Background: an optimization exercise with open tools, aiming at small area, a short achievable clock period and few clock cycles. Do not read the settings as production practice.
RTL that was checked went through simulation tests only; none was proved equivalent to the original.
Some runs may be left out. An edit can pass the tests and still lose a function that they never use.
Function not checked in runs 2, 13 and 15: the RTL went through the layout flow alone.

==> design.v <==
module exu(
	input wire clk,
	input wire rstn,
	input wire [19:0] ex_sig,
	input wire [31:0] ex_src1,
	input wire [31:0] ex_src2,
	input wire ex_out_valid,
	output reg [31:0] ex_result,
	output wire [2:0] ex_exception,
	output reg ex_in_valid
	);
	assign ex_exception = 3'd0;
	reg st_mul, st_fa1, st_fa2, st_dneg, st_dnorm, st_diter, st_dfix,
	    st_x0, st_lm1, st_lm2;
	wire idle = ~(st_mul | st_fa1 | st_fa2 | st_dneg | st_dnorm | st_diter |
	              st_dfix | st_x0 | st_lm1 | st_lm2);
	reg ph_sq, ph_m1;      
	reg m_ai, m_af, m_bf, m_x;  
	reg [31:0] A, B, Q;
	reg [32:0] P;
	reg [12:0] X;
	reg [7:0] EY0, EY1;
	reg SY, SWP, F1, FSUB, SGL;
	reg [4:0] cnt;
	reg sA, sB;
	reg o_fdiv, o_div, o_rem, o_sdiv;
	reg SIGX, SIGD;
	reg [4:0] osel;        
	reg os_cmp, os_sg, R0;
	wire [31:0] i1 = ex_src1;
	wire [31:0] i2 = ex_src2;
	wire eq31 = i1[30:0] == i2[30:0];
	wire lt31 = i1[30:0] < i2[30:0];
	wire gt31 = ~lt31 & ~eq31;
	wire feq = eq31 & (i1[31] == i2[31]);
	wire flt = (i1[31] & ~i2[31]) | (~i1[31] & ~i2[31] & lt31) | (i1[31] & i2[31] & gt31);
	wire flt_r = (i2[31] & ~i1[31]) | (~i2[31] & ~i1[31] & gt31) | (i2[31] & i1[31] & lt31);
	wire fle = ~flt_r;
	wire cmp_bit = (ex_sig[12] & feq) | (ex_sig[13] & flt) | (ex_sig[14] & fle) |
	               (ex_sig[15] & i2[31]) | (ex_sig[16] & ~i2[31]);
	wire is_cmp = |ex_sig[16:12];
	wire is_imul = |ex_sig[3:0];
	wire is_div = |ex_sig[7:4];
	wire is_fadd = ex_sig[8] | ex_sig[9];
	wire [8:0] ed = {1'b0, i1[30:23]} - {1'b0, i2[30:23]};
	wire [7:0] sm_i = ed[8] ? (i2[30:23] - i1[30:23]) : ed[7:0];
	wire fa_sy = gt31 ? i1[31] : (i2[31] ^ ex_sig[9]);
	wire [32:0] ma = ({33{m_ai}} & {sA & A[31], A}) |
	                 ({33{m_af}} & {10'd1, A[22:0]}) |
	                 ({33{m_bf}} & {10'd1, B[22:0]}) |
	                 ({33{m_x}}  & {9'd0, X, 11'd0});
	wire last = cnt == 5'd0;
	wire sd = last & sB & Q[7];
	wire [40:0] t;
	mstep mstep_u (.ma(ma), .d({sd, Q[7:0]}), .P(P), .t(t));
	wire [22:0] mymux = P[23] ? P[22:0] : {P[21:0], Q[31]};
	wire [31:0] dmin = A;
	wire [32:0] dsub = {1'b0, dmin} - {1'b0, Q};
	wire dge = ~dsub[32];
	wire [31:0] dr1 = dge ? dsub[31:0] : dmin;
	wire [32:0] dsub2 = {1'b0, dr1} - {2'b0, Q[31:1]};
	wire dge2 = ~dsub2[32];
	wire [31:0] dr2 = SGL ? dr1 : (dge2 ? dsub2[31:0] : dr1);
	wire [31:0] dq2 = SGL ? {1'b0, Q[31:1]} : {2'b0, Q[31:2]};
	wire [31:0] negA = ~A + 32'd1;
	wire [31:0] negB = ~B + 32'd1;
	function [5:0] clz32(input [31:0] v);
		integer k;
		begin
			clz32 = 6'd32;
			for (k = 0; k < 32; k = k + 1)
				if (v[k]) clz32 = 6'd31 - k[5:0];
		end
	endfunction
	wire [5:0] clzA = clz32(A);
	wire [5:0] clzB = clz32(B);
	wire [6:0] nsh = {1'b0, clzB} - {1'b0, clzA};
	wire [31:0] Bsh = B << nsh[4:0];
	wire [7:0] SM = EY0;
	wire [22:0] m1a = SWP ? B[22:0] : A[22:0];
	wire [22:0] m2a = SWP ? A[22:0] : B[22:0];
	wire [7:0] e1a = SWP ? B[30:23] : A[30:23];
	wire pm = A[31] ^ B[31] ^ FSUB;
	wire flag1 = (SM[7:1] == 7'd0) & pm;
	wire [24:0] m2b = {1'b1, m2a, 1'b0} >> SM;
	wire [25:0] mya2 = {2'b01, m1a, 1'b0} + ({1'b0, m2b} ^ {26{pm}}) + {25'd0, pm};
	wire [22:0] my2 = mya2[25] ? mya2[24:2] : (mya2[24] ? mya2[23:1] : mya2[22:0]);
		wire [7:0] ey2 = mya2[25] ? e1a + 8'd1 : (mya2[24] ? e1a : ((|e1a) ? e1a - 8'd1 : 8'd0));
	wire [24:0] m2c = SM[0] ? {2'b01, m2a} : {1'b1, m2a, 1'b0};
	wire [24:0] m1c = {1'b1, m1a, 1'b0} - m2c;
	function [4:0] lzc25(input [24:0] v);
		integer k;
		begin
			lzc25 = 5'd25;
			for (k = 0; k < 25; k = k + 1)
				if (v[k]) lzc25 = 5'd24 - k[4:0];
		end
	endfunction
	wire [4:0] lz = lzc25(m1c);
	wire [24:0] m1s = m1c << lz;
	wire [8:0] ey1a = {1'b0, e1a} - {4'd0, lz};
	wire [7:0] ey1 = (ey1a[8] | ~|m1c) ? 8'd0 : ey1a[7:0];
	wire [31:0] fa_res = flag1 ? {SY, ey1, m1s[23:1]} : {SY, ey2, my2};
	wire [7:0] xe = o_fdiv ? P[30:23] : A[30:23];
	wire fzero = o_fdiv ? (P[30:23] == 8'd0) : 1'b0;
	wire mzero = ~o_fdiv & ((A[30:0] == 31'd0) | (B[30:0] == 31'd0));
	wire [9:0] D0 = mzero ? 10'h381 :
	                {2'b0, xe} + (o_fdiv ? ~{2'b0, B[30:23]} : {2'b0, B[30:23]}) + (o_fdiv ? 10'd127 : 10'h381);
	wire [9:0] D1 = D0 + 10'd1;
	wire [7:0] ey0_n = (D0[9] | fzero) ? 8'd0 : D0[7:0];
	wire [7:0] ey1_n = (D1[9] | fzero) ? 8'd0 : D1[7:0];
	wire [22:0] mix2 = {X[10:0], 12'd0} - mymux;
	always @(posedge clk) begin
		if (~rstn) begin
			{st_mul, st_fa1, st_fa2, st_dneg, st_dnorm, st_diter, st_dfix, st_x0, st_lm1, st_lm2} <= 10'd0;
			ex_in_valid <= 1'b0;
		end else begin
			ex_in_valid <= 1'b0;
			if (idle & ex_out_valid) begin
				A <= ex_sig[11] ? {7'd0, 1'b1, 13'd0, 11'd0} + {22'd0, 1'b1, ex_src2[22:13]} + 32'd1 : ex_src1;
				B <= ex_src2;
				sA <= ex_sig[1] | ex_sig[2];
				sB <= ex_sig[1];
				m_ai <= is_imul;
				m_af <= ex_sig[10];
				m_bf <= 1'b0;
				m_x <= 1'b0;
				ph_sq <= 1'b0;
				ph_m1 <= 1'b0;
				o_fdiv <= ex_sig[11];
				o_div <= ex_sig[4] | ex_sig[5];
				o_rem <= ex_sig[6] | ex_sig[7];
				o_sdiv <= ex_sig[4] | ex_sig[6];
				SIGX <= ex_src1[31];
				SIGD <= ex_src2[31];
				FSUB <= ex_sig[9];
				SY <= is_fadd ? fa_sy : (ex_src1[31] ^ ex_src2[31]);
				SWP <= lt31;
				EY0 <= sm_i;
				R0 <= cmp_bit;
				P <= ex_sig[11] ? {1'b0, ex_src1} : 33'd0;
				Q <= ex_sig[10] ? {8'd0, 1'b1, ex_src2[22:0]} :
				     ex_sig[11] ? {8'd0, 1'b1, ex_src2[22:13], 1'b1, 12'd0} : ex_src2;
				X <= 13'd0;
				cnt <= ex_sig[10] ? 5'd2 : ex_sig[11] ? 5'd6 : 5'd3;
				SGL <= 1'b1;
				os_cmp <= |ex_sig[14:12];
				os_sg <= ex_sig[15] | ex_sig[16];
				osel <= {ex_sig[10] | ex_sig[11], ex_sig[4] | ex_sig[5], ex_sig[6] | ex_sig[7], ex_sig[0], ~(ex_sig[0] | is_div | ex_sig[10] | ex_sig[11] | is_cmp)};
				ex_in_valid <= is_cmp;
				st_mul <= is_imul | ex_sig[10];
				st_fa1 <= is_fadd;
				st_dneg <= is_div & (ex_sig[4] | ex_sig[6]) & (ex_src1[31] | ex_src2[31]);
				st_dnorm <= is_div & ~((ex_sig[4] | ex_sig[6]) & (ex_src1[31] | ex_src2[31]));
				st_x0 <= ex_sig[11];
			end
			if (st_mul) begin
				P <= t[40:8];
				Q <= {t[7:0], Q[31:8]};
				if (~o_fdiv) EY0 <= ey0_n;
				if (~o_fdiv) EY1 <= ey1_n;
				cnt <= cnt - 5'd1;
				if (last) begin
					st_mul <= 1'b0;
					if (ph_sq) st_lm1 <= 1'b1;
					else if (ph_m1) st_lm2 <= 1'b1;
					else ex_in_valid <= 1'b1;
				end
			end
			if (st_fa1) begin
				P <= {1'b0, fa_res};
				st_fa1 <= 1'b0;
				ex_in_valid <= 1'b1;
			end
			if (st_dneg) begin
				if (o_sdiv & A[31]) A <= negA;
				if (o_sdiv & B[31]) B <= negB;
				st_dneg <= 1'b0;
				st_dnorm <= 1'b1;
			end
			if (st_dnorm) begin
				st_dnorm <= 1'b0;
				if (B == 32'd0) begin
					B <= 32'hffffffff;
					st_dfix <= 1'b1;
				end else if (nsh[6]) begin
					B <= 32'd0;
					st_dfix <= 1'b1;
				end else begin
					Q <= Bsh;
					B <= 32'd0;
					cnt <= {1'b0, nsh[4:1]};
					SGL <= ~nsh[0];
					st_diter <= 1'b1;
				end
			end
			if (st_diter) begin
				A <= dr2;
				B <= SGL ? {B[30:0], dge} : {B[29:0], dge, dge2};
				Q <= dq2;
				SGL <= 1'b0;
				cnt <= cnt - 5'd1;
				if (last) begin
					st_diter <= 1'b0;
					if ((o_sdiv & o_div & (SIGX ^ SIGD)) | (o_sdiv & o_rem & SIGX))
						st_dfix <= 1'b1;
					else
						ex_in_valid <= 1'b1;
				end
			end
			if (st_dfix) begin
				if (o_sdiv & o_div & (SIGX ^ SIGD)) B <= negB;
				if (o_sdiv & o_rem & SIGX) A <= negA;
				st_dfix <= 1'b0;
				ex_in_valid <= 1'b1;
			end
			if (st_x0) begin
				A <= dr2;
				X <= SGL ? {X[11:0], dge} : {X[10:0], dge, dge2};
				Q <= dq2;
				SGL <= 1'b0;
				EY0 <= ey0_n;
				EY1 <= ey1_n;
				cnt <= cnt - 5'd1;
				if (last) begin
					A <= P[31:0];
					P <= 33'd0;
					Q <= {16'd0, X[10:0], dge, dge2, 3'd0};
					cnt <= 5'd1;
					st_x0 <= 1'b0;
					st_mul <= 1'b1;
					m_x <= 1'b1;
					ph_sq <= 1'b1;
				end
			end
			if (st_lm1) begin
				P <= 33'd0;
				Q <= {8'd0, 1'b1, mymux};
				cnt <= 5'd2;
				m_x <= 1'b0;
				m_bf <= 1'b1;
				ph_sq <= 1'b0;
				ph_m1 <= 1'b1;
				st_lm1 <= 1'b0;
				st_mul <= 1'b1;
			end
			if (st_lm2) begin
				P <= 33'd0;
				Q <= {8'd0, 1'b1, mix2};
				cnt <= 5'd2;
				m_bf <= 1'b0;
				m_af <= 1'b1;
				ph_m1 <= 1'b0;
				st_lm2 <= 1'b0;
				st_mul <= 1'b1;
			end
		end
	end
	wire [31:0] fpack = {SY, P[23] ? EY1 : EY0, mymux};
	always @(*) begin
		ex_result = ({32{osel[0]}} & P[31:0]) |
		            ({32{osel[1]}} & Q) |
		            ({32{osel[2]}} & A) |
		            ({32{osel[3]}} & B) |
		            ({32{osel[4]}} & fpack) |
		            {os_sg & R0, {31{os_sg}} & A[30:0]} |
		            {31'd0, os_cmp & R0};
	end
endmodule
module mstep(input [32:0] ma, input [8:0] d, input [32:0] P, output [40:0] t);
wire one0 = d[0] ^ 1'b0;
wire two0 = (d[1] & ~d[0] & ~1'b0) | (~d[1] & d[0] & 1'b0);
wire neg0 = d[1];
wire pp0_0 = ((one0 & ma[0]) | (two0 & 1'b0)) ^ neg0;
wire pp0_1 = ((one0 & ma[1]) | (two0 & ma[0])) ^ neg0;
wire pp0_2 = ((one0 & ma[2]) | (two0 & ma[1])) ^ neg0;
wire pp0_3 = ((one0 & ma[3]) | (two0 & ma[2])) ^ neg0;
wire pp0_4 = ((one0 & ma[4]) | (two0 & ma[3])) ^ neg0;
wire pp0_5 = ((one0 & ma[5]) | (two0 & ma[4])) ^ neg0;
wire pp0_6 = ((one0 & ma[6]) | (two0 & ma[5])) ^ neg0;
wire pp0_7 = ((one0 & ma[7]) | (two0 & ma[6])) ^ neg0;
wire pp0_8 = ((one0 & ma[8]) | (two0 & ma[7])) ^ neg0;
wire pp0_9 = ((one0 & ma[9]) | (two0 & ma[8])) ^ neg0;
wire pp0_10 = ((one0 & ma[10]) | (two0 & ma[9])) ^ neg0;
wire pp0_11 = ((one0 & ma[11]) | (two0 & ma[10])) ^ neg0;
wire pp0_12 = ((one0 & ma[12]) | (two0 & ma[11])) ^ neg0;
wire pp0_13 = ((one0 & ma[13]) | (two0 & ma[12])) ^ neg0;
wire pp0_14 = ((one0 & ma[14]) | (two0 & ma[13])) ^ neg0;
wire pp0_15 = ((one0 & ma[15]) | (two0 & ma[14])) ^ neg0;
wire pp0_16 = ((one0 & ma[16]) | (two0 & ma[15])) ^ neg0;
wire pp0_17 = ((one0 & ma[17]) | (two0 & ma[16])) ^ neg0;
wire pp0_18 = ((one0 & ma[18]) | (two0 & ma[17])) ^ neg0;
wire pp0_19 = ((one0 & ma[19]) | (two0 & ma[18])) ^ neg0;
wire pp0_20 = ((one0 & ma[20]) | (two0 & ma[19])) ^ neg0;
wire pp0_21 = ((one0 & ma[21]) | (two0 & ma[20])) ^ neg0;
wire pp0_22 = ((one0 & ma[22]) | (two0 & ma[21])) ^ neg0;
wire pp0_23 = ((one0 & ma[23]) | (two0 & ma[22])) ^ neg0;
wire pp0_24 = ((one0 & ma[24]) | (two0 & ma[23])) ^ neg0;
wire pp0_25 = ((one0 & ma[25]) | (two0 & ma[24])) ^ neg0;
wire pp0_26 = ((one0 & ma[26]) | (two0 & ma[25])) ^ neg0;
wire pp0_27 = ((one0 & ma[27]) | (two0 & ma[26])) ^ neg0;
wire pp0_28 = ((one0 & ma[28]) | (two0 & ma[27])) ^ neg0;
wire pp0_29 = ((one0 & ma[29]) | (two0 & ma[28])) ^ neg0;
wire pp0_30 = ((one0 & ma[30]) | (two0 & ma[29])) ^ neg0;
wire pp0_31 = ((one0 & ma[31]) | (two0 & ma[30])) ^ neg0;
wire pp0_32 = ((one0 & ma[32]) | (two0 & ma[31])) ^ neg0;
wire pp0_33 = ((one0 & ma[32]) | (two0 & ma[32])) ^ neg0;
wire npp0_33 = ~pp0_33;
wire one1 = d[2] ^ d[1];
wire two1 = (d[3] & ~d[2] & ~d[1]) | (~d[3] & d[2] & d[1]);
wire neg1 = d[3];
wire pp1_0 = ((one1 & ma[0]) | (two1 & 1'b0)) ^ neg1;
wire pp1_1 = ((one1 & ma[1]) | (two1 & ma[0])) ^ neg1;
wire pp1_2 = ((one1 & ma[2]) | (two1 & ma[1])) ^ neg1;
wire pp1_3 = ((one1 & ma[3]) | (two1 & ma[2])) ^ neg1;
wire pp1_4 = ((one1 & ma[4]) | (two1 & ma[3])) ^ neg1;
wire pp1_5 = ((one1 & ma[5]) | (two1 & ma[4])) ^ neg1;
wire pp1_6 = ((one1 & ma[6]) | (two1 & ma[5])) ^ neg1;
wire pp1_7 = ((one1 & ma[7]) | (two1 & ma[6])) ^ neg1;
wire pp1_8 = ((one1 & ma[8]) | (two1 & ma[7])) ^ neg1;
wire pp1_9 = ((one1 & ma[9]) | (two1 & ma[8])) ^ neg1;
wire pp1_10 = ((one1 & ma[10]) | (two1 & ma[9])) ^ neg1;
wire pp1_11 = ((one1 & ma[11]) | (two1 & ma[10])) ^ neg1;
wire pp1_12 = ((one1 & ma[12]) | (two1 & ma[11])) ^ neg1;
wire pp1_13 = ((one1 & ma[13]) | (two1 & ma[12])) ^ neg1;
wire pp1_14 = ((one1 & ma[14]) | (two1 & ma[13])) ^ neg1;
wire pp1_15 = ((one1 & ma[15]) | (two1 & ma[14])) ^ neg1;
wire pp1_16 = ((one1 & ma[16]) | (two1 & ma[15])) ^ neg1;
wire pp1_17 = ((one1 & ma[17]) | (two1 & ma[16])) ^ neg1;
wire pp1_18 = ((one1 & ma[18]) | (two1 & ma[17])) ^ neg1;
wire pp1_19 = ((one1 & ma[19]) | (two1 & ma[18])) ^ neg1;
wire pp1_20 = ((one1 & ma[20]) | (two1 & ma[19])) ^ neg1;
wire pp1_21 = ((one1 & ma[21]) | (two1 & ma[20])) ^ neg1;
wire pp1_22 = ((one1 & ma[22]) | (two1 & ma[21])) ^ neg1;
wire pp1_23 = ((one1 & ma[23]) | (two1 & ma[22])) ^ neg1;
wire pp1_24 = ((one1 & ma[24]) | (two1 & ma[23])) ^ neg1;
wire pp1_25 = ((one1 & ma[25]) | (two1 & ma[24])) ^ neg1;
wire pp1_26 = ((one1 & ma[26]) | (two1 & ma[25])) ^ neg1;
wire pp1_27 = ((one1 & ma[27]) | (two1 & ma[26])) ^ neg1;
wire pp1_28 = ((one1 & ma[28]) | (two1 & ma[27])) ^ neg1;
wire pp1_29 = ((one1 & ma[29]) | (two1 & ma[28])) ^ neg1;
wire pp1_30 = ((one1 & ma[30]) | (two1 & ma[29])) ^ neg1;
wire pp1_31 = ((one1 & ma[31]) | (two1 & ma[30])) ^ neg1;
wire pp1_32 = ((one1 & ma[32]) | (two1 & ma[31])) ^ neg1;
wire pp1_33 = ((one1 & ma[32]) | (two1 & ma[32])) ^ neg1;
wire npp1_33 = ~pp1_33;
wire one2 = d[4] ^ d[3];
wire two2 = (d[5] & ~d[4] & ~d[3]) | (~d[5] & d[4] & d[3]);
wire neg2 = d[5];
wire pp2_0 = ((one2 & ma[0]) | (two2 & 1'b0)) ^ neg2;
wire pp2_1 = ((one2 & ma[1]) | (two2 & ma[0])) ^ neg2;
wire pp2_2 = ((one2 & ma[2]) | (two2 & ma[1])) ^ neg2;
wire pp2_3 = ((one2 & ma[3]) | (two2 & ma[2])) ^ neg2;
wire pp2_4 = ((one2 & ma[4]) | (two2 & ma[3])) ^ neg2;
wire pp2_5 = ((one2 & ma[5]) | (two2 & ma[4])) ^ neg2;
wire pp2_6 = ((one2 & ma[6]) | (two2 & ma[5])) ^ neg2;
wire pp2_7 = ((one2 & ma[7]) | (two2 & ma[6])) ^ neg2;
wire pp2_8 = ((one2 & ma[8]) | (two2 & ma[7])) ^ neg2;
wire pp2_9 = ((one2 & ma[9]) | (two2 & ma[8])) ^ neg2;
wire pp2_10 = ((one2 & ma[10]) | (two2 & ma[9])) ^ neg2;
wire pp2_11 = ((one2 & ma[11]) | (two2 & ma[10])) ^ neg2;
wire pp2_12 = ((one2 & ma[12]) | (two2 & ma[11])) ^ neg2;
wire pp2_13 = ((one2 & ma[13]) | (two2 & ma[12])) ^ neg2;
wire pp2_14 = ((one2 & ma[14]) | (two2 & ma[13])) ^ neg2;
wire pp2_15 = ((one2 & ma[15]) | (two2 & ma[14])) ^ neg2;
wire pp2_16 = ((one2 & ma[16]) | (two2 & ma[15])) ^ neg2;
wire pp2_17 = ((one2 & ma[17]) | (two2 & ma[16])) ^ neg2;
wire pp2_18 = ((one2 & ma[18]) | (two2 & ma[17])) ^ neg2;
wire pp2_19 = ((one2 & ma[19]) | (two2 & ma[18])) ^ neg2;
wire pp2_20 = ((one2 & ma[20]) | (two2 & ma[19])) ^ neg2;
wire pp2_21 = ((one2 & ma[21]) | (two2 & ma[20])) ^ neg2;
wire pp2_22 = ((one2 & ma[22]) | (two2 & ma[21])) ^ neg2;
wire pp2_23 = ((one2 & ma[23]) | (two2 & ma[22])) ^ neg2;
wire pp2_24 = ((one2 & ma[24]) | (two2 & ma[23])) ^ neg2;
wire pp2_25 = ((one2 & ma[25]) | (two2 & ma[24])) ^ neg2;
wire pp2_26 = ((one2 & ma[26]) | (two2 & ma[25])) ^ neg2;
wire pp2_27 = ((one2 & ma[27]) | (two2 & ma[26])) ^ neg2;
wire pp2_28 = ((one2 & ma[28]) | (two2 & ma[27])) ^ neg2;
wire pp2_29 = ((one2 & ma[29]) | (two2 & ma[28])) ^ neg2;
wire pp2_30 = ((one2 & ma[30]) | (two2 & ma[29])) ^ neg2;
wire pp2_31 = ((one2 & ma[31]) | (two2 & ma[30])) ^ neg2;
wire pp2_32 = ((one2 & ma[32]) | (two2 & ma[31])) ^ neg2;
wire pp2_33 = ((one2 & ma[32]) | (two2 & ma[32])) ^ neg2;
wire npp2_33 = ~pp2_33;
wire one3 = d[6] ^ d[5];
wire two3 = (d[7] & ~d[6] & ~d[5]) | (~d[7] & d[6] & d[5]);
wire neg3 = d[7];
wire pp3_0 = ((one3 & ma[0]) | (two3 & 1'b0)) ^ neg3;
wire pp3_1 = ((one3 & ma[1]) | (two3 & ma[0])) ^ neg3;
wire pp3_2 = ((one3 & ma[2]) | (two3 & ma[1])) ^ neg3;
wire pp3_3 = ((one3 & ma[3]) | (two3 & ma[2])) ^ neg3;
wire pp3_4 = ((one3 & ma[4]) | (two3 & ma[3])) ^ neg3;
wire pp3_5 = ((one3 & ma[5]) | (two3 & ma[4])) ^ neg3;
wire pp3_6 = ((one3 & ma[6]) | (two3 & ma[5])) ^ neg3;
wire pp3_7 = ((one3 & ma[7]) | (two3 & ma[6])) ^ neg3;
wire pp3_8 = ((one3 & ma[8]) | (two3 & ma[7])) ^ neg3;
wire pp3_9 = ((one3 & ma[9]) | (two3 & ma[8])) ^ neg3;
wire pp3_10 = ((one3 & ma[10]) | (two3 & ma[9])) ^ neg3;
wire pp3_11 = ((one3 & ma[11]) | (two3 & ma[10])) ^ neg3;
wire pp3_12 = ((one3 & ma[12]) | (two3 & ma[11])) ^ neg3;
wire pp3_13 = ((one3 & ma[13]) | (two3 & ma[12])) ^ neg3;
wire pp3_14 = ((one3 & ma[14]) | (two3 & ma[13])) ^ neg3;
wire pp3_15 = ((one3 & ma[15]) | (two3 & ma[14])) ^ neg3;
wire pp3_16 = ((one3 & ma[16]) | (two3 & ma[15])) ^ neg3;
wire pp3_17 = ((one3 & ma[17]) | (two3 & ma[16])) ^ neg3;
wire pp3_18 = ((one3 & ma[18]) | (two3 & ma[17])) ^ neg3;
wire pp3_19 = ((one3 & ma[19]) | (two3 & ma[18])) ^ neg3;
wire pp3_20 = ((one3 & ma[20]) | (two3 & ma[19])) ^ neg3;
wire pp3_21 = ((one3 & ma[21]) | (two3 & ma[20])) ^ neg3;
wire pp3_22 = ((one3 & ma[22]) | (two3 & ma[21])) ^ neg3;
wire pp3_23 = ((one3 & ma[23]) | (two3 & ma[22])) ^ neg3;
wire pp3_24 = ((one3 & ma[24]) | (two3 & ma[23])) ^ neg3;
wire pp3_25 = ((one3 & ma[25]) | (two3 & ma[24])) ^ neg3;
wire pp3_26 = ((one3 & ma[26]) | (two3 & ma[25])) ^ neg3;
wire pp3_27 = ((one3 & ma[27]) | (two3 & ma[26])) ^ neg3;
wire pp3_28 = ((one3 & ma[28]) | (two3 & ma[27])) ^ neg3;
wire pp3_29 = ((one3 & ma[29]) | (two3 & ma[28])) ^ neg3;
wire pp3_30 = ((one3 & ma[30]) | (two3 & ma[29])) ^ neg3;
wire pp3_31 = ((one3 & ma[31]) | (two3 & ma[30])) ^ neg3;
wire pp3_32 = ((one3 & ma[32]) | (two3 & ma[31])) ^ neg3;
wire pp3_33 = ((one3 & ma[32]) | (two3 & ma[32])) ^ neg3;
wire npp3_33 = ~pp3_33;
wire u = d[7] & ~d[8];
wire ur_0 = u & ma[0];
wire ur_1 = u & ma[1];
wire ur_2 = u & ma[2];
wire ur_3 = u & ma[3];
wire ur_4 = u & ma[4];
wire ur_5 = u & ma[5];
wire ur_6 = u & ma[6];
wire ur_7 = u & ma[7];
wire ur_8 = u & ma[8];
wire ur_9 = u & ma[9];
wire ur_10 = u & ma[10];
wire ur_11 = u & ma[11];
wire ur_12 = u & ma[12];
wire ur_13 = u & ma[13];
wire ur_14 = u & ma[14];
wire ur_15 = u & ma[15];
wire ur_16 = u & ma[16];
wire ur_17 = u & ma[17];
wire ur_18 = u & ma[18];
wire ur_19 = u & ma[19];
wire ur_20 = u & ma[20];
wire ur_21 = u & ma[21];
wire ur_22 = u & ma[22];
wire ur_23 = u & ma[23];
wire ur_24 = u & ma[24];
wire ur_25 = u & ma[25];
wire ur_26 = u & ma[26];
wire ur_27 = u & ma[27];
wire ur_28 = u & ma[28];
wire ur_29 = u & ma[29];
wire ur_30 = u & ma[30];
wire ur_31 = u & ma[31];
wire nur_32 = ~(u & ma[32]);
wire nP32 = ~P[32];
wire r1 = pp0_32 ^ pp1_30;
wire r2 = pp0_32 & pp1_30;
wire r3 = pp0_4 ^ pp1_2;
wire r4 = pp0_4 & pp1_2;
wire r5 = pp0_5 ^ pp1_3;
wire r6 = pp0_5 & pp1_3;
wire r7 = pp0_6 ^ pp1_4 ^ pp2_2;
wire r8 = (pp0_6 & pp1_4) | (pp0_6 & pp2_2) | (pp1_4 & pp2_2);
wire r9 = pp3_0 ^ neg3;
wire r10 = pp3_0 & neg3;
wire r11 = pp0_7 ^ pp1_5 ^ pp2_3;
wire r12 = (pp0_7 & pp1_5) | (pp0_7 & pp2_3) | (pp1_5 & pp2_3);
wire r13 = pp3_1 ^ P[7];
wire r14 = pp3_1 & P[7];
wire r15 = pp0_8 ^ pp1_6 ^ pp2_4;
wire r16 = (pp0_8 & pp1_6) | (pp0_8 & pp2_4) | (pp1_6 & pp2_4);
wire r17 = pp3_2 ^ ur_0 ^ P[8];
wire r18 = (pp3_2 & ur_0) | (pp3_2 & P[8]) | (ur_0 & P[8]);
wire r19 = pp0_9 ^ pp1_7 ^ pp2_5;
wire r20 = (pp0_9 & pp1_7) | (pp0_9 & pp2_5) | (pp1_7 & pp2_5);
wire r21 = pp3_3 ^ ur_1 ^ P[9];
wire r22 = (pp3_3 & ur_1) | (pp3_3 & P[9]) | (ur_1 & P[9]);
wire r23 = pp0_10 ^ pp1_8 ^ pp2_6;
wire r24 = (pp0_10 & pp1_8) | (pp0_10 & pp2_6) | (pp1_8 & pp2_6);
wire r25 = pp3_4 ^ ur_2 ^ P[10];
wire r26 = (pp3_4 & ur_2) | (pp3_4 & P[10]) | (ur_2 & P[10]);
wire r27 = pp0_11 ^ pp1_9 ^ pp2_7;
wire r28 = (pp0_11 & pp1_9) | (pp0_11 & pp2_7) | (pp1_9 & pp2_7);
wire r29 = pp3_5 ^ ur_3 ^ P[11];
wire r30 = (pp3_5 & ur_3) | (pp3_5 & P[11]) | (ur_3 & P[11]);
wire r31 = pp0_12 ^ pp1_10 ^ pp2_8;
wire r32 = (pp0_12 & pp1_10) | (pp0_12 & pp2_8) | (pp1_10 & pp2_8);
wire r33 = pp3_6 ^ ur_4 ^ P[12];
wire r34 = (pp3_6 & ur_4) | (pp3_6 & P[12]) | (ur_4 & P[12]);
wire r35 = pp0_13 ^ pp1_11 ^ pp2_9;
wire r36 = (pp0_13 & pp1_11) | (pp0_13 & pp2_9) | (pp1_11 & pp2_9);
wire r37 = pp3_7 ^ ur_5 ^ P[13];
wire r38 = (pp3_7 & ur_5) | (pp3_7 & P[13]) | (ur_5 & P[13]);
wire r39 = pp0_14 ^ pp1_12 ^ pp2_10;
wire r40 = (pp0_14 & pp1_12) | (pp0_14 & pp2_10) | (pp1_12 & pp2_10);
wire r41 = pp3_8 ^ ur_6 ^ P[14];
wire r42 = (pp3_8 & ur_6) | (pp3_8 & P[14]) | (ur_6 & P[14]);
wire r43 = pp0_15 ^ pp1_13 ^ pp2_11;
wire r44 = (pp0_15 & pp1_13) | (pp0_15 & pp2_11) | (pp1_13 & pp2_11);
wire r45 = pp3_9 ^ ur_7 ^ P[15];
wire r46 = (pp3_9 & ur_7) | (pp3_9 & P[15]) | (ur_7 & P[15]);
wire r47 = pp0_16 ^ pp1_14 ^ pp2_12;
wire r48 = (pp0_16 & pp1_14) | (pp0_16 & pp2_12) | (pp1_14 & pp2_12);
wire r49 = pp3_10 ^ ur_8 ^ P[16];
wire r50 = (pp3_10 & ur_8) | (pp3_10 & P[16]) | (ur_8 & P[16]);
wire r51 = pp0_17 ^ pp1_15 ^ pp2_13;
wire r52 = (pp0_17 & pp1_15) | (pp0_17 & pp2_13) | (pp1_15 & pp2_13);
wire r53 = pp3_11 ^ ur_9 ^ P[17];
wire r54 = (pp3_11 & ur_9) | (pp3_11 & P[17]) | (ur_9 & P[17]);
wire r55 = pp0_18 ^ pp1_16 ^ pp2_14;
wire r56 = (pp0_18 & pp1_16) | (pp0_18 & pp2_14) | (pp1_16 & pp2_14);
wire r57 = pp3_12 ^ ur_10 ^ P[18];
wire r58 = (pp3_12 & ur_10) | (pp3_12 & P[18]) | (ur_10 & P[18]);
wire r59 = pp0_19 ^ pp1_17 ^ pp2_15;
wire r60 = (pp0_19 & pp1_17) | (pp0_19 & pp2_15) | (pp1_17 & pp2_15);
wire r61 = pp3_13 ^ ur_11 ^ P[19];
wire r62 = (pp3_13 & ur_11) | (pp3_13 & P[19]) | (ur_11 & P[19]);
wire r63 = pp0_20 ^ pp1_18 ^ pp2_16;
wire r64 = (pp0_20 & pp1_18) | (pp0_20 & pp2_16) | (pp1_18 & pp2_16);
wire r65 = pp3_14 ^ ur_12 ^ P[20];
wire r66 = (pp3_14 & ur_12) | (pp3_14 & P[20]) | (ur_12 & P[20]);
wire r67 = pp0_21 ^ pp1_19 ^ pp2_17;
wire r68 = (pp0_21 & pp1_19) | (pp0_21 & pp2_17) | (pp1_19 & pp2_17);
wire r69 = pp3_15 ^ ur_13 ^ P[21];
wire r70 = (pp3_15 & ur_13) | (pp3_15 & P[21]) | (ur_13 & P[21]);
wire r71 = pp0_22 ^ pp1_20 ^ pp2_18;
wire r72 = (pp0_22 & pp1_20) | (pp0_22 & pp2_18) | (pp1_20 & pp2_18);
wire r73 = pp3_16 ^ ur_14 ^ P[22];
wire r74 = (pp3_16 & ur_14) | (pp3_16 & P[22]) | (ur_14 & P[22]);
wire r75 = pp0_23 ^ pp1_21 ^ pp2_19;
wire r76 = (pp0_23 & pp1_21) | (pp0_23 & pp2_19) | (pp1_21 & pp2_19);
wire r77 = pp3_17 ^ ur_15 ^ P[23];
wire r78 = (pp3_17 & ur_15) | (pp3_17 & P[23]) | (ur_15 & P[23]);
wire r79 = pp0_24 ^ pp1_22 ^ pp2_20;
wire r80 = (pp0_24 & pp1_22) | (pp0_24 & pp2_20) | (pp1_22 & pp2_20);
wire r81 = pp3_18 ^ ur_16 ^ P[24];
wire r82 = (pp3_18 & ur_16) | (pp3_18 & P[24]) | (ur_16 & P[24]);
wire r83 = pp0_25 ^ pp1_23 ^ pp2_21;
wire r84 = (pp0_25 & pp1_23) | (pp0_25 & pp2_21) | (pp1_23 & pp2_21);
wire r85 = pp3_19 ^ ur_17 ^ P[25];
wire r86 = (pp3_19 & ur_17) | (pp3_19 & P[25]) | (ur_17 & P[25]);
wire r87 = pp0_26 ^ pp1_24 ^ pp2_22;
wire r88 = (pp0_26 & pp1_24) | (pp0_26 & pp2_22) | (pp1_24 & pp2_22);
wire r89 = pp3_20 ^ ur_18 ^ P[26];
wire r90 = (pp3_20 & ur_18) | (pp3_20 & P[26]) | (ur_18 & P[26]);
wire r91 = pp0_27 ^ pp1_25 ^ pp2_23;
wire r92 = (pp0_27 & pp1_25) | (pp0_27 & pp2_23) | (pp1_25 & pp2_23);
wire r93 = pp3_21 ^ ur_19 ^ P[27];
wire r94 = (pp3_21 & ur_19) | (pp3_21 & P[27]) | (ur_19 & P[27]);
wire r95 = pp0_28 ^ pp1_26 ^ pp2_24;
wire r96 = (pp0_28 & pp1_26) | (pp0_28 & pp2_24) | (pp1_26 & pp2_24);
wire r97 = pp3_22 ^ ur_20 ^ P[28];
wire r98 = (pp3_22 & ur_20) | (pp3_22 & P[28]) | (ur_20 & P[28]);
wire r99 = pp0_29 ^ pp1_27 ^ pp2_25;
wire r100 = (pp0_29 & pp1_27) | (pp0_29 & pp2_25) | (pp1_27 & pp2_25);
wire r101 = pp3_23 ^ ur_21 ^ P[29];
wire r102 = (pp3_23 & ur_21) | (pp3_23 & P[29]) | (ur_21 & P[29]);
wire r103 = pp0_30 ^ pp1_28 ^ pp2_26;
wire r104 = (pp0_30 & pp1_28) | (pp0_30 & pp2_26) | (pp1_28 & pp2_26);
wire r105 = pp3_24 ^ ur_22 ^ P[30];
wire r106 = (pp3_24 & ur_22) | (pp3_24 & P[30]) | (ur_22 & P[30]);
wire r107 = pp0_31 ^ pp1_29 ^ pp2_27;
wire r108 = (pp0_31 & pp1_29) | (pp0_31 & pp2_27) | (pp1_29 & pp2_27);
wire r109 = pp3_25 ^ ur_23 ^ P[31];
wire r110 = (pp3_25 & ur_23) | (pp3_25 & P[31]) | (ur_23 & P[31]);
wire r111 = r1 ^ pp2_28 ^ pp3_26;
wire r112 = (r1 & pp2_28) | (r1 & pp3_26) | (pp2_28 & pp3_26);
wire r113 = ur_24 ^ nP32 ^ 1'b1;
wire r114 = (ur_24 & nP32) | (ur_24 & 1'b1) | (nP32 & 1'b1);
wire r115 = r2 ^ npp0_33 ^ pp1_31;
wire r116 = (r2 & npp0_33) | (r2 & pp1_31) | (npp0_33 & pp1_31);
wire r117 = pp2_29 ^ pp3_27 ^ ur_25;
wire r118 = (pp2_29 & pp3_27) | (pp2_29 & ur_25) | (pp3_27 & ur_25);
wire r119 = pp1_32 ^ pp2_30 ^ pp3_28;
wire r120 = (pp1_32 & pp2_30) | (pp1_32 & pp3_28) | (pp2_30 & pp3_28);
wire r121 = ur_26 ^ 1'b1;
wire r122 = ur_26 & 1'b1;
wire r123 = npp1_33 ^ pp2_31 ^ pp3_29;
wire r124 = (npp1_33 & pp2_31) | (npp1_33 & pp3_29) | (pp2_31 & pp3_29);
wire r125 = pp2_32 ^ pp3_30;
wire r126 = pp2_32 & pp3_30;
wire r127 = pp0_2 ^ pp1_0;
wire r128 = pp0_2 & pp1_0;
wire r129 = pp0_3 ^ pp1_1;
wire r130 = pp0_3 & pp1_1;
wire r131 = r3 ^ pp2_0 ^ neg2;
wire r132 = (r3 & pp2_0) | (r3 & neg2) | (pp2_0 & neg2);
wire r133 = r4 ^ r5 ^ pp2_1;
wire r134 = (r4 & r5) | (r4 & pp2_1) | (r5 & pp2_1);
wire r135 = r6 ^ r7 ^ r9;
wire r136 = (r6 & r7) | (r6 & r9) | (r7 & r9);
wire r137 = r8 ^ r10 ^ r11;
wire r138 = (r8 & r10) | (r8 & r11) | (r10 & r11);
wire r139 = r12 ^ r14 ^ r15;
wire r140 = (r12 & r14) | (r12 & r15) | (r14 & r15);
wire r141 = r16 ^ r18 ^ r19;
wire r142 = (r16 & r18) | (r16 & r19) | (r18 & r19);
wire r143 = r20 ^ r22 ^ r23;
wire r144 = (r20 & r22) | (r20 & r23) | (r22 & r23);
wire r145 = r24 ^ r26 ^ r27;
wire r146 = (r24 & r26) | (r24 & r27) | (r26 & r27);
wire r147 = r28 ^ r30 ^ r31;
wire r148 = (r28 & r30) | (r28 & r31) | (r30 & r31);
wire r149 = r32 ^ r34 ^ r35;
wire r150 = (r32 & r34) | (r32 & r35) | (r34 & r35);
wire r151 = r36 ^ r38 ^ r39;
wire r152 = (r36 & r38) | (r36 & r39) | (r38 & r39);
wire r153 = r40 ^ r42 ^ r43;
wire r154 = (r40 & r42) | (r40 & r43) | (r42 & r43);
wire r155 = r44 ^ r46 ^ r47;
wire r156 = (r44 & r46) | (r44 & r47) | (r46 & r47);
wire r157 = r48 ^ r50 ^ r51;
wire r158 = (r48 & r50) | (r48 & r51) | (r50 & r51);
wire r159 = r52 ^ r54 ^ r55;
wire r160 = (r52 & r54) | (r52 & r55) | (r54 & r55);
wire r161 = r56 ^ r58 ^ r59;
wire r162 = (r56 & r58) | (r56 & r59) | (r58 & r59);
wire r163 = r60 ^ r62 ^ r63;
wire r164 = (r60 & r62) | (r60 & r63) | (r62 & r63);
wire r165 = r64 ^ r66 ^ r67;
wire r166 = (r64 & r66) | (r64 & r67) | (r66 & r67);
wire r167 = r68 ^ r70 ^ r71;
wire r168 = (r68 & r70) | (r68 & r71) | (r70 & r71);
wire r169 = r72 ^ r74 ^ r75;
wire r170 = (r72 & r74) | (r72 & r75) | (r74 & r75);
wire r171 = r76 ^ r78 ^ r79;
wire r172 = (r76 & r78) | (r76 & r79) | (r78 & r79);
wire r173 = r80 ^ r82 ^ r83;
wire r174 = (r80 & r82) | (r80 & r83) | (r82 & r83);
wire r175 = r84 ^ r86 ^ r87;
wire r176 = (r84 & r86) | (r84 & r87) | (r86 & r87);
wire r177 = r88 ^ r90 ^ r91;
wire r178 = (r88 & r90) | (r88 & r91) | (r90 & r91);
wire r179 = r92 ^ r94 ^ r95;
wire r180 = (r92 & r94) | (r92 & r95) | (r94 & r95);
wire r181 = r96 ^ r98 ^ r99;
wire r182 = (r96 & r98) | (r96 & r99) | (r98 & r99);
wire r183 = r100 ^ r102 ^ r103;
wire r184 = (r100 & r102) | (r100 & r103) | (r102 & r103);
wire r185 = r104 ^ r106 ^ r107;
wire r186 = (r104 & r106) | (r104 & r107) | (r106 & r107);
wire r187 = r108 ^ r110 ^ r111;
wire r188 = (r108 & r110) | (r108 & r111) | (r110 & r111);
wire r189 = r112 ^ r114 ^ r115;
wire r190 = (r112 & r114) | (r112 & r115) | (r114 & r115);
wire r191 = r116 ^ r118 ^ r119;
wire r192 = (r116 & r118) | (r116 & r119) | (r118 & r119);
wire r193 = r120 ^ r122 ^ r123;
wire r194 = (r120 & r122) | (r120 & r123) | (r122 & r123);
wire r195 = r124 ^ r125 ^ ur_28;
wire r196 = (r124 & r125) | (r124 & ur_28) | (r125 & ur_28);
wire r197 = r126 ^ npp2_33 ^ pp3_31;
wire r198 = (r126 & npp2_33) | (r126 & pp3_31) | (npp2_33 & pp3_31);
wire r199 = pp3_32 ^ ur_30;
wire r200 = pp3_32 & ur_30;
wire r201 = pp0_0 ^ neg0;
wire r202 = pp0_0 & neg0;
wire r203 = pp0_1 ^ P[1];
wire r204 = pp0_1 & P[1];
wire r205 = r127 ^ neg1 ^ P[2];
wire r206 = (r127 & neg1) | (r127 & P[2]) | (neg1 & P[2]);
wire r207 = r128 ^ r129 ^ P[3];
wire r208 = (r128 & r129) | (r128 & P[3]) | (r129 & P[3]);
wire r209 = r130 ^ r131 ^ P[4];
wire r210 = (r130 & r131) | (r130 & P[4]) | (r131 & P[4]);
wire r211 = r132 ^ r133 ^ P[5];
wire r212 = (r132 & r133) | (r132 & P[5]) | (r133 & P[5]);
wire r213 = r134 ^ r135 ^ P[6];
wire r214 = (r134 & r135) | (r134 & P[6]) | (r135 & P[6]);
wire r215 = r136 ^ r137 ^ r13;
wire r216 = (r136 & r137) | (r136 & r13) | (r137 & r13);
wire r217 = r138 ^ r139 ^ r17;
wire r218 = (r138 & r139) | (r138 & r17) | (r139 & r17);
wire r219 = r140 ^ r141 ^ r21;
wire r220 = (r140 & r141) | (r140 & r21) | (r141 & r21);
wire r221 = r142 ^ r143 ^ r25;
wire r222 = (r142 & r143) | (r142 & r25) | (r143 & r25);
wire r223 = r144 ^ r145 ^ r29;
wire r224 = (r144 & r145) | (r144 & r29) | (r145 & r29);
wire r225 = r146 ^ r147 ^ r33;
wire r226 = (r146 & r147) | (r146 & r33) | (r147 & r33);
wire r227 = r148 ^ r149 ^ r37;
wire r228 = (r148 & r149) | (r148 & r37) | (r149 & r37);
wire r229 = r150 ^ r151 ^ r41;
wire r230 = (r150 & r151) | (r150 & r41) | (r151 & r41);
wire r231 = r152 ^ r153 ^ r45;
wire r232 = (r152 & r153) | (r152 & r45) | (r153 & r45);
wire r233 = r154 ^ r155 ^ r49;
wire r234 = (r154 & r155) | (r154 & r49) | (r155 & r49);
wire r235 = r156 ^ r157 ^ r53;
wire r236 = (r156 & r157) | (r156 & r53) | (r157 & r53);
wire r237 = r158 ^ r159 ^ r57;
wire r238 = (r158 & r159) | (r158 & r57) | (r159 & r57);
wire r239 = r160 ^ r161 ^ r61;
wire r240 = (r160 & r161) | (r160 & r61) | (r161 & r61);
wire r241 = r162 ^ r163 ^ r65;
wire r242 = (r162 & r163) | (r162 & r65) | (r163 & r65);
wire r243 = r164 ^ r165 ^ r69;
wire r244 = (r164 & r165) | (r164 & r69) | (r165 & r69);
wire r245 = r166 ^ r167 ^ r73;
wire r246 = (r166 & r167) | (r166 & r73) | (r167 & r73);
wire r247 = r168 ^ r169 ^ r77;
wire r248 = (r168 & r169) | (r168 & r77) | (r169 & r77);
wire r249 = r170 ^ r171 ^ r81;
wire r250 = (r170 & r171) | (r170 & r81) | (r171 & r81);
wire r251 = r172 ^ r173 ^ r85;
wire r252 = (r172 & r173) | (r172 & r85) | (r173 & r85);
wire r253 = r174 ^ r175 ^ r89;
wire r254 = (r174 & r175) | (r174 & r89) | (r175 & r89);
wire r255 = r176 ^ r177 ^ r93;
wire r256 = (r176 & r177) | (r176 & r93) | (r177 & r93);
wire r257 = r178 ^ r179 ^ r97;
wire r258 = (r178 & r179) | (r178 & r97) | (r179 & r97);
wire r259 = r180 ^ r181 ^ r101;
wire r260 = (r180 & r181) | (r180 & r101) | (r181 & r101);
wire r261 = r182 ^ r183 ^ r105;
wire r262 = (r182 & r183) | (r182 & r105) | (r183 & r105);
wire r263 = r184 ^ r185 ^ r109;
wire r264 = (r184 & r185) | (r184 & r109) | (r185 & r109);
wire r265 = r186 ^ r187 ^ r113;
wire r266 = (r186 & r187) | (r186 & r113) | (r187 & r113);
wire r267 = r188 ^ r189 ^ r117;
wire r268 = (r188 & r189) | (r188 & r117) | (r189 & r117);
wire r269 = r190 ^ r191 ^ r121;
wire r270 = (r190 & r191) | (r190 & r121) | (r191 & r121);
wire r271 = r192 ^ r193 ^ ur_27;
wire r272 = (r192 & r193) | (r192 & ur_27) | (r193 & ur_27);
wire r273 = r194 ^ r195 ^ 1'b1;
wire r274 = (r194 & r195) | (r194 & 1'b1) | (r195 & 1'b1);
wire r275 = r196 ^ r197 ^ ur_29;
wire r276 = (r196 & r197) | (r196 & ur_29) | (r197 & ur_29);
wire r277 = r198 ^ r199 ^ 1'b1;
wire r278 = (r198 & r199) | (r198 & 1'b1) | (r199 & 1'b1);
wire r279 = r200 ^ npp3_33 ^ ur_31;
wire r280 = (r200 & npp3_33) | (r200 & ur_31) | (npp3_33 & ur_31);
wire [40:0] sx = {r280,r278,r276,r274,r272,r270,r268,r266,r264,r262,r260,r258,r256,r254,r252,r250,r248,r246,r244,r242,r240,r238,r236,r234,r232,r230,r228,r226,r224,r222,r220,r218,r216,r214,r212,r210,r208,r206,r204,r202,r201};
wire [40:0] sy = {nur_32,r279,r277,r275,r273,r271,r269,r267,r265,r263,r261,r259,r257,r255,r253,r251,r249,r247,r245,r243,r241,r239,r237,r235,r233,r231,r229,r227,r225,r223,r221,r219,r217,r215,r213,r211,r209,r207,r205,r203,P[0]};
assign t = sx + sy;
endmodule
==> run.sh <==
#!/bin/bash
# synth_recipe.tcl (not shown) runs the flow's synth.tcl, then flattens the netlist and writes it again
# the make line also repeats each setting of config.mk as NAME=value (left out here)
make -C /OpenROAD-flow-scripts/flow DESIGN_CONFIG=/design/flow/config.mk WORK_HOME=/design/flow/orfs CLKGATE_MAP_FILE= SYNTH_SCRIPT=/design/flow/synth_recipe.tcl finish
==> config.mk <==
export PLATFORM = sky130hd
export DESIGN_NAME = exu
export DESIGN_NICKNAME = exu
export VERILOG_FILES = /design/flow/design.v
export SDC_FILE = /design/flow/constraint.sdc
export NUM_CORES = 4
export LEC_CHECK = 0
export ABC_CLOCK_PERIOD_IN_PS = 5000
export CAP_MARGIN = 30
export CORE_MARGIN = 2
export CORE_UTILIZATION = 45
export SETUP_SLACK_MARGIN = 4
export SLEW_MARGIN = 30
export TNS_END_PERCENT = 10
==> constraint.sdc <==
create_clock -name core_clock -period 10.0 [get_ports {clk}]
set_input_delay 2.0000 -clock core_clock [delete_from_list [all_inputs] [get_ports {clk}]]
set_output_delay 2.0000 -clock core_clock [all_outputs]
set_load 0.01 [all_outputs]
==> qor.yml, run 1 <==
die_w_um: 312
netlist_area_mm2: 0.0428
setup_ws_ns: 2.98
m1WireLength_mm: 89.2
grt.overflow.total: 0
grt_usage_pct: 46.3
largestClassByArea: "multi-input gates"
critPathTopFamily: "compound AO/OA/AOI/OAI gates"
async_reset_ff_share_pct: 0
yosysWarnings: 1
dieArea_mm2: 0.0976
yosys-top-cells-count: "606 x nand2_1, 549 x a21oi_1, 481 x o21ai_0"
r2r_cells: 27
holdPathEnd: "P[32]"
grt_first_pass_wirelength_mm: 329
yosys.area.top_type: "edfxtp_1"
vias_per_cell: 7.05
place_ws_ns: 1.58
dr.pass1.iters: 11
worstSetupPathType: "reg -> reg"
die_y_um: 312
maxSlewHeadroom_pct: 24.0
cts_buffers: 17
wl_met2_mm: 96.2
synthAdderAreaFrac_pct: 13.6
worst_slew_pin_slew_ns: 1.13
cp.required_ns: 10.32
worstHoldPathCells: 2
yosys.area_share.simple_pct: 18.1
io_pins: 123
hp-start: "P[32]"
cts_root_buf: "clkbuf_16"
path_buf_inv: 3
crit_top_cell: "nor3_1"
regArea_mm2: 0.00579
final-clk-cell-share_pct: 1.23
grt_pass1_vias: 44800
dr_total_vias: 51200
hold_buffers: 0
timing.rr.end: "Q[3]"
wl_mm: 241
highest_layer: "met5"
multi_input_area_mm2: 0.0356
drive_above_1_share_pct: 15.6
regMostFlops: "P"
status: "no timing/DRC/antenna violations"
cts_tree: "built"
diodes: 13
synthTopCellsByArea: "edfxtp_1 13%, ha_1 7.4%, a21oi_1 6.4%"
grt_setup_unrepaired: "true"
syn_area_per_cell_um2: 7.27
synth-compound-area-share_pct: 33.2
endpoint: "Q[3]"
worstPathArrival_ns: 7.34
max_freq_mhz: 142
clock-skew-final_ns: 0.0429
slew_viol_final: 0
final_hold_viol_count: 0
synth_xor_area_share_pct: 5.69
Testbench counts for the RTL of run 1, summed over its fixed seeds: cycles 125,594.
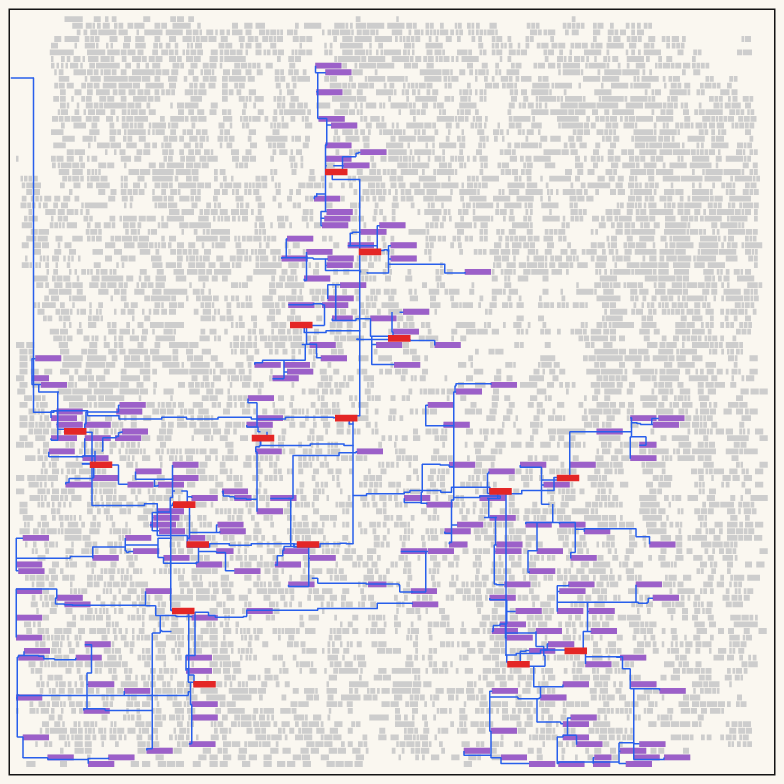
run_1/clock_map.png
[purple] flip-flops | count: 196
[blue] clock wires | length: 3760 um
[red] cells driving clock nets | count: 17
routed clock nets: 18

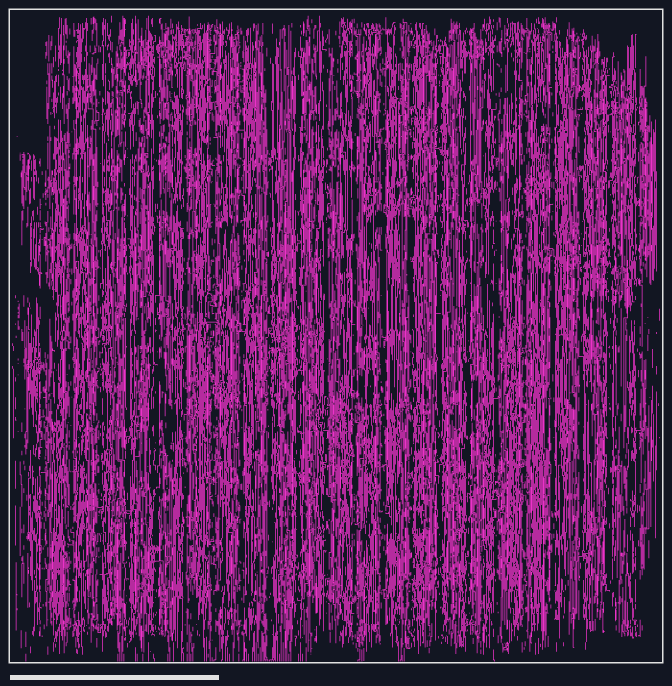
run_1/met2.png
Bar = 100 um.
main direction: vertical
wire length on this layer: 96.2 mm
longest straight run: 129 um

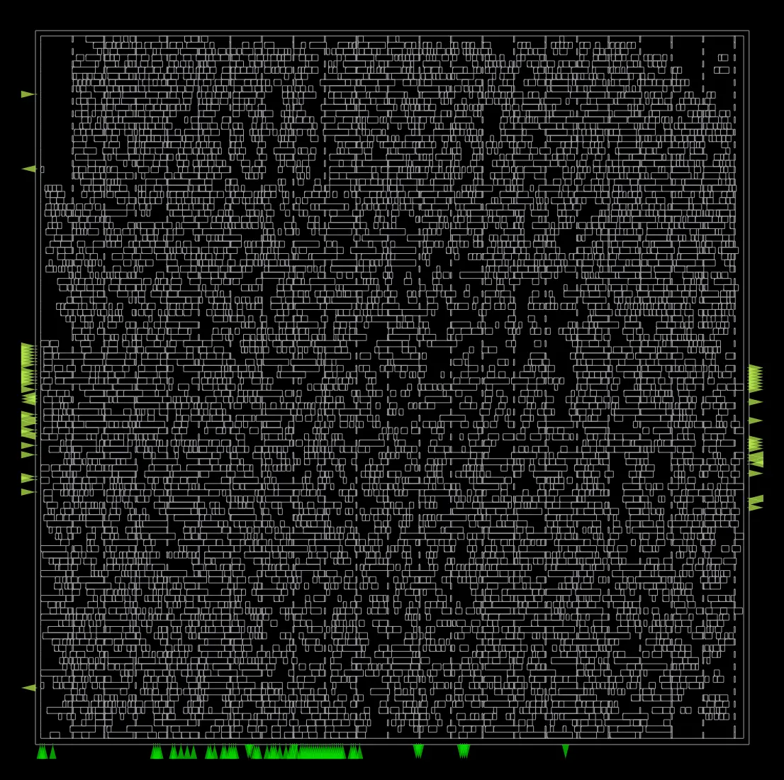
run_1/final_placement.png
tap cells: 1265
seq_cells: 196
number of placement rows: 113
Core ar.: 0.0946 mm^2
post-layout util: 53.5%

run_1/port_nets.png
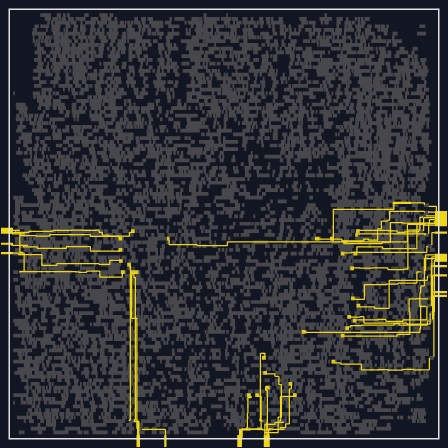

--- run 2 (diff from run 1) ---
--- a/design.v
+++ b/design.v
@@ -103,10 +103,11 @@
 	wire [31:0] fa_res = flag1 ? {SY, ey1, m1s[23:1]} : {SY, ey2, my2};
-	wire [7:0] xe = o_fdiv ? P[30:23] : A[30:23];
-	wire fzero = o_fdiv ? (P[30:23] == 8'd0) : 1'b0;
-	wire mzero = ~o_fdiv & ((A[30:0] == 31'd0) | (B[30:0] == 31'd0));
-	wire [9:0] D0 = mzero ? 10'h381 :
-	                {2'b0, xe} + (o_fdiv ? ~{2'b0, B[30:23]} : {2'b0, B[30:23]}) + (o_fdiv ? 10'd127 : 10'h381);
-	wire [9:0] D1 = D0 + 10'd1;
-	wire [7:0] ey0_n = (D0[9] | fzero) ? 8'd0 : D0[7:0];
-	wire [7:0] ey1_n = (D1[9] | fzero) ? 8'd0 : D1[7:0];
+	wire [8:0] fm_eya0 = (A[30:0] == 31'd0 || B[30:0] == 31'd0) ? 9'd0 : {1'b0, A[30:23]} + {1'b0, B[30:23]};
+	wire [9:0] fm_e0 = {1'b0, fm_eya0} - 10'd127;
+	wire [9:0] fm_e1 = {1'b0, fm_eya0} - 10'd126;
+	wire [8:0] fd_eya0 = (P[30:23] == 8'd0) ? 9'd0 : {1'b0, P[30:23]} + 9'd126;
+	wire [8:0] fd_eya1 = (P[30:23] == 8'd0) ? 9'd0 : {1'b0, P[30:23]} + 9'd127;
+	wire [8:0] fd_e0 = fd_eya0 - {1'b0, B[30:23]};
+	wire [8:0] fd_e1 = fd_eya1 - {1'b0, B[30:23]};
+	wire [7:0] ey0_n = o_fdiv ? ((fd_eya0 > {1'b0, B[30:23]}) ? fd_e0[7:0] : 8'd0) : (fm_e0[9] ? 8'd0 : fm_e0[7:0]);
+	wire [7:0] ey1_n = o_fdiv ? ((fd_eya1 > {1'b0, B[30:23]}) ? fd_e1[7:0] : 8'd0) : (fm_e1[9] ? 8'd0 : fm_e1[7:0]);
 	wire [22:0] mix2 = {X[10:0], 12'd0} - mymux;
--- a/config.mk
+++ b/config.mk
@@ -8,7 +8,7 @@
 export ABC_CLOCK_PERIOD_IN_PS = 5000
-export CAP_MARGIN = 30
+export CAP_MARGIN = 20
 export CORE_MARGIN = 2
-export CORE_UTILIZATION = 45
+export CORE_UTILIZATION = 50
 export SETUP_SLACK_MARGIN = 4
-export SLEW_MARGIN = 30
+export SLEW_MARGIN = 20
 export TNS_END_PERCENT = 10
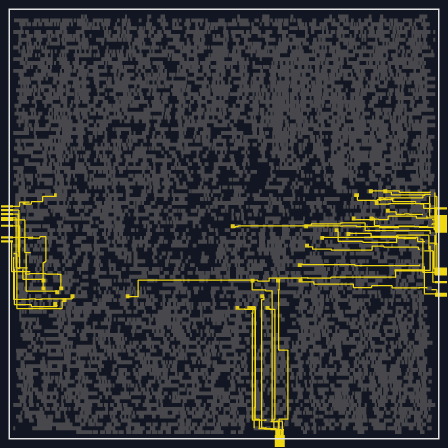
run_2/port_nets.png
| color | port | bits | direction | edge | end cells | buffers | wire |
|---|---|---|---|---|---|---|---|
| yellow | ex_result | 32 | output | 17 right, 8 left, 7 bottom | 32 | 32 | 3030 um |

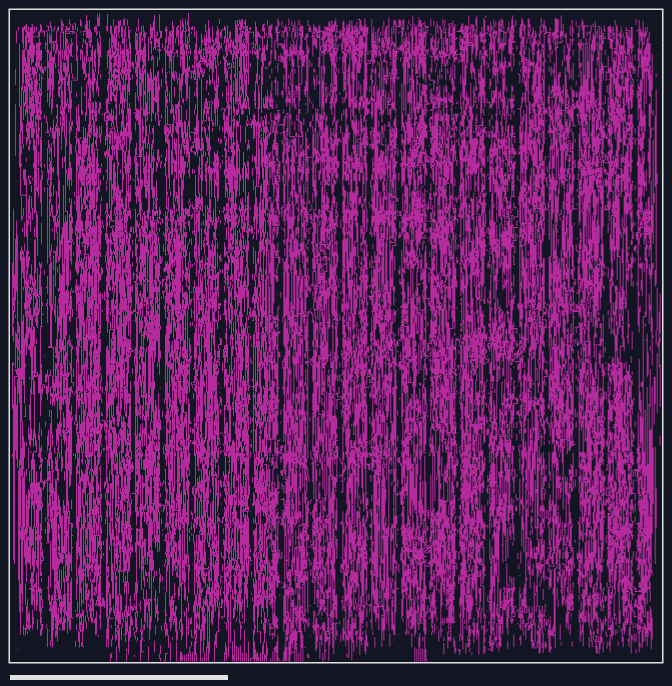
run_2/met2.png
Bar = 100 um.
longest straight run: 103 um
main direction: vertical
nets with wire on the layer: 5413
share of all routed wire: 39%

==> qor.yml, run 2 <==
status: "finished with violations"
so_faults: "capacitance limit, slew limit"
dp_cells: 6974
final_hold_viol_count: 0
synth_top_family_by_area: "compound AO/OA/AOI/OAI gates"
synth-edff-count: 186
largestClassByArea: "multi-input gates"
grt_util_met3_pct: 18.6
setup_viol: 0
yosysWarnings: 1
timing.rr.end: "P[18]"
wl_mm: 240
postSynthCellCount: 6059
worstHoldPathCells: 1
end_kind: "register"
yosys-top-cells-count: "634 x nand2_1, 588 x a21oi_1, 519 x o21ai_0"
clock_path_buffers: 2
diodes: 2
wl_met2_mm: 94.1
synth-compound-area-share_pct: 33.5
fin_util_pct: 58.8
synthAdderAreaFrac_pct: 14.0
ctsResizeCount: 379
slew_viol_final: 2
num_rows: 108
critPathTopFamily: "compound AO/OA/AOI/OAI gates"
regArea_mm2: 0.00579
core_mm2: 0.0868
nMultiInputCombCells: 4961
vias_per_cell: 7.25
grt_pass1_vias: 46800
async_reset_ff_share_pct: 0
cp.required_ns: 10.39
netlist_area_mm2: 0.0437
yosysSeqAreaShare_pct: 13.2
drive_above_1_share_pct: 15.4
maxSlewHeadroom_pct: -4.21
m1WireLength_mm: 85.6
final-clk-cell-share_pct: 1.21
yosys.area.top_type: "edfxtp_1"
synthTopCellsByArea: "edfxtp_1 13%, ha_1 7.8%, a21oi_1 6.7%"
die_w_um: 300
cap_violations: 1
nClkBuffers: 17
max_freq_mhz: 149
hold_buffers: 0
clock-skew-final_ns: 0.0334
syn_area_per_cell_um2: 7.21
dr.pass1.iters: 10
hp-start: "st_dfix"
dieArea_mm2: 0.0898
synthMuxAreaShare_pct: 6.63
holdPathEnd: "st_dfix"
use_met2_pct: 71.0
io_pins: 123
cts_root_buf: "clkbuf_16"
start_util_pct: 50.4
cts_buffers: 17
final_cell_mix: "615 x nand2_1, 562 x a21oi_1, 478 x o21ai_0"
nNonClkInverters: 399
endpoint: "P[18]"
multi_input_area_mm2: 0.0365
die_y_um: 300
grt_start_max_net_pins: 90
worst_slew_pin_slew_ns: 1.55
setup_ws_ns: 3.29
worstSetupPathType: "reg -> reg"
reg2reg_from: "m_af"
cts_tree: "built"
num-nets-final: 6609
path_buf_inv: 2
drcViolationCount: 0
gr-max-usage-layer: "met2"
synth_ff_type: "edfxtp_1"
clk_pin_slew_ns: 0.09
nFlopsAndLatches: 196
final.min_clock_period_ns: 6.71
regMostFlops: "P"
synth_xor_area_share_pct: 5.94
grt_usage_pct: 51.1
grt_setup_unrepaired: "true"
yosys.area_share.simple_pct: 18.6
grt.overflow.total: 0
place_ws_ns: 2.12
highest_layer: "met5"
min_period_over_period_pct: 67.1
r2r_cells: 21
dr_total_vias: 52800
yosysMostFrequentCell: "nand2_1"
worstPathArrival_ns: 7.10
tap_cells: 1155
grt_first_pass_wirelength_mm: 336
run_2/final_placement.png
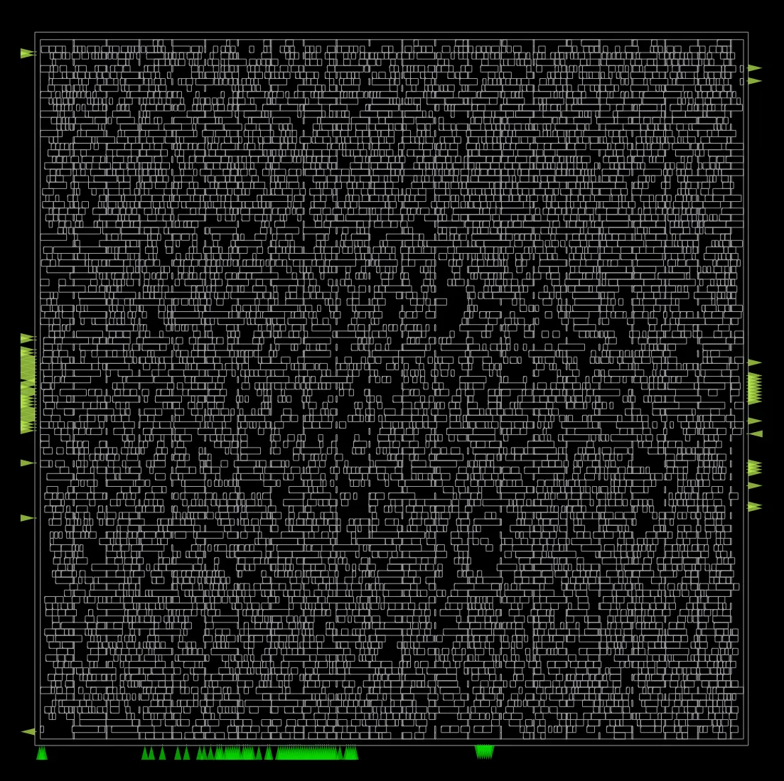

--- run 3 (diff from run 2) ---
--- a/design.v
+++ b/design.v
@@ -17,3 +17,3 @@
 	reg ph_sq, ph_m1;      
-	reg m_ai, m_af, m_bf, m_x;  
+	reg [32:0] MA;         
 	reg [31:0] A, B, Q;
@@ -47,6 +47,3 @@
 	wire fa_sy = gt31 ? i1[31] : (i2[31] ^ ex_sig[9]);
-	wire [32:0] ma = ({33{m_ai}} & {sA & A[31], A}) |
-	                 ({33{m_af}} & {10'd1, A[22:0]}) |
-	                 ({33{m_bf}} & {10'd1, B[22:0]}) |
-	                 ({33{m_x}}  & {9'd0, X, 11'd0});
+	wire [32:0] ma = MA;
 	wire last = cnt == 5'd0;
@@ -59,6 +56,10 @@
 	wire dge = ~dsub[32];
+	wire [32:0] dsubh = {1'b0, dmin} - {2'b0, Q[31:1]};
+	wire [33:0] c3a = {2'b0, dmin}, c3b = ~{2'b0, Q}, c3c = ~{3'b0, Q[31:1]};
+	wire [33:0] c3s = c3a ^ c3b ^ c3c;
+	wire [33:0] c3c2 = {(c3a[32:0] & c3b[32:0]) | (c3a[32:0] & c3c[32:0]) | (c3b[32:0] & c3c[32:0]), 1'b1};
+	wire [33:0] dsub3 = c3s + c3c2 + 34'd1;
+	wire dge2 = dge ? ~dsub3[33] : ~dsubh[32];
 	wire [31:0] dr1 = dge ? dsub[31:0] : dmin;
-	wire [32:0] dsub2 = {1'b0, dr1} - {2'b0, Q[31:1]};
-	wire dge2 = ~dsub2[32];
-	wire [31:0] dr2 = SGL ? dr1 : (dge2 ? dsub2[31:0] : dr1);
+	wire [31:0] dr2 = SGL ? dr1 : (dge ? (dge2 ? dsub3[31:0] : dsub[31:0]) : (dge2 ? dsubh[31:0] : dmin));
 	wire [31:0] dq2 = SGL ? {1'b0, Q[31:1]} : {2'b0, Q[31:2]};
@@ -103,11 +104,10 @@
 	wire [31:0] fa_res = flag1 ? {SY, ey1, m1s[23:1]} : {SY, ey2, my2};
-	wire [8:0] fm_eya0 = (A[30:0] == 31'd0 || B[30:0] == 31'd0) ? 9'd0 : {1'b0, A[30:23]} + {1'b0, B[30:23]};
-	wire [9:0] fm_e0 = {1'b0, fm_eya0} - 10'd127;
-	wire [9:0] fm_e1 = {1'b0, fm_eya0} - 10'd126;
-	wire [8:0] fd_eya0 = (P[30:23] == 8'd0) ? 9'd0 : {1'b0, P[30:23]} + 9'd126;
-	wire [8:0] fd_eya1 = (P[30:23] == 8'd0) ? 9'd0 : {1'b0, P[30:23]} + 9'd127;
-	wire [8:0] fd_e0 = fd_eya0 - {1'b0, B[30:23]};
-	wire [8:0] fd_e1 = fd_eya1 - {1'b0, B[30:23]};
-	wire [7:0] ey0_n = o_fdiv ? ((fd_eya0 > {1'b0, B[30:23]}) ? fd_e0[7:0] : 8'd0) : (fm_e0[9] ? 8'd0 : fm_e0[7:0]);
-	wire [7:0] ey1_n = o_fdiv ? ((fd_eya1 > {1'b0, B[30:23]}) ? fd_e1[7:0] : 8'd0) : (fm_e1[9] ? 8'd0 : fm_e1[7:0]);
+	wire [7:0] xe = o_fdiv ? P[30:23] : A[30:23];
+	wire fzero = o_fdiv ? (P[30:23] == 8'd0) : 1'b0;
+	wire mzero = ~o_fdiv & ((A[30:0] == 31'd0) | (B[30:0] == 31'd0));
+	wire [9:0] D0 = mzero ? 10'h381 :
+	                {2'b0, xe} + (o_fdiv ? ~{2'b0, B[30:23]} : {2'b0, B[30:23]}) + (o_fdiv ? 10'd127 : 10'h381);
+	wire [9:0] D1 = D0 + 10'd1;
+	wire [7:0] ey0_n = (D0[9] | fzero) ? 8'd0 : D0[7:0];
+	wire [7:0] ey1_n = (D1[9] | fzero) ? 8'd0 : D1[7:0];
 	wire [22:0] mix2 = {X[10:0], 12'd0} - mymux;
@@ -124,6 +124,3 @@
 				sB <= ex_sig[1];
-				m_ai <= is_imul;
-				m_af <= ex_sig[10];
-				m_bf <= 1'b0;
-				m_x <= 1'b0;
+				MA <= ex_sig[10] ? {10'd1, ex_src1[22:0]} : {(ex_sig[1] | ex_sig[2]) & ex_src1[31], ex_src1};
 				ph_sq <= 1'b0;
@@ -232,3 +229,3 @@
 					st_mul <= 1'b1;
-					m_x <= 1'b1;
+					MA <= {9'd0, X[10:0], dge, dge2, 11'd0};
 					ph_sq <= 1'b1;
@@ -240,4 +237,3 @@
 				cnt <= 5'd2;
-				m_x <= 1'b0;
-				m_bf <= 1'b1;
+				MA <= {10'd1, B[22:0]};
 				ph_sq <= 1'b0;
@@ -251,4 +247,3 @@
 				cnt <= 5'd2;
-				m_bf <= 1'b0;
-				m_af <= 1'b1;
+				MA <= {10'd1, A[22:0]};
 				ph_m1 <= 1'b0;
--- a/config.mk
+++ b/config.mk
@@ -8,7 +8,7 @@
 export ABC_CLOCK_PERIOD_IN_PS = 5000
-export CAP_MARGIN = 20
+export CAP_MARGIN = 30
 export CORE_MARGIN = 2
-export CORE_UTILIZATION = 50
+export CORE_UTILIZATION = 45
 export SETUP_SLACK_MARGIN = 4
-export SLEW_MARGIN = 20
+export SLEW_MARGIN = 30
 export TNS_END_PERCENT = 10
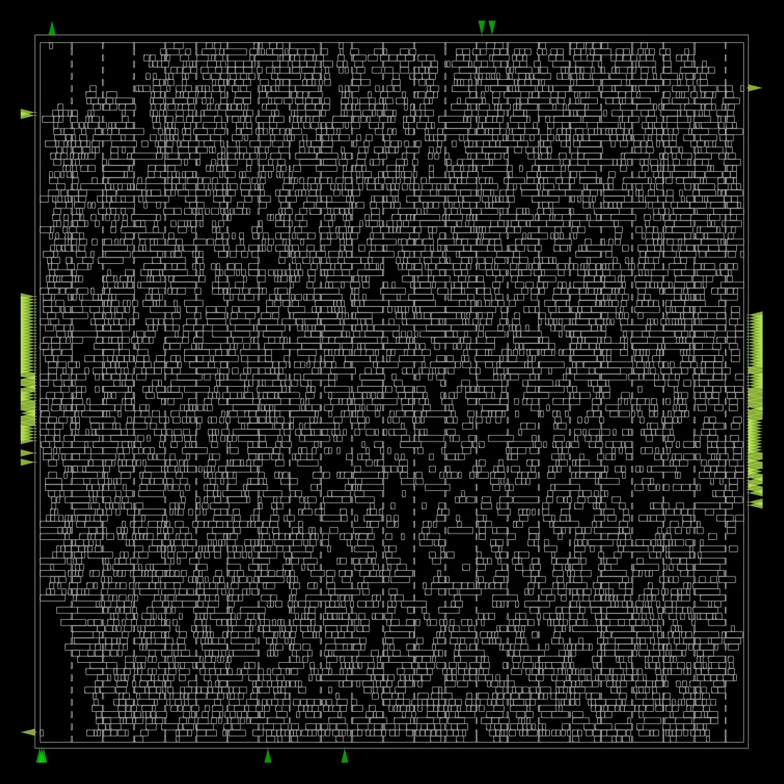
run_3/final_placement.png
post-route insts no fill: 7090
Filler cells: 9490

==> qor.yml, run 3 <==
cts_root_buf: "clkbuf_16"
maxSlewHeadroom_pct: 29.7
dr_total_vias: 49100
cp.required_ns: 10.40
end_kind: "register"
die_w_um: 316
clock_path_buffers: 3
setup_viol: 0
grt_setup_unrepaired: "true"
holdPathEnd: "st_lm2"
hp-start: "ph_sq"
timing.rr.end: "P[31]"
yosysSeqAreaShare_pct: 15.0
dieArea_mm2: 0.100
grt_util_met3_pct: 17.4
reg2reg_from: "Q[4]"
vias_per_cell: 6.93
die_y_um: 316
io_pins: 123
max_freq_mhz: 156
endpoint: "P[31]"
nClkBuffers: 38
largestClassByArea: "multi-input gates"
start_util_pct: 45.4
core_mm2: 0.0967
diodes: 8
cts_buffers: 30
status: "no timing/DRC/antenna violations"
clk_pin_slew_ns: 0.08
grt_usage_pct: 45.5
yosys.area.top_type: "edfxtp_1"
grt_pass1_vias: 44400
synth-compound-area-share_pct: 28.7
postSynthCellCount: 5760
worst_slew_pin_slew_ns: 1.05
yosysMostFrequentCell: "nand2_1"
tap_cells: 1276
yosys.area_share.simple_pct: 16.9
nMultiInputCombCells: 4674
grt.overflow.total: 0
cap_violations: 0
path_buf_inv: 4
min_period_over_period_pct: 64.1
gr-max-usage-layer: "met2"
num_rows: 114
drive_above_1_share_pct: 12.7
multi_input_area_mm2: 0.0355
grt_start_max_net_pins: 115
ctsResizeCount: 166
num-nets-final: 6322
cts_tree: "built"
worstPathArrival_ns: 6.81
nFlopsAndLatches: 223
highest_layer: "met5"
synth_top_family_by_area: "compound AO/OA/AOI/OAI gates"
dp_cells: 6869
wl_met2_mm: 92.4
dr.pass1.iters: 7
nNonClkInverters: 421
m1WireLength_mm: 90.1
final-clk-cell-share_pct: 2.12
use_met2_pct: 62.9
async_reset_ff_share_pct: 0
regArea_mm2: 0.00661
synth-edff-count: 213
grt_first_pass_wirelength_mm: 328
wl_mm: 237
drcViolationCount: 0
synthTopCellsByArea: "edfxtp_1 15%, ha_1 8.2%, fa_1 7.6%"
hold_buffers: 0
syn_area_per_cell_um2: 7.61
Testbench counts for the RTL of run 3, summed over its fixed seeds: cycles 125,594.
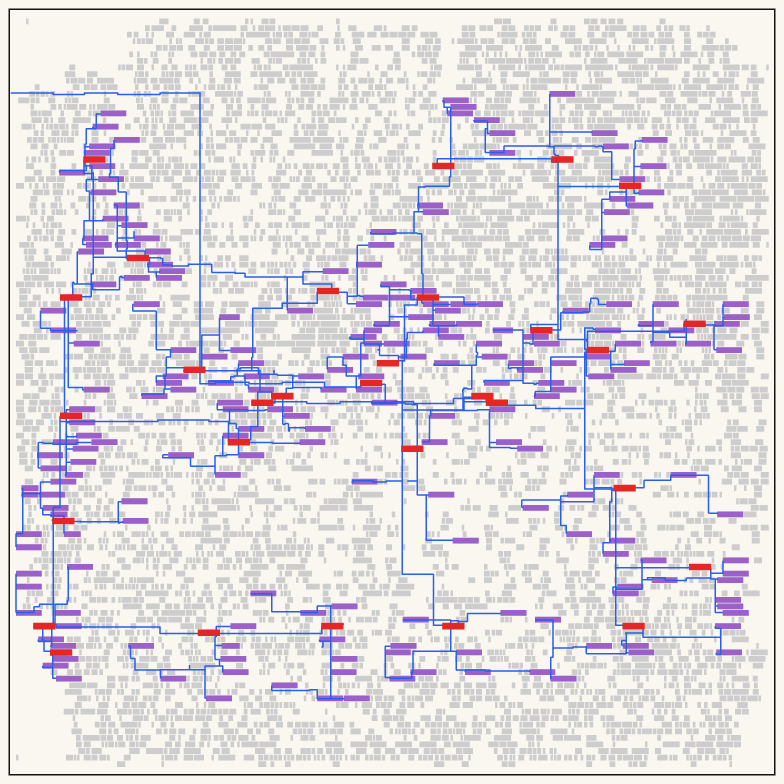
run_3/clock_map.png
[purple] flip-flops | count: 223
[blue] clock wires | length: 4740 um
[red] cells driving clock nets | count: 30
routed clock nets: 31

run_3/wire_density.png
32 x 32 tiles, from black (low) to pale yellow (high), scaled to the fullest tile. Values are wire area over tile area, all layers added.
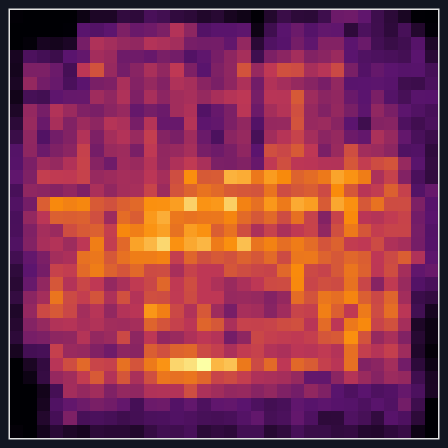

--- run 4 (diff from run 3) ---
--- a/design.v
+++ b/design.v
@@ -182,6 +182,12 @@
 					B <= 32'hffffffff;
-					st_dfix <= 1'b1;
+					if (o_sdiv & ((o_div & (SIGX ^ SIGD)) | (o_rem & SIGX)))
+						st_dfix <= 1'b1;
+					else
+						ex_in_valid <= 1'b1;
 				end else if (nsh[6]) begin
 					B <= 32'd0;
-					st_dfix <= 1'b1;
+					if (o_sdiv & o_rem & SIGX)
+						st_dfix <= 1'b1;
+					else
+						ex_in_valid <= 1'b1;
 				end else begin
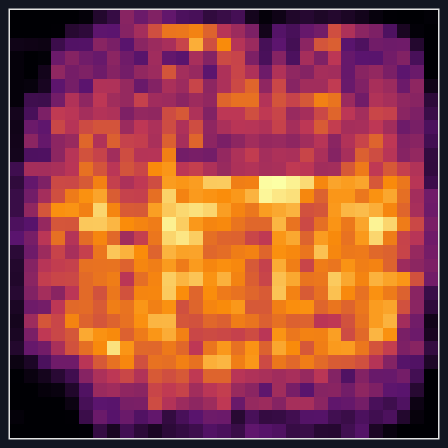
run_4/wire_density.png
31 x 31 tiles, from black (low) to pale yellow (high), scaled to the fullest tile. Values are wire area over tile area, all layers added.
densest ninth of the die: center
emptiest ninth of the die: upper left
mean over tiles: 0.42
tiles over half the peak: 46%
fullest tile: 0.91
nearly empty tiles: 5.6%

==> qor.yml, run 4 <==
status: "no timing/DRC/antenna violations"
final-clk-cell-share_pct: 2.02
nMultiInputCombCells: 4641
hp-start: "ph_sq"
critPathTopFamily: "adder cells"
final.min_clock_period_ns: 6.18
clock_path_buffers: 3
cts_buffers: 31
place_ws_ns: 2.22
hold_buffers: 0
holdPathEnd: "st_lm2"
clk_pin_slew_ns: 0.06
drcViolationCount: 0
ctsResizeCount: 209
postSynthCellCount: 5723
yosysSeqAreaShare_pct: 15.2
end_kind: "register"
setup_ws_ns: 3.82
synth-compound-area-share_pct: 28.7
multi_input_area_mm2: 0.0353
synth_xor_area_share_pct: 8.10
num_rows: 114
worstPathArrival_ns: 6.65
gr-max-usage-layer: "met2"
min_period_over_period_pct: 61.8
die_w_um: 315
m1WireLength_mm: 86.6
final_cells: 7121
tap_cells: 1276
reg2reg_from: "Q[3]"
num-nets-final: 6350
die_y_um: 315
vias_per_cell: 6.88
yosys.area.top_type: "edfxtp_1"
synth-edff-count: 213
cts_tree: "built"
grt_util_met3_pct: 17.1
maxSlewHeadroom_pct: 25.3
dieArea_mm2: 0.0992
endpoint: "P[27]"
slew_viol_final: 0
highest_layer: "met5"
final_hold_viol_count: 0
worst_slew_pin_slew_ns: 1.11
dp_cells: 6832
netlist_area_mm2: 0.0435
path_buf_inv: 5
drive_above_1_share_pct: 14.0
yosysMostFrequentCell: "nand2_1"
max_freq_mhz: 162
fillerInstances: 9281
worstHoldPathCells: 1
synth_top_family_by_area: "compound AO/OA/AOI/OAI gates"
yosys.area_share.simple_pct: 16.4
grt_pass1_vias: 44100
grt_setup_unrepaired: "true"
largestClassByArea: "multi-input gates"
synthTopCellsByArea: "edfxtp_1 15%, ha_1 8.3%, fa_1 7.6%"
syn_area_per_cell_um2: 7.60
diodes: 11
Testbench counts for the RTL of run 4, summed over its fixed seeds: cycles 123,756.
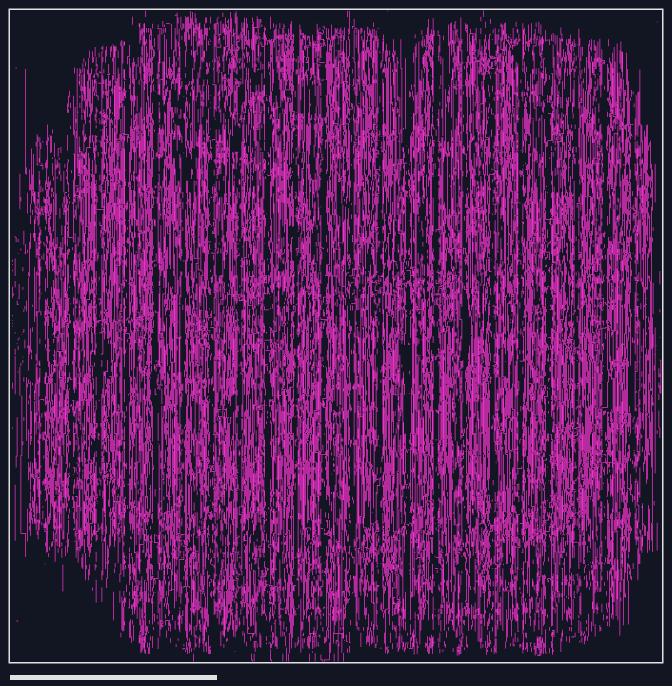
run_4/met2.png
Bar = 100 um.
longest straight run: 137 um
nets with wire on the layer: 5197
wire length on this layer: 89.6 mm
main direction: vertical
share of all routed wire: 39%

run_4/clock_map.png
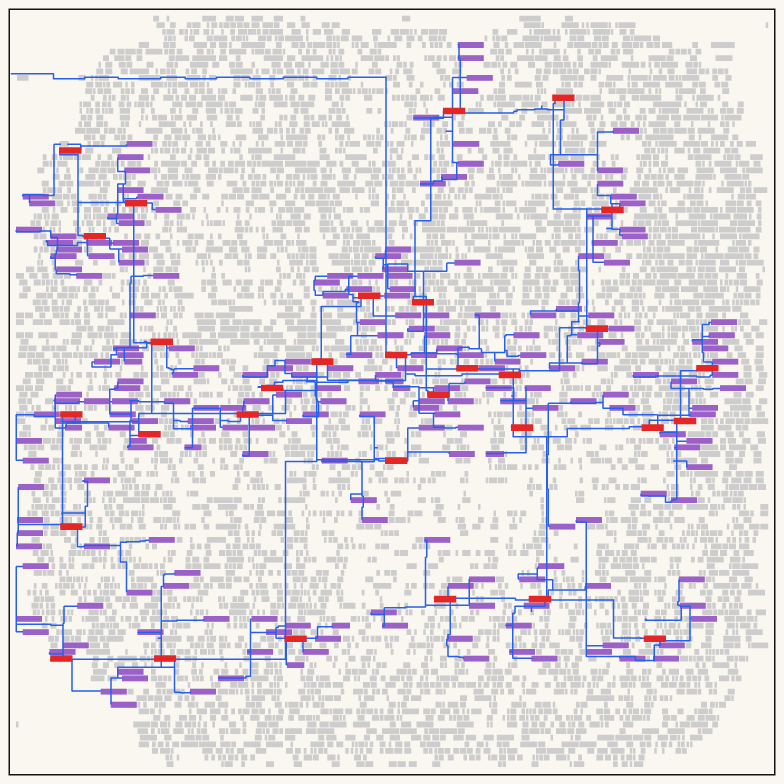

--- run 5 (diff from run 4) ---
--- a/config.mk
+++ b/config.mk
@@ -11,3 +11,3 @@
 export CORE_UTILIZATION = 45
-export SETUP_SLACK_MARGIN = 4
+export SETUP_SLACK_MARGIN = 4.5
 export SLEW_MARGIN = 30
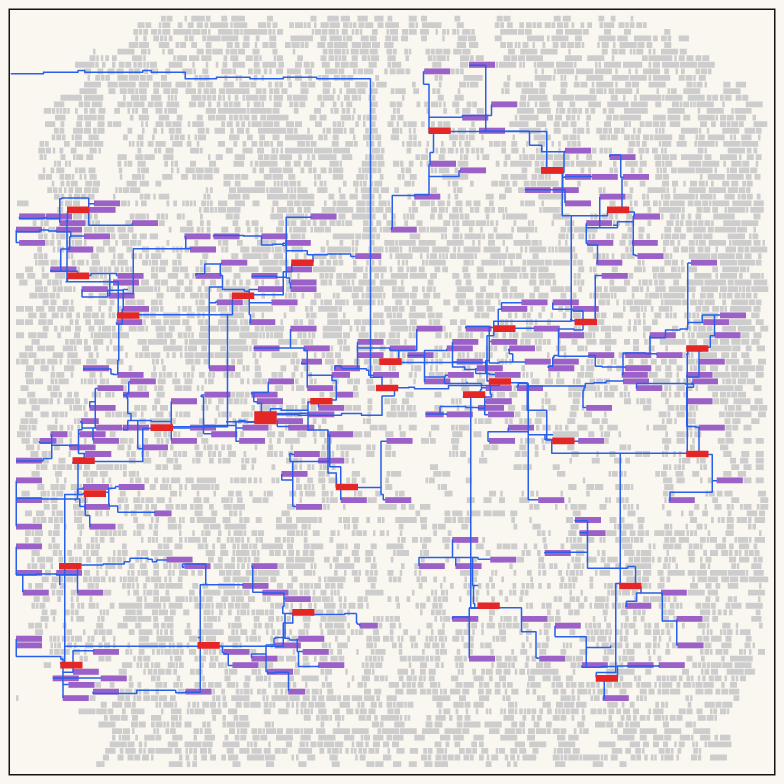
run_5/clock_map.png
[purple] flip-flops | count: 223
[blue] clock wires | length: 4830 um
[red] cells driving clock nets | count: 31
routed clock nets: 32

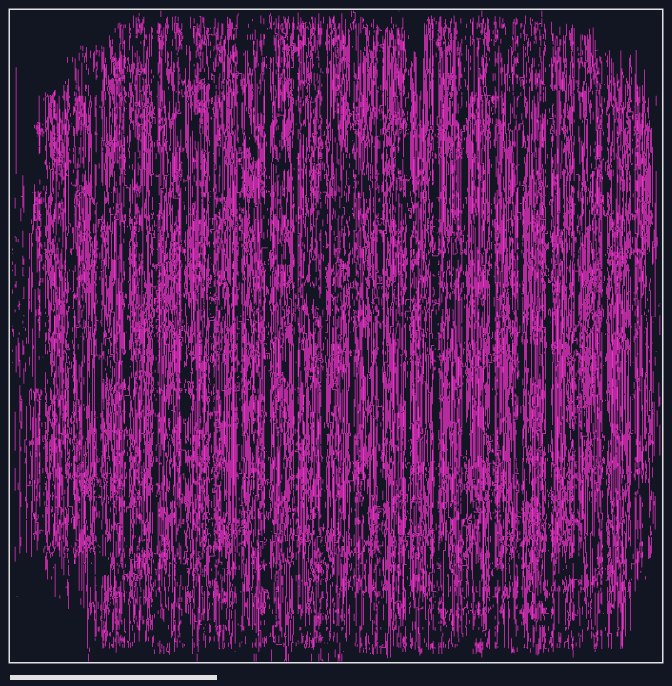
run_5/met2.png
Bar = 100 um.
share of all routed wire: 39%
main direction: vertical
wire length on this layer: 91.0 mm

==> qor.yml, run 5 <==
status: "no timing/DRC/antenna violations"
yosysWarnings: 1
num-nets-final: 6363
nClkBuffers: 37
cts_tree: "built"
dr.pass1.iters: 9
dieArea_mm2: 0.0992
start_util_pct: 45.2
nNonClkInverters: 426
synth-edff-count: 213
synthAdderAreaFrac_pct: 15.9
drive_above_1_share_pct: 15.2
largestClassByArea: "multi-input gates"
yosysMostFrequentCell: "nand2_1"
synth_xor_area_share_pct: 8.10
multi_input_area_mm2: 0.0356
maxSlewHeadroom_pct: 28.6
use_met2_pct: 61.7
path_buf_inv: 5
endpoint: "P[29]"
place_ws_ns: 2.23
final_cell_mix: "566 x nand2_1, 516 x a21oi_1, 395 x inv_1"
io_pins: 123
grt_first_pass_wirelength_mm: 323
cap_violations: 0
setup_ws_ns: 3.76
wl_mm: 232
clk_pin_slew_ns: 0.07
diodes: 7
fin_util_pct: 53.8
final-clk-cell-share_pct: 2.11
netlist_area_mm2: 0.0435
cp.required_ns: 10.35
regArea_mm2: 0.00661
yosys-top-cells-count: "574 x nand2_1, 554 x a21oi_1, 415 x inv_1"
r2r_cells: 25
clock-skew-final_ns: 0.0258
async_reset_ff_share_pct: 0
highest_layer: "met5"
min_period_over_period_pct: 62.4
timing.rr.end: "P[29]"
cts_root_buf: "clkbuf_16"
synthTopCellsByArea: "edfxtp_1 15%, ha_1 8.3%, fa_1 7.6%"
grtUsageMet1_pct: 59.4
grt_pass1_vias: 44200
n_all_buffers: 503
worstSetupPathType: "reg -> reg"
dr_total_vias: 49300
postSynthCellCount: 5723
drcViolationCount: 0
nMultiInputCombCells: 4638
num_rows: 114
final_hold_viol_count: 0
yosysSeqAreaShare_pct: 15.2
grt_start_max_net_pins: 140
worstHoldPathCells: 1
gr-max-usage-layer: "met2"
grt_util_met3_pct: 16.1
setup_viol: 0
hold_buffers: 0
synth_top_family_by_area: "compound AO/OA/AOI/OAI gates"
core_mm2: 0.0963
synth_ff_type: "edfxtp_1"
m1WireLength_mm: 89.0
fin_hold_ws_ns: 0.504
wl_met2_mm: 91.0
reg2reg_from: "Q[2]"
grt.overflow.total: 0
crit_top_cell: "fa_1"
worst_slew_pin_slew_ns: 1.07
portBuffers: 116
clk_latency_ns: 0.64
nFlopsAndLatches: 223
crit_path_max_fanout: 5
grt_setup_unrepaired: "true"
vias_per_cell: 6.91
tap_cells: 1276
critPathTopFamily: "adder cells"
ys_ff_latch: 223
die_y_um: 315
die_w_um: 315
holdPathEnd: "st_lm2"
yosys.area.top_type: "edfxtp_1"
synth-compound-area-share_pct: 28.7
slew_viol_final: 0
worstPathArrival_ns: 6.60
dp_cells: 6831
final_cells: 7131
synthMuxAreaShare_pct: 8.18
fillerInstances: 9253
run_5/final_placement.png
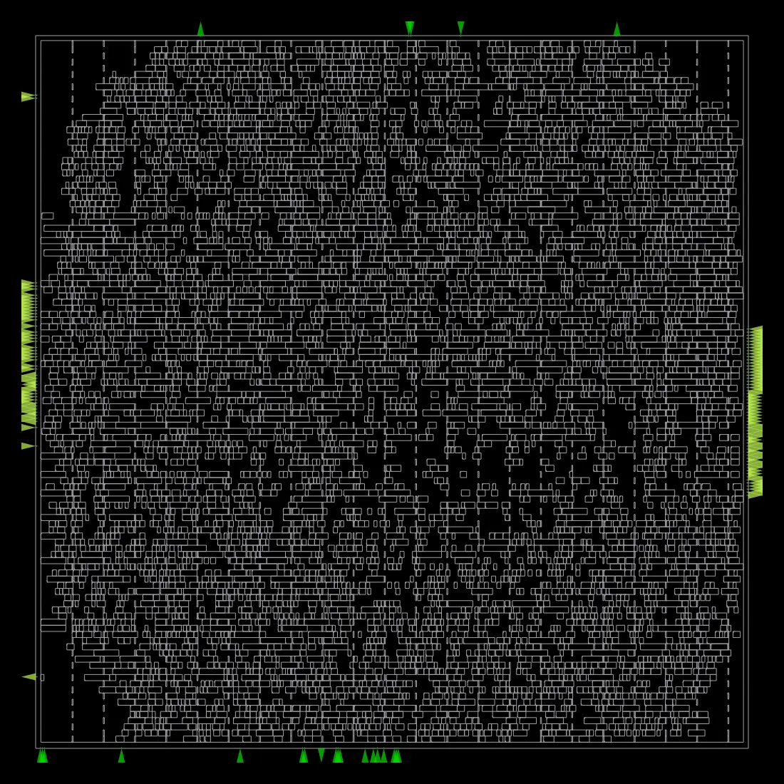

--- run 6 (diff from run 5) ---
--- a/config.mk
+++ b/config.mk
@@ -10,4 +10,5 @@
 export CORE_MARGIN = 2
-export CORE_UTILIZATION = 45
-export SETUP_SLACK_MARGIN = 4.5
+export CORE_UTILIZATION = 50
+export PLACE_DENSITY = 0.7
+export SETUP_SLACK_MARGIN = 4
 export SLEW_MARGIN = 30
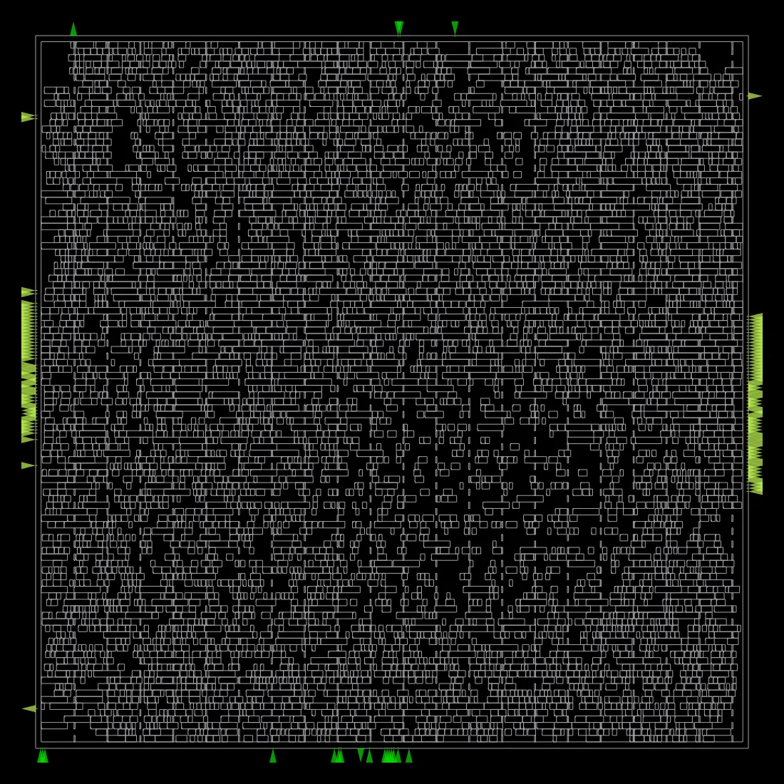
run_6/final_placement.png
tap cells: 1155
Filler cells: 8034
post-layout util: 58.6%
seq_cells: 223
Core ar.: 0.0865 mm^2

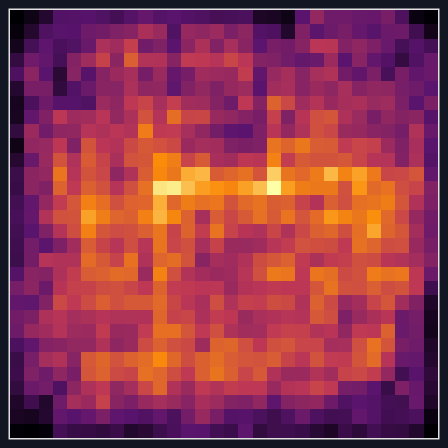
run_6/wire_density.png
30 x 30 tiles, from black (low) to pale yellow (high), scaled to the fullest tile. Values are wire area over tile area, all layers added.
fullest tile: 1.1
tiles over half the peak: 37%
mean over tiles: 0.47

==> qor.yml, run 6 <==
ctsResizeCount: 251
multi_input_area_mm2: 0.0355
highest_layer: "met5"
crit_path_max_fanout: 6
final_hold_viol_count: 0
die_y_um: 299
nMultiInputCombCells: 4640
cts_tree: "built"
yosys.area.top_type: "edfxtp_1"
dieArea_mm2: 0.0894
dr.pass1.iters: 10
dr_total_vias: 49300
synth-compound-area-share_pct: 28.7
clock_path_buffers: 3
synth_top_family_by_area: "compound AO/OA/AOI/OAI gates"
grt_pass1_vias: 44600
timing.rr.end: "P[24]"
grt_setup_unrepaired: "true"
setup_viol: 0
status: "no timing/DRC/antenna violations"
max_freq_mhz: 155
async_reset_ff_share_pct: 0
yosysSeqAreaShare_pct: 15.2
cap_violations: 0
clock-skew-final_ns: 0.0230
diodes: 9
crit_top_cell: "nand2_1"
syn_area_per_cell_um2: 7.60
synth_xor_area_share_pct: 8.10
worstPathArrival_ns: 6.80
synthAdderAreaFrac_pct: 15.9
synthMuxAreaShare_pct: 8.18
r2r_cells: 24
final_cell_mix: "565 x nand2_1, 521 x a21oi_1, 398 x inv_1"
num-nets-final: 6310
worst_slew_pin_slew_ns: 1.33
synthTopCellsByArea: "edfxtp_1 15%, ha_1 8.3%, fa_1 7.6%"
io_pins: 123
use_met2_pct: 67.7
fin_hold_ws_ns: 0.536
cts_buffers: 31
nNonClkInverters: 425
reg2reg_from: "Q[2]"
postSynthCellCount: 5723
cp.required_ns: 10.36
maxSlewHeadroom_pct: 10.9
vias_per_cell: 7.08
die_w_um: 299
worstHoldPathCells: 1
synth_ff_type: "edfxtp_1"
yosys-top-cells-count: "574 x nand2_1, 554 x a21oi_1, 415 x inv_1"
synth-edff-count: 213
yosys.area_share.simple_pct: 16.4
place_ws_ns: 2.15
clk_latency_ns: 0.65
yosysMostFrequentCell: "nand2_1"
holdPathEnd: "st_lm2"
hold_buffers: 0
grtUsageMet1_pct: 63.9
endpoint: "P[24]"
min_period_over_period_pct: 64.4
netlist_area_mm2: 0.0435
drive_above_1_share_pct: 13.9
end_kind: "register"
nClkBuffers: 37
portBuffers: 116
grt.overflow.total: 0
critPathTopFamily: "compound AO/OA/AOI/OAI gates"
ys_ff_latch: 223
start_util_pct: 50.3
grt_start_max_net_pins: 105
grt_first_pass_wirelength_mm: 320
num_rows: 108
grt_util_met3_pct: 16.5
grt_usage_pct: 48.8
cts_root_buf: "clkbuf_16"
run_6/met2.png
Bar = 100 um.
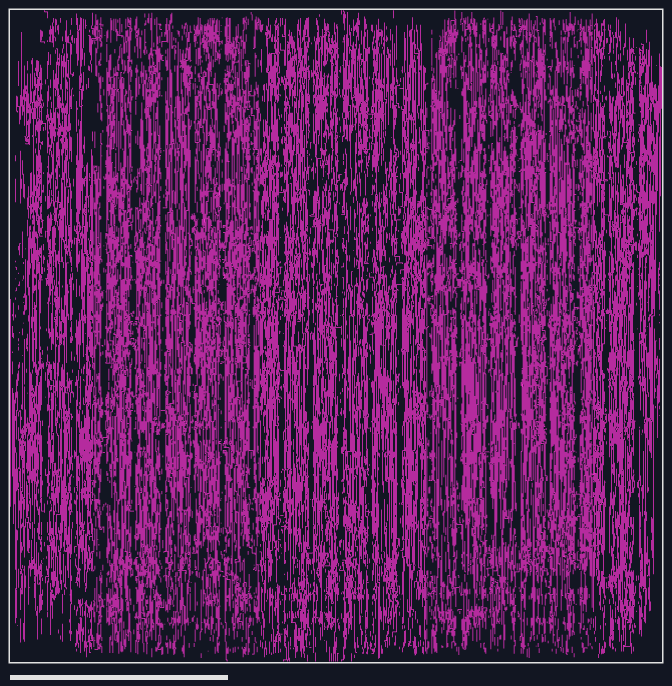

--- run 7 (diff from run 6) ---
--- a/config.mk
+++ b/config.mk
@@ -10,6 +10,5 @@
 export CORE_MARGIN = 2
-export CORE_UTILIZATION = 50
-export PLACE_DENSITY = 0.7
+export CORE_UTILIZATION = 45
 export SETUP_SLACK_MARGIN = 4
 export SLEW_MARGIN = 30
-export TNS_END_PERCENT = 10
+export TNS_END_PERCENT = 0
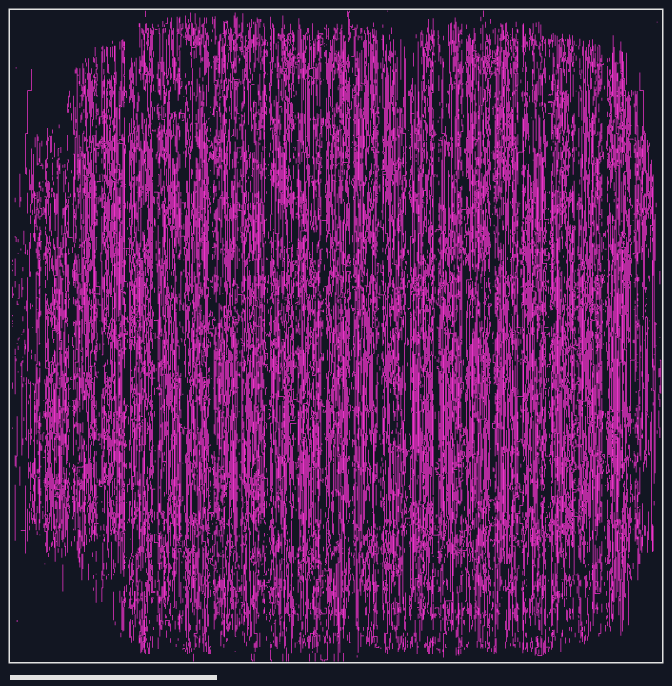
run_7/met2.png
Bar = 100 um.
share of all routed wire: 39%
nets with wire on the layer: 5071
wire length on this layer: 89.2 mm

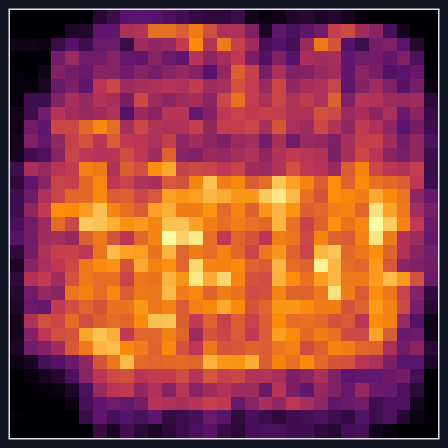
run_7/wire_density.png
31 x 31 tiles, from black (low) to pale yellow (high), scaled to the fullest tile. Values are wire area over tile area, all layers added.
densest ninth of the die: center
emptiest ninth of the die: upper left
fullest tile: 0.91
mean over tiles: 0.41
nearly empty tiles: 5.8%

==> qor.yml, run 7 <==
crit_path_max_incr_delay_ns: 0.43
status: "no timing/DRC/antenna violations"
yosysMostFrequentCell: "nand2_1"
dr.pass1.iters: 14
tap_cells: 1276
cts_setup_buffers: 80
nFlopsAndLatches: 223
clock_path_buffers: 3
multi_input_area_mm2: 0.0349
slew_viol_final: 0
ctsResizeCount: 149
m1WireLength_mm: 86.8
num_rows: 114
r2r_cells: 28
holdPathEnd: "st_lm2"
wl_mm: 226
ys_ff_latch: 223
met3_length_mm: 33.0
fin_hold_ws_ns: 0.517
yosysSeqAreaShare_pct: 15.2
wl_per_cell_um: 32.1
grtUsageMet1_pct: 57.1
path_buf_inv: 5
grt_pass1_vias: 43700
yosys.area_share.simple_pct: 16.4
endpoint: "Q[12]"
nMultiInputCombCells: 4641
highest_layer: "met5"
netlist_area_mm2: 0.0435
area_delta_synth_final_pct: 14.5
nNonClkInverters: 423
yosys-top-cells-count: "574 x nand2_1, 554 x a21oi_1, 415 x inv_1"
fin_util_pct: 51.8
maxSlewHeadroom_pct: 20.8
synth_cell_types: 100
drive_above_1_share_pct: 11.8
use_met2_pct: 60.3
n_all_buffers: 410
synth_xor_area_share_pct: 8.10
core_mm2: 0.0963
final-clk-cell-share_pct: 2.07
multi_input_area_share_pct: 70.0
design_area_mm2: 0.0499
portBuffers: 116
end_kind: "register"
syn_area_per_cell_um2: 7.60
regArea_mm2: 0.00661
yosys.area.top_type: "edfxtp_1"
nonClkBufAreaFrac_pct: 8.04
final_cell_mix: "570 x nand2_1, 524 x a21oi_1, 404 x inv_1"
critPathTopFamily: "compound AO/OA/AOI/OAI gates"
synthTopCellsByArea: "edfxtp_1 15%, ha_1 8.3%, fa_1 7.6%"
setup-tns-final_ns: 0
synthMuxAreaShare_pct: 8.18
synth_top_area_share_pct: 14.7
hp-start: "ph_sq"
synth_ff_type: "edfxtp_1"
seq_area_share_pct: 13.2
start_util_pct: 45.2
worstHoldPathCells: 1
diodes: 8
synth_top_family_by_area: "compound AO/OA/AOI/OAI gates"
htree_levels: 1
synthAdderAreaFrac_pct: 15.9
die_y_um: 315
clock-skew-final_ns: 0.0198
synth-edff-count: 213
clk_pin_slew_ns: 0.07
r2r_slack_ns: 3.71
die_w_um: 315
cts_root_buf: "clkbuf_16"
grt_first_pass_wirelength_mm: 314
largestClassByArea: "multi-input gates"
io_pins: 123
grt.overflow.total: 0
final.min_clock_period_ns: 6.29
nClkBuffers: 38
min_period_over_period_pct: 62.9
antenna_found_initial: 11
drcViolationCount: 0
reg2reg_from: "A[0]"
wl_met2_mm: 89.2
cts_tree: "built"
fillerInstances: 9417
worstSetupStartpoint: "A[0]"
final_cells: 7038
dp_hpwl_mm: 166
num-nets-final: 6270
timing.rr.end: "Q[12]"
place_ws_ns: 2.22
worstHoldPathType: "reg -> reg"
ant_nets: 0
dr_total_vias: 48200
vias_per_cell: 6.85
worstSetupPathType: "reg -> reg"
crit_path_max_fanout: 15
clk_latency_ns: 0.65
top_regs: "MA: 33 flops, P: 33 flops"
final_hold_viol_count: 0
cts_buffers: 31
drtIter0Drc: 7220
cp.required_ns: 10.37
dieArea_mm2: 0.0992
setup_ws_ns: 3.71
cp_slowest_cell: "fa_2"
worstPathArrival_ns: 6.65
postPlaceCellArea_mm2: 0.0461
postSynthCellCount: 5723
max_freq_mhz: 159
clkSinkCount: 223
setup_viol: 0
dp_cells: 6832
hold_buffers: 0
crit_path_start_kind: "register"
grt_usage_pct: 43.4
yosysWarnings: 1
grt_util_met3_pct: 15.8
synth-compound-area-share_pct: 28.7
worst-path-stages: 28
grt_start_max_net_pins: 181
place_congestion: 1.10
grt_setup_unrepaired: "true"
async_reset_ff_share_pct: 0
worst_slew_pin_slew_ns: 1.17
final_common_cell: "nand2_1"
cap_violations: 0
gr-max-usage-layer: "met2"
run_7/port_nets.png
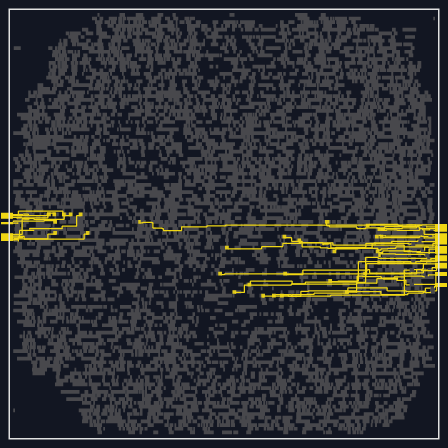

--- run 8 (diff from run 7) ---
--- a/design.v
+++ b/design.v
@@ -120,3 +120,3 @@
 			if (idle & ex_out_valid) begin
-				A <= ex_sig[11] ? {7'd0, 1'b1, 13'd0, 11'd0} + {22'd0, 1'b1, ex_src2[22:13]} + 32'd1 : ex_src1;
+				A <= ex_sig[11] ? 32'd8385537 + {22'd0, ex_src2[22:13]} - {9'd0, ex_src2[22:13], 13'd0} : ex_src1;
 				B <= ex_src2;
@@ -140,6 +140,6 @@
 				Q <= ex_sig[10] ? {8'd0, 1'b1, ex_src2[22:0]} :
-				     ex_sig[11] ? {8'd0, 1'b1, ex_src2[22:13], 1'b1, 12'd0} : ex_src2;
-				X <= 13'd0;
-				cnt <= ex_sig[10] ? 5'd2 : ex_sig[11] ? 5'd6 : 5'd3;
-				SGL <= 1'b1;
+				     ex_sig[11] ? {9'd0, 1'b1, ex_src2[22:13], 1'b1, 11'd0} : ex_src2;
+				X <= 13'd1;
+				cnt <= ex_sig[10] ? 5'd2 : ex_sig[11] ? 5'd5 : 5'd3;
+				SGL <= 1'b0;
 				os_cmp <= |ex_sig[14:12];
--- a/config.mk
+++ b/config.mk
@@ -13,2 +13,2 @@
 export SLEW_MARGIN = 30
-export TNS_END_PERCENT = 0
+export TNS_END_PERCENT = 10
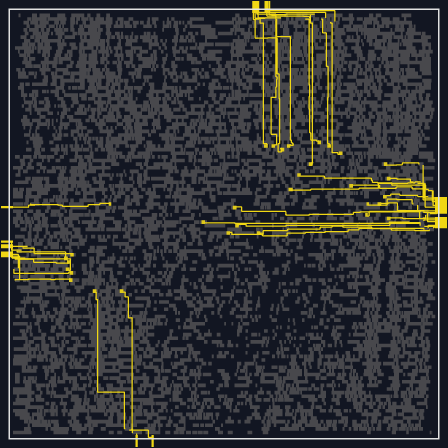
run_8/port_nets.png
| color | port | bits | direction | edge | end cells | buffers | wire |
|---|---|---|---|---|---|---|---|
| yellow | ex_result | 32 | output | 15 right, 8 top, 7 left, 2 bottom | 32 | 32 | 3320 um |

==> qor.yml, run 8 <==
drtIter0Drc: 8378
area_delta_synth_final_pct: 17.5
cp.required_ns: 10.33
yosysSeqAreaShare_pct: 14.6
worstSetupPathType: "reg -> reg"
ys_ff_latch: 223
reg2reg_from: "A[8]"
grt_setup_unrepaired: "true"
hold_buffers: 0
clkSinkCount: 223
crit_path_max_incr_delay_ns: 0.57
synth-compound-area-share_pct: 30.2
dp_hpwl_mm: 187
critPathTopFamily: "compound AO/OA/AOI/OAI gates"
setup_viol: 0
timing.rr.end: "P[23]"
worstPathArrival_ns: 6.52
yosys-top-cells-count: "577 x nand2_1, 563 x a21oi_1, 419 x inv_1"
crit_path_start_kind: "register"
status: "no timing/DRC/antenna violations"
final.min_clock_period_ns: 6.19
maxSlewHeadroom_pct: 28.3
drive_above_1_share_pct: 14.9
largestClassByArea: "multi-input gates"
min_period_over_period_pct: 61.9
dr_total_vias: 51700
multi_input_area_mm2: 0.0371
num_rows: 116
path_buf_inv: 5
worst-path-stages: 24
io_pins: 123
cap_violations: 0
diodes: 18
holdPathEnd: "st_lm2"
portBuffers: 116
crit_path_max_fanout: 30
gr-max-usage-layer: "met2"
worst_slew_pin_slew_ns: 1.07
dp_cells: 7104
crit_top_cell: "buf_6"
netlist_area_mm2: 0.0452
slew_viol_final: 0
synthAdderAreaFrac_pct: 15.9
grt_pass1_vias: 46300
setup-tns-final_ns: 0
use_met2_pct: 64.2
fillerInstances: 9653
cp_slowest_cell: "edfxtp_1"
grtUsageMet1_pct: 63.5
place_congestion: 1.05
nFlopsAndLatches: 223
fin_util_pct: 53.2
synth-edff-count: 213
multi_input_area_share_pct: 69.9
nonClkBufAreaFrac_pct: 9.27
die_y_um: 321
end_kind: "register"
synth_top_area_share_pct: 14.2
nClkBuffers: 43
cts_setup_buffers: 133
ctsResizeCount: 281
regArea_mm2: 0.00661
r2r_slack_ns: 3.81
synth_top_family_by_area: "compound AO/OA/AOI/OAI gates"
met3_length_mm: 36.3
vias_per_cell: 7.00
Testbench counts for the RTL of run 8, summed over its fixed seeds: cycles 122,462.
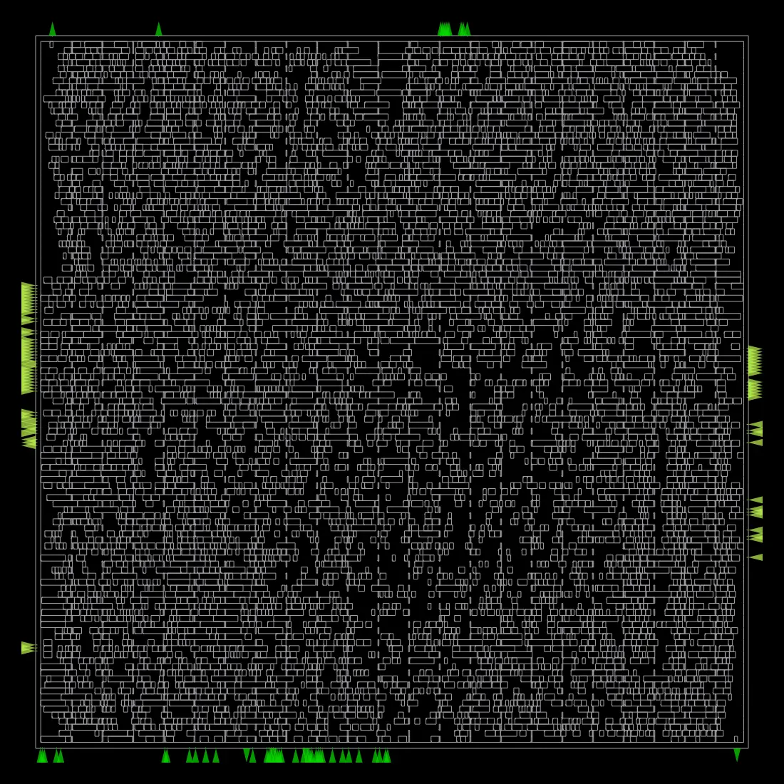
run_8/final_placement.png
Core ar.: 0.0999 mm^2
post-route insts no fill: 7391

run_8/met2.png
Bar = 100 um.
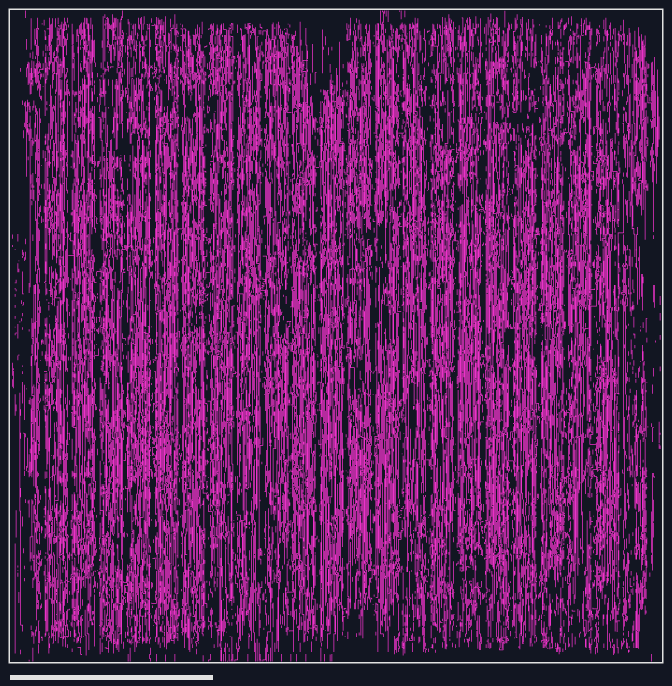

--- run 9 (diff from run 8) ---
--- a/config.mk
+++ b/config.mk
@@ -13,2 +13,2 @@
 export SLEW_MARGIN = 30
-export TNS_END_PERCENT = 10
+export TNS_END_PERCENT = 0
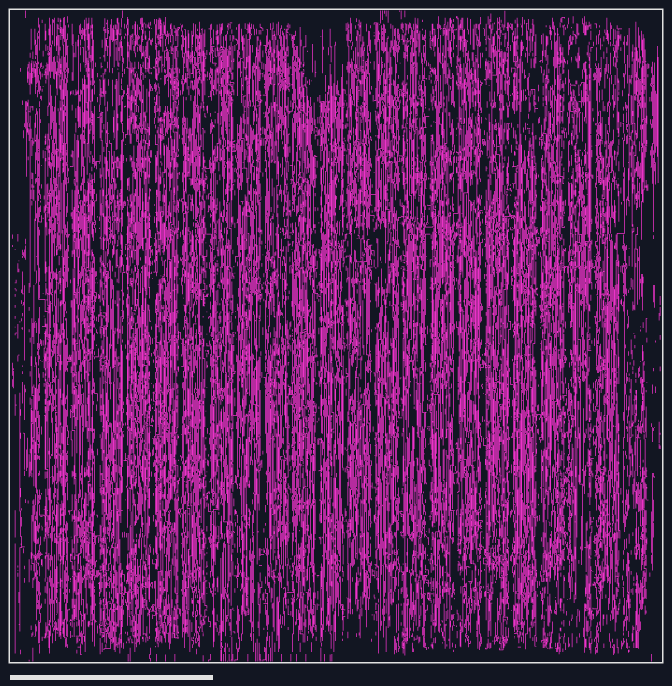
run_9/met2.png
Bar = 100 um.
wire length on this layer: 97.8 mm
longest straight run: 187 um
nets with wire on the layer: 5380

==> qor.yml, run 9 <==
status: "no timing/DRC/antenna violations"
grtUsageMet1_pct: 63.3
setup-tns-final_ns: 0
vias_per_cell: 6.99
timing.rr.end: "P[30]"
critPathTopFamily: "compound AO/OA/AOI/OAI gates"
nClkBuffers: 43
drive_above_1_share_pct: 14.2
ctsResizeCount: 266
regArea_mm2: 0.00661
worstHoldPathType: "reg -> reg"
netlist_area_mm2: 0.0452
fillerInstances: 9680
clkSinkCount: 223
io_pins: 123
antenna_found_initial: 27
postSynthCellCount: 5970
hold_buffers: 0
cts_setup_buffers: 124
grt_first_pass_wirelength_mm: 348
final-clk-cell-share_pct: 2.14
dp_cells: 7104
cap_violations: 0
async_reset_ff_share_pct: 0
clk_latency_ns: 0.64
drtIter0Drc: 8227
synthAdderAreaFrac_pct: 15.9
clock-skew-final_ns: 0.0570
worstHoldPathCells: 1
ant_nets: 0
min_period_over_period_pct: 62.2
diodes: 18
yosys.area.top_type: "edfxtp_1"
m1WireLength_mm: 98.9
drcViolationCount: 0
slew_viol_final: 0
met3_length_mm: 35.3
final_cell_mix: "569 x nand2_1, 523 x a21oi_1, 401 x inv_1"
final_cells: 7365
synth-edff-count: 213
crit_path_max_fanout: 30
final_common_cell: "nand2_1"
grt_usage_pct: 46.8
htree_levels: 2
design_area_mm2: 0.0527
path_buf_inv: 5
yosysWarnings: 1
num_rows: 116
top_regs: "MA: 33 flops, P: 33 flops"
final.min_clock_period_ns: 6.22
synthMuxAreaShare_pct: 6.79
fin_hold_ws_ns: 0.506
cp_slowest_cell: "o21ai_1"
multi_input_area_share_pct: 70.2
grt_util_met3_pct: 14.7
wl_met2_mm: 97.8
gr-max-usage-layer: "met2"
synth-compound-area-share_pct: 30.2
worstSetupStartpoint: "A[16]"
synth_top_family_by_area: "compound AO/OA/AOI/OAI gates"
tap_cells: 1298
setup_ws_ns: 3.78
crit_path_max_incr_delay_ns: 0.57
nFlopsAndLatches: 223
wl_mm: 251
nNonClkInverters: 427
die_y_um: 321
yosys.area_share.simple_pct: 17.0
reg2reg_from: "A[16]"
place_congestion: 1.05
syn_area_per_cell_um2: 7.57
fin_util_pct: 52.8
worst-path-stages: 24
postPlaceCellArea_mm2: 0.0477
dp_hpwl_mm: 187
setup_viol: 0
clk_pin_slew_ns: 0.06
cts_buffers: 34
seq_area_share_pct: 12.5
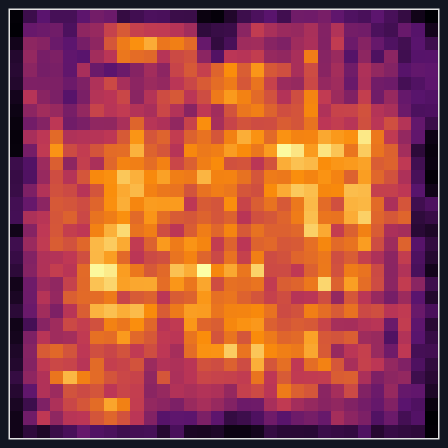
run_9/wire_density.png
32 x 32 tiles, from black (low) to pale yellow (high), scaled to the fullest tile. Values are wire area over tile area, all layers added.
densest ninth of the die: center
fullest tile: 0.90
mean over tiles: 0.44
tiles over half the peak: 53%
nearly empty tiles: 0.90%

run_9/port_nets.png
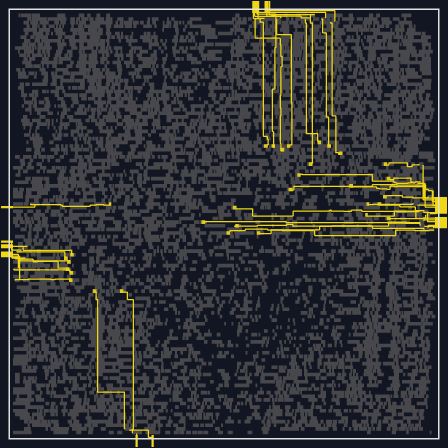

--- run 10 (diff from run 9) ---
==> flow/run.sh (new file) <==
#!/bin/bash
# The standard layout (standard.sh: ORFS synthesis to finish, unchanged
# scripts and settings), with two changes to how the layout is made:
#  - port buffers are buf_2 cells (buffer_ports otherwise picks the slow
#    clkdlybuf4s50 delay cell for every input and output port);
#  - the resizer may swap cells of different footprints when it repairs
#    timing (the platform sets MATCH_CELL_FOOTPRINT = 1).
# make's full output goes to orfs_make.log in the work folder; ORFS keeps
# each tool's log under orfs/logs/.
set -euo pipefail
bash standard.sh MATCH_CELL_FOOTPRINT=0 "BUFFER_PORTS_ARGS=-buffer_cell sky130_fd_sc_hd__buf_2" finish > orfs_make.log 2>&1
==> standard.sh (new file) <==
#!/bin/bash
# synth_recipe.tcl (not shown) runs the flow's synth.tcl, then flattens the netlist and writes it again
# the make line also repeats each setting of config.mk as NAME=value (left out here)
make -C /OpenROAD-flow-scripts/flow DESIGN_CONFIG=/design/flow/config.mk WORK_HOME=/design/flow/orfs CLKGATE_MAP_FILE= SYNTH_SCRIPT=/design/flow/synth_recipe.tcl "${@:-finish}"
--- a/config.mk
+++ b/config.mk
@@ -13,2 +13,2 @@
 export SLEW_MARGIN = 30
-export TNS_END_PERCENT = 0
+export TNS_END_PERCENT = 10
removed: run.sh
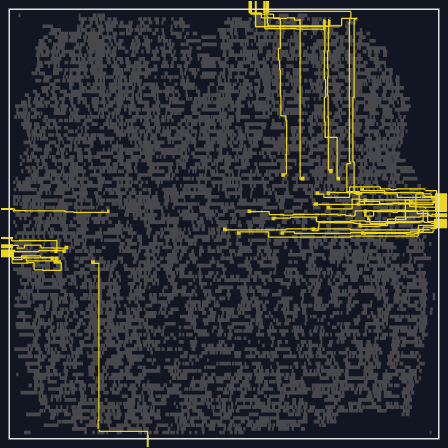
run_10/port_nets.png
| color | port | bits | direction | edge | end cells | buffers | wire |
|---|---|---|---|---|---|---|---|
| yellow | ex_result | 32 | output | 17 right, 8 left, 6 top, 1 bottom | 32 | 32 | 3430 um |

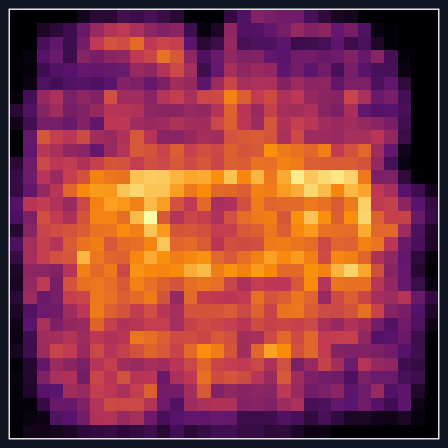
run_10/wire_density.png
32 x 32 tiles, from black (low) to pale yellow (high), scaled to the fullest tile. Values are wire area over tile area, all layers added.
densest ninth of the die: center
tiles over half the peak: 39%
nearly empty tiles: 7.6%

==> qor.yml, run 10 <==
synth-edff-count: 213
crit_path_start_kind: "register"
cts_root_buf: "clkbuf_16"
largestClassByArea: "multi-input gates"
final_common_cell: "nand2_1"
worst-path-stages: 26
synth_cell_types: 113
drtIter0Drc: 8622
grt_start_max_net_pins: 70
design_area_mm2: 0.0516
final_cell_mix: "570 x nand2_1, 531 x a21oi_1, 403 x inv_1"
wl_mm: 236
fin_hold_ws_ns: 0.506
drcViolationCount: 0
yosysWarnings: 1
netlist_area_mm2: 0.0452
grt_first_pass_wirelength_mm: 330
cts_setup_buffers: 102
hold_buffers: 0
clock-skew-final_ns: 0.0430
endpoint: "Q[14]"
place_congestion: 1.06
final.min_clock_period_ns: 6.22
postSynthCellCount: 5970
io_pins: 123
max_freq_mhz: 161
wl_per_cell_um: 32.2
setup_viol: 0
fillerInstances: 9697
htree_levels: 2
setup-tns-final_ns: 0
die_y_um: 321
cap_violations: 0
synth_top_area_share_pct: 14.2
maxSlewHeadroom_pct: 33.5
met3_length_mm: 35.7
dp_cells: 7072
crit_path_max_fanout: 8
critPathTopFamily: "compound AO/OA/AOI/OAI gates"
yosys.area_share.simple_pct: 17.0
grt.overflow.total: 0
m1WireLength_mm: 89.4
final_hold_viol_count: 0
num-nets-final: 6559
yosysMostFrequentCell: "nand2_1"
die_w_um: 321
setup_ws_ns: 3.78
worstHoldPathType: "reg -> reg"
drive_above_1_share_pct: 15.0
crit_path_max_incr_delay_ns: 0.69
nClkBuffers: 40
nMultiInputCombCells: 4865
portBuffers: 116
n_all_buffers: 442
path_buf_inv: 2
core_mm2: 0.0999
highest_layer: "met5"
worst_slew_pin_slew_ns: 0.997
cp_slowest_cell: "fa_2"
ys_ff_latch: 223
final-clk-cell-share_pct: 2.23
synth_xor_area_share_pct: 7.83
postPlaceCellArea_mm2: 0.0469
end_kind: "register"
worstPathArrival_ns: 6.51
num_rows: 116
nonClkBufAreaFrac_pct: 7.21
worstSetupStartpoint: "A[3]"
top_regs: "MA: 33 flops, P: 33 flops"
clk_latency_ns: 0.61
syn_area_per_cell_um2: 7.57
synth_top_family_by_area: "compound AO/OA/AOI/OAI gates"
cts_tree: "built"
grtUsageMet1_pct: 57.8
grt_usage_pct: 43.8
vias_per_cell: 6.94
holdPathEnd: "st_lm2"
area_delta_synth_final_pct: 14.3
yosysSeqAreaShare_pct: 14.6
regArea_mm2: 0.00661
dp_hpwl_mm: 175
fin_util_pct: 51.7
yosys-top-cells-count: "577 x nand2_1, 563 x a21oi_1, 419 x inv_1"
synthMuxAreaShare_pct: 6.79
slew_viol_final: 0
dr.pass1.iters: 12
grt_pass1_vias: 45600
yosys.area.top_type: "edfxtp_1"
clkSinkCount: 223
dr_total_vias: 50900
final_cells: 7332
async_reset_ff_share_pct: 0
r2r_slack_ns: 3.78
synth_ff_type: "edfxtp_1"
place_ws_ns: 1.92
clock_path_buffers: 3
multi_input_area_share_pct: 71.1
timing.rr.end: "Q[14]"
ant_nets: 0
worstSetupPathType: "reg -> reg"
reg2reg_from: "A[3]"
tap_cells: 1298
ctsResizeCount: 238
dieArea_mm2: 0.103
use_met2_pct: 60.1
cp.required_ns: 10.28
multi_input_area_mm2: 0.0367
min_period_over_period_pct: 62.2
grt_setup_unrepaired: "true"
synthAdderAreaFrac_pct: 15.9
diodes: 12
cts_buffers: 34
start_util_pct: 45.3
hp-start: "ph_sq"
wl_met2_mm: 92.0
gr-max-usage-layer: "met2"
worstHoldPathCells: 1
nFlopsAndLatches: 223
seq_area_share_pct: 12.8
r2r_cells: 26
synth-compound-area-share_pct: 30.2
status: "no timing/DRC/antenna violations"
synthTopCellsByArea: "edfxtp_1 14%, ha_1 8.5%, fa_1 7.4%"
grt_util_met3_pct: 15.9
nNonClkInverters: 433
antenna_found_initial: 13
clk_pin_slew_ns: 0.06
run_10/clock_map.png
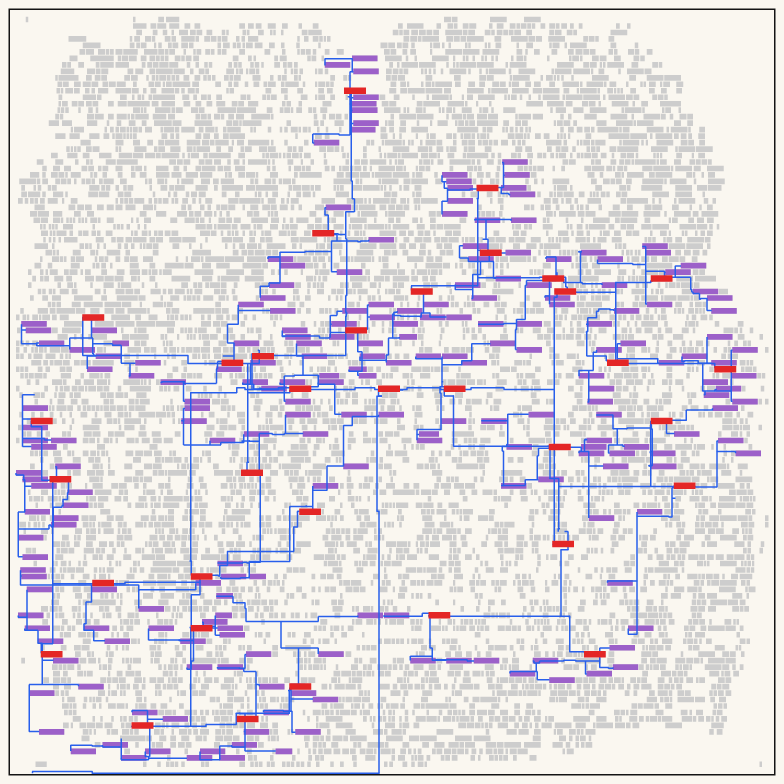

--- run 11 (diff from run 10) ---
--- a/config.mk
+++ b/config.mk
@@ -13,2 +13,2 @@
 export SLEW_MARGIN = 30
-export TNS_END_PERCENT = 10
+export TNS_END_PERCENT = 0
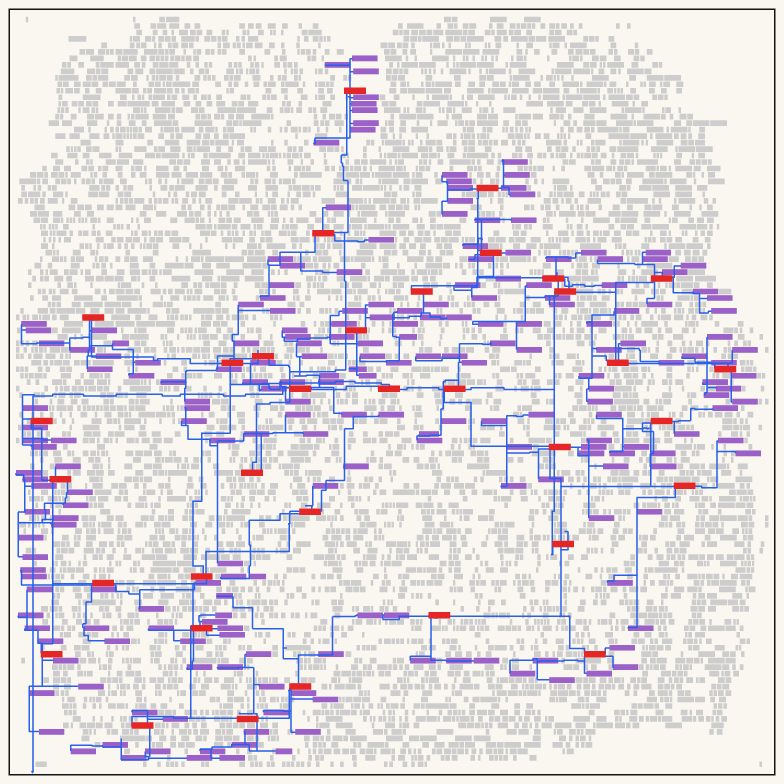
run_11/clock_map.png
[purple] flip-flops | count: 223
[blue] clock wires | length: 5040 um
[red] cells driving clock nets | count: 34
routed clock nets: 35

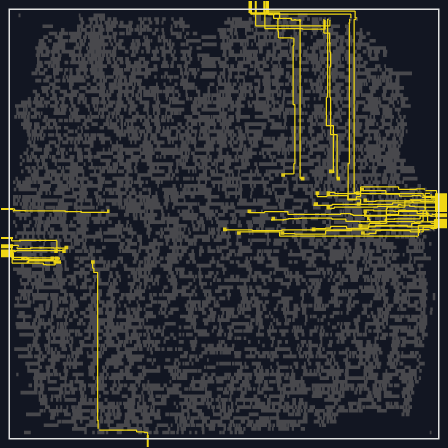
run_11/port_nets.png
| color | port | bits | direction | edge | end cells | buffers | wire |
|---|---|---|---|---|---|---|---|
| yellow | ex_result | 32 | output | 17 right, 8 left, 6 top, 1 bottom | 32 | 32 | 3390 um |

==> qor.yml, run 11 <==
status: "no timing/DRC/antenna violations"
cts_setup_buffers: 84
yosys.area.top_type: "edfxtp_1"
clk_pin_slew_ns: 0.07
n_all_buffers: 417
grt_first_pass_wirelength_mm: 329
diodes: 18
netlist_area_mm2: 0.0452
yosysSeqAreaShare_pct: 14.6
worstSetupStartpoint: "A[0]"
max_freq_mhz: 159
yosysMostFrequentCell: "nand2_1"
syn_area_per_cell_um2: 7.57
synth_cell_types: 113
crit_path_start_kind: "register"
multi_input_area_share_pct: 71.3
grtUsageMet1_pct: 57.6
grt_start_max_net_pins: 70
cap_violations: 0
place_congestion: 1.06
start_util_pct: 45.3
use_met2_pct: 60.1
holdPathEnd: "st_lm2"
dr.pass1.iters: 10
drcViolationCount: 0
worstHoldPathCells: 1
top_regs: "MA: 33 flops, P: 33 flops"
worstPathArrival_ns: 6.59
postPlaceCellArea_mm2: 0.0469
fin_util_pct: 51.3
synthMuxAreaShare_pct: 6.79
r2r_cells: 25
wl_met2_mm: 91.4
clock_path_buffers: 3
yosysWarnings: 1
num-nets-final: 6533
worst-path-stages: 25
wl_mm: 235
dieArea_mm2: 0.103
maxSlewHeadroom_pct: 33.5
drtIter0Drc: 8726
tap_cells: 1298
end_kind: "register"
yosys-top-cells-count: "577 x nand2_1, 563 x a21oi_1, 419 x inv_1"
wl_per_cell_um: 32.1
core_mm2: 0.0999
area_delta_synth_final_pct: 13.3
postSynthCellCount: 5970
yosys.area_share.simple_pct: 17.0
met3_length_mm: 35.8
cts_root_buf: "clkbuf_16"
setup_viol: 0
htree_levels: 2
grt.overflow.total: 0
worst_slew_pin_slew_ns: 0.987
highest_layer: "met5"
multi_input_area_mm2: 0.0365
m1WireLength_mm: 89.4
ys_ff_latch: 223
setup_ws_ns: 3.70
cp_slowest_cell: "fa_2"
drive_above_1_share_pct: 14.4
regArea_mm2: 0.00661
gr-max-usage-layer: "met2"
clkSinkCount: 223
clock-skew-final_ns: 0.0392
timing.rr.end: "Q[14]"
seq_area_share_pct: 12.9
nMultiInputCombCells: 4864
final_hold_viol_count: 0
final_common_cell: "nand2_1"
nNonClkInverters: 433
grt_pass1_vias: 45500
cp.required_ns: 10.29
reg2reg_from: "A[0]"
min_period_over_period_pct: 63.0
fillerInstances: 9728
r2r_slack_ns: 3.70
slew_viol_final: 0
synthAdderAreaFrac_pct: 15.9
synth_top_area_share_pct: 14.2
final_cell_mix: "572 x nand2_1, 534 x a21oi_1, 401 x inv_1"
antenna_found_initial: 21
nClkBuffers: 40
dp_cells: 7072
die_y_um: 321
grt_setup_unrepaired: "true"
setup-tns-final_ns: 0
async_reset_ff_share_pct: 0
critPathTopFamily: "compound AO/OA/AOI/OAI gates"
place_ws_ns: 1.92
endpoint: "Q[14]"
cts_buffers: 34
io_pins: 123
synth_ff_type: "edfxtp_1"
worstHoldPathType: "reg -> reg"
hold_buffers: 0
synth_top_family_by_area: "compound AO/OA/AOI/OAI gates"
die_w_um: 321
crit_path_max_fanout: 6
final.min_clock_period_ns: 6.30
num_rows: 116
synthTopCellsByArea: "edfxtp_1 14%, ha_1 8.5%, fa_1 7.4%"
hp-start: "ph_sq"
design_area_mm2: 0.0512
ctsResizeCount: 199
synth-edff-count: 213
cts_tree: "built"
final_cells: 7312
dp_hpwl_mm: 175
portBuffers: 116
grt_usage_pct: 43.6
synth_xor_area_share_pct: 7.83
dr_total_vias: 50900
path_buf_inv: 5
nFlopsAndLatches: 223
clk_latency_ns: 0.61
nonClkBufAreaFrac_pct: 6.79
largestClassByArea: "multi-input gates"
final-clk-cell-share_pct: 2.25
synth-compound-area-share_pct: 30.2
worstSetupPathType: "reg -> reg"
fin_hold_ws_ns: 0.508
crit_path_max_incr_delay_ns: 0.73
grt_util_met3_pct: 15.9
ant_nets: 0
vias_per_cell: 6.96
run_11/met2.png
Bar = 100 um.
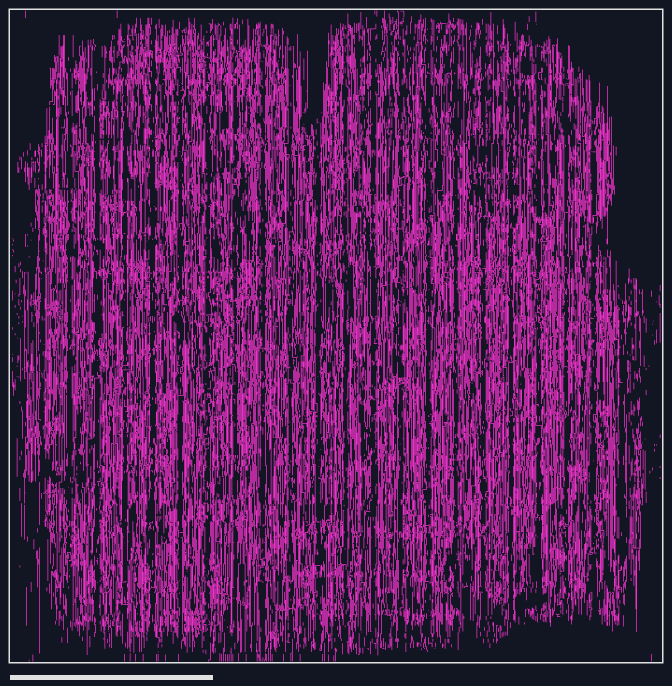

--- run 12 (diff from run 11) ---
--- a/design.v
+++ b/design.v
@@ -120,3 +120,3 @@
 			if (idle & ex_out_valid) begin
-				A <= ex_sig[11] ? 32'd8385537 + {22'd0, ex_src2[22:13]} - {9'd0, ex_src2[22:13], 13'd0} : ex_src1;
+				A <= ex_sig[11] ? {7'd0, 1'b1, 13'd0, 11'd0} + {22'd0, 1'b1, ex_src2[22:13]} + 32'd1 : ex_src1;
 				B <= ex_src2;
@@ -140,6 +140,6 @@
 				Q <= ex_sig[10] ? {8'd0, 1'b1, ex_src2[22:0]} :
-				     ex_sig[11] ? {9'd0, 1'b1, ex_src2[22:13], 1'b1, 11'd0} : ex_src2;
-				X <= 13'd1;
-				cnt <= ex_sig[10] ? 5'd2 : ex_sig[11] ? 5'd5 : 5'd3;
-				SGL <= 1'b0;
+				     ex_sig[11] ? {8'd0, 1'b1, ex_src2[22:13], 1'b1, 12'd0} : ex_src2;
+				X <= 13'd0;
+				cnt <= ex_sig[10] ? 5'd2 : ex_sig[11] ? 5'd6 : 5'd3;
+				SGL <= 1'b1;
 				os_cmp <= |ex_sig[14:12];
@@ -182,12 +182,6 @@
 					B <= 32'hffffffff;
-					if (o_sdiv & ((o_div & (SIGX ^ SIGD)) | (o_rem & SIGX)))
-						st_dfix <= 1'b1;
-					else
-						ex_in_valid <= 1'b1;
+					st_dfix <= 1'b1;
 				end else if (nsh[6]) begin
 					B <= 32'd0;
-					if (o_sdiv & o_rem & SIGX)
-						st_dfix <= 1'b1;
-					else
-						ex_in_valid <= 1'b1;
+					st_dfix <= 1'b1;
 				end else begin
--- a/config.mk
+++ b/config.mk
@@ -13,2 +13,2 @@
 export SLEW_MARGIN = 30
-export TNS_END_PERCENT = 0
+export TNS_END_PERCENT = 10
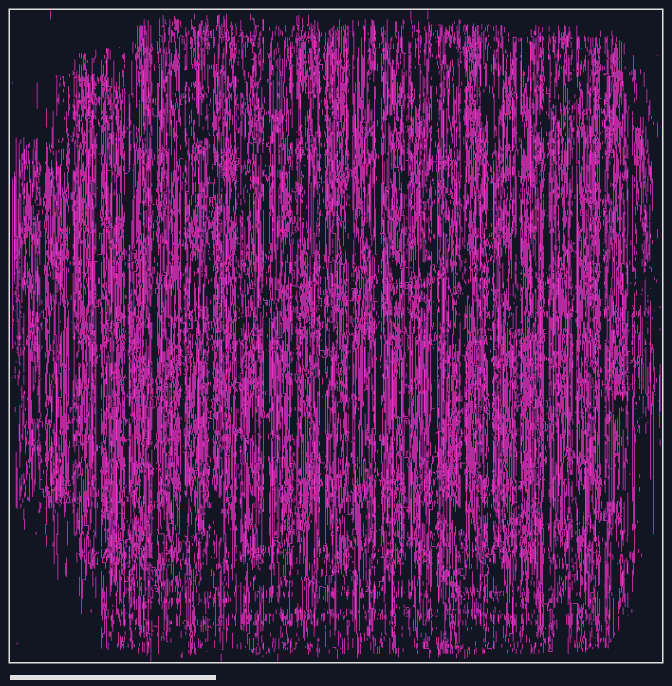
run_12/met2.png
Bar = 100 um.
share of all routed wire: 39%
wire length on this layer: 90.8 mm
longest straight run: 129 um
main direction: vertical
nets with wire on the layer: 5126

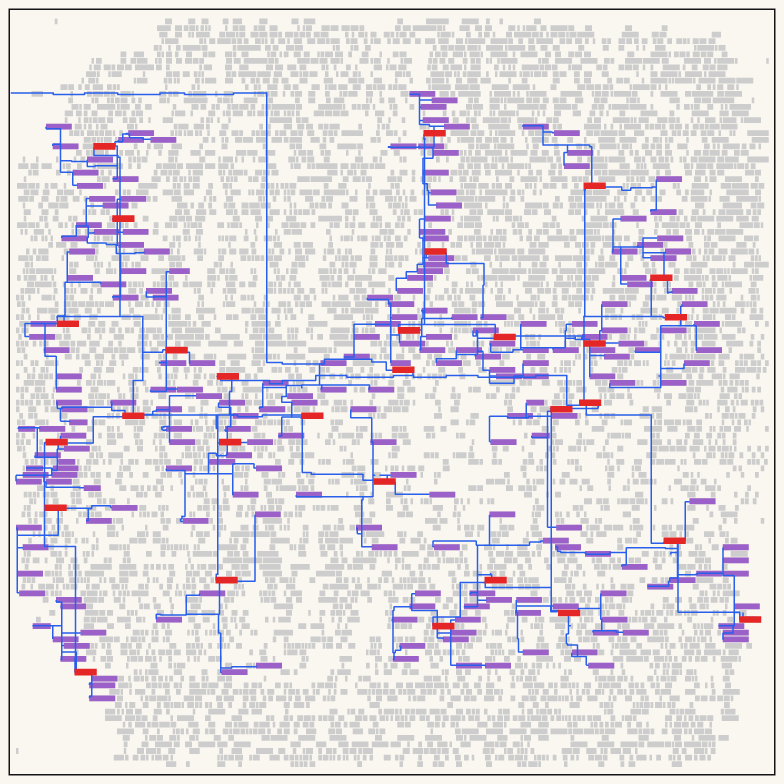
run_12/clock_map.png
[red] cells driving clock nets | count: 29
[purple] flip-flops | count: 223
[blue] clock wires | length: 4510 um
routed clock nets: 30

==> qor.yml, run 12 <==
reg2reg_from: "Q[1]"
worst-path-stages: 27
gr-max-usage-layer: "met2"
design_area_mm2: 0.0499
clock-skew-final_ns: 0.0379
synth-edff-count: 213
area_delta_synth_final_pct: 13.7
setup_ws_ns: 3.46
top_regs: "MA: 33 flops, P: 33 flops"
synth_xor_area_share_pct: 8.04
crit_path_max_incr_delay_ns: 0.53
drive_above_1_share_pct: 14.6
endpoint: "P[29]"
regArea_mm2: 0.00661
hp-start: "ph_sq"
r2r_slack_ns: 3.46
diodes: 10
critPathTopFamily: "compound AO/OA/AOI/OAI gates"
antenna_found_initial: 12
ant_nets: 0
maxSlewHeadroom_pct: 21.5
cap_violations: 0
yosysWarnings: 1
ctsResizeCount: 230
grt_usage_pct: 44.4
grt_start_max_net_pins: 124
cts_tree: "built"
nFlopsAndLatches: 223
wl_per_cell_um: 32.6
fillerInstances: 9563
async_reset_ff_share_pct: 0
hold_buffers: 0
nNonClkInverters: 419
clock_path_buffers: 3
num-nets-final: 6314
fin_util_pct: 51.6
final_common_cell: "nand2_1"
clk_pin_slew_ns: 0.07
synth_top_area_share_pct: 14.6
cts_buffers: 29
n_all_buffers: 427
crit_path_start_kind: "register"
netlist_area_mm2: 0.0439
setup-tns-final_ns: 0
dr_total_vias: 49100
synth_top_family_by_area: "compound AO/OA/AOI/OAI gates"
slew_viol_final: 0
wl_met2_mm: 90.8
synthMuxAreaShare_pct: 8.08
timing.rr.end: "P[29]"
highest_layer: "met5"
syn_area_per_cell_um2: 7.61
clkSinkCount: 223
r2r_cells: 27
final_hold_viol_count: 0
yosys.area_share.simple_pct: 16.9
place_congestion: 1.08
drtIter0Drc: 7441
grt_util_met3_pct: 16.1
path_buf_inv: 5
worstSetupPathType: "reg -> reg"
synth_ff_type: "edfxtp_1"
dieArea_mm2: 0.100
nClkBuffers: 32
synthTopCellsByArea: "edfxtp_1 15%, ha_1 8.2%, fa_1 7.6%"
synth_cell_types: 103
fin_hold_ws_ns: 0.484
cts_setup_buffers: 98
postSynthCellCount: 5760
synthAdderAreaFrac_pct: 15.8
yosysSeqAreaShare_pct: 15.0
min_period_over_period_pct: 65.4
status: "no timing/DRC/antenna violations"
use_met2_pct: 62.2
nMultiInputCombCells: 4674
multi_input_area_share_pct: 71.3
yosys.area.top_type: "edfxtp_1"
holdPathEnd: "st_lm2"
dr.pass1.iters: 12
cts_root_buf: "clkbuf_16"
die_y_um: 316
tap_cells: 1276
max_freq_mhz: 153
setup_viol: 0
ys_ff_latch: 223
grtUsageMet1_pct: 57.9
worstSetupStartpoint: "Q[1]"
nonClkBufAreaFrac_pct: 6.95
start_util_pct: 45.4
place_ws_ns: 1.97
crit_path_max_fanout: 5
seq_area_share_pct: 13.3
yosys-top-cells-count: "611 x nand2_1, 490 x a21oi_1, 415 x inv_1"
grt_setup_unrepaired: "true"
final_cell_mix: "605 x nand2_1, 468 x a21oi_1, 398 x inv_1"
wl_mm: 231
cp_slowest_cell: "fa_1"
met3_length_mm: 32.9
clk_latency_ns: 0.65
worst_slew_pin_slew_ns: 1.18
num_rows: 114
final.min_clock_period_ns: 6.54
postPlaceCellArea_mm2: 0.0459
final-clk-cell-share_pct: 1.95
dp_hpwl_mm: 172
multi_input_area_mm2: 0.0356
core_mm2: 0.0967
grt_first_pass_wirelength_mm: 321
final_cells: 7083
cp.required_ns: 10.36
die_w_um: 316
grt_pass1_vias: 44000
worstHoldPathCells: 1
synth-compound-area-share_pct: 28.7
drcViolationCount: 0
htree_levels: 1
dp_cells: 6864
worstPathArrival_ns: 6.90
grt.overflow.total: 0
worstHoldPathType: "reg -> reg"
yosysMostFrequentCell: "nand2_1"
portBuffers: 116
io_pins: 123
vias_per_cell: 6.93
end_kind: "register"
largestClassByArea: "multi-input gates"
m1WireLength_mm: 88.6
Testbench counts for the RTL of run 12, summed over its fixed seeds: cycles 125,594.
run_12/wire_density.png
32 x 32 tiles, from black (low) to pale yellow (high), scaled to the fullest tile. Values are wire area over tile area, all layers added.
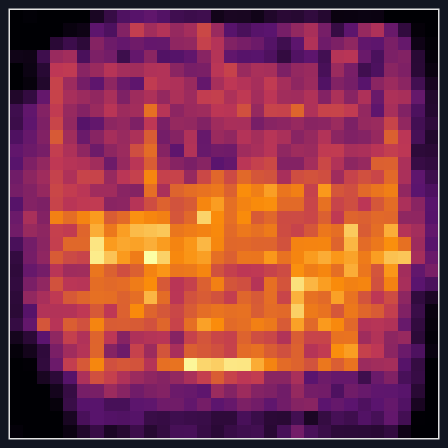

--- run 13 (diff from run 12) ---
--- a/design.v
+++ b/design.v
@@ -22,3 +22,3 @@
 	reg [7:0] EY0, EY1;
-	reg SY, SWP, F1, FSUB, SGL;
+	reg SY, SGL;
 	reg [4:0] cnt;
@@ -80,6 +80,6 @@
 	wire [7:0] SM = EY0;
-	wire [22:0] m1a = SWP ? B[22:0] : A[22:0];
-	wire [22:0] m2a = SWP ? A[22:0] : B[22:0];
-	wire [7:0] e1a = SWP ? B[30:23] : A[30:23];
-	wire pm = A[31] ^ B[31] ^ FSUB;
+	wire [22:0] m1a = A[22:0];
+	wire [22:0] m2a = B[22:0];
+	wire [7:0] e1a = A[30:23];
+	wire pm = A[31] ^ B[31];
 	wire flag1 = (SM[7:1] == 7'd0) & pm;
@@ -120,4 +120,5 @@
 			if (idle & ex_out_valid) begin
-				A <= ex_sig[11] ? {7'd0, 1'b1, 13'd0, 11'd0} + {22'd0, 1'b1, ex_src2[22:13]} + 32'd1 : ex_src1;
-				B <= ex_src2;
+				A <= ex_sig[11] ? {7'd0, 1'b1, 13'd0, 11'd0} + {22'd0, 1'b1, ex_src2[22:13]} + 32'd1 :
+				     (is_fadd & lt31) ? {ex_src2[31] ^ ex_sig[9], ex_src2[30:0]} : ex_src1;
+				B <= (is_fadd & lt31) ? ex_src1 : is_fadd ? {ex_src2[31] ^ ex_sig[9], ex_src2[30:0]} : ex_src2;
 				sA <= ex_sig[1] | ex_sig[2];
@@ -133,5 +134,3 @@
 				SIGD <= ex_src2[31];
-				FSUB <= ex_sig[9];
 				SY <= is_fadd ? fa_sy : (ex_src1[31] ^ ex_src2[31]);
-				SWP <= lt31;
 				EY0 <= sm_i;
==> run.sh (new file) <==
#!/bin/bash
# synth_recipe.tcl (not shown) runs the flow's synth.tcl, then flattens the netlist and writes it again
# the make line also repeats each setting of config.mk as NAME=value (left out here)
make -C /OpenROAD-flow-scripts/flow DESIGN_CONFIG=/design/flow/config.mk WORK_HOME=/design/flow/orfs CLKGATE_MAP_FILE= SYNTH_SCRIPT=/design/flow/synth_recipe.tcl finish
removed: flow/run.sh
removed: standard.sh
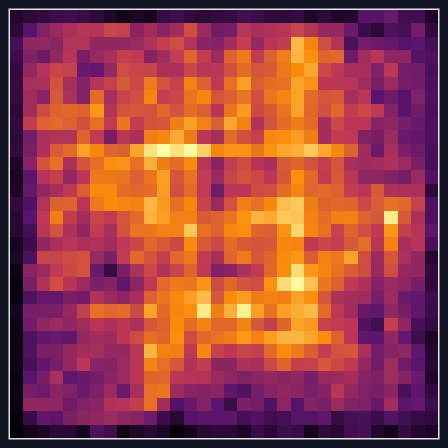
run_13/wire_density.png
32 x 32 tiles, from black (low) to pale yellow (high), scaled to the fullest tile. Values are wire area over tile area, all layers added.
nearly empty tiles: 0.30%
fullest tile: 0.95
mean over tiles: 0.45
densest ninth of the die: center
tiles over half the peak: 46%

==> qor.yml, run 13 <==
status: "no timing/DRC/antenna violations"
nClkBuffers: 38
clkSinkCount: 221
tap_cells: 1276
drive_above_1_share_pct: 13.7
yosys-top-cells-count: "554 x a21oi_1, 542 x nand2_1, 436 x nor2_1"
final.min_clock_period_ns: 6.94
clock_path_buffers: 3
yosys.area_share.simple_pct: 17.1
worstSetupStartpoint: "Q[2]"
worst_slew_pin_slew_ns: 1.06
grt_pass1_vias: 45200
final-clk-cell-share_pct: 1.77
cts_tree: "built"
timing.rr.end: "P[31]"
crit_path_start_kind: "register"
synth_ff_type: "edfxtp_1"
gr-max-usage-layer: "met2"
clk_pin_slew_ns: 0.06
crit_path_max_incr_delay_ns: 0.55
dp_cells: 6897
max_freq_mhz: 144
final_cells: 7162
design_area_mm2: 0.0511
grt_usage_pct: 47.0
num-nets-final: 6388
synth_xor_area_share_pct: 7.84
fin_util_pct: 53.0
maxSlewHeadroom_pct: 28.5
synthMuxAreaShare_pct: 6.74
postSynthCellCount: 5777
use_met2_pct: 66.7
reg2reg_from: "Q[2]"
worstHoldPathCells: 1
cp_slowest_cell: "fa_1"
fillerInstances: 9422
final_hold_viol_count: 0
area_delta_synth_final_pct: 17.2
dieArea_mm2: 0.0993
largestClassByArea: "multi-input gates"
hp-start: "ph_sq"
wl_met2_mm: 98.1
die_w_um: 315
nonClkBufAreaFrac_pct: 8.91
vias_per_cell: 6.98
setup-tns-final_ns: 0
met3_length_mm: 32.2
place_ws_ns: 1.75
crit_path_max_fanout: 4
cts_buffers: 29
grtUsageMet1_pct: 60.5
synth-compound-area-share_pct: 30.3
min_period_over_period_pct: 69.4
setup_ws_ns: 3.06
hold_buffers: 0
netlist_area_mm2: 0.0436
htree_levels: 1
dp_hpwl_mm: 182
final_cell_mix: "537 x nand2_1, 525 x a21oi_1, 420 x nor2_1"
core_mm2: 0.0963
worstHoldPathType: "reg -> reg"
start_util_pct: 45.3
clk_latency_ns: 0.65
yosysSeqAreaShare_pct: 15.0
postPlaceCellArea_mm2: 0.0464
slew_viol_final: 0
grt_setup_unrepaired: "true"
path_buf_inv: 3
grt_first_pass_wirelength_mm: 337
drtIter0Drc: 7334
critPathTopFamily: "compound AO/OA/AOI/OAI gates"
r2r_cells: 24
die_y_um: 315
multi_input_area_share_pct: 70.5
num_rows: 114
cts_root_buf: "clkbuf_16"
synthTopCellsByArea: "edfxtp_1 15%, ha_1 8.2%, fa_1 7.6%"
ys_ff_latch: 221
end_kind: "register"
fin_hold_ws_ns: 0.499
portBuffers: 116
worst-path-stages: 24
multi_input_area_mm2: 0.0360
worstPathArrival_ns: 7.30
yosysWarnings: 1
ctsResizeCount: 265
synth_top_area_share_pct: 14.5
worstSetupPathType: "reg -> reg"
grt_util_met3_pct: 15.0
ant_nets: 0
n_all_buffers: 482
cts_setup_buffers: 118
io_pins: 123
holdPathEnd: "st_lm2"
syn_area_per_cell_um2: 7.54
m1WireLength_mm: 92.6
synthAdderAreaFrac_pct: 15.9
nMultiInputCombCells: 4748
nFlopsAndLatches: 221
grt_start_max_net_pins: 108
final_common_cell: "nand2_1"
place_congestion: 1.05
wl_per_cell_um: 34.0
r2r_slack_ns: 3.06
clock-skew-final_ns: 0.0439
top_regs: "MA: 33 flops, P: 33 flops"
antenna_found_initial: 22
synth-edff-count: 211
crit_top_cell: "fa_1"
yosys.area.top_type: "edfxtp_1"
seq_area_share_pct: 12.8
cap_violations: 0
dr_total_vias: 50000
wl_mm: 244
async_reset_ff_share_pct: 0
setup_viol: 0
cp.required_ns: 10.36
grt.overflow.total: 0
synth_top_family_by_area: "compound AO/OA/AOI/OAI gates"
nNonClkInverters: 366
endpoint: "P[31]"
regArea_mm2: 0.00655
diodes: 17
highest_layer: "met5"
yosysMostFrequentCell: "a21oi_1"
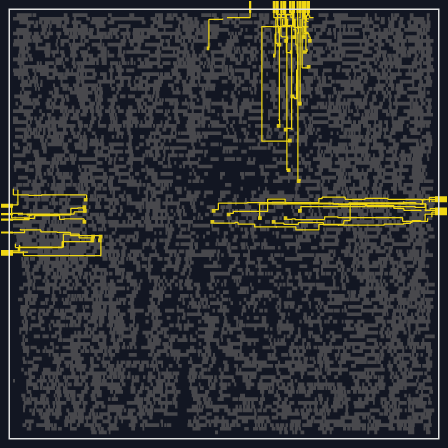
run_13/port_nets.png
| color | port | bits | direction | edge | end cells | buffers | wire |
|---|---|---|---|---|---|---|---|
| yellow | ex_result | 32 | output | 17 top, 8 left, 7 right | 32 | 32 | 2710 um |

run_13/met2.png
Bar = 100 um.
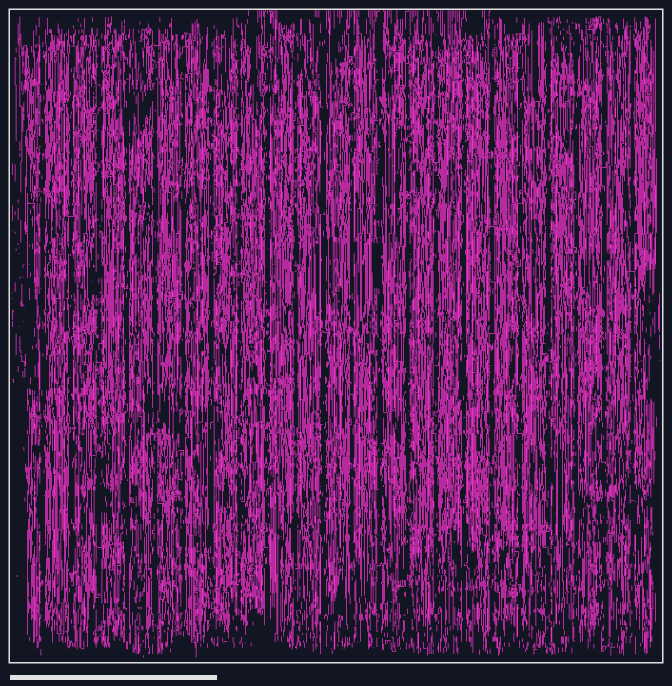

--- run 14 (diff from run 13) ---
--- a/design.v
+++ b/design.v
@@ -22,3 +22,3 @@
 	reg [7:0] EY0, EY1;
-	reg SY, SGL;
+	reg SY, SWP, F1, FSUB, SGL;
 	reg [4:0] cnt;
@@ -29,2 +29,3 @@
 	reg os_cmp, os_sg, R0;
+	reg [1:0] mw;
 	wire [31:0] i1 = ex_src1;
@@ -47,2 +48,5 @@
 	wire fa_sy = gt31 ? i1[31] : (i2[31] ^ ex_sig[9]);
+	wire [1:0] msteps = (i2[31:7] == {25{i2[31]}}) ? 2'd0 :
+	                    (i2[31:15] == {17{i2[31]}}) ? 2'd1 :
+	                    (i2[31:23] == {9{i2[31]}}) ? 2'd2 : 2'd3;
 	wire [32:0] ma = MA;
@@ -80,6 +84,6 @@
 	wire [7:0] SM = EY0;
-	wire [22:0] m1a = A[22:0];
-	wire [22:0] m2a = B[22:0];
-	wire [7:0] e1a = A[30:23];
-	wire pm = A[31] ^ B[31];
+	wire [22:0] m1a = SWP ? B[22:0] : A[22:0];
+	wire [22:0] m2a = SWP ? A[22:0] : B[22:0];
+	wire [7:0] e1a = SWP ? B[30:23] : A[30:23];
+	wire pm = A[31] ^ B[31] ^ FSUB;
 	wire flag1 = (SM[7:1] == 7'd0) & pm;
@@ -120,8 +124,7 @@
 			if (idle & ex_out_valid) begin
-				A <= ex_sig[11] ? {7'd0, 1'b1, 13'd0, 11'd0} + {22'd0, 1'b1, ex_src2[22:13]} + 32'd1 :
-				     (is_fadd & lt31) ? {ex_src2[31] ^ ex_sig[9], ex_src2[30:0]} : ex_src1;
-				B <= (is_fadd & lt31) ? ex_src1 : is_fadd ? {ex_src2[31] ^ ex_sig[9], ex_src2[30:0]} : ex_src2;
+				A <= ex_sig[11] ? {7'd0, 1'b1, 13'd0, 11'd0} + {22'd0, 1'b1, ex_src2[22:13]} + 32'd1 : ex_src1;
+				B <= ex_src2;
 				sA <= ex_sig[1] | ex_sig[2];
-				sB <= ex_sig[1];
-				MA <= ex_sig[10] ? {10'd1, ex_src1[22:0]} : {(ex_sig[1] | ex_sig[2]) & ex_src1[31], ex_src1};
+				sB <= ex_sig[0] | ex_sig[1];
+				MA <= ex_sig[10] ? {10'd1, ex_src1[22:0]} : {(ex_sig[0] | ex_sig[1] | ex_sig[2]) & ex_src1[31], ex_src1};
 				ph_sq <= 1'b0;
@@ -134,3 +137,5 @@
 				SIGD <= ex_src2[31];
+				FSUB <= ex_sig[9];
 				SY <= is_fadd ? fa_sy : (ex_src1[31] ^ ex_src2[31]);
+				SWP <= lt31;
 				EY0 <= sm_i;
@@ -141,3 +146,4 @@
 				X <= 13'd0;
-				cnt <= ex_sig[10] ? 5'd2 : ex_sig[11] ? 5'd6 : 5'd3;
+				cnt <= ex_sig[10] ? 5'd2 : ex_sig[11] ? 5'd6 : ex_sig[0] ? {3'd0, msteps} : 5'd3;
+				mw <= ex_sig[0] ? msteps : 2'd3;
 				SGL <= 1'b1;
@@ -181,6 +187,12 @@
 					B <= 32'hffffffff;
-					st_dfix <= 1'b1;
+					if (o_sdiv & ((o_div & (SIGX ^ SIGD)) | (o_rem & SIGX)))
+						st_dfix <= 1'b1;
+					else
+						ex_in_valid <= 1'b1;
 				end else if (nsh[6]) begin
 					B <= 32'd0;
-					st_dfix <= 1'b1;
+					if (o_sdiv & o_rem & SIGX)
+						st_dfix <= 1'b1;
+					else
+						ex_in_valid <= 1'b1;
 				end else begin
@@ -256,3 +268,6 @@
 		ex_result = ({32{osel[0]}} & P[31:0]) |
-		            ({32{osel[1]}} & Q) |
+		            ({32{osel[1] & (mw == 2'd3)}} & Q) |
+		            ({32{osel[1] & (mw == 2'd2)}} & {P[7:0], Q[31:8]}) |
+		            ({32{osel[1] & (mw == 2'd1)}} & {P[15:0], Q[31:16]}) |
+		            ({32{osel[1] & (mw == 2'd0)}} & {P[23:0], Q[31:24]}) |
 		            ({32{osel[2]}} & A) |
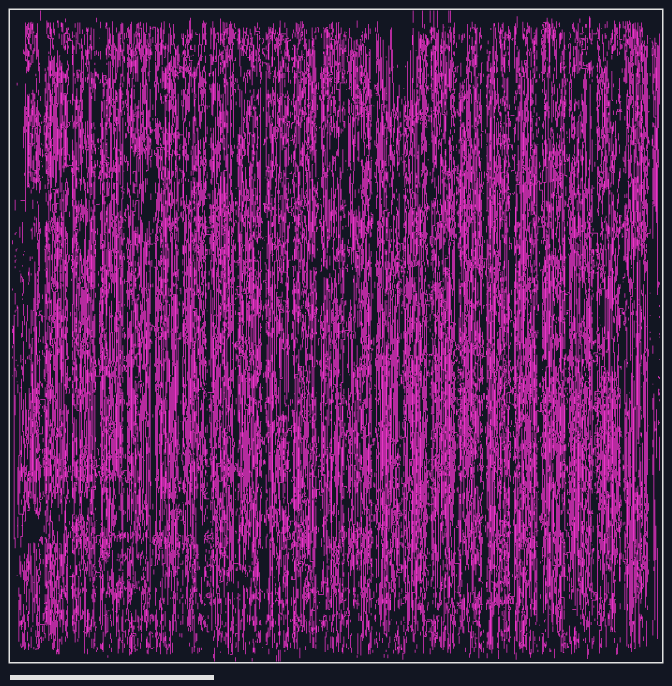
run_14/met2.png
Bar = 100 um.
longest straight run: 136 um
share of all routed wire: 38%
main direction: vertical

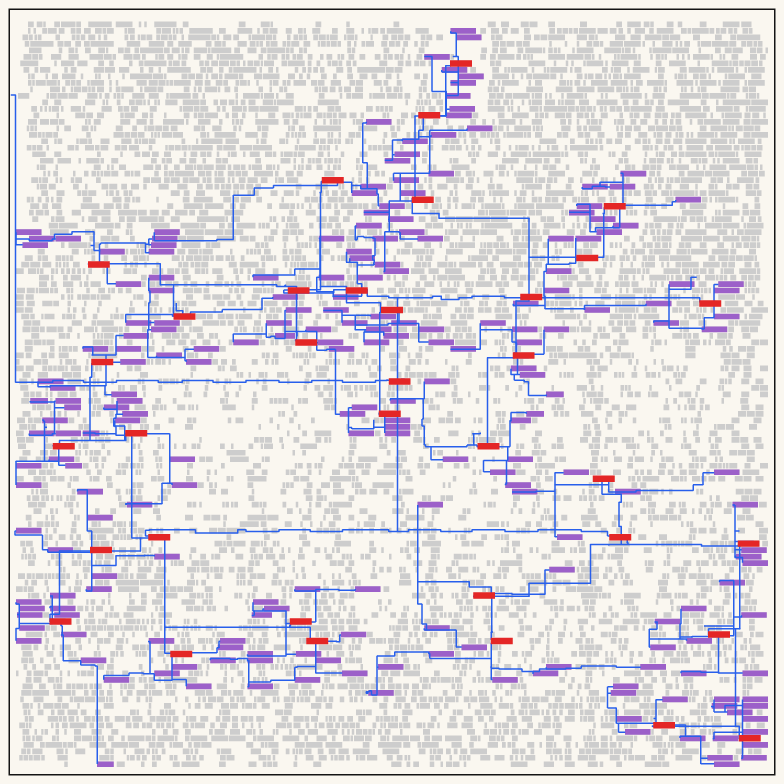
run_14/clock_map.png
[red] cells driving clock nets | count: 35
[purple] flip-flops | count: 225
[blue] clock wires | length: 5350 um
routed clock nets: 36
flops lie: widely spread

==> qor.yml, run 14 <==
tap_cells: 1287
grt_setup_unrepaired: "true"
nonClkBufAreaFrac_pct: 9.92
synthMuxAreaShare_pct: 6.65
dr.pass1.iters: 13
critPathTopFamily: "compound AO/OA/AOI/OAI gates"
worstHoldPathCells: 1
setup-tns-final_ns: 0
crit_path_start_kind: "register"
holdPathEnd: "st_lm2"
highest_layer: "met5"
synth_top_family_by_area: "compound AO/OA/AOI/OAI gates"
synth_top_area_share_pct: 14.3
netlist_area_mm2: 0.0450
clock_path_buffers: 3
area_delta_synth_final_pct: 18.5
r2r_cells: 33
syn_area_per_cell_um2: 7.44
grt.overflow.total: 0
wl_met2_mm: 100
wl_per_cell_um: 34.9
ys_ff_latch: 225
yosys.area.top_type: "edfxtp_1"
crit_path_max_incr_delay_ns: 0.57
postPlaceCellArea_mm2: 0.0476
crit_path_max_fanout: 8
gr-max-usage-layer: "met2"
worst-path-stages: 33
fin_util_pct: 54.0
worstSetupStartpoint: "A[1]"
yosys.area_share.simple_pct: 18.8
grt_first_pass_wirelength_mm: 363
synthTopCellsByArea: "edfxtp_1 14%, ha_1 8.0%, fa_1 7.4%"
clk_pin_slew_ns: 0.07
final-clk-cell-share_pct: 2.21
max_freq_mhz: 161
core_mm2: 0.0987
yosysMostFrequentCell: "nand2_1"
nFlopsAndLatches: 225
end_kind: "register"
drive_above_1_share_pct: 15.6
cts_setup_buffers: 155
die_y_um: 320
seq_area_share_pct: 12.5
dp_hpwl_mm: 191
synth-compound-area-share_pct: 28.8
nNonClkInverters: 438
nClkBuffers: 43
cp.required_ns: 10.45
drcViolationCount: 0
synth_cell_types: 117
cp_slowest_cell: "fa_2"
dp_cells: 7160
timing.rr.end: "Q[21]"
grt_pass1_vias: 47500
num-nets-final: 6693
ant_nets: 0
die_w_um: 320
met3_length_mm: 39.7
final_hold_viol_count: 0
hold_buffers: 0
synthAdderAreaFrac_pct: 15.4
wl_mm: 262
design_area_mm2: 0.0533
min_period_over_period_pct: 62.3
n_all_buffers: 548
slew_viol_final: 0
nMultiInputCombCells: 4905
dieArea_mm2: 0.103
final_cell_mix: "654 x nand2_1, 531 x a21oi_1, 408 x inv_1"
worstPathArrival_ns: 6.68
final_cells: 7495
clk_latency_ns: 0.61
fin_hold_ws_ns: 0.507
antenna_found_initial: 24
hp-start: "ph_sq"
postSynthCellCount: 6046
largestClassByArea: "multi-input gates"
maxSlewHeadroom_pct: 22.8
io_pins: 123
grt_start_max_net_pins: 138
final.min_clock_period_ns: 6.23
status: "no timing/DRC/antenna violations"
drtIter0Drc: 9167
fillerInstances: 9733
grtUsageMet1_pct: 65.7
ctsResizeCount: 287
reg2reg_from: "A[1]"
grt_util_met3_pct: 18.6
multi_input_area_share_pct: 68.9
worstSetupPathType: "reg -> reg"
portBuffers: 116
path_buf_inv: 4
htree_levels: 2
worstHoldPathType: "reg -> reg"
r2r_slack_ns: 3.77
yosysWarnings: 1
cts_buffers: 35
dr_total_vias: 52900
m1WireLength_mm: 101
place_ws_ns: 2.25
setup_viol: 0
setup_ws_ns: 3.77
yosys-top-cells-count: "663 x nand2_1, 564 x a21oi_1, 428 x inv_1"
cts_root_buf: "clkbuf_16"
synth_xor_area_share_pct: 7.76
regArea_mm2: 0.00667
place_congestion: 1.08
vias_per_cell: 7.06
use_met2_pct: 66.7
clkSinkCount: 225
diodes: 30
synth-edff-count: 215
worst_slew_pin_slew_ns: 1.16
synth_ff_type: "edfxtp_1"
clock-skew-final_ns: 0.0353
multi_input_area_mm2: 0.0368
cap_violations: 0
num_rows: 115
top_regs: "MA: 33 flops, P: 33 flops"
start_util_pct: 45.6
grt_usage_pct: 49.3
endpoint: "Q[21]"
async_reset_ff_share_pct: 0
final_common_cell: "nand2_1"
yosysSeqAreaShare_pct: 14.8
cts_tree: "built"
Testbench counts for the RTL of run 14, summed over its fixed seeds: cycles 119,400.
run_14/port_nets.png
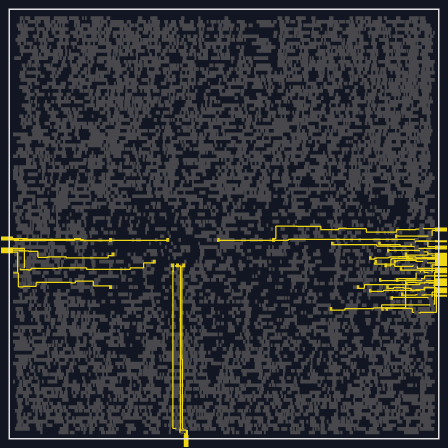

==> run 15: a larger rewrite; changed files in full <==
==> design.v <==
module exu(
	input wire clk,
	input wire rstn,
	input wire [19:0] ex_sig,
	input wire [31:0] ex_src1,
	input wire [31:0] ex_src2,
	input wire ex_out_valid,
	output reg [31:0] ex_result,
	output wire [2:0] ex_exception,
	output reg ex_in_valid
	);
	assign ex_exception = 3'd0;
	reg st_mul, st_fa1, st_fa2, st_dneg, st_dnorm, st_diter, st_dfix,
	    st_x0, st_lm1, st_lm2;
	wire idle = ~(st_mul | st_fa1 | st_fa2 | st_dneg | st_dnorm | st_diter |
	              st_dfix | st_x0 | st_lm1 | st_lm2);
	reg ph_sq, ph_m1;      
	reg [32:0] MA;         
	reg [31:0] A, B, Q;
	reg [32:0] P;
	reg [12:0] X;
	reg [7:0] EY0, EY1;
	reg SY, SWP, F1, FSUB, SGL;
	reg [4:0] cnt;
	reg sA, sB;
	reg o_fdiv, o_div, o_rem, o_sdiv;
	reg SIGX, SIGD;
	reg [4:0] osel;        
	reg os_cmp, os_sg, R0;
	wire [31:0] i1 = ex_src1;
	wire [31:0] i2 = ex_src2;
	wire eq31 = i1[30:0] == i2[30:0];
	wire lt31 = i1[30:0] < i2[30:0];
	wire gt31 = ~lt31 & ~eq31;
	wire feq = eq31 & (i1[31] == i2[31]);
	wire flt = (i1[31] & ~i2[31]) | (~i1[31] & ~i2[31] & lt31) | (i1[31] & i2[31] & gt31);
	wire flt_r = (i2[31] & ~i1[31]) | (~i2[31] & ~i1[31] & gt31) | (i2[31] & i1[31] & lt31);
	wire fle = ~flt_r;
	wire cmp_bit = (ex_sig[12] & feq) | (ex_sig[13] & flt) | (ex_sig[14] & fle) |
	               (ex_sig[15] & i2[31]) | (ex_sig[16] & ~i2[31]);
	wire is_cmp = |ex_sig[16:12];
	wire is_imul = |ex_sig[3:0];
	wire is_div = |ex_sig[7:4];
	wire is_fadd = ex_sig[8] | ex_sig[9];
	wire [8:0] ed = {1'b0, i1[30:23]} - {1'b0, i2[30:23]};
	wire [7:0] sm_i = ed[8] ? (i2[30:23] - i1[30:23]) : ed[7:0];
	wire fa_sy = gt31 ? i1[31] : (i2[31] ^ ex_sig[9]);
	wire [32:0] ma = MA;
	wire last = cnt == 5'd0;
	reg [3:0] BO, BT, BN;
	reg BU;
	wire [40:0] t;
	mstep2 mstep_u (.ma(ma), .one(BO), .two(BT), .neg(BN), .u(BU), .P(P), .t(t));
	wire [22:0] mymux = P[23] ? P[22:0] : {P[21:0], Q[31]};
	wire [31:0] dmin = A;
	wire [32:0] dsub = {1'b0, dmin} - {1'b0, Q};
	wire dge = ~dsub[32];
	wire [32:0] dsubh = {1'b0, dmin} - {2'b0, Q[31:1]};
	wire [33:0] c3a = {2'b0, dmin}, c3b = ~{2'b0, Q}, c3c = ~{3'b0, Q[31:1]};
	wire [33:0] c3s = c3a ^ c3b ^ c3c;
	wire [33:0] c3c2 = {(c3a[32:0] & c3b[32:0]) | (c3a[32:0] & c3c[32:0]) | (c3b[32:0] & c3c[32:0]), 1'b1};
	wire [33:0] dsub3 = c3s + c3c2 + 34'd1;
	wire dge2 = dge ? ~dsub3[33] : ~dsubh[32];
	wire [31:0] dr1 = dge ? dsub[31:0] : dmin;
	wire [31:0] dr2 = SGL ? dr1 : (dge ? (dge2 ? dsub3[31:0] : dsub[31:0]) : (dge2 ? dsubh[31:0] : dmin));
	wire [31:0] dq2 = SGL ? {1'b0, Q[31:1]} : {2'b0, Q[31:2]};
	wire [31:0] negA = ~A + 32'd1;
	wire [31:0] negB = ~B + 32'd1;
	function [5:0] clz32(input [31:0] v);
		integer k;
		begin
			clz32 = 6'd32;
			for (k = 0; k < 32; k = k + 1)
				if (v[k]) clz32 = 6'd31 - k[5:0];
		end
	endfunction
	wire [31:0] Ap = (o_sdiv & A[31]) ? negA : A;
	wire [31:0] Bp = (o_sdiv & B[31]) ? negB : B;
	wire [31:0] lzA_in = idle ? ex_src1 : Ap;
	wire [31:0] lzB_in = idle ? ex_src2 : Bp;
	wire [5:0] clzA = clz32(lzA_in);
	wire [5:0] clzB = clz32(lzB_in);
	reg [6:0] NSH;
	reg BZ;
	wire [6:0] nsh = NSH;
	wire [31:0] Bsh = B << nsh[4:0];
	wire [7:0] SM = EY0;
	wire [22:0] m1a = SWP ? B[22:0] : A[22:0];
	wire [22:0] m2a = SWP ? A[22:0] : B[22:0];
	wire [7:0] e1a = SWP ? B[30:23] : A[30:23];
	wire pm = A[31] ^ B[31] ^ FSUB;
	wire flag1 = (SM[7:1] == 7'd0) & pm;
	wire [24:0] m2b = {1'b1, m2a, 1'b0} >> SM;
	wire [25:0] mya2 = {2'b01, m1a, 1'b0} + ({1'b0, m2b} ^ {26{pm}}) + {25'd0, pm};
	wire [22:0] my2 = mya2[25] ? mya2[24:2] : (mya2[24] ? mya2[23:1] : mya2[22:0]);
		wire [7:0] ey2 = mya2[25] ? e1a + 8'd1 : (mya2[24] ? e1a : ((|e1a) ? e1a - 8'd1 : 8'd0));
	wire [24:0] m2c = SM[0] ? {2'b01, m2a} : {1'b1, m2a, 1'b0};
	wire [24:0] m1c = {1'b1, m1a, 1'b0} - m2c;
	function [4:0] lzc25(input [24:0] v);
		integer k;
		begin
			lzc25 = 5'd25;
			for (k = 0; k < 25; k = k + 1)
				if (v[k]) lzc25 = 5'd24 - k[4:0];
		end
	endfunction
	wire [4:0] lz = lzc25(m1c);
	wire [24:0] m1s = m1c << lz;
	wire [8:0] ey1a = {1'b0, e1a} - {4'd0, lz};
	wire [7:0] ey1 = (ey1a[8] | ~|m1c) ? 8'd0 : ey1a[7:0];
	wire [31:0] fa_res = flag1 ? {SY, ey1, m1s[23:1]} : {SY, ey2, my2};
	wire [7:0] xe = o_fdiv ? P[30:23] : A[30:23];
	wire fzero = o_fdiv ? (P[30:23] == 8'd0) : 1'b0;
	wire mzero = ~o_fdiv & ((A[30:0] == 31'd0) | (B[30:0] == 31'd0));
	wire [9:0] D0 = mzero ? 10'h381 :
	                {2'b0, xe} + (o_fdiv ? ~{2'b0, B[30:23]} : {2'b0, B[30:23]}) + (o_fdiv ? 10'd127 : 10'h381);
	wire [9:0] D1 = D0 + 10'd1;
	wire [7:0] ey0_n = (D0[9] | fzero) ? 8'd0 : D0[7:0];
	wire [7:0] ey1_n = (D1[9] | fzero) ? 8'd0 : D1[7:0];
	wire [22:0] mix2 = {X[10:0], 12'd0} - mymux;
	reg [7:0] dn;
	always @(*) begin
		if (st_mul) dn = Q[15:8];
		else if (st_x0) dn = {X[2:0], dge, dge2, 3'd0};
		else if (st_lm1) dn = mymux[7:0];
		else if (st_lm2) dn = mix2[7:0];
		else dn = ex_src2[7:0];
	end
	wire [8:0] dd = {dn, 1'b0};
	wire [3:0] bo_n, bt_n, bn_n;
	genvar gj;
	generate for (gj = 0; gj < 4; gj = gj + 1) begin : benc
		assign bo_n[gj] = dd[2*gj+1] ^ dd[2*gj];
		assign bt_n[gj] = (dd[2*gj+2] & ~dd[2*gj+1] & ~dd[2*gj]) | (~dd[2*gj+2] & dd[2*gj+1] & dd[2*gj]);
		assign bn_n[gj] = dd[2*gj+2];
	end endgenerate
	wire bu_n = dn[7] & ~(st_mul & (cnt == 5'd1) & sB);
	always @(posedge clk) begin
		BO <= bo_n;
		BT <= bt_n;
		BN <= bn_n;
		BU <= bu_n;
	end
	always @(posedge clk) begin
		if (~rstn) begin
			{st_mul, st_fa1, st_fa2, st_dneg, st_dnorm, st_diter, st_dfix, st_x0, st_lm1, st_lm2} <= 10'd0;
			ex_in_valid <= 1'b0;
		end else begin
			ex_in_valid <= 1'b0;
			if (idle & ex_out_valid) begin
				A <= ex_sig[11] ? {7'd0, 1'b1, 13'd0, 11'd0} + {22'd0, 1'b1, ex_src2[22:13]} + 32'd1 : ex_src1;
				B <= ex_src2;
				sA <= ex_sig[1] | ex_sig[2];
				sB <= ex_sig[1];
				MA <= ex_sig[10] ? {10'd1, ex_src1[22:0]} : {(ex_sig[1] | ex_sig[2]) & ex_src1[31], ex_src1};
				ph_sq <= 1'b0;
				ph_m1 <= 1'b0;
				o_fdiv <= ex_sig[11];
				o_div <= ex_sig[4] | ex_sig[5];
				o_rem <= ex_sig[6] | ex_sig[7];
				o_sdiv <= ex_sig[4] | ex_sig[6];
				SIGX <= ex_src1[31];
				NSH <= {1'b0, clzB} - {1'b0, clzA};
				BZ <= ex_src2 == 32'd0;
				SIGD <= ex_src2[31];
				FSUB <= ex_sig[9];
				SY <= is_fadd ? fa_sy : (ex_src1[31] ^ ex_src2[31]);
				SWP <= lt31;
				EY0 <= sm_i;
				R0 <= cmp_bit;
				P <= ex_sig[11] ? {1'b0, ex_src1} : 33'd0;
				Q <= ex_sig[10] ? {8'd0, 1'b1, ex_src2[22:0]} :
				     ex_sig[11] ? {8'd0, 1'b1, ex_src2[22:13], 1'b1, 12'd0} : ex_src2;
				X <= 13'd0;
				cnt <= ex_sig[10] ? 5'd2 : ex_sig[11] ? 5'd6 : 5'd3;
				SGL <= 1'b1;
				os_cmp <= |ex_sig[14:12];
				os_sg <= ex_sig[15] | ex_sig[16];
				osel <= {ex_sig[10] | ex_sig[11], ex_sig[4] | ex_sig[5], ex_sig[6] | ex_sig[7], ex_sig[0], ~(ex_sig[0] | is_div | ex_sig[10] | ex_sig[11] | is_cmp)};
				ex_in_valid <= is_cmp;
				st_mul <= is_imul | ex_sig[10];
				st_fa1 <= is_fadd;
				st_dneg <= is_div & (ex_sig[4] | ex_sig[6]) & (ex_src1[31] | ex_src2[31]);
				st_dnorm <= is_div & ~((ex_sig[4] | ex_sig[6]) & (ex_src1[31] | ex_src2[31]));
				st_x0 <= ex_sig[11];
			end
			if (st_mul) begin
				P <= t[40:8];
				Q <= {t[7:0], Q[31:8]};
				if (~o_fdiv) EY0 <= ey0_n;
				if (~o_fdiv) EY1 <= ey1_n;
				cnt <= cnt - 5'd1;
				if (last) begin
					st_mul <= 1'b0;
					if (ph_sq) st_lm1 <= 1'b1;
					else if (ph_m1) st_lm2 <= 1'b1;
					else ex_in_valid <= 1'b1;
				end
			end
			if (st_fa1) begin
				P <= {1'b0, fa_res};
				st_fa1 <= 1'b0;
				ex_in_valid <= 1'b1;
			end
			if (st_dneg) begin
				A <= Ap;
				B <= Bp;
				NSH <= {1'b0, clzB} - {1'b0, clzA};
				BZ <= Bp == 32'd0;
				st_dneg <= 1'b0;
				st_dnorm <= 1'b1;
			end
			if (st_dnorm) begin
				st_dnorm <= 1'b0;
				if (BZ) begin
					B <= 32'hffffffff;
					st_dfix <= 1'b1;
				end else if (nsh[6]) begin
					B <= 32'd0;
					st_dfix <= 1'b1;
				end else begin
					Q <= Bsh;
					B <= 32'd0;
					cnt <= {1'b0, nsh[4:1]};
					SGL <= ~nsh[0];
					st_diter <= 1'b1;
				end
			end
			if (st_diter) begin
				A <= dr2;
				B <= SGL ? {B[30:0], dge} : {B[29:0], dge, dge2};
				Q <= dq2;
				SGL <= 1'b0;
				cnt <= cnt - 5'd1;
				if (last) begin
					st_diter <= 1'b0;
					if ((o_sdiv & o_div & (SIGX ^ SIGD)) | (o_sdiv & o_rem & SIGX))
						st_dfix <= 1'b1;
					else
						ex_in_valid <= 1'b1;
				end
			end
			if (st_dfix) begin
				if (o_sdiv & o_div & (SIGX ^ SIGD)) B <= negB;
				if (o_sdiv & o_rem & SIGX) A <= negA;
				st_dfix <= 1'b0;
				ex_in_valid <= 1'b1;
			end
			if (st_x0) begin
				A <= dr2;
				X <= SGL ? {X[11:0], dge} : {X[10:0], dge, dge2};
				Q <= dq2;
				SGL <= 1'b0;
				EY0 <= ey0_n;
				EY1 <= ey1_n;
				cnt <= cnt - 5'd1;
				if (last) begin
					A <= P[31:0];
					P <= 33'd0;
					Q <= {16'd0, X[10:0], dge, dge2, 3'd0};
					cnt <= 5'd1;
					st_x0 <= 1'b0;
					st_mul <= 1'b1;
					MA <= {9'd0, X[10:0], dge, dge2, 11'd0};
					ph_sq <= 1'b1;
				end
			end
			if (st_lm1) begin
				P <= 33'd0;
				Q <= {8'd0, 1'b1, mymux};
				cnt <= 5'd2;
				MA <= {10'd1, B[22:0]};
				ph_sq <= 1'b0;
				ph_m1 <= 1'b1;
				st_lm1 <= 1'b0;
				st_mul <= 1'b1;
			end
			if (st_lm2) begin
				P <= 33'd0;
				Q <= {8'd0, 1'b1, mix2};
				cnt <= 5'd2;
				MA <= {10'd1, A[22:0]};
				ph_m1 <= 1'b0;
				st_lm2 <= 1'b0;
				st_mul <= 1'b1;
			end
		end
	end
	wire [31:0] fpack = {SY, P[23] ? EY1 : EY0, mymux};
	always @(*) begin
		ex_result = ({32{osel[0]}} & P[31:0]) |
		            ({32{osel[1]}} & Q) |
		            ({32{osel[2]}} & A) |
		            ({32{osel[3]}} & B) |
		            ({32{osel[4]}} & fpack) |
		            {os_sg & R0, {31{os_sg}} & A[30:0]} |
		            {31'd0, os_cmp & R0};
	end
endmodule
module mstep2(input [32:0] ma, input [3:0] one, input [3:0] two, input [3:0] neg, input u, input [32:0] P, output [40:0] t);
wire pp0_0 = ((one[0] & ma[0]) | (two[0] & 1'b0)) ^ neg[0];
wire pp0_1 = ((one[0] & ma[1]) | (two[0] & ma[0])) ^ neg[0];
wire pp0_2 = ((one[0] & ma[2]) | (two[0] & ma[1])) ^ neg[0];
wire pp0_3 = ((one[0] & ma[3]) | (two[0] & ma[2])) ^ neg[0];
wire pp0_4 = ((one[0] & ma[4]) | (two[0] & ma[3])) ^ neg[0];
wire pp0_5 = ((one[0] & ma[5]) | (two[0] & ma[4])) ^ neg[0];
wire pp0_6 = ((one[0] & ma[6]) | (two[0] & ma[5])) ^ neg[0];
wire pp0_7 = ((one[0] & ma[7]) | (two[0] & ma[6])) ^ neg[0];
wire pp0_8 = ((one[0] & ma[8]) | (two[0] & ma[7])) ^ neg[0];
wire pp0_9 = ((one[0] & ma[9]) | (two[0] & ma[8])) ^ neg[0];
wire pp0_10 = ((one[0] & ma[10]) | (two[0] & ma[9])) ^ neg[0];
wire pp0_11 = ((one[0] & ma[11]) | (two[0] & ma[10])) ^ neg[0];
wire pp0_12 = ((one[0] & ma[12]) | (two[0] & ma[11])) ^ neg[0];
wire pp0_13 = ((one[0] & ma[13]) | (two[0] & ma[12])) ^ neg[0];
wire pp0_14 = ((one[0] & ma[14]) | (two[0] & ma[13])) ^ neg[0];
wire pp0_15 = ((one[0] & ma[15]) | (two[0] & ma[14])) ^ neg[0];
wire pp0_16 = ((one[0] & ma[16]) | (two[0] & ma[15])) ^ neg[0];
wire pp0_17 = ((one[0] & ma[17]) | (two[0] & ma[16])) ^ neg[0];
wire pp0_18 = ((one[0] & ma[18]) | (two[0] & ma[17])) ^ neg[0];
wire pp0_19 = ((one[0] & ma[19]) | (two[0] & ma[18])) ^ neg[0];
wire pp0_20 = ((one[0] & ma[20]) | (two[0] & ma[19])) ^ neg[0];
wire pp0_21 = ((one[0] & ma[21]) | (two[0] & ma[20])) ^ neg[0];
wire pp0_22 = ((one[0] & ma[22]) | (two[0] & ma[21])) ^ neg[0];
wire pp0_23 = ((one[0] & ma[23]) | (two[0] & ma[22])) ^ neg[0];
wire pp0_24 = ((one[0] & ma[24]) | (two[0] & ma[23])) ^ neg[0];
wire pp0_25 = ((one[0] & ma[25]) | (two[0] & ma[24])) ^ neg[0];
wire pp0_26 = ((one[0] & ma[26]) | (two[0] & ma[25])) ^ neg[0];
wire pp0_27 = ((one[0] & ma[27]) | (two[0] & ma[26])) ^ neg[0];
wire pp0_28 = ((one[0] & ma[28]) | (two[0] & ma[27])) ^ neg[0];
wire pp0_29 = ((one[0] & ma[29]) | (two[0] & ma[28])) ^ neg[0];
wire pp0_30 = ((one[0] & ma[30]) | (two[0] & ma[29])) ^ neg[0];
wire pp0_31 = ((one[0] & ma[31]) | (two[0] & ma[30])) ^ neg[0];
wire pp0_32 = ((one[0] & ma[32]) | (two[0] & ma[31])) ^ neg[0];
wire pp0_33 = ((one[0] & ma[32]) | (two[0] & ma[32])) ^ neg[0];
wire npp0_33 = ~pp0_33;
wire pp1_0 = ((one[1] & ma[0]) | (two[1] & 1'b0)) ^ neg[1];
wire pp1_1 = ((one[1] & ma[1]) | (two[1] & ma[0])) ^ neg[1];
wire pp1_2 = ((one[1] & ma[2]) | (two[1] & ma[1])) ^ neg[1];
wire pp1_3 = ((one[1] & ma[3]) | (two[1] & ma[2])) ^ neg[1];
wire pp1_4 = ((one[1] & ma[4]) | (two[1] & ma[3])) ^ neg[1];
wire pp1_5 = ((one[1] & ma[5]) | (two[1] & ma[4])) ^ neg[1];
wire pp1_6 = ((one[1] & ma[6]) | (two[1] & ma[5])) ^ neg[1];
wire pp1_7 = ((one[1] & ma[7]) | (two[1] & ma[6])) ^ neg[1];
wire pp1_8 = ((one[1] & ma[8]) | (two[1] & ma[7])) ^ neg[1];
wire pp1_9 = ((one[1] & ma[9]) | (two[1] & ma[8])) ^ neg[1];
wire pp1_10 = ((one[1] & ma[10]) | (two[1] & ma[9])) ^ neg[1];
wire pp1_11 = ((one[1] & ma[11]) | (two[1] & ma[10])) ^ neg[1];
wire pp1_12 = ((one[1] & ma[12]) | (two[1] & ma[11])) ^ neg[1];
wire pp1_13 = ((one[1] & ma[13]) | (two[1] & ma[12])) ^ neg[1];
wire pp1_14 = ((one[1] & ma[14]) | (two[1] & ma[13])) ^ neg[1];
wire pp1_15 = ((one[1] & ma[15]) | (two[1] & ma[14])) ^ neg[1];
wire pp1_16 = ((one[1] & ma[16]) | (two[1] & ma[15])) ^ neg[1];
wire pp1_17 = ((one[1] & ma[17]) | (two[1] & ma[16])) ^ neg[1];
wire pp1_18 = ((one[1] & ma[18]) | (two[1] & ma[17])) ^ neg[1];
wire pp1_19 = ((one[1] & ma[19]) | (two[1] & ma[18])) ^ neg[1];
wire pp1_20 = ((one[1] & ma[20]) | (two[1] & ma[19])) ^ neg[1];
wire pp1_21 = ((one[1] & ma[21]) | (two[1] & ma[20])) ^ neg[1];
wire pp1_22 = ((one[1] & ma[22]) | (two[1] & ma[21])) ^ neg[1];
wire pp1_23 = ((one[1] & ma[23]) | (two[1] & ma[22])) ^ neg[1];
wire pp1_24 = ((one[1] & ma[24]) | (two[1] & ma[23])) ^ neg[1];
wire pp1_25 = ((one[1] & ma[25]) | (two[1] & ma[24])) ^ neg[1];
wire pp1_26 = ((one[1] & ma[26]) | (two[1] & ma[25])) ^ neg[1];
wire pp1_27 = ((one[1] & ma[27]) | (two[1] & ma[26])) ^ neg[1];
wire pp1_28 = ((one[1] & ma[28]) | (two[1] & ma[27])) ^ neg[1];
wire pp1_29 = ((one[1] & ma[29]) | (two[1] & ma[28])) ^ neg[1];
wire pp1_30 = ((one[1] & ma[30]) | (two[1] & ma[29])) ^ neg[1];
wire pp1_31 = ((one[1] & ma[31]) | (two[1] & ma[30])) ^ neg[1];
wire pp1_32 = ((one[1] & ma[32]) | (two[1] & ma[31])) ^ neg[1];
wire pp1_33 = ((one[1] & ma[32]) | (two[1] & ma[32])) ^ neg[1];
wire npp1_33 = ~pp1_33;
wire pp2_0 = ((one[2] & ma[0]) | (two[2] & 1'b0)) ^ neg[2];
wire pp2_1 = ((one[2] & ma[1]) | (two[2] & ma[0])) ^ neg[2];
wire pp2_2 = ((one[2] & ma[2]) | (two[2] & ma[1])) ^ neg[2];
wire pp2_3 = ((one[2] & ma[3]) | (two[2] & ma[2])) ^ neg[2];
wire pp2_4 = ((one[2] & ma[4]) | (two[2] & ma[3])) ^ neg[2];
wire pp2_5 = ((one[2] & ma[5]) | (two[2] & ma[4])) ^ neg[2];
wire pp2_6 = ((one[2] & ma[6]) | (two[2] & ma[5])) ^ neg[2];
wire pp2_7 = ((one[2] & ma[7]) | (two[2] & ma[6])) ^ neg[2];
wire pp2_8 = ((one[2] & ma[8]) | (two[2] & ma[7])) ^ neg[2];
wire pp2_9 = ((one[2] & ma[9]) | (two[2] & ma[8])) ^ neg[2];
wire pp2_10 = ((one[2] & ma[10]) | (two[2] & ma[9])) ^ neg[2];
wire pp2_11 = ((one[2] & ma[11]) | (two[2] & ma[10])) ^ neg[2];
wire pp2_12 = ((one[2] & ma[12]) | (two[2] & ma[11])) ^ neg[2];
wire pp2_13 = ((one[2] & ma[13]) | (two[2] & ma[12])) ^ neg[2];
wire pp2_14 = ((one[2] & ma[14]) | (two[2] & ma[13])) ^ neg[2];
wire pp2_15 = ((one[2] & ma[15]) | (two[2] & ma[14])) ^ neg[2];
wire pp2_16 = ((one[2] & ma[16]) | (two[2] & ma[15])) ^ neg[2];
wire pp2_17 = ((one[2] & ma[17]) | (two[2] & ma[16])) ^ neg[2];
wire pp2_18 = ((one[2] & ma[18]) | (two[2] & ma[17])) ^ neg[2];
wire pp2_19 = ((one[2] & ma[19]) | (two[2] & ma[18])) ^ neg[2];
wire pp2_20 = ((one[2] & ma[20]) | (two[2] & ma[19])) ^ neg[2];
wire pp2_21 = ((one[2] & ma[21]) | (two[2] & ma[20])) ^ neg[2];
wire pp2_22 = ((one[2] & ma[22]) | (two[2] & ma[21])) ^ neg[2];
wire pp2_23 = ((one[2] & ma[23]) | (two[2] & ma[22])) ^ neg[2];
wire pp2_24 = ((one[2] & ma[24]) | (two[2] & ma[23])) ^ neg[2];
wire pp2_25 = ((one[2] & ma[25]) | (two[2] & ma[24])) ^ neg[2];
wire pp2_26 = ((one[2] & ma[26]) | (two[2] & ma[25])) ^ neg[2];
wire pp2_27 = ((one[2] & ma[27]) | (two[2] & ma[26])) ^ neg[2];
wire pp2_28 = ((one[2] & ma[28]) | (two[2] & ma[27])) ^ neg[2];
wire pp2_29 = ((one[2] & ma[29]) | (two[2] & ma[28])) ^ neg[2];
wire pp2_30 = ((one[2] & ma[30]) | (two[2] & ma[29])) ^ neg[2];
wire pp2_31 = ((one[2] & ma[31]) | (two[2] & ma[30])) ^ neg[2];
wire pp2_32 = ((one[2] & ma[32]) | (two[2] & ma[31])) ^ neg[2];
wire pp2_33 = ((one[2] & ma[32]) | (two[2] & ma[32])) ^ neg[2];
wire npp2_33 = ~pp2_33;
wire pp3_0 = ((one[3] & ma[0]) | (two[3] & 1'b0)) ^ neg[3];
wire pp3_1 = ((one[3] & ma[1]) | (two[3] & ma[0])) ^ neg[3];
wire pp3_2 = ((one[3] & ma[2]) | (two[3] & ma[1])) ^ neg[3];
wire pp3_3 = ((one[3] & ma[3]) | (two[3] & ma[2])) ^ neg[3];
wire pp3_4 = ((one[3] & ma[4]) | (two[3] & ma[3])) ^ neg[3];
wire pp3_5 = ((one[3] & ma[5]) | (two[3] & ma[4])) ^ neg[3];
wire pp3_6 = ((one[3] & ma[6]) | (two[3] & ma[5])) ^ neg[3];
wire pp3_7 = ((one[3] & ma[7]) | (two[3] & ma[6])) ^ neg[3];
wire pp3_8 = ((one[3] & ma[8]) | (two[3] & ma[7])) ^ neg[3];
wire pp3_9 = ((one[3] & ma[9]) | (two[3] & ma[8])) ^ neg[3];
wire pp3_10 = ((one[3] & ma[10]) | (two[3] & ma[9])) ^ neg[3];
wire pp3_11 = ((one[3] & ma[11]) | (two[3] & ma[10])) ^ neg[3];
wire pp3_12 = ((one[3] & ma[12]) | (two[3] & ma[11])) ^ neg[3];
wire pp3_13 = ((one[3] & ma[13]) | (two[3] & ma[12])) ^ neg[3];
wire pp3_14 = ((one[3] & ma[14]) | (two[3] & ma[13])) ^ neg[3];
wire pp3_15 = ((one[3] & ma[15]) | (two[3] & ma[14])) ^ neg[3];
wire pp3_16 = ((one[3] & ma[16]) | (two[3] & ma[15])) ^ neg[3];
wire pp3_17 = ((one[3] & ma[17]) | (two[3] & ma[16])) ^ neg[3];
wire pp3_18 = ((one[3] & ma[18]) | (two[3] & ma[17])) ^ neg[3];
wire pp3_19 = ((one[3] & ma[19]) | (two[3] & ma[18])) ^ neg[3];
wire pp3_20 = ((one[3] & ma[20]) | (two[3] & ma[19])) ^ neg[3];
wire pp3_21 = ((one[3] & ma[21]) | (two[3] & ma[20])) ^ neg[3];
wire pp3_22 = ((one[3] & ma[22]) | (two[3] & ma[21])) ^ neg[3];
wire pp3_23 = ((one[3] & ma[23]) | (two[3] & ma[22])) ^ neg[3];
wire pp3_24 = ((one[3] & ma[24]) | (two[3] & ma[23])) ^ neg[3];
wire pp3_25 = ((one[3] & ma[25]) | (two[3] & ma[24])) ^ neg[3];
wire pp3_26 = ((one[3] & ma[26]) | (two[3] & ma[25])) ^ neg[3];
wire pp3_27 = ((one[3] & ma[27]) | (two[3] & ma[26])) ^ neg[3];
wire pp3_28 = ((one[3] & ma[28]) | (two[3] & ma[27])) ^ neg[3];
wire pp3_29 = ((one[3] & ma[29]) | (two[3] & ma[28])) ^ neg[3];
wire pp3_30 = ((one[3] & ma[30]) | (two[3] & ma[29])) ^ neg[3];
wire pp3_31 = ((one[3] & ma[31]) | (two[3] & ma[30])) ^ neg[3];
wire pp3_32 = ((one[3] & ma[32]) | (two[3] & ma[31])) ^ neg[3];
wire pp3_33 = ((one[3] & ma[32]) | (two[3] & ma[32])) ^ neg[3];
wire npp3_33 = ~pp3_33;
wire ur_0 = u & ma[0];
wire ur_1 = u & ma[1];
wire ur_2 = u & ma[2];
wire ur_3 = u & ma[3];
wire ur_4 = u & ma[4];
wire ur_5 = u & ma[5];
wire ur_6 = u & ma[6];
wire ur_7 = u & ma[7];
wire ur_8 = u & ma[8];
wire ur_9 = u & ma[9];
wire ur_10 = u & ma[10];
wire ur_11 = u & ma[11];
wire ur_12 = u & ma[12];
wire ur_13 = u & ma[13];
wire ur_14 = u & ma[14];
wire ur_15 = u & ma[15];
wire ur_16 = u & ma[16];
wire ur_17 = u & ma[17];
wire ur_18 = u & ma[18];
wire ur_19 = u & ma[19];
wire ur_20 = u & ma[20];
wire ur_21 = u & ma[21];
wire ur_22 = u & ma[22];
wire ur_23 = u & ma[23];
wire ur_24 = u & ma[24];
wire ur_25 = u & ma[25];
wire ur_26 = u & ma[26];
wire ur_27 = u & ma[27];
wire ur_28 = u & ma[28];
wire ur_29 = u & ma[29];
wire ur_30 = u & ma[30];
wire ur_31 = u & ma[31];
wire nur_32 = ~(u & ma[32]);
wire nP32 = ~P[32];
wire r1 = pp0_32 ^ pp1_30;
wire r2 = pp0_32 & pp1_30;
wire r3 = pp0_4 ^ pp1_2;
wire r4 = pp0_4 & pp1_2;
wire r5 = pp0_5 ^ pp1_3;
wire r6 = pp0_5 & pp1_3;
wire r7 = pp0_6 ^ pp1_4 ^ pp2_2;
wire r8 = (pp0_6 & pp1_4) | (pp0_6 & pp2_2) | (pp1_4 & pp2_2);
wire r9 = pp3_0 ^ neg[3];
wire r10 = pp3_0 & neg[3];
wire r11 = pp0_7 ^ pp1_5 ^ pp2_3;
wire r12 = (pp0_7 & pp1_5) | (pp0_7 & pp2_3) | (pp1_5 & pp2_3);
wire r13 = pp3_1 ^ P[7];
wire r14 = pp3_1 & P[7];
wire r15 = pp0_8 ^ pp1_6 ^ pp2_4;
wire r16 = (pp0_8 & pp1_6) | (pp0_8 & pp2_4) | (pp1_6 & pp2_4);
wire r17 = pp3_2 ^ ur_0 ^ P[8];
wire r18 = (pp3_2 & ur_0) | (pp3_2 & P[8]) | (ur_0 & P[8]);
wire r19 = pp0_9 ^ pp1_7 ^ pp2_5;
wire r20 = (pp0_9 & pp1_7) | (pp0_9 & pp2_5) | (pp1_7 & pp2_5);
wire r21 = pp3_3 ^ ur_1 ^ P[9];
wire r22 = (pp3_3 & ur_1) | (pp3_3 & P[9]) | (ur_1 & P[9]);
wire r23 = pp0_10 ^ pp1_8 ^ pp2_6;
wire r24 = (pp0_10 & pp1_8) | (pp0_10 & pp2_6) | (pp1_8 & pp2_6);
wire r25 = pp3_4 ^ ur_2 ^ P[10];
wire r26 = (pp3_4 & ur_2) | (pp3_4 & P[10]) | (ur_2 & P[10]);
wire r27 = pp0_11 ^ pp1_9 ^ pp2_7;
wire r28 = (pp0_11 & pp1_9) | (pp0_11 & pp2_7) | (pp1_9 & pp2_7);
wire r29 = pp3_5 ^ ur_3 ^ P[11];
wire r30 = (pp3_5 & ur_3) | (pp3_5 & P[11]) | (ur_3 & P[11]);
wire r31 = pp0_12 ^ pp1_10 ^ pp2_8;
wire r32 = (pp0_12 & pp1_10) | (pp0_12 & pp2_8) | (pp1_10 & pp2_8);
wire r33 = pp3_6 ^ ur_4 ^ P[12];
wire r34 = (pp3_6 & ur_4) | (pp3_6 & P[12]) | (ur_4 & P[12]);
wire r35 = pp0_13 ^ pp1_11 ^ pp2_9;
wire r36 = (pp0_13 & pp1_11) | (pp0_13 & pp2_9) | (pp1_11 & pp2_9);
wire r37 = pp3_7 ^ ur_5 ^ P[13];
wire r38 = (pp3_7 & ur_5) | (pp3_7 & P[13]) | (ur_5 & P[13]);
wire r39 = pp0_14 ^ pp1_12 ^ pp2_10;
wire r40 = (pp0_14 & pp1_12) | (pp0_14 & pp2_10) | (pp1_12 & pp2_10);
wire r41 = pp3_8 ^ ur_6 ^ P[14];
wire r42 = (pp3_8 & ur_6) | (pp3_8 & P[14]) | (ur_6 & P[14]);
wire r43 = pp0_15 ^ pp1_13 ^ pp2_11;
wire r44 = (pp0_15 & pp1_13) | (pp0_15 & pp2_11) | (pp1_13 & pp2_11);
wire r45 = pp3_9 ^ ur_7 ^ P[15];
wire r46 = (pp3_9 & ur_7) | (pp3_9 & P[15]) | (ur_7 & P[15]);
wire r47 = pp0_16 ^ pp1_14 ^ pp2_12;
wire r48 = (pp0_16 & pp1_14) | (pp0_16 & pp2_12) | (pp1_14 & pp2_12);
wire r49 = pp3_10 ^ ur_8 ^ P[16];
wire r50 = (pp3_10 & ur_8) | (pp3_10 & P[16]) | (ur_8 & P[16]);
wire r51 = pp0_17 ^ pp1_15 ^ pp2_13;
wire r52 = (pp0_17 & pp1_15) | (pp0_17 & pp2_13) | (pp1_15 & pp2_13);
wire r53 = pp3_11 ^ ur_9 ^ P[17];
wire r54 = (pp3_11 & ur_9) | (pp3_11 & P[17]) | (ur_9 & P[17]);
wire r55 = pp0_18 ^ pp1_16 ^ pp2_14;
wire r56 = (pp0_18 & pp1_16) | (pp0_18 & pp2_14) | (pp1_16 & pp2_14);
wire r57 = pp3_12 ^ ur_10 ^ P[18];
wire r58 = (pp3_12 & ur_10) | (pp3_12 & P[18]) | (ur_10 & P[18]);
wire r59 = pp0_19 ^ pp1_17 ^ pp2_15;
wire r60 = (pp0_19 & pp1_17) | (pp0_19 & pp2_15) | (pp1_17 & pp2_15);
wire r61 = pp3_13 ^ ur_11 ^ P[19];
wire r62 = (pp3_13 & ur_11) | (pp3_13 & P[19]) | (ur_11 & P[19]);
wire r63 = pp0_20 ^ pp1_18 ^ pp2_16;
wire r64 = (pp0_20 & pp1_18) | (pp0_20 & pp2_16) | (pp1_18 & pp2_16);
wire r65 = pp3_14 ^ ur_12 ^ P[20];
wire r66 = (pp3_14 & ur_12) | (pp3_14 & P[20]) | (ur_12 & P[20]);
wire r67 = pp0_21 ^ pp1_19 ^ pp2_17;
wire r68 = (pp0_21 & pp1_19) | (pp0_21 & pp2_17) | (pp1_19 & pp2_17);
wire r69 = pp3_15 ^ ur_13 ^ P[21];
wire r70 = (pp3_15 & ur_13) | (pp3_15 & P[21]) | (ur_13 & P[21]);
wire r71 = pp0_22 ^ pp1_20 ^ pp2_18;
wire r72 = (pp0_22 & pp1_20) | (pp0_22 & pp2_18) | (pp1_20 & pp2_18);
wire r73 = pp3_16 ^ ur_14 ^ P[22];
wire r74 = (pp3_16 & ur_14) | (pp3_16 & P[22]) | (ur_14 & P[22]);
wire r75 = pp0_23 ^ pp1_21 ^ pp2_19;
wire r76 = (pp0_23 & pp1_21) | (pp0_23 & pp2_19) | (pp1_21 & pp2_19);
wire r77 = pp3_17 ^ ur_15 ^ P[23];
wire r78 = (pp3_17 & ur_15) | (pp3_17 & P[23]) | (ur_15 & P[23]);
wire r79 = pp0_24 ^ pp1_22 ^ pp2_20;
wire r80 = (pp0_24 & pp1_22) | (pp0_24 & pp2_20) | (pp1_22 & pp2_20);
wire r81 = pp3_18 ^ ur_16 ^ P[24];
wire r82 = (pp3_18 & ur_16) | (pp3_18 & P[24]) | (ur_16 & P[24]);
wire r83 = pp0_25 ^ pp1_23 ^ pp2_21;
wire r84 = (pp0_25 & pp1_23) | (pp0_25 & pp2_21) | (pp1_23 & pp2_21);
wire r85 = pp3_19 ^ ur_17 ^ P[25];
wire r86 = (pp3_19 & ur_17) | (pp3_19 & P[25]) | (ur_17 & P[25]);
wire r87 = pp0_26 ^ pp1_24 ^ pp2_22;
wire r88 = (pp0_26 & pp1_24) | (pp0_26 & pp2_22) | (pp1_24 & pp2_22);
wire r89 = pp3_20 ^ ur_18 ^ P[26];
wire r90 = (pp3_20 & ur_18) | (pp3_20 & P[26]) | (ur_18 & P[26]);
wire r91 = pp0_27 ^ pp1_25 ^ pp2_23;
wire r92 = (pp0_27 & pp1_25) | (pp0_27 & pp2_23) | (pp1_25 & pp2_23);
wire r93 = pp3_21 ^ ur_19 ^ P[27];
wire r94 = (pp3_21 & ur_19) | (pp3_21 & P[27]) | (ur_19 & P[27]);
wire r95 = pp0_28 ^ pp1_26 ^ pp2_24;
wire r96 = (pp0_28 & pp1_26) | (pp0_28 & pp2_24) | (pp1_26 & pp2_24);
wire r97 = pp3_22 ^ ur_20 ^ P[28];
wire r98 = (pp3_22 & ur_20) | (pp3_22 & P[28]) | (ur_20 & P[28]);
wire r99 = pp0_29 ^ pp1_27 ^ pp2_25;
wire r100 = (pp0_29 & pp1_27) | (pp0_29 & pp2_25) | (pp1_27 & pp2_25);
wire r101 = pp3_23 ^ ur_21 ^ P[29];
wire r102 = (pp3_23 & ur_21) | (pp3_23 & P[29]) | (ur_21 & P[29]);
wire r103 = pp0_30 ^ pp1_28 ^ pp2_26;
wire r104 = (pp0_30 & pp1_28) | (pp0_30 & pp2_26) | (pp1_28 & pp2_26);
wire r105 = pp3_24 ^ ur_22 ^ P[30];
wire r106 = (pp3_24 & ur_22) | (pp3_24 & P[30]) | (ur_22 & P[30]);
wire r107 = pp0_31 ^ pp1_29 ^ pp2_27;
wire r108 = (pp0_31 & pp1_29) | (pp0_31 & pp2_27) | (pp1_29 & pp2_27);
wire r109 = pp3_25 ^ ur_23 ^ P[31];
wire r110 = (pp3_25 & ur_23) | (pp3_25 & P[31]) | (ur_23 & P[31]);
wire r111 = r1 ^ pp2_28 ^ pp3_26;
wire r112 = (r1 & pp2_28) | (r1 & pp3_26) | (pp2_28 & pp3_26);
wire r113 = ur_24 ^ nP32 ^ 1'b1;
wire r114 = (ur_24 & nP32) | (ur_24 & 1'b1) | (nP32 & 1'b1);
wire r115 = r2 ^ npp0_33 ^ pp1_31;
wire r116 = (r2 & npp0_33) | (r2 & pp1_31) | (npp0_33 & pp1_31);
wire r117 = pp2_29 ^ pp3_27 ^ ur_25;
wire r118 = (pp2_29 & pp3_27) | (pp2_29 & ur_25) | (pp3_27 & ur_25);
wire r119 = pp1_32 ^ pp2_30 ^ pp3_28;
wire r120 = (pp1_32 & pp2_30) | (pp1_32 & pp3_28) | (pp2_30 & pp3_28);
wire r121 = ur_26 ^ 1'b1;
wire r122 = ur_26 & 1'b1;
wire r123 = npp1_33 ^ pp2_31 ^ pp3_29;
wire r124 = (npp1_33 & pp2_31) | (npp1_33 & pp3_29) | (pp2_31 & pp3_29);
wire r125 = pp2_32 ^ pp3_30;
wire r126 = pp2_32 & pp3_30;
wire r127 = pp0_2 ^ pp1_0;
wire r128 = pp0_2 & pp1_0;
wire r129 = pp0_3 ^ pp1_1;
wire r130 = pp0_3 & pp1_1;
wire r131 = r3 ^ pp2_0 ^ neg[2];
wire r132 = (r3 & pp2_0) | (r3 & neg[2]) | (pp2_0 & neg[2]);
wire r133 = r4 ^ r5 ^ pp2_1;
wire r134 = (r4 & r5) | (r4 & pp2_1) | (r5 & pp2_1);
wire r135 = r6 ^ r7 ^ r9;
wire r136 = (r6 & r7) | (r6 & r9) | (r7 & r9);
wire r137 = r8 ^ r10 ^ r11;
wire r138 = (r8 & r10) | (r8 & r11) | (r10 & r11);
wire r139 = r12 ^ r14 ^ r15;
wire r140 = (r12 & r14) | (r12 & r15) | (r14 & r15);
wire r141 = r16 ^ r18 ^ r19;
wire r142 = (r16 & r18) | (r16 & r19) | (r18 & r19);
wire r143 = r20 ^ r22 ^ r23;
wire r144 = (r20 & r22) | (r20 & r23) | (r22 & r23);
wire r145 = r24 ^ r26 ^ r27;
wire r146 = (r24 & r26) | (r24 & r27) | (r26 & r27);
wire r147 = r28 ^ r30 ^ r31;
wire r148 = (r28 & r30) | (r28 & r31) | (r30 & r31);
wire r149 = r32 ^ r34 ^ r35;
wire r150 = (r32 & r34) | (r32 & r35) | (r34 & r35);
wire r151 = r36 ^ r38 ^ r39;
wire r152 = (r36 & r38) | (r36 & r39) | (r38 & r39);
wire r153 = r40 ^ r42 ^ r43;
wire r154 = (r40 & r42) | (r40 & r43) | (r42 & r43);
wire r155 = r44 ^ r46 ^ r47;
wire r156 = (r44 & r46) | (r44 & r47) | (r46 & r47);
wire r157 = r48 ^ r50 ^ r51;
wire r158 = (r48 & r50) | (r48 & r51) | (r50 & r51);
wire r159 = r52 ^ r54 ^ r55;
wire r160 = (r52 & r54) | (r52 & r55) | (r54 & r55);
wire r161 = r56 ^ r58 ^ r59;
wire r162 = (r56 & r58) | (r56 & r59) | (r58 & r59);
wire r163 = r60 ^ r62 ^ r63;
wire r164 = (r60 & r62) | (r60 & r63) | (r62 & r63);
wire r165 = r64 ^ r66 ^ r67;
wire r166 = (r64 & r66) | (r64 & r67) | (r66 & r67);
wire r167 = r68 ^ r70 ^ r71;
wire r168 = (r68 & r70) | (r68 & r71) | (r70 & r71);
wire r169 = r72 ^ r74 ^ r75;
wire r170 = (r72 & r74) | (r72 & r75) | (r74 & r75);
wire r171 = r76 ^ r78 ^ r79;
wire r172 = (r76 & r78) | (r76 & r79) | (r78 & r79);
wire r173 = r80 ^ r82 ^ r83;
wire r174 = (r80 & r82) | (r80 & r83) | (r82 & r83);
wire r175 = r84 ^ r86 ^ r87;
wire r176 = (r84 & r86) | (r84 & r87) | (r86 & r87);
wire r177 = r88 ^ r90 ^ r91;
wire r178 = (r88 & r90) | (r88 & r91) | (r90 & r91);
wire r179 = r92 ^ r94 ^ r95;
wire r180 = (r92 & r94) | (r92 & r95) | (r94 & r95);
wire r181 = r96 ^ r98 ^ r99;
wire r182 = (r96 & r98) | (r96 & r99) | (r98 & r99);
wire r183 = r100 ^ r102 ^ r103;
wire r184 = (r100 & r102) | (r100 & r103) | (r102 & r103);
wire r185 = r104 ^ r106 ^ r107;
wire r186 = (r104 & r106) | (r104 & r107) | (r106 & r107);
wire r187 = r108 ^ r110 ^ r111;
wire r188 = (r108 & r110) | (r108 & r111) | (r110 & r111);
wire r189 = r112 ^ r114 ^ r115;
wire r190 = (r112 & r114) | (r112 & r115) | (r114 & r115);
wire r191 = r116 ^ r118 ^ r119;
wire r192 = (r116 & r118) | (r116 & r119) | (r118 & r119);
wire r193 = r120 ^ r122 ^ r123;
wire r194 = (r120 & r122) | (r120 & r123) | (r122 & r123);
wire r195 = r124 ^ r125 ^ ur_28;
wire r196 = (r124 & r125) | (r124 & ur_28) | (r125 & ur_28);
wire r197 = r126 ^ npp2_33 ^ pp3_31;
wire r198 = (r126 & npp2_33) | (r126 & pp3_31) | (npp2_33 & pp3_31);
wire r199 = pp3_32 ^ ur_30;
wire r200 = pp3_32 & ur_30;
wire r201 = pp0_0 ^ neg[0];
wire r202 = pp0_0 & neg[0];
wire r203 = pp0_1 ^ P[1];
wire r204 = pp0_1 & P[1];
wire r205 = r127 ^ neg[1] ^ P[2];
wire r206 = (r127 & neg[1]) | (r127 & P[2]) | (neg[1] & P[2]);
wire r207 = r128 ^ r129 ^ P[3];
wire r208 = (r128 & r129) | (r128 & P[3]) | (r129 & P[3]);
wire r209 = r130 ^ r131 ^ P[4];
wire r210 = (r130 & r131) | (r130 & P[4]) | (r131 & P[4]);
wire r211 = r132 ^ r133 ^ P[5];
wire r212 = (r132 & r133) | (r132 & P[5]) | (r133 & P[5]);
wire r213 = r134 ^ r135 ^ P[6];
wire r214 = (r134 & r135) | (r134 & P[6]) | (r135 & P[6]);
wire r215 = r136 ^ r137 ^ r13;
wire r216 = (r136 & r137) | (r136 & r13) | (r137 & r13);
wire r217 = r138 ^ r139 ^ r17;
wire r218 = (r138 & r139) | (r138 & r17) | (r139 & r17);
wire r219 = r140 ^ r141 ^ r21;
wire r220 = (r140 & r141) | (r140 & r21) | (r141 & r21);
wire r221 = r142 ^ r143 ^ r25;
wire r222 = (r142 & r143) | (r142 & r25) | (r143 & r25);
wire r223 = r144 ^ r145 ^ r29;
wire r224 = (r144 & r145) | (r144 & r29) | (r145 & r29);
wire r225 = r146 ^ r147 ^ r33;
wire r226 = (r146 & r147) | (r146 & r33) | (r147 & r33);
wire r227 = r148 ^ r149 ^ r37;
wire r228 = (r148 & r149) | (r148 & r37) | (r149 & r37);
wire r229 = r150 ^ r151 ^ r41;
wire r230 = (r150 & r151) | (r150 & r41) | (r151 & r41);
wire r231 = r152 ^ r153 ^ r45;
wire r232 = (r152 & r153) | (r152 & r45) | (r153 & r45);
wire r233 = r154 ^ r155 ^ r49;
wire r234 = (r154 & r155) | (r154 & r49) | (r155 & r49);
wire r235 = r156 ^ r157 ^ r53;
wire r236 = (r156 & r157) | (r156 & r53) | (r157 & r53);
wire r237 = r158 ^ r159 ^ r57;
wire r238 = (r158 & r159) | (r158 & r57) | (r159 & r57);
wire r239 = r160 ^ r161 ^ r61;
wire r240 = (r160 & r161) | (r160 & r61) | (r161 & r61);
wire r241 = r162 ^ r163 ^ r65;
wire r242 = (r162 & r163) | (r162 & r65) | (r163 & r65);
wire r243 = r164 ^ r165 ^ r69;
wire r244 = (r164 & r165) | (r164 & r69) | (r165 & r69);
wire r245 = r166 ^ r167 ^ r73;
wire r246 = (r166 & r167) | (r166 & r73) | (r167 & r73);
wire r247 = r168 ^ r169 ^ r77;
wire r248 = (r168 & r169) | (r168 & r77) | (r169 & r77);
wire r249 = r170 ^ r171 ^ r81;
wire r250 = (r170 & r171) | (r170 & r81) | (r171 & r81);
wire r251 = r172 ^ r173 ^ r85;
wire r252 = (r172 & r173) | (r172 & r85) | (r173 & r85);
wire r253 = r174 ^ r175 ^ r89;
wire r254 = (r174 & r175) | (r174 & r89) | (r175 & r89);
wire r255 = r176 ^ r177 ^ r93;
wire r256 = (r176 & r177) | (r176 & r93) | (r177 & r93);
wire r257 = r178 ^ r179 ^ r97;
wire r258 = (r178 & r179) | (r178 & r97) | (r179 & r97);
wire r259 = r180 ^ r181 ^ r101;
wire r260 = (r180 & r181) | (r180 & r101) | (r181 & r101);
wire r261 = r182 ^ r183 ^ r105;
wire r262 = (r182 & r183) | (r182 & r105) | (r183 & r105);
wire r263 = r184 ^ r185 ^ r109;
wire r264 = (r184 & r185) | (r184 & r109) | (r185 & r109);
wire r265 = r186 ^ r187 ^ r113;
wire r266 = (r186 & r187) | (r186 & r113) | (r187 & r113);
wire r267 = r188 ^ r189 ^ r117;
wire r268 = (r188 & r189) | (r188 & r117) | (r189 & r117);
wire r269 = r190 ^ r191 ^ r121;
wire r270 = (r190 & r191) | (r190 & r121) | (r191 & r121);
wire r271 = r192 ^ r193 ^ ur_27;
wire r272 = (r192 & r193) | (r192 & ur_27) | (r193 & ur_27);
wire r273 = r194 ^ r195 ^ 1'b1;
wire r274 = (r194 & r195) | (r194 & 1'b1) | (r195 & 1'b1);
wire r275 = r196 ^ r197 ^ ur_29;
wire r276 = (r196 & r197) | (r196 & ur_29) | (r197 & ur_29);
wire r277 = r198 ^ r199 ^ 1'b1;
wire r278 = (r198 & r199) | (r198 & 1'b1) | (r199 & 1'b1);
wire r279 = r200 ^ npp3_33 ^ ur_31;
wire r280 = (r200 & npp3_33) | (r200 & ur_31) | (npp3_33 & ur_31);
wire [40:0] sx = {r280,r278,r276,r274,r272,r270,r268,r266,r264,r262,r260,r258,r256,r254,r252,r250,r248,r246,r244,r242,r240,r238,r236,r234,r232,r230,r228,r226,r224,r222,r220,r218,r216,r214,r212,r210,r208,r206,r204,r202,r201};
wire [40:0] sy = {nur_32,r279,r277,r275,r273,r271,r269,r267,r265,r263,r261,r259,r257,r255,r253,r251,r249,r247,r245,r243,r241,r239,r237,r235,r233,r231,r229,r227,r225,r223,r221,r219,r217,r215,r213,r211,r209,r207,r205,r203,P[0]};
assign t = sx + sy;
endmodule
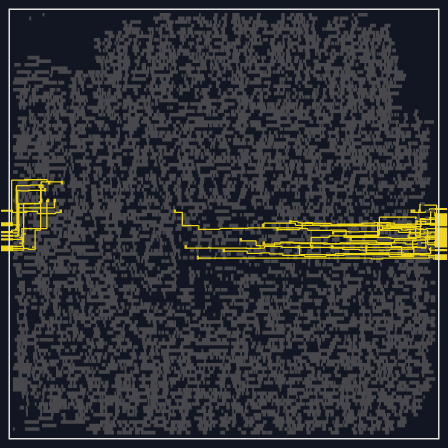
run_15/port_nets.png
| color | port | bits | direction | edge | end cells | buffers | wire |
|---|---|---|---|---|---|---|---|
| yellow | ex_result | 32 | output | 23 right, 9 left | 32 | 32 | 2900 um |

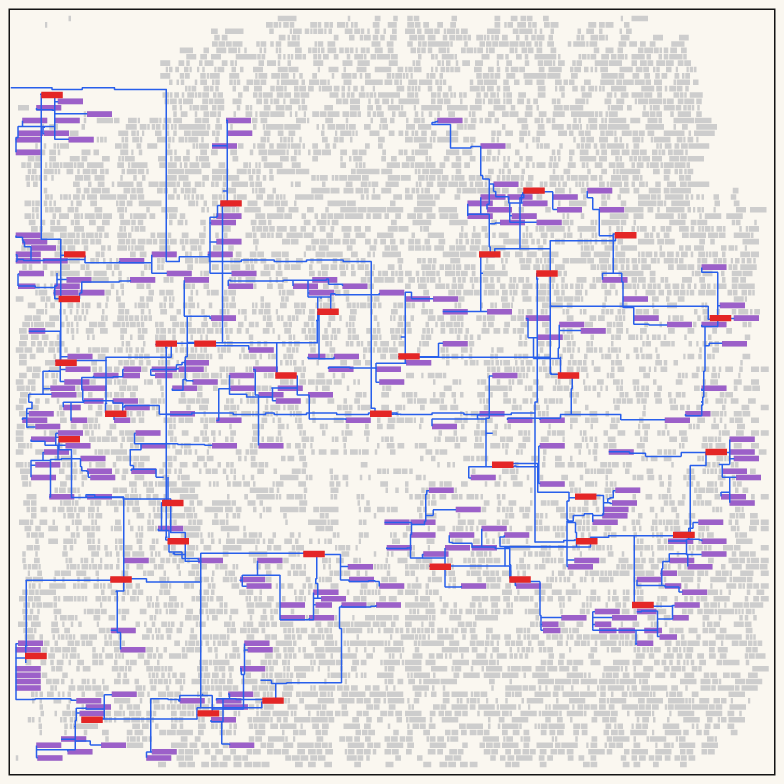
run_15/clock_map.png
[purple] flip-flops | count: 243
[blue] clock wires | length: 5340 um
[red] cells driving clock nets | count: 35
routed clock nets: 36

==> qor.yml, run 15 <==
cts_root_buf: "clkbuf_16"
worstHoldPathType: "reg -> reg"
m1WireLength_mm: 92.9
setup_ws_ns: 3.48
yosysSeqAreaShare_pct: 15.2
num-nets-final: 6737
r2r_cells: 29
ys_ff_latch: 243
postSynthCellCount: 6165
hp-start: "ph_sq"
synth-compound-area-share_pct: 28.5
setup-tns-final_ns: 0
drive_above_1_share_pct: 13.1
synth_ff_type: "edfxtp_1"
yosys.area_share.simple_pct: 17.4
synth_xor_area_share_pct: 9.39
htree_levels: 2
slew_viol_final: 0
worst_slew_pin_slew_ns: 1.18
die_y_um: 326
crit_path_max_fanout: 4
synth_top_family_by_area: "compound AO/OA/AOI/OAI gates"
grt_first_pass_wirelength_mm: 346
top_regs: "MA: 33 flops, P: 33 flops"
worstHoldPathCells: 1
critPathTopFamily: "compound AO/OA/AOI/OAI gates"
final-clk-cell-share_pct: 2.30
synthMuxAreaShare_pct: 7.79
status: "no timing/DRC/antenna violations"
regArea_mm2: 0.00709
setup_viol: 0
end_kind: "register"
cts_buffers: 35
n_all_buffers: 487
cap_violations: 0
tap_cells: 1380
worstSetupStartpoint: "ex_src2[4]"
hold_buffers: 0
start_util_pct: 45.2
largestClassByArea: "multi-input gates"
design_area_mm2: 0.0536
crit_top_cell: "o21ai_0"
yosysWarnings: 1
path_buf_inv: 4
clock_path_buffers: 3
synthTopCellsByArea: "edfxtp_1 14%, ha_1 7.4%, fa_1 7.1%"
final_cell_mix: "583 x nand2_1, 554 x a21oi_1, 480 x nor2_1"
nMultiInputCombCells: 5036
cts_tree: "built"
worstPathArrival_ns: 6.90
maxSlewHeadroom_pct: 20.8
r2r_slack_ns: 3.48
io_pins: 123
nonClkBufAreaFrac_pct: 8.24
clkSinkCount: 243
highest_layer: "met5"
timing.rr.end: "P[23]"
grt_pass1_vias: 47600
seq_area_share_pct: 13.2
synthAdderAreaFrac_pct: 14.6
cp.required_ns: 10.38
wl_mm: 246
dieArea_mm2: 0.106
postPlaceCellArea_mm2: 0.0493
nNonClkInverters: 404
core_mm2: 0.103
min_period_over_period_pct: 65.2
gr-max-usage-layer: "met2"
endpoint: "NSH[6]"
netlist_area_mm2: 0.0466
final_cells: 7632
cp_slowest_cell: "clkdlybuf4s50_1"
diodes: 18
fin_hold_ws_ns: 0.497
ctsResizeCount: 235
synth-edff-count: 220
met3_length_mm: 35.5
use_met2_pct: 60.5
grtUsageMet1_pct: 57.1

[afterwards: timing with drivers on the ports]
Ports are ideal in the flow. The routed layouts listed here were re-timed in OpenROAD. Step 1 (the two cells are an assumption about what drives the block):
set clk [get_ports {clk}]
set_driving_cell -lib_cell sky130_fd_sc_hd__clkbuf_16 $clk
set_driving_cell -lib_cell sky130_fd_sc_hd__buf_2 [delete_from_list [all_inputs] $clk]
Step 2 times the ports against the registers' clock, not the clock port: input delays grow and output delays shrink by t, the midpoint of the rising clock arrivals with the driver on. Three values: no drivers, after step 1, after step 2; two values: the first two.
| run | t, ns | setup WS [ns] | latest minus earliest clock arrival (ns) |
|---|---|---|---|
| run 1 | 0.601 | 2.977 / 2.977 / 2.977 | 0.043 / 0.043 |
| run 2 | 0.609 | 3.288 / 3.288 / 3.288 | 0.033 / 0.033 |
| run 3 | 0.702 | 3.591 / 3.591 / 3.288 | 0.032 / 0.031 |
| run 4 | 0.709 | 3.821 / 3.821 / 3.327 | 0.018 / 0.018 |
| run 5 | 0.703 | 3.756 / 3.756 / 3.589 | 0.026 / 0.026 |
| run 6 | 0.706 | 3.561 / 3.561 / 3.551 | 0.024 / 0.023 |
| run 7 | 0.711 | 3.713 / 3.713 / 3.434 | 0.020 / 0.020 |
| run 8 | 0.678 | 3.808 / 3.808 / 3.573 | 0.052 / 0.052 |
| run 9 | 0.680 | 3.777 / 3.777 / 3.588 | 0.057 / 0.057 |
| run 10 | 0.657 | 3.778 / 3.778 / 3.688 | 0.043 / 0.043 |
| run 11 | 0.672 | 3.704 / 3.704 / 3.637 | 0.039 / 0.039 |
| run 12 | 0.708 | 3.459 / 3.459 / 3.459 | 0.038 / 0.038 |
| run 13 | 0.699 | 3.062 / 3.062 / 2.930 | 0.044 / 0.044 |
| run 14 | 0.667 | 3.774 / 3.774 / 3.503 | 0.035 / 0.035 |
| run 15 | 0.674 | 3.482 / 3.485 / 2.857 | 0.049 / 0.049 |
For run 15, which loses most, drivers alone change the setup slack by +0.003 ns; drivers and shift together by -0.625 ns.
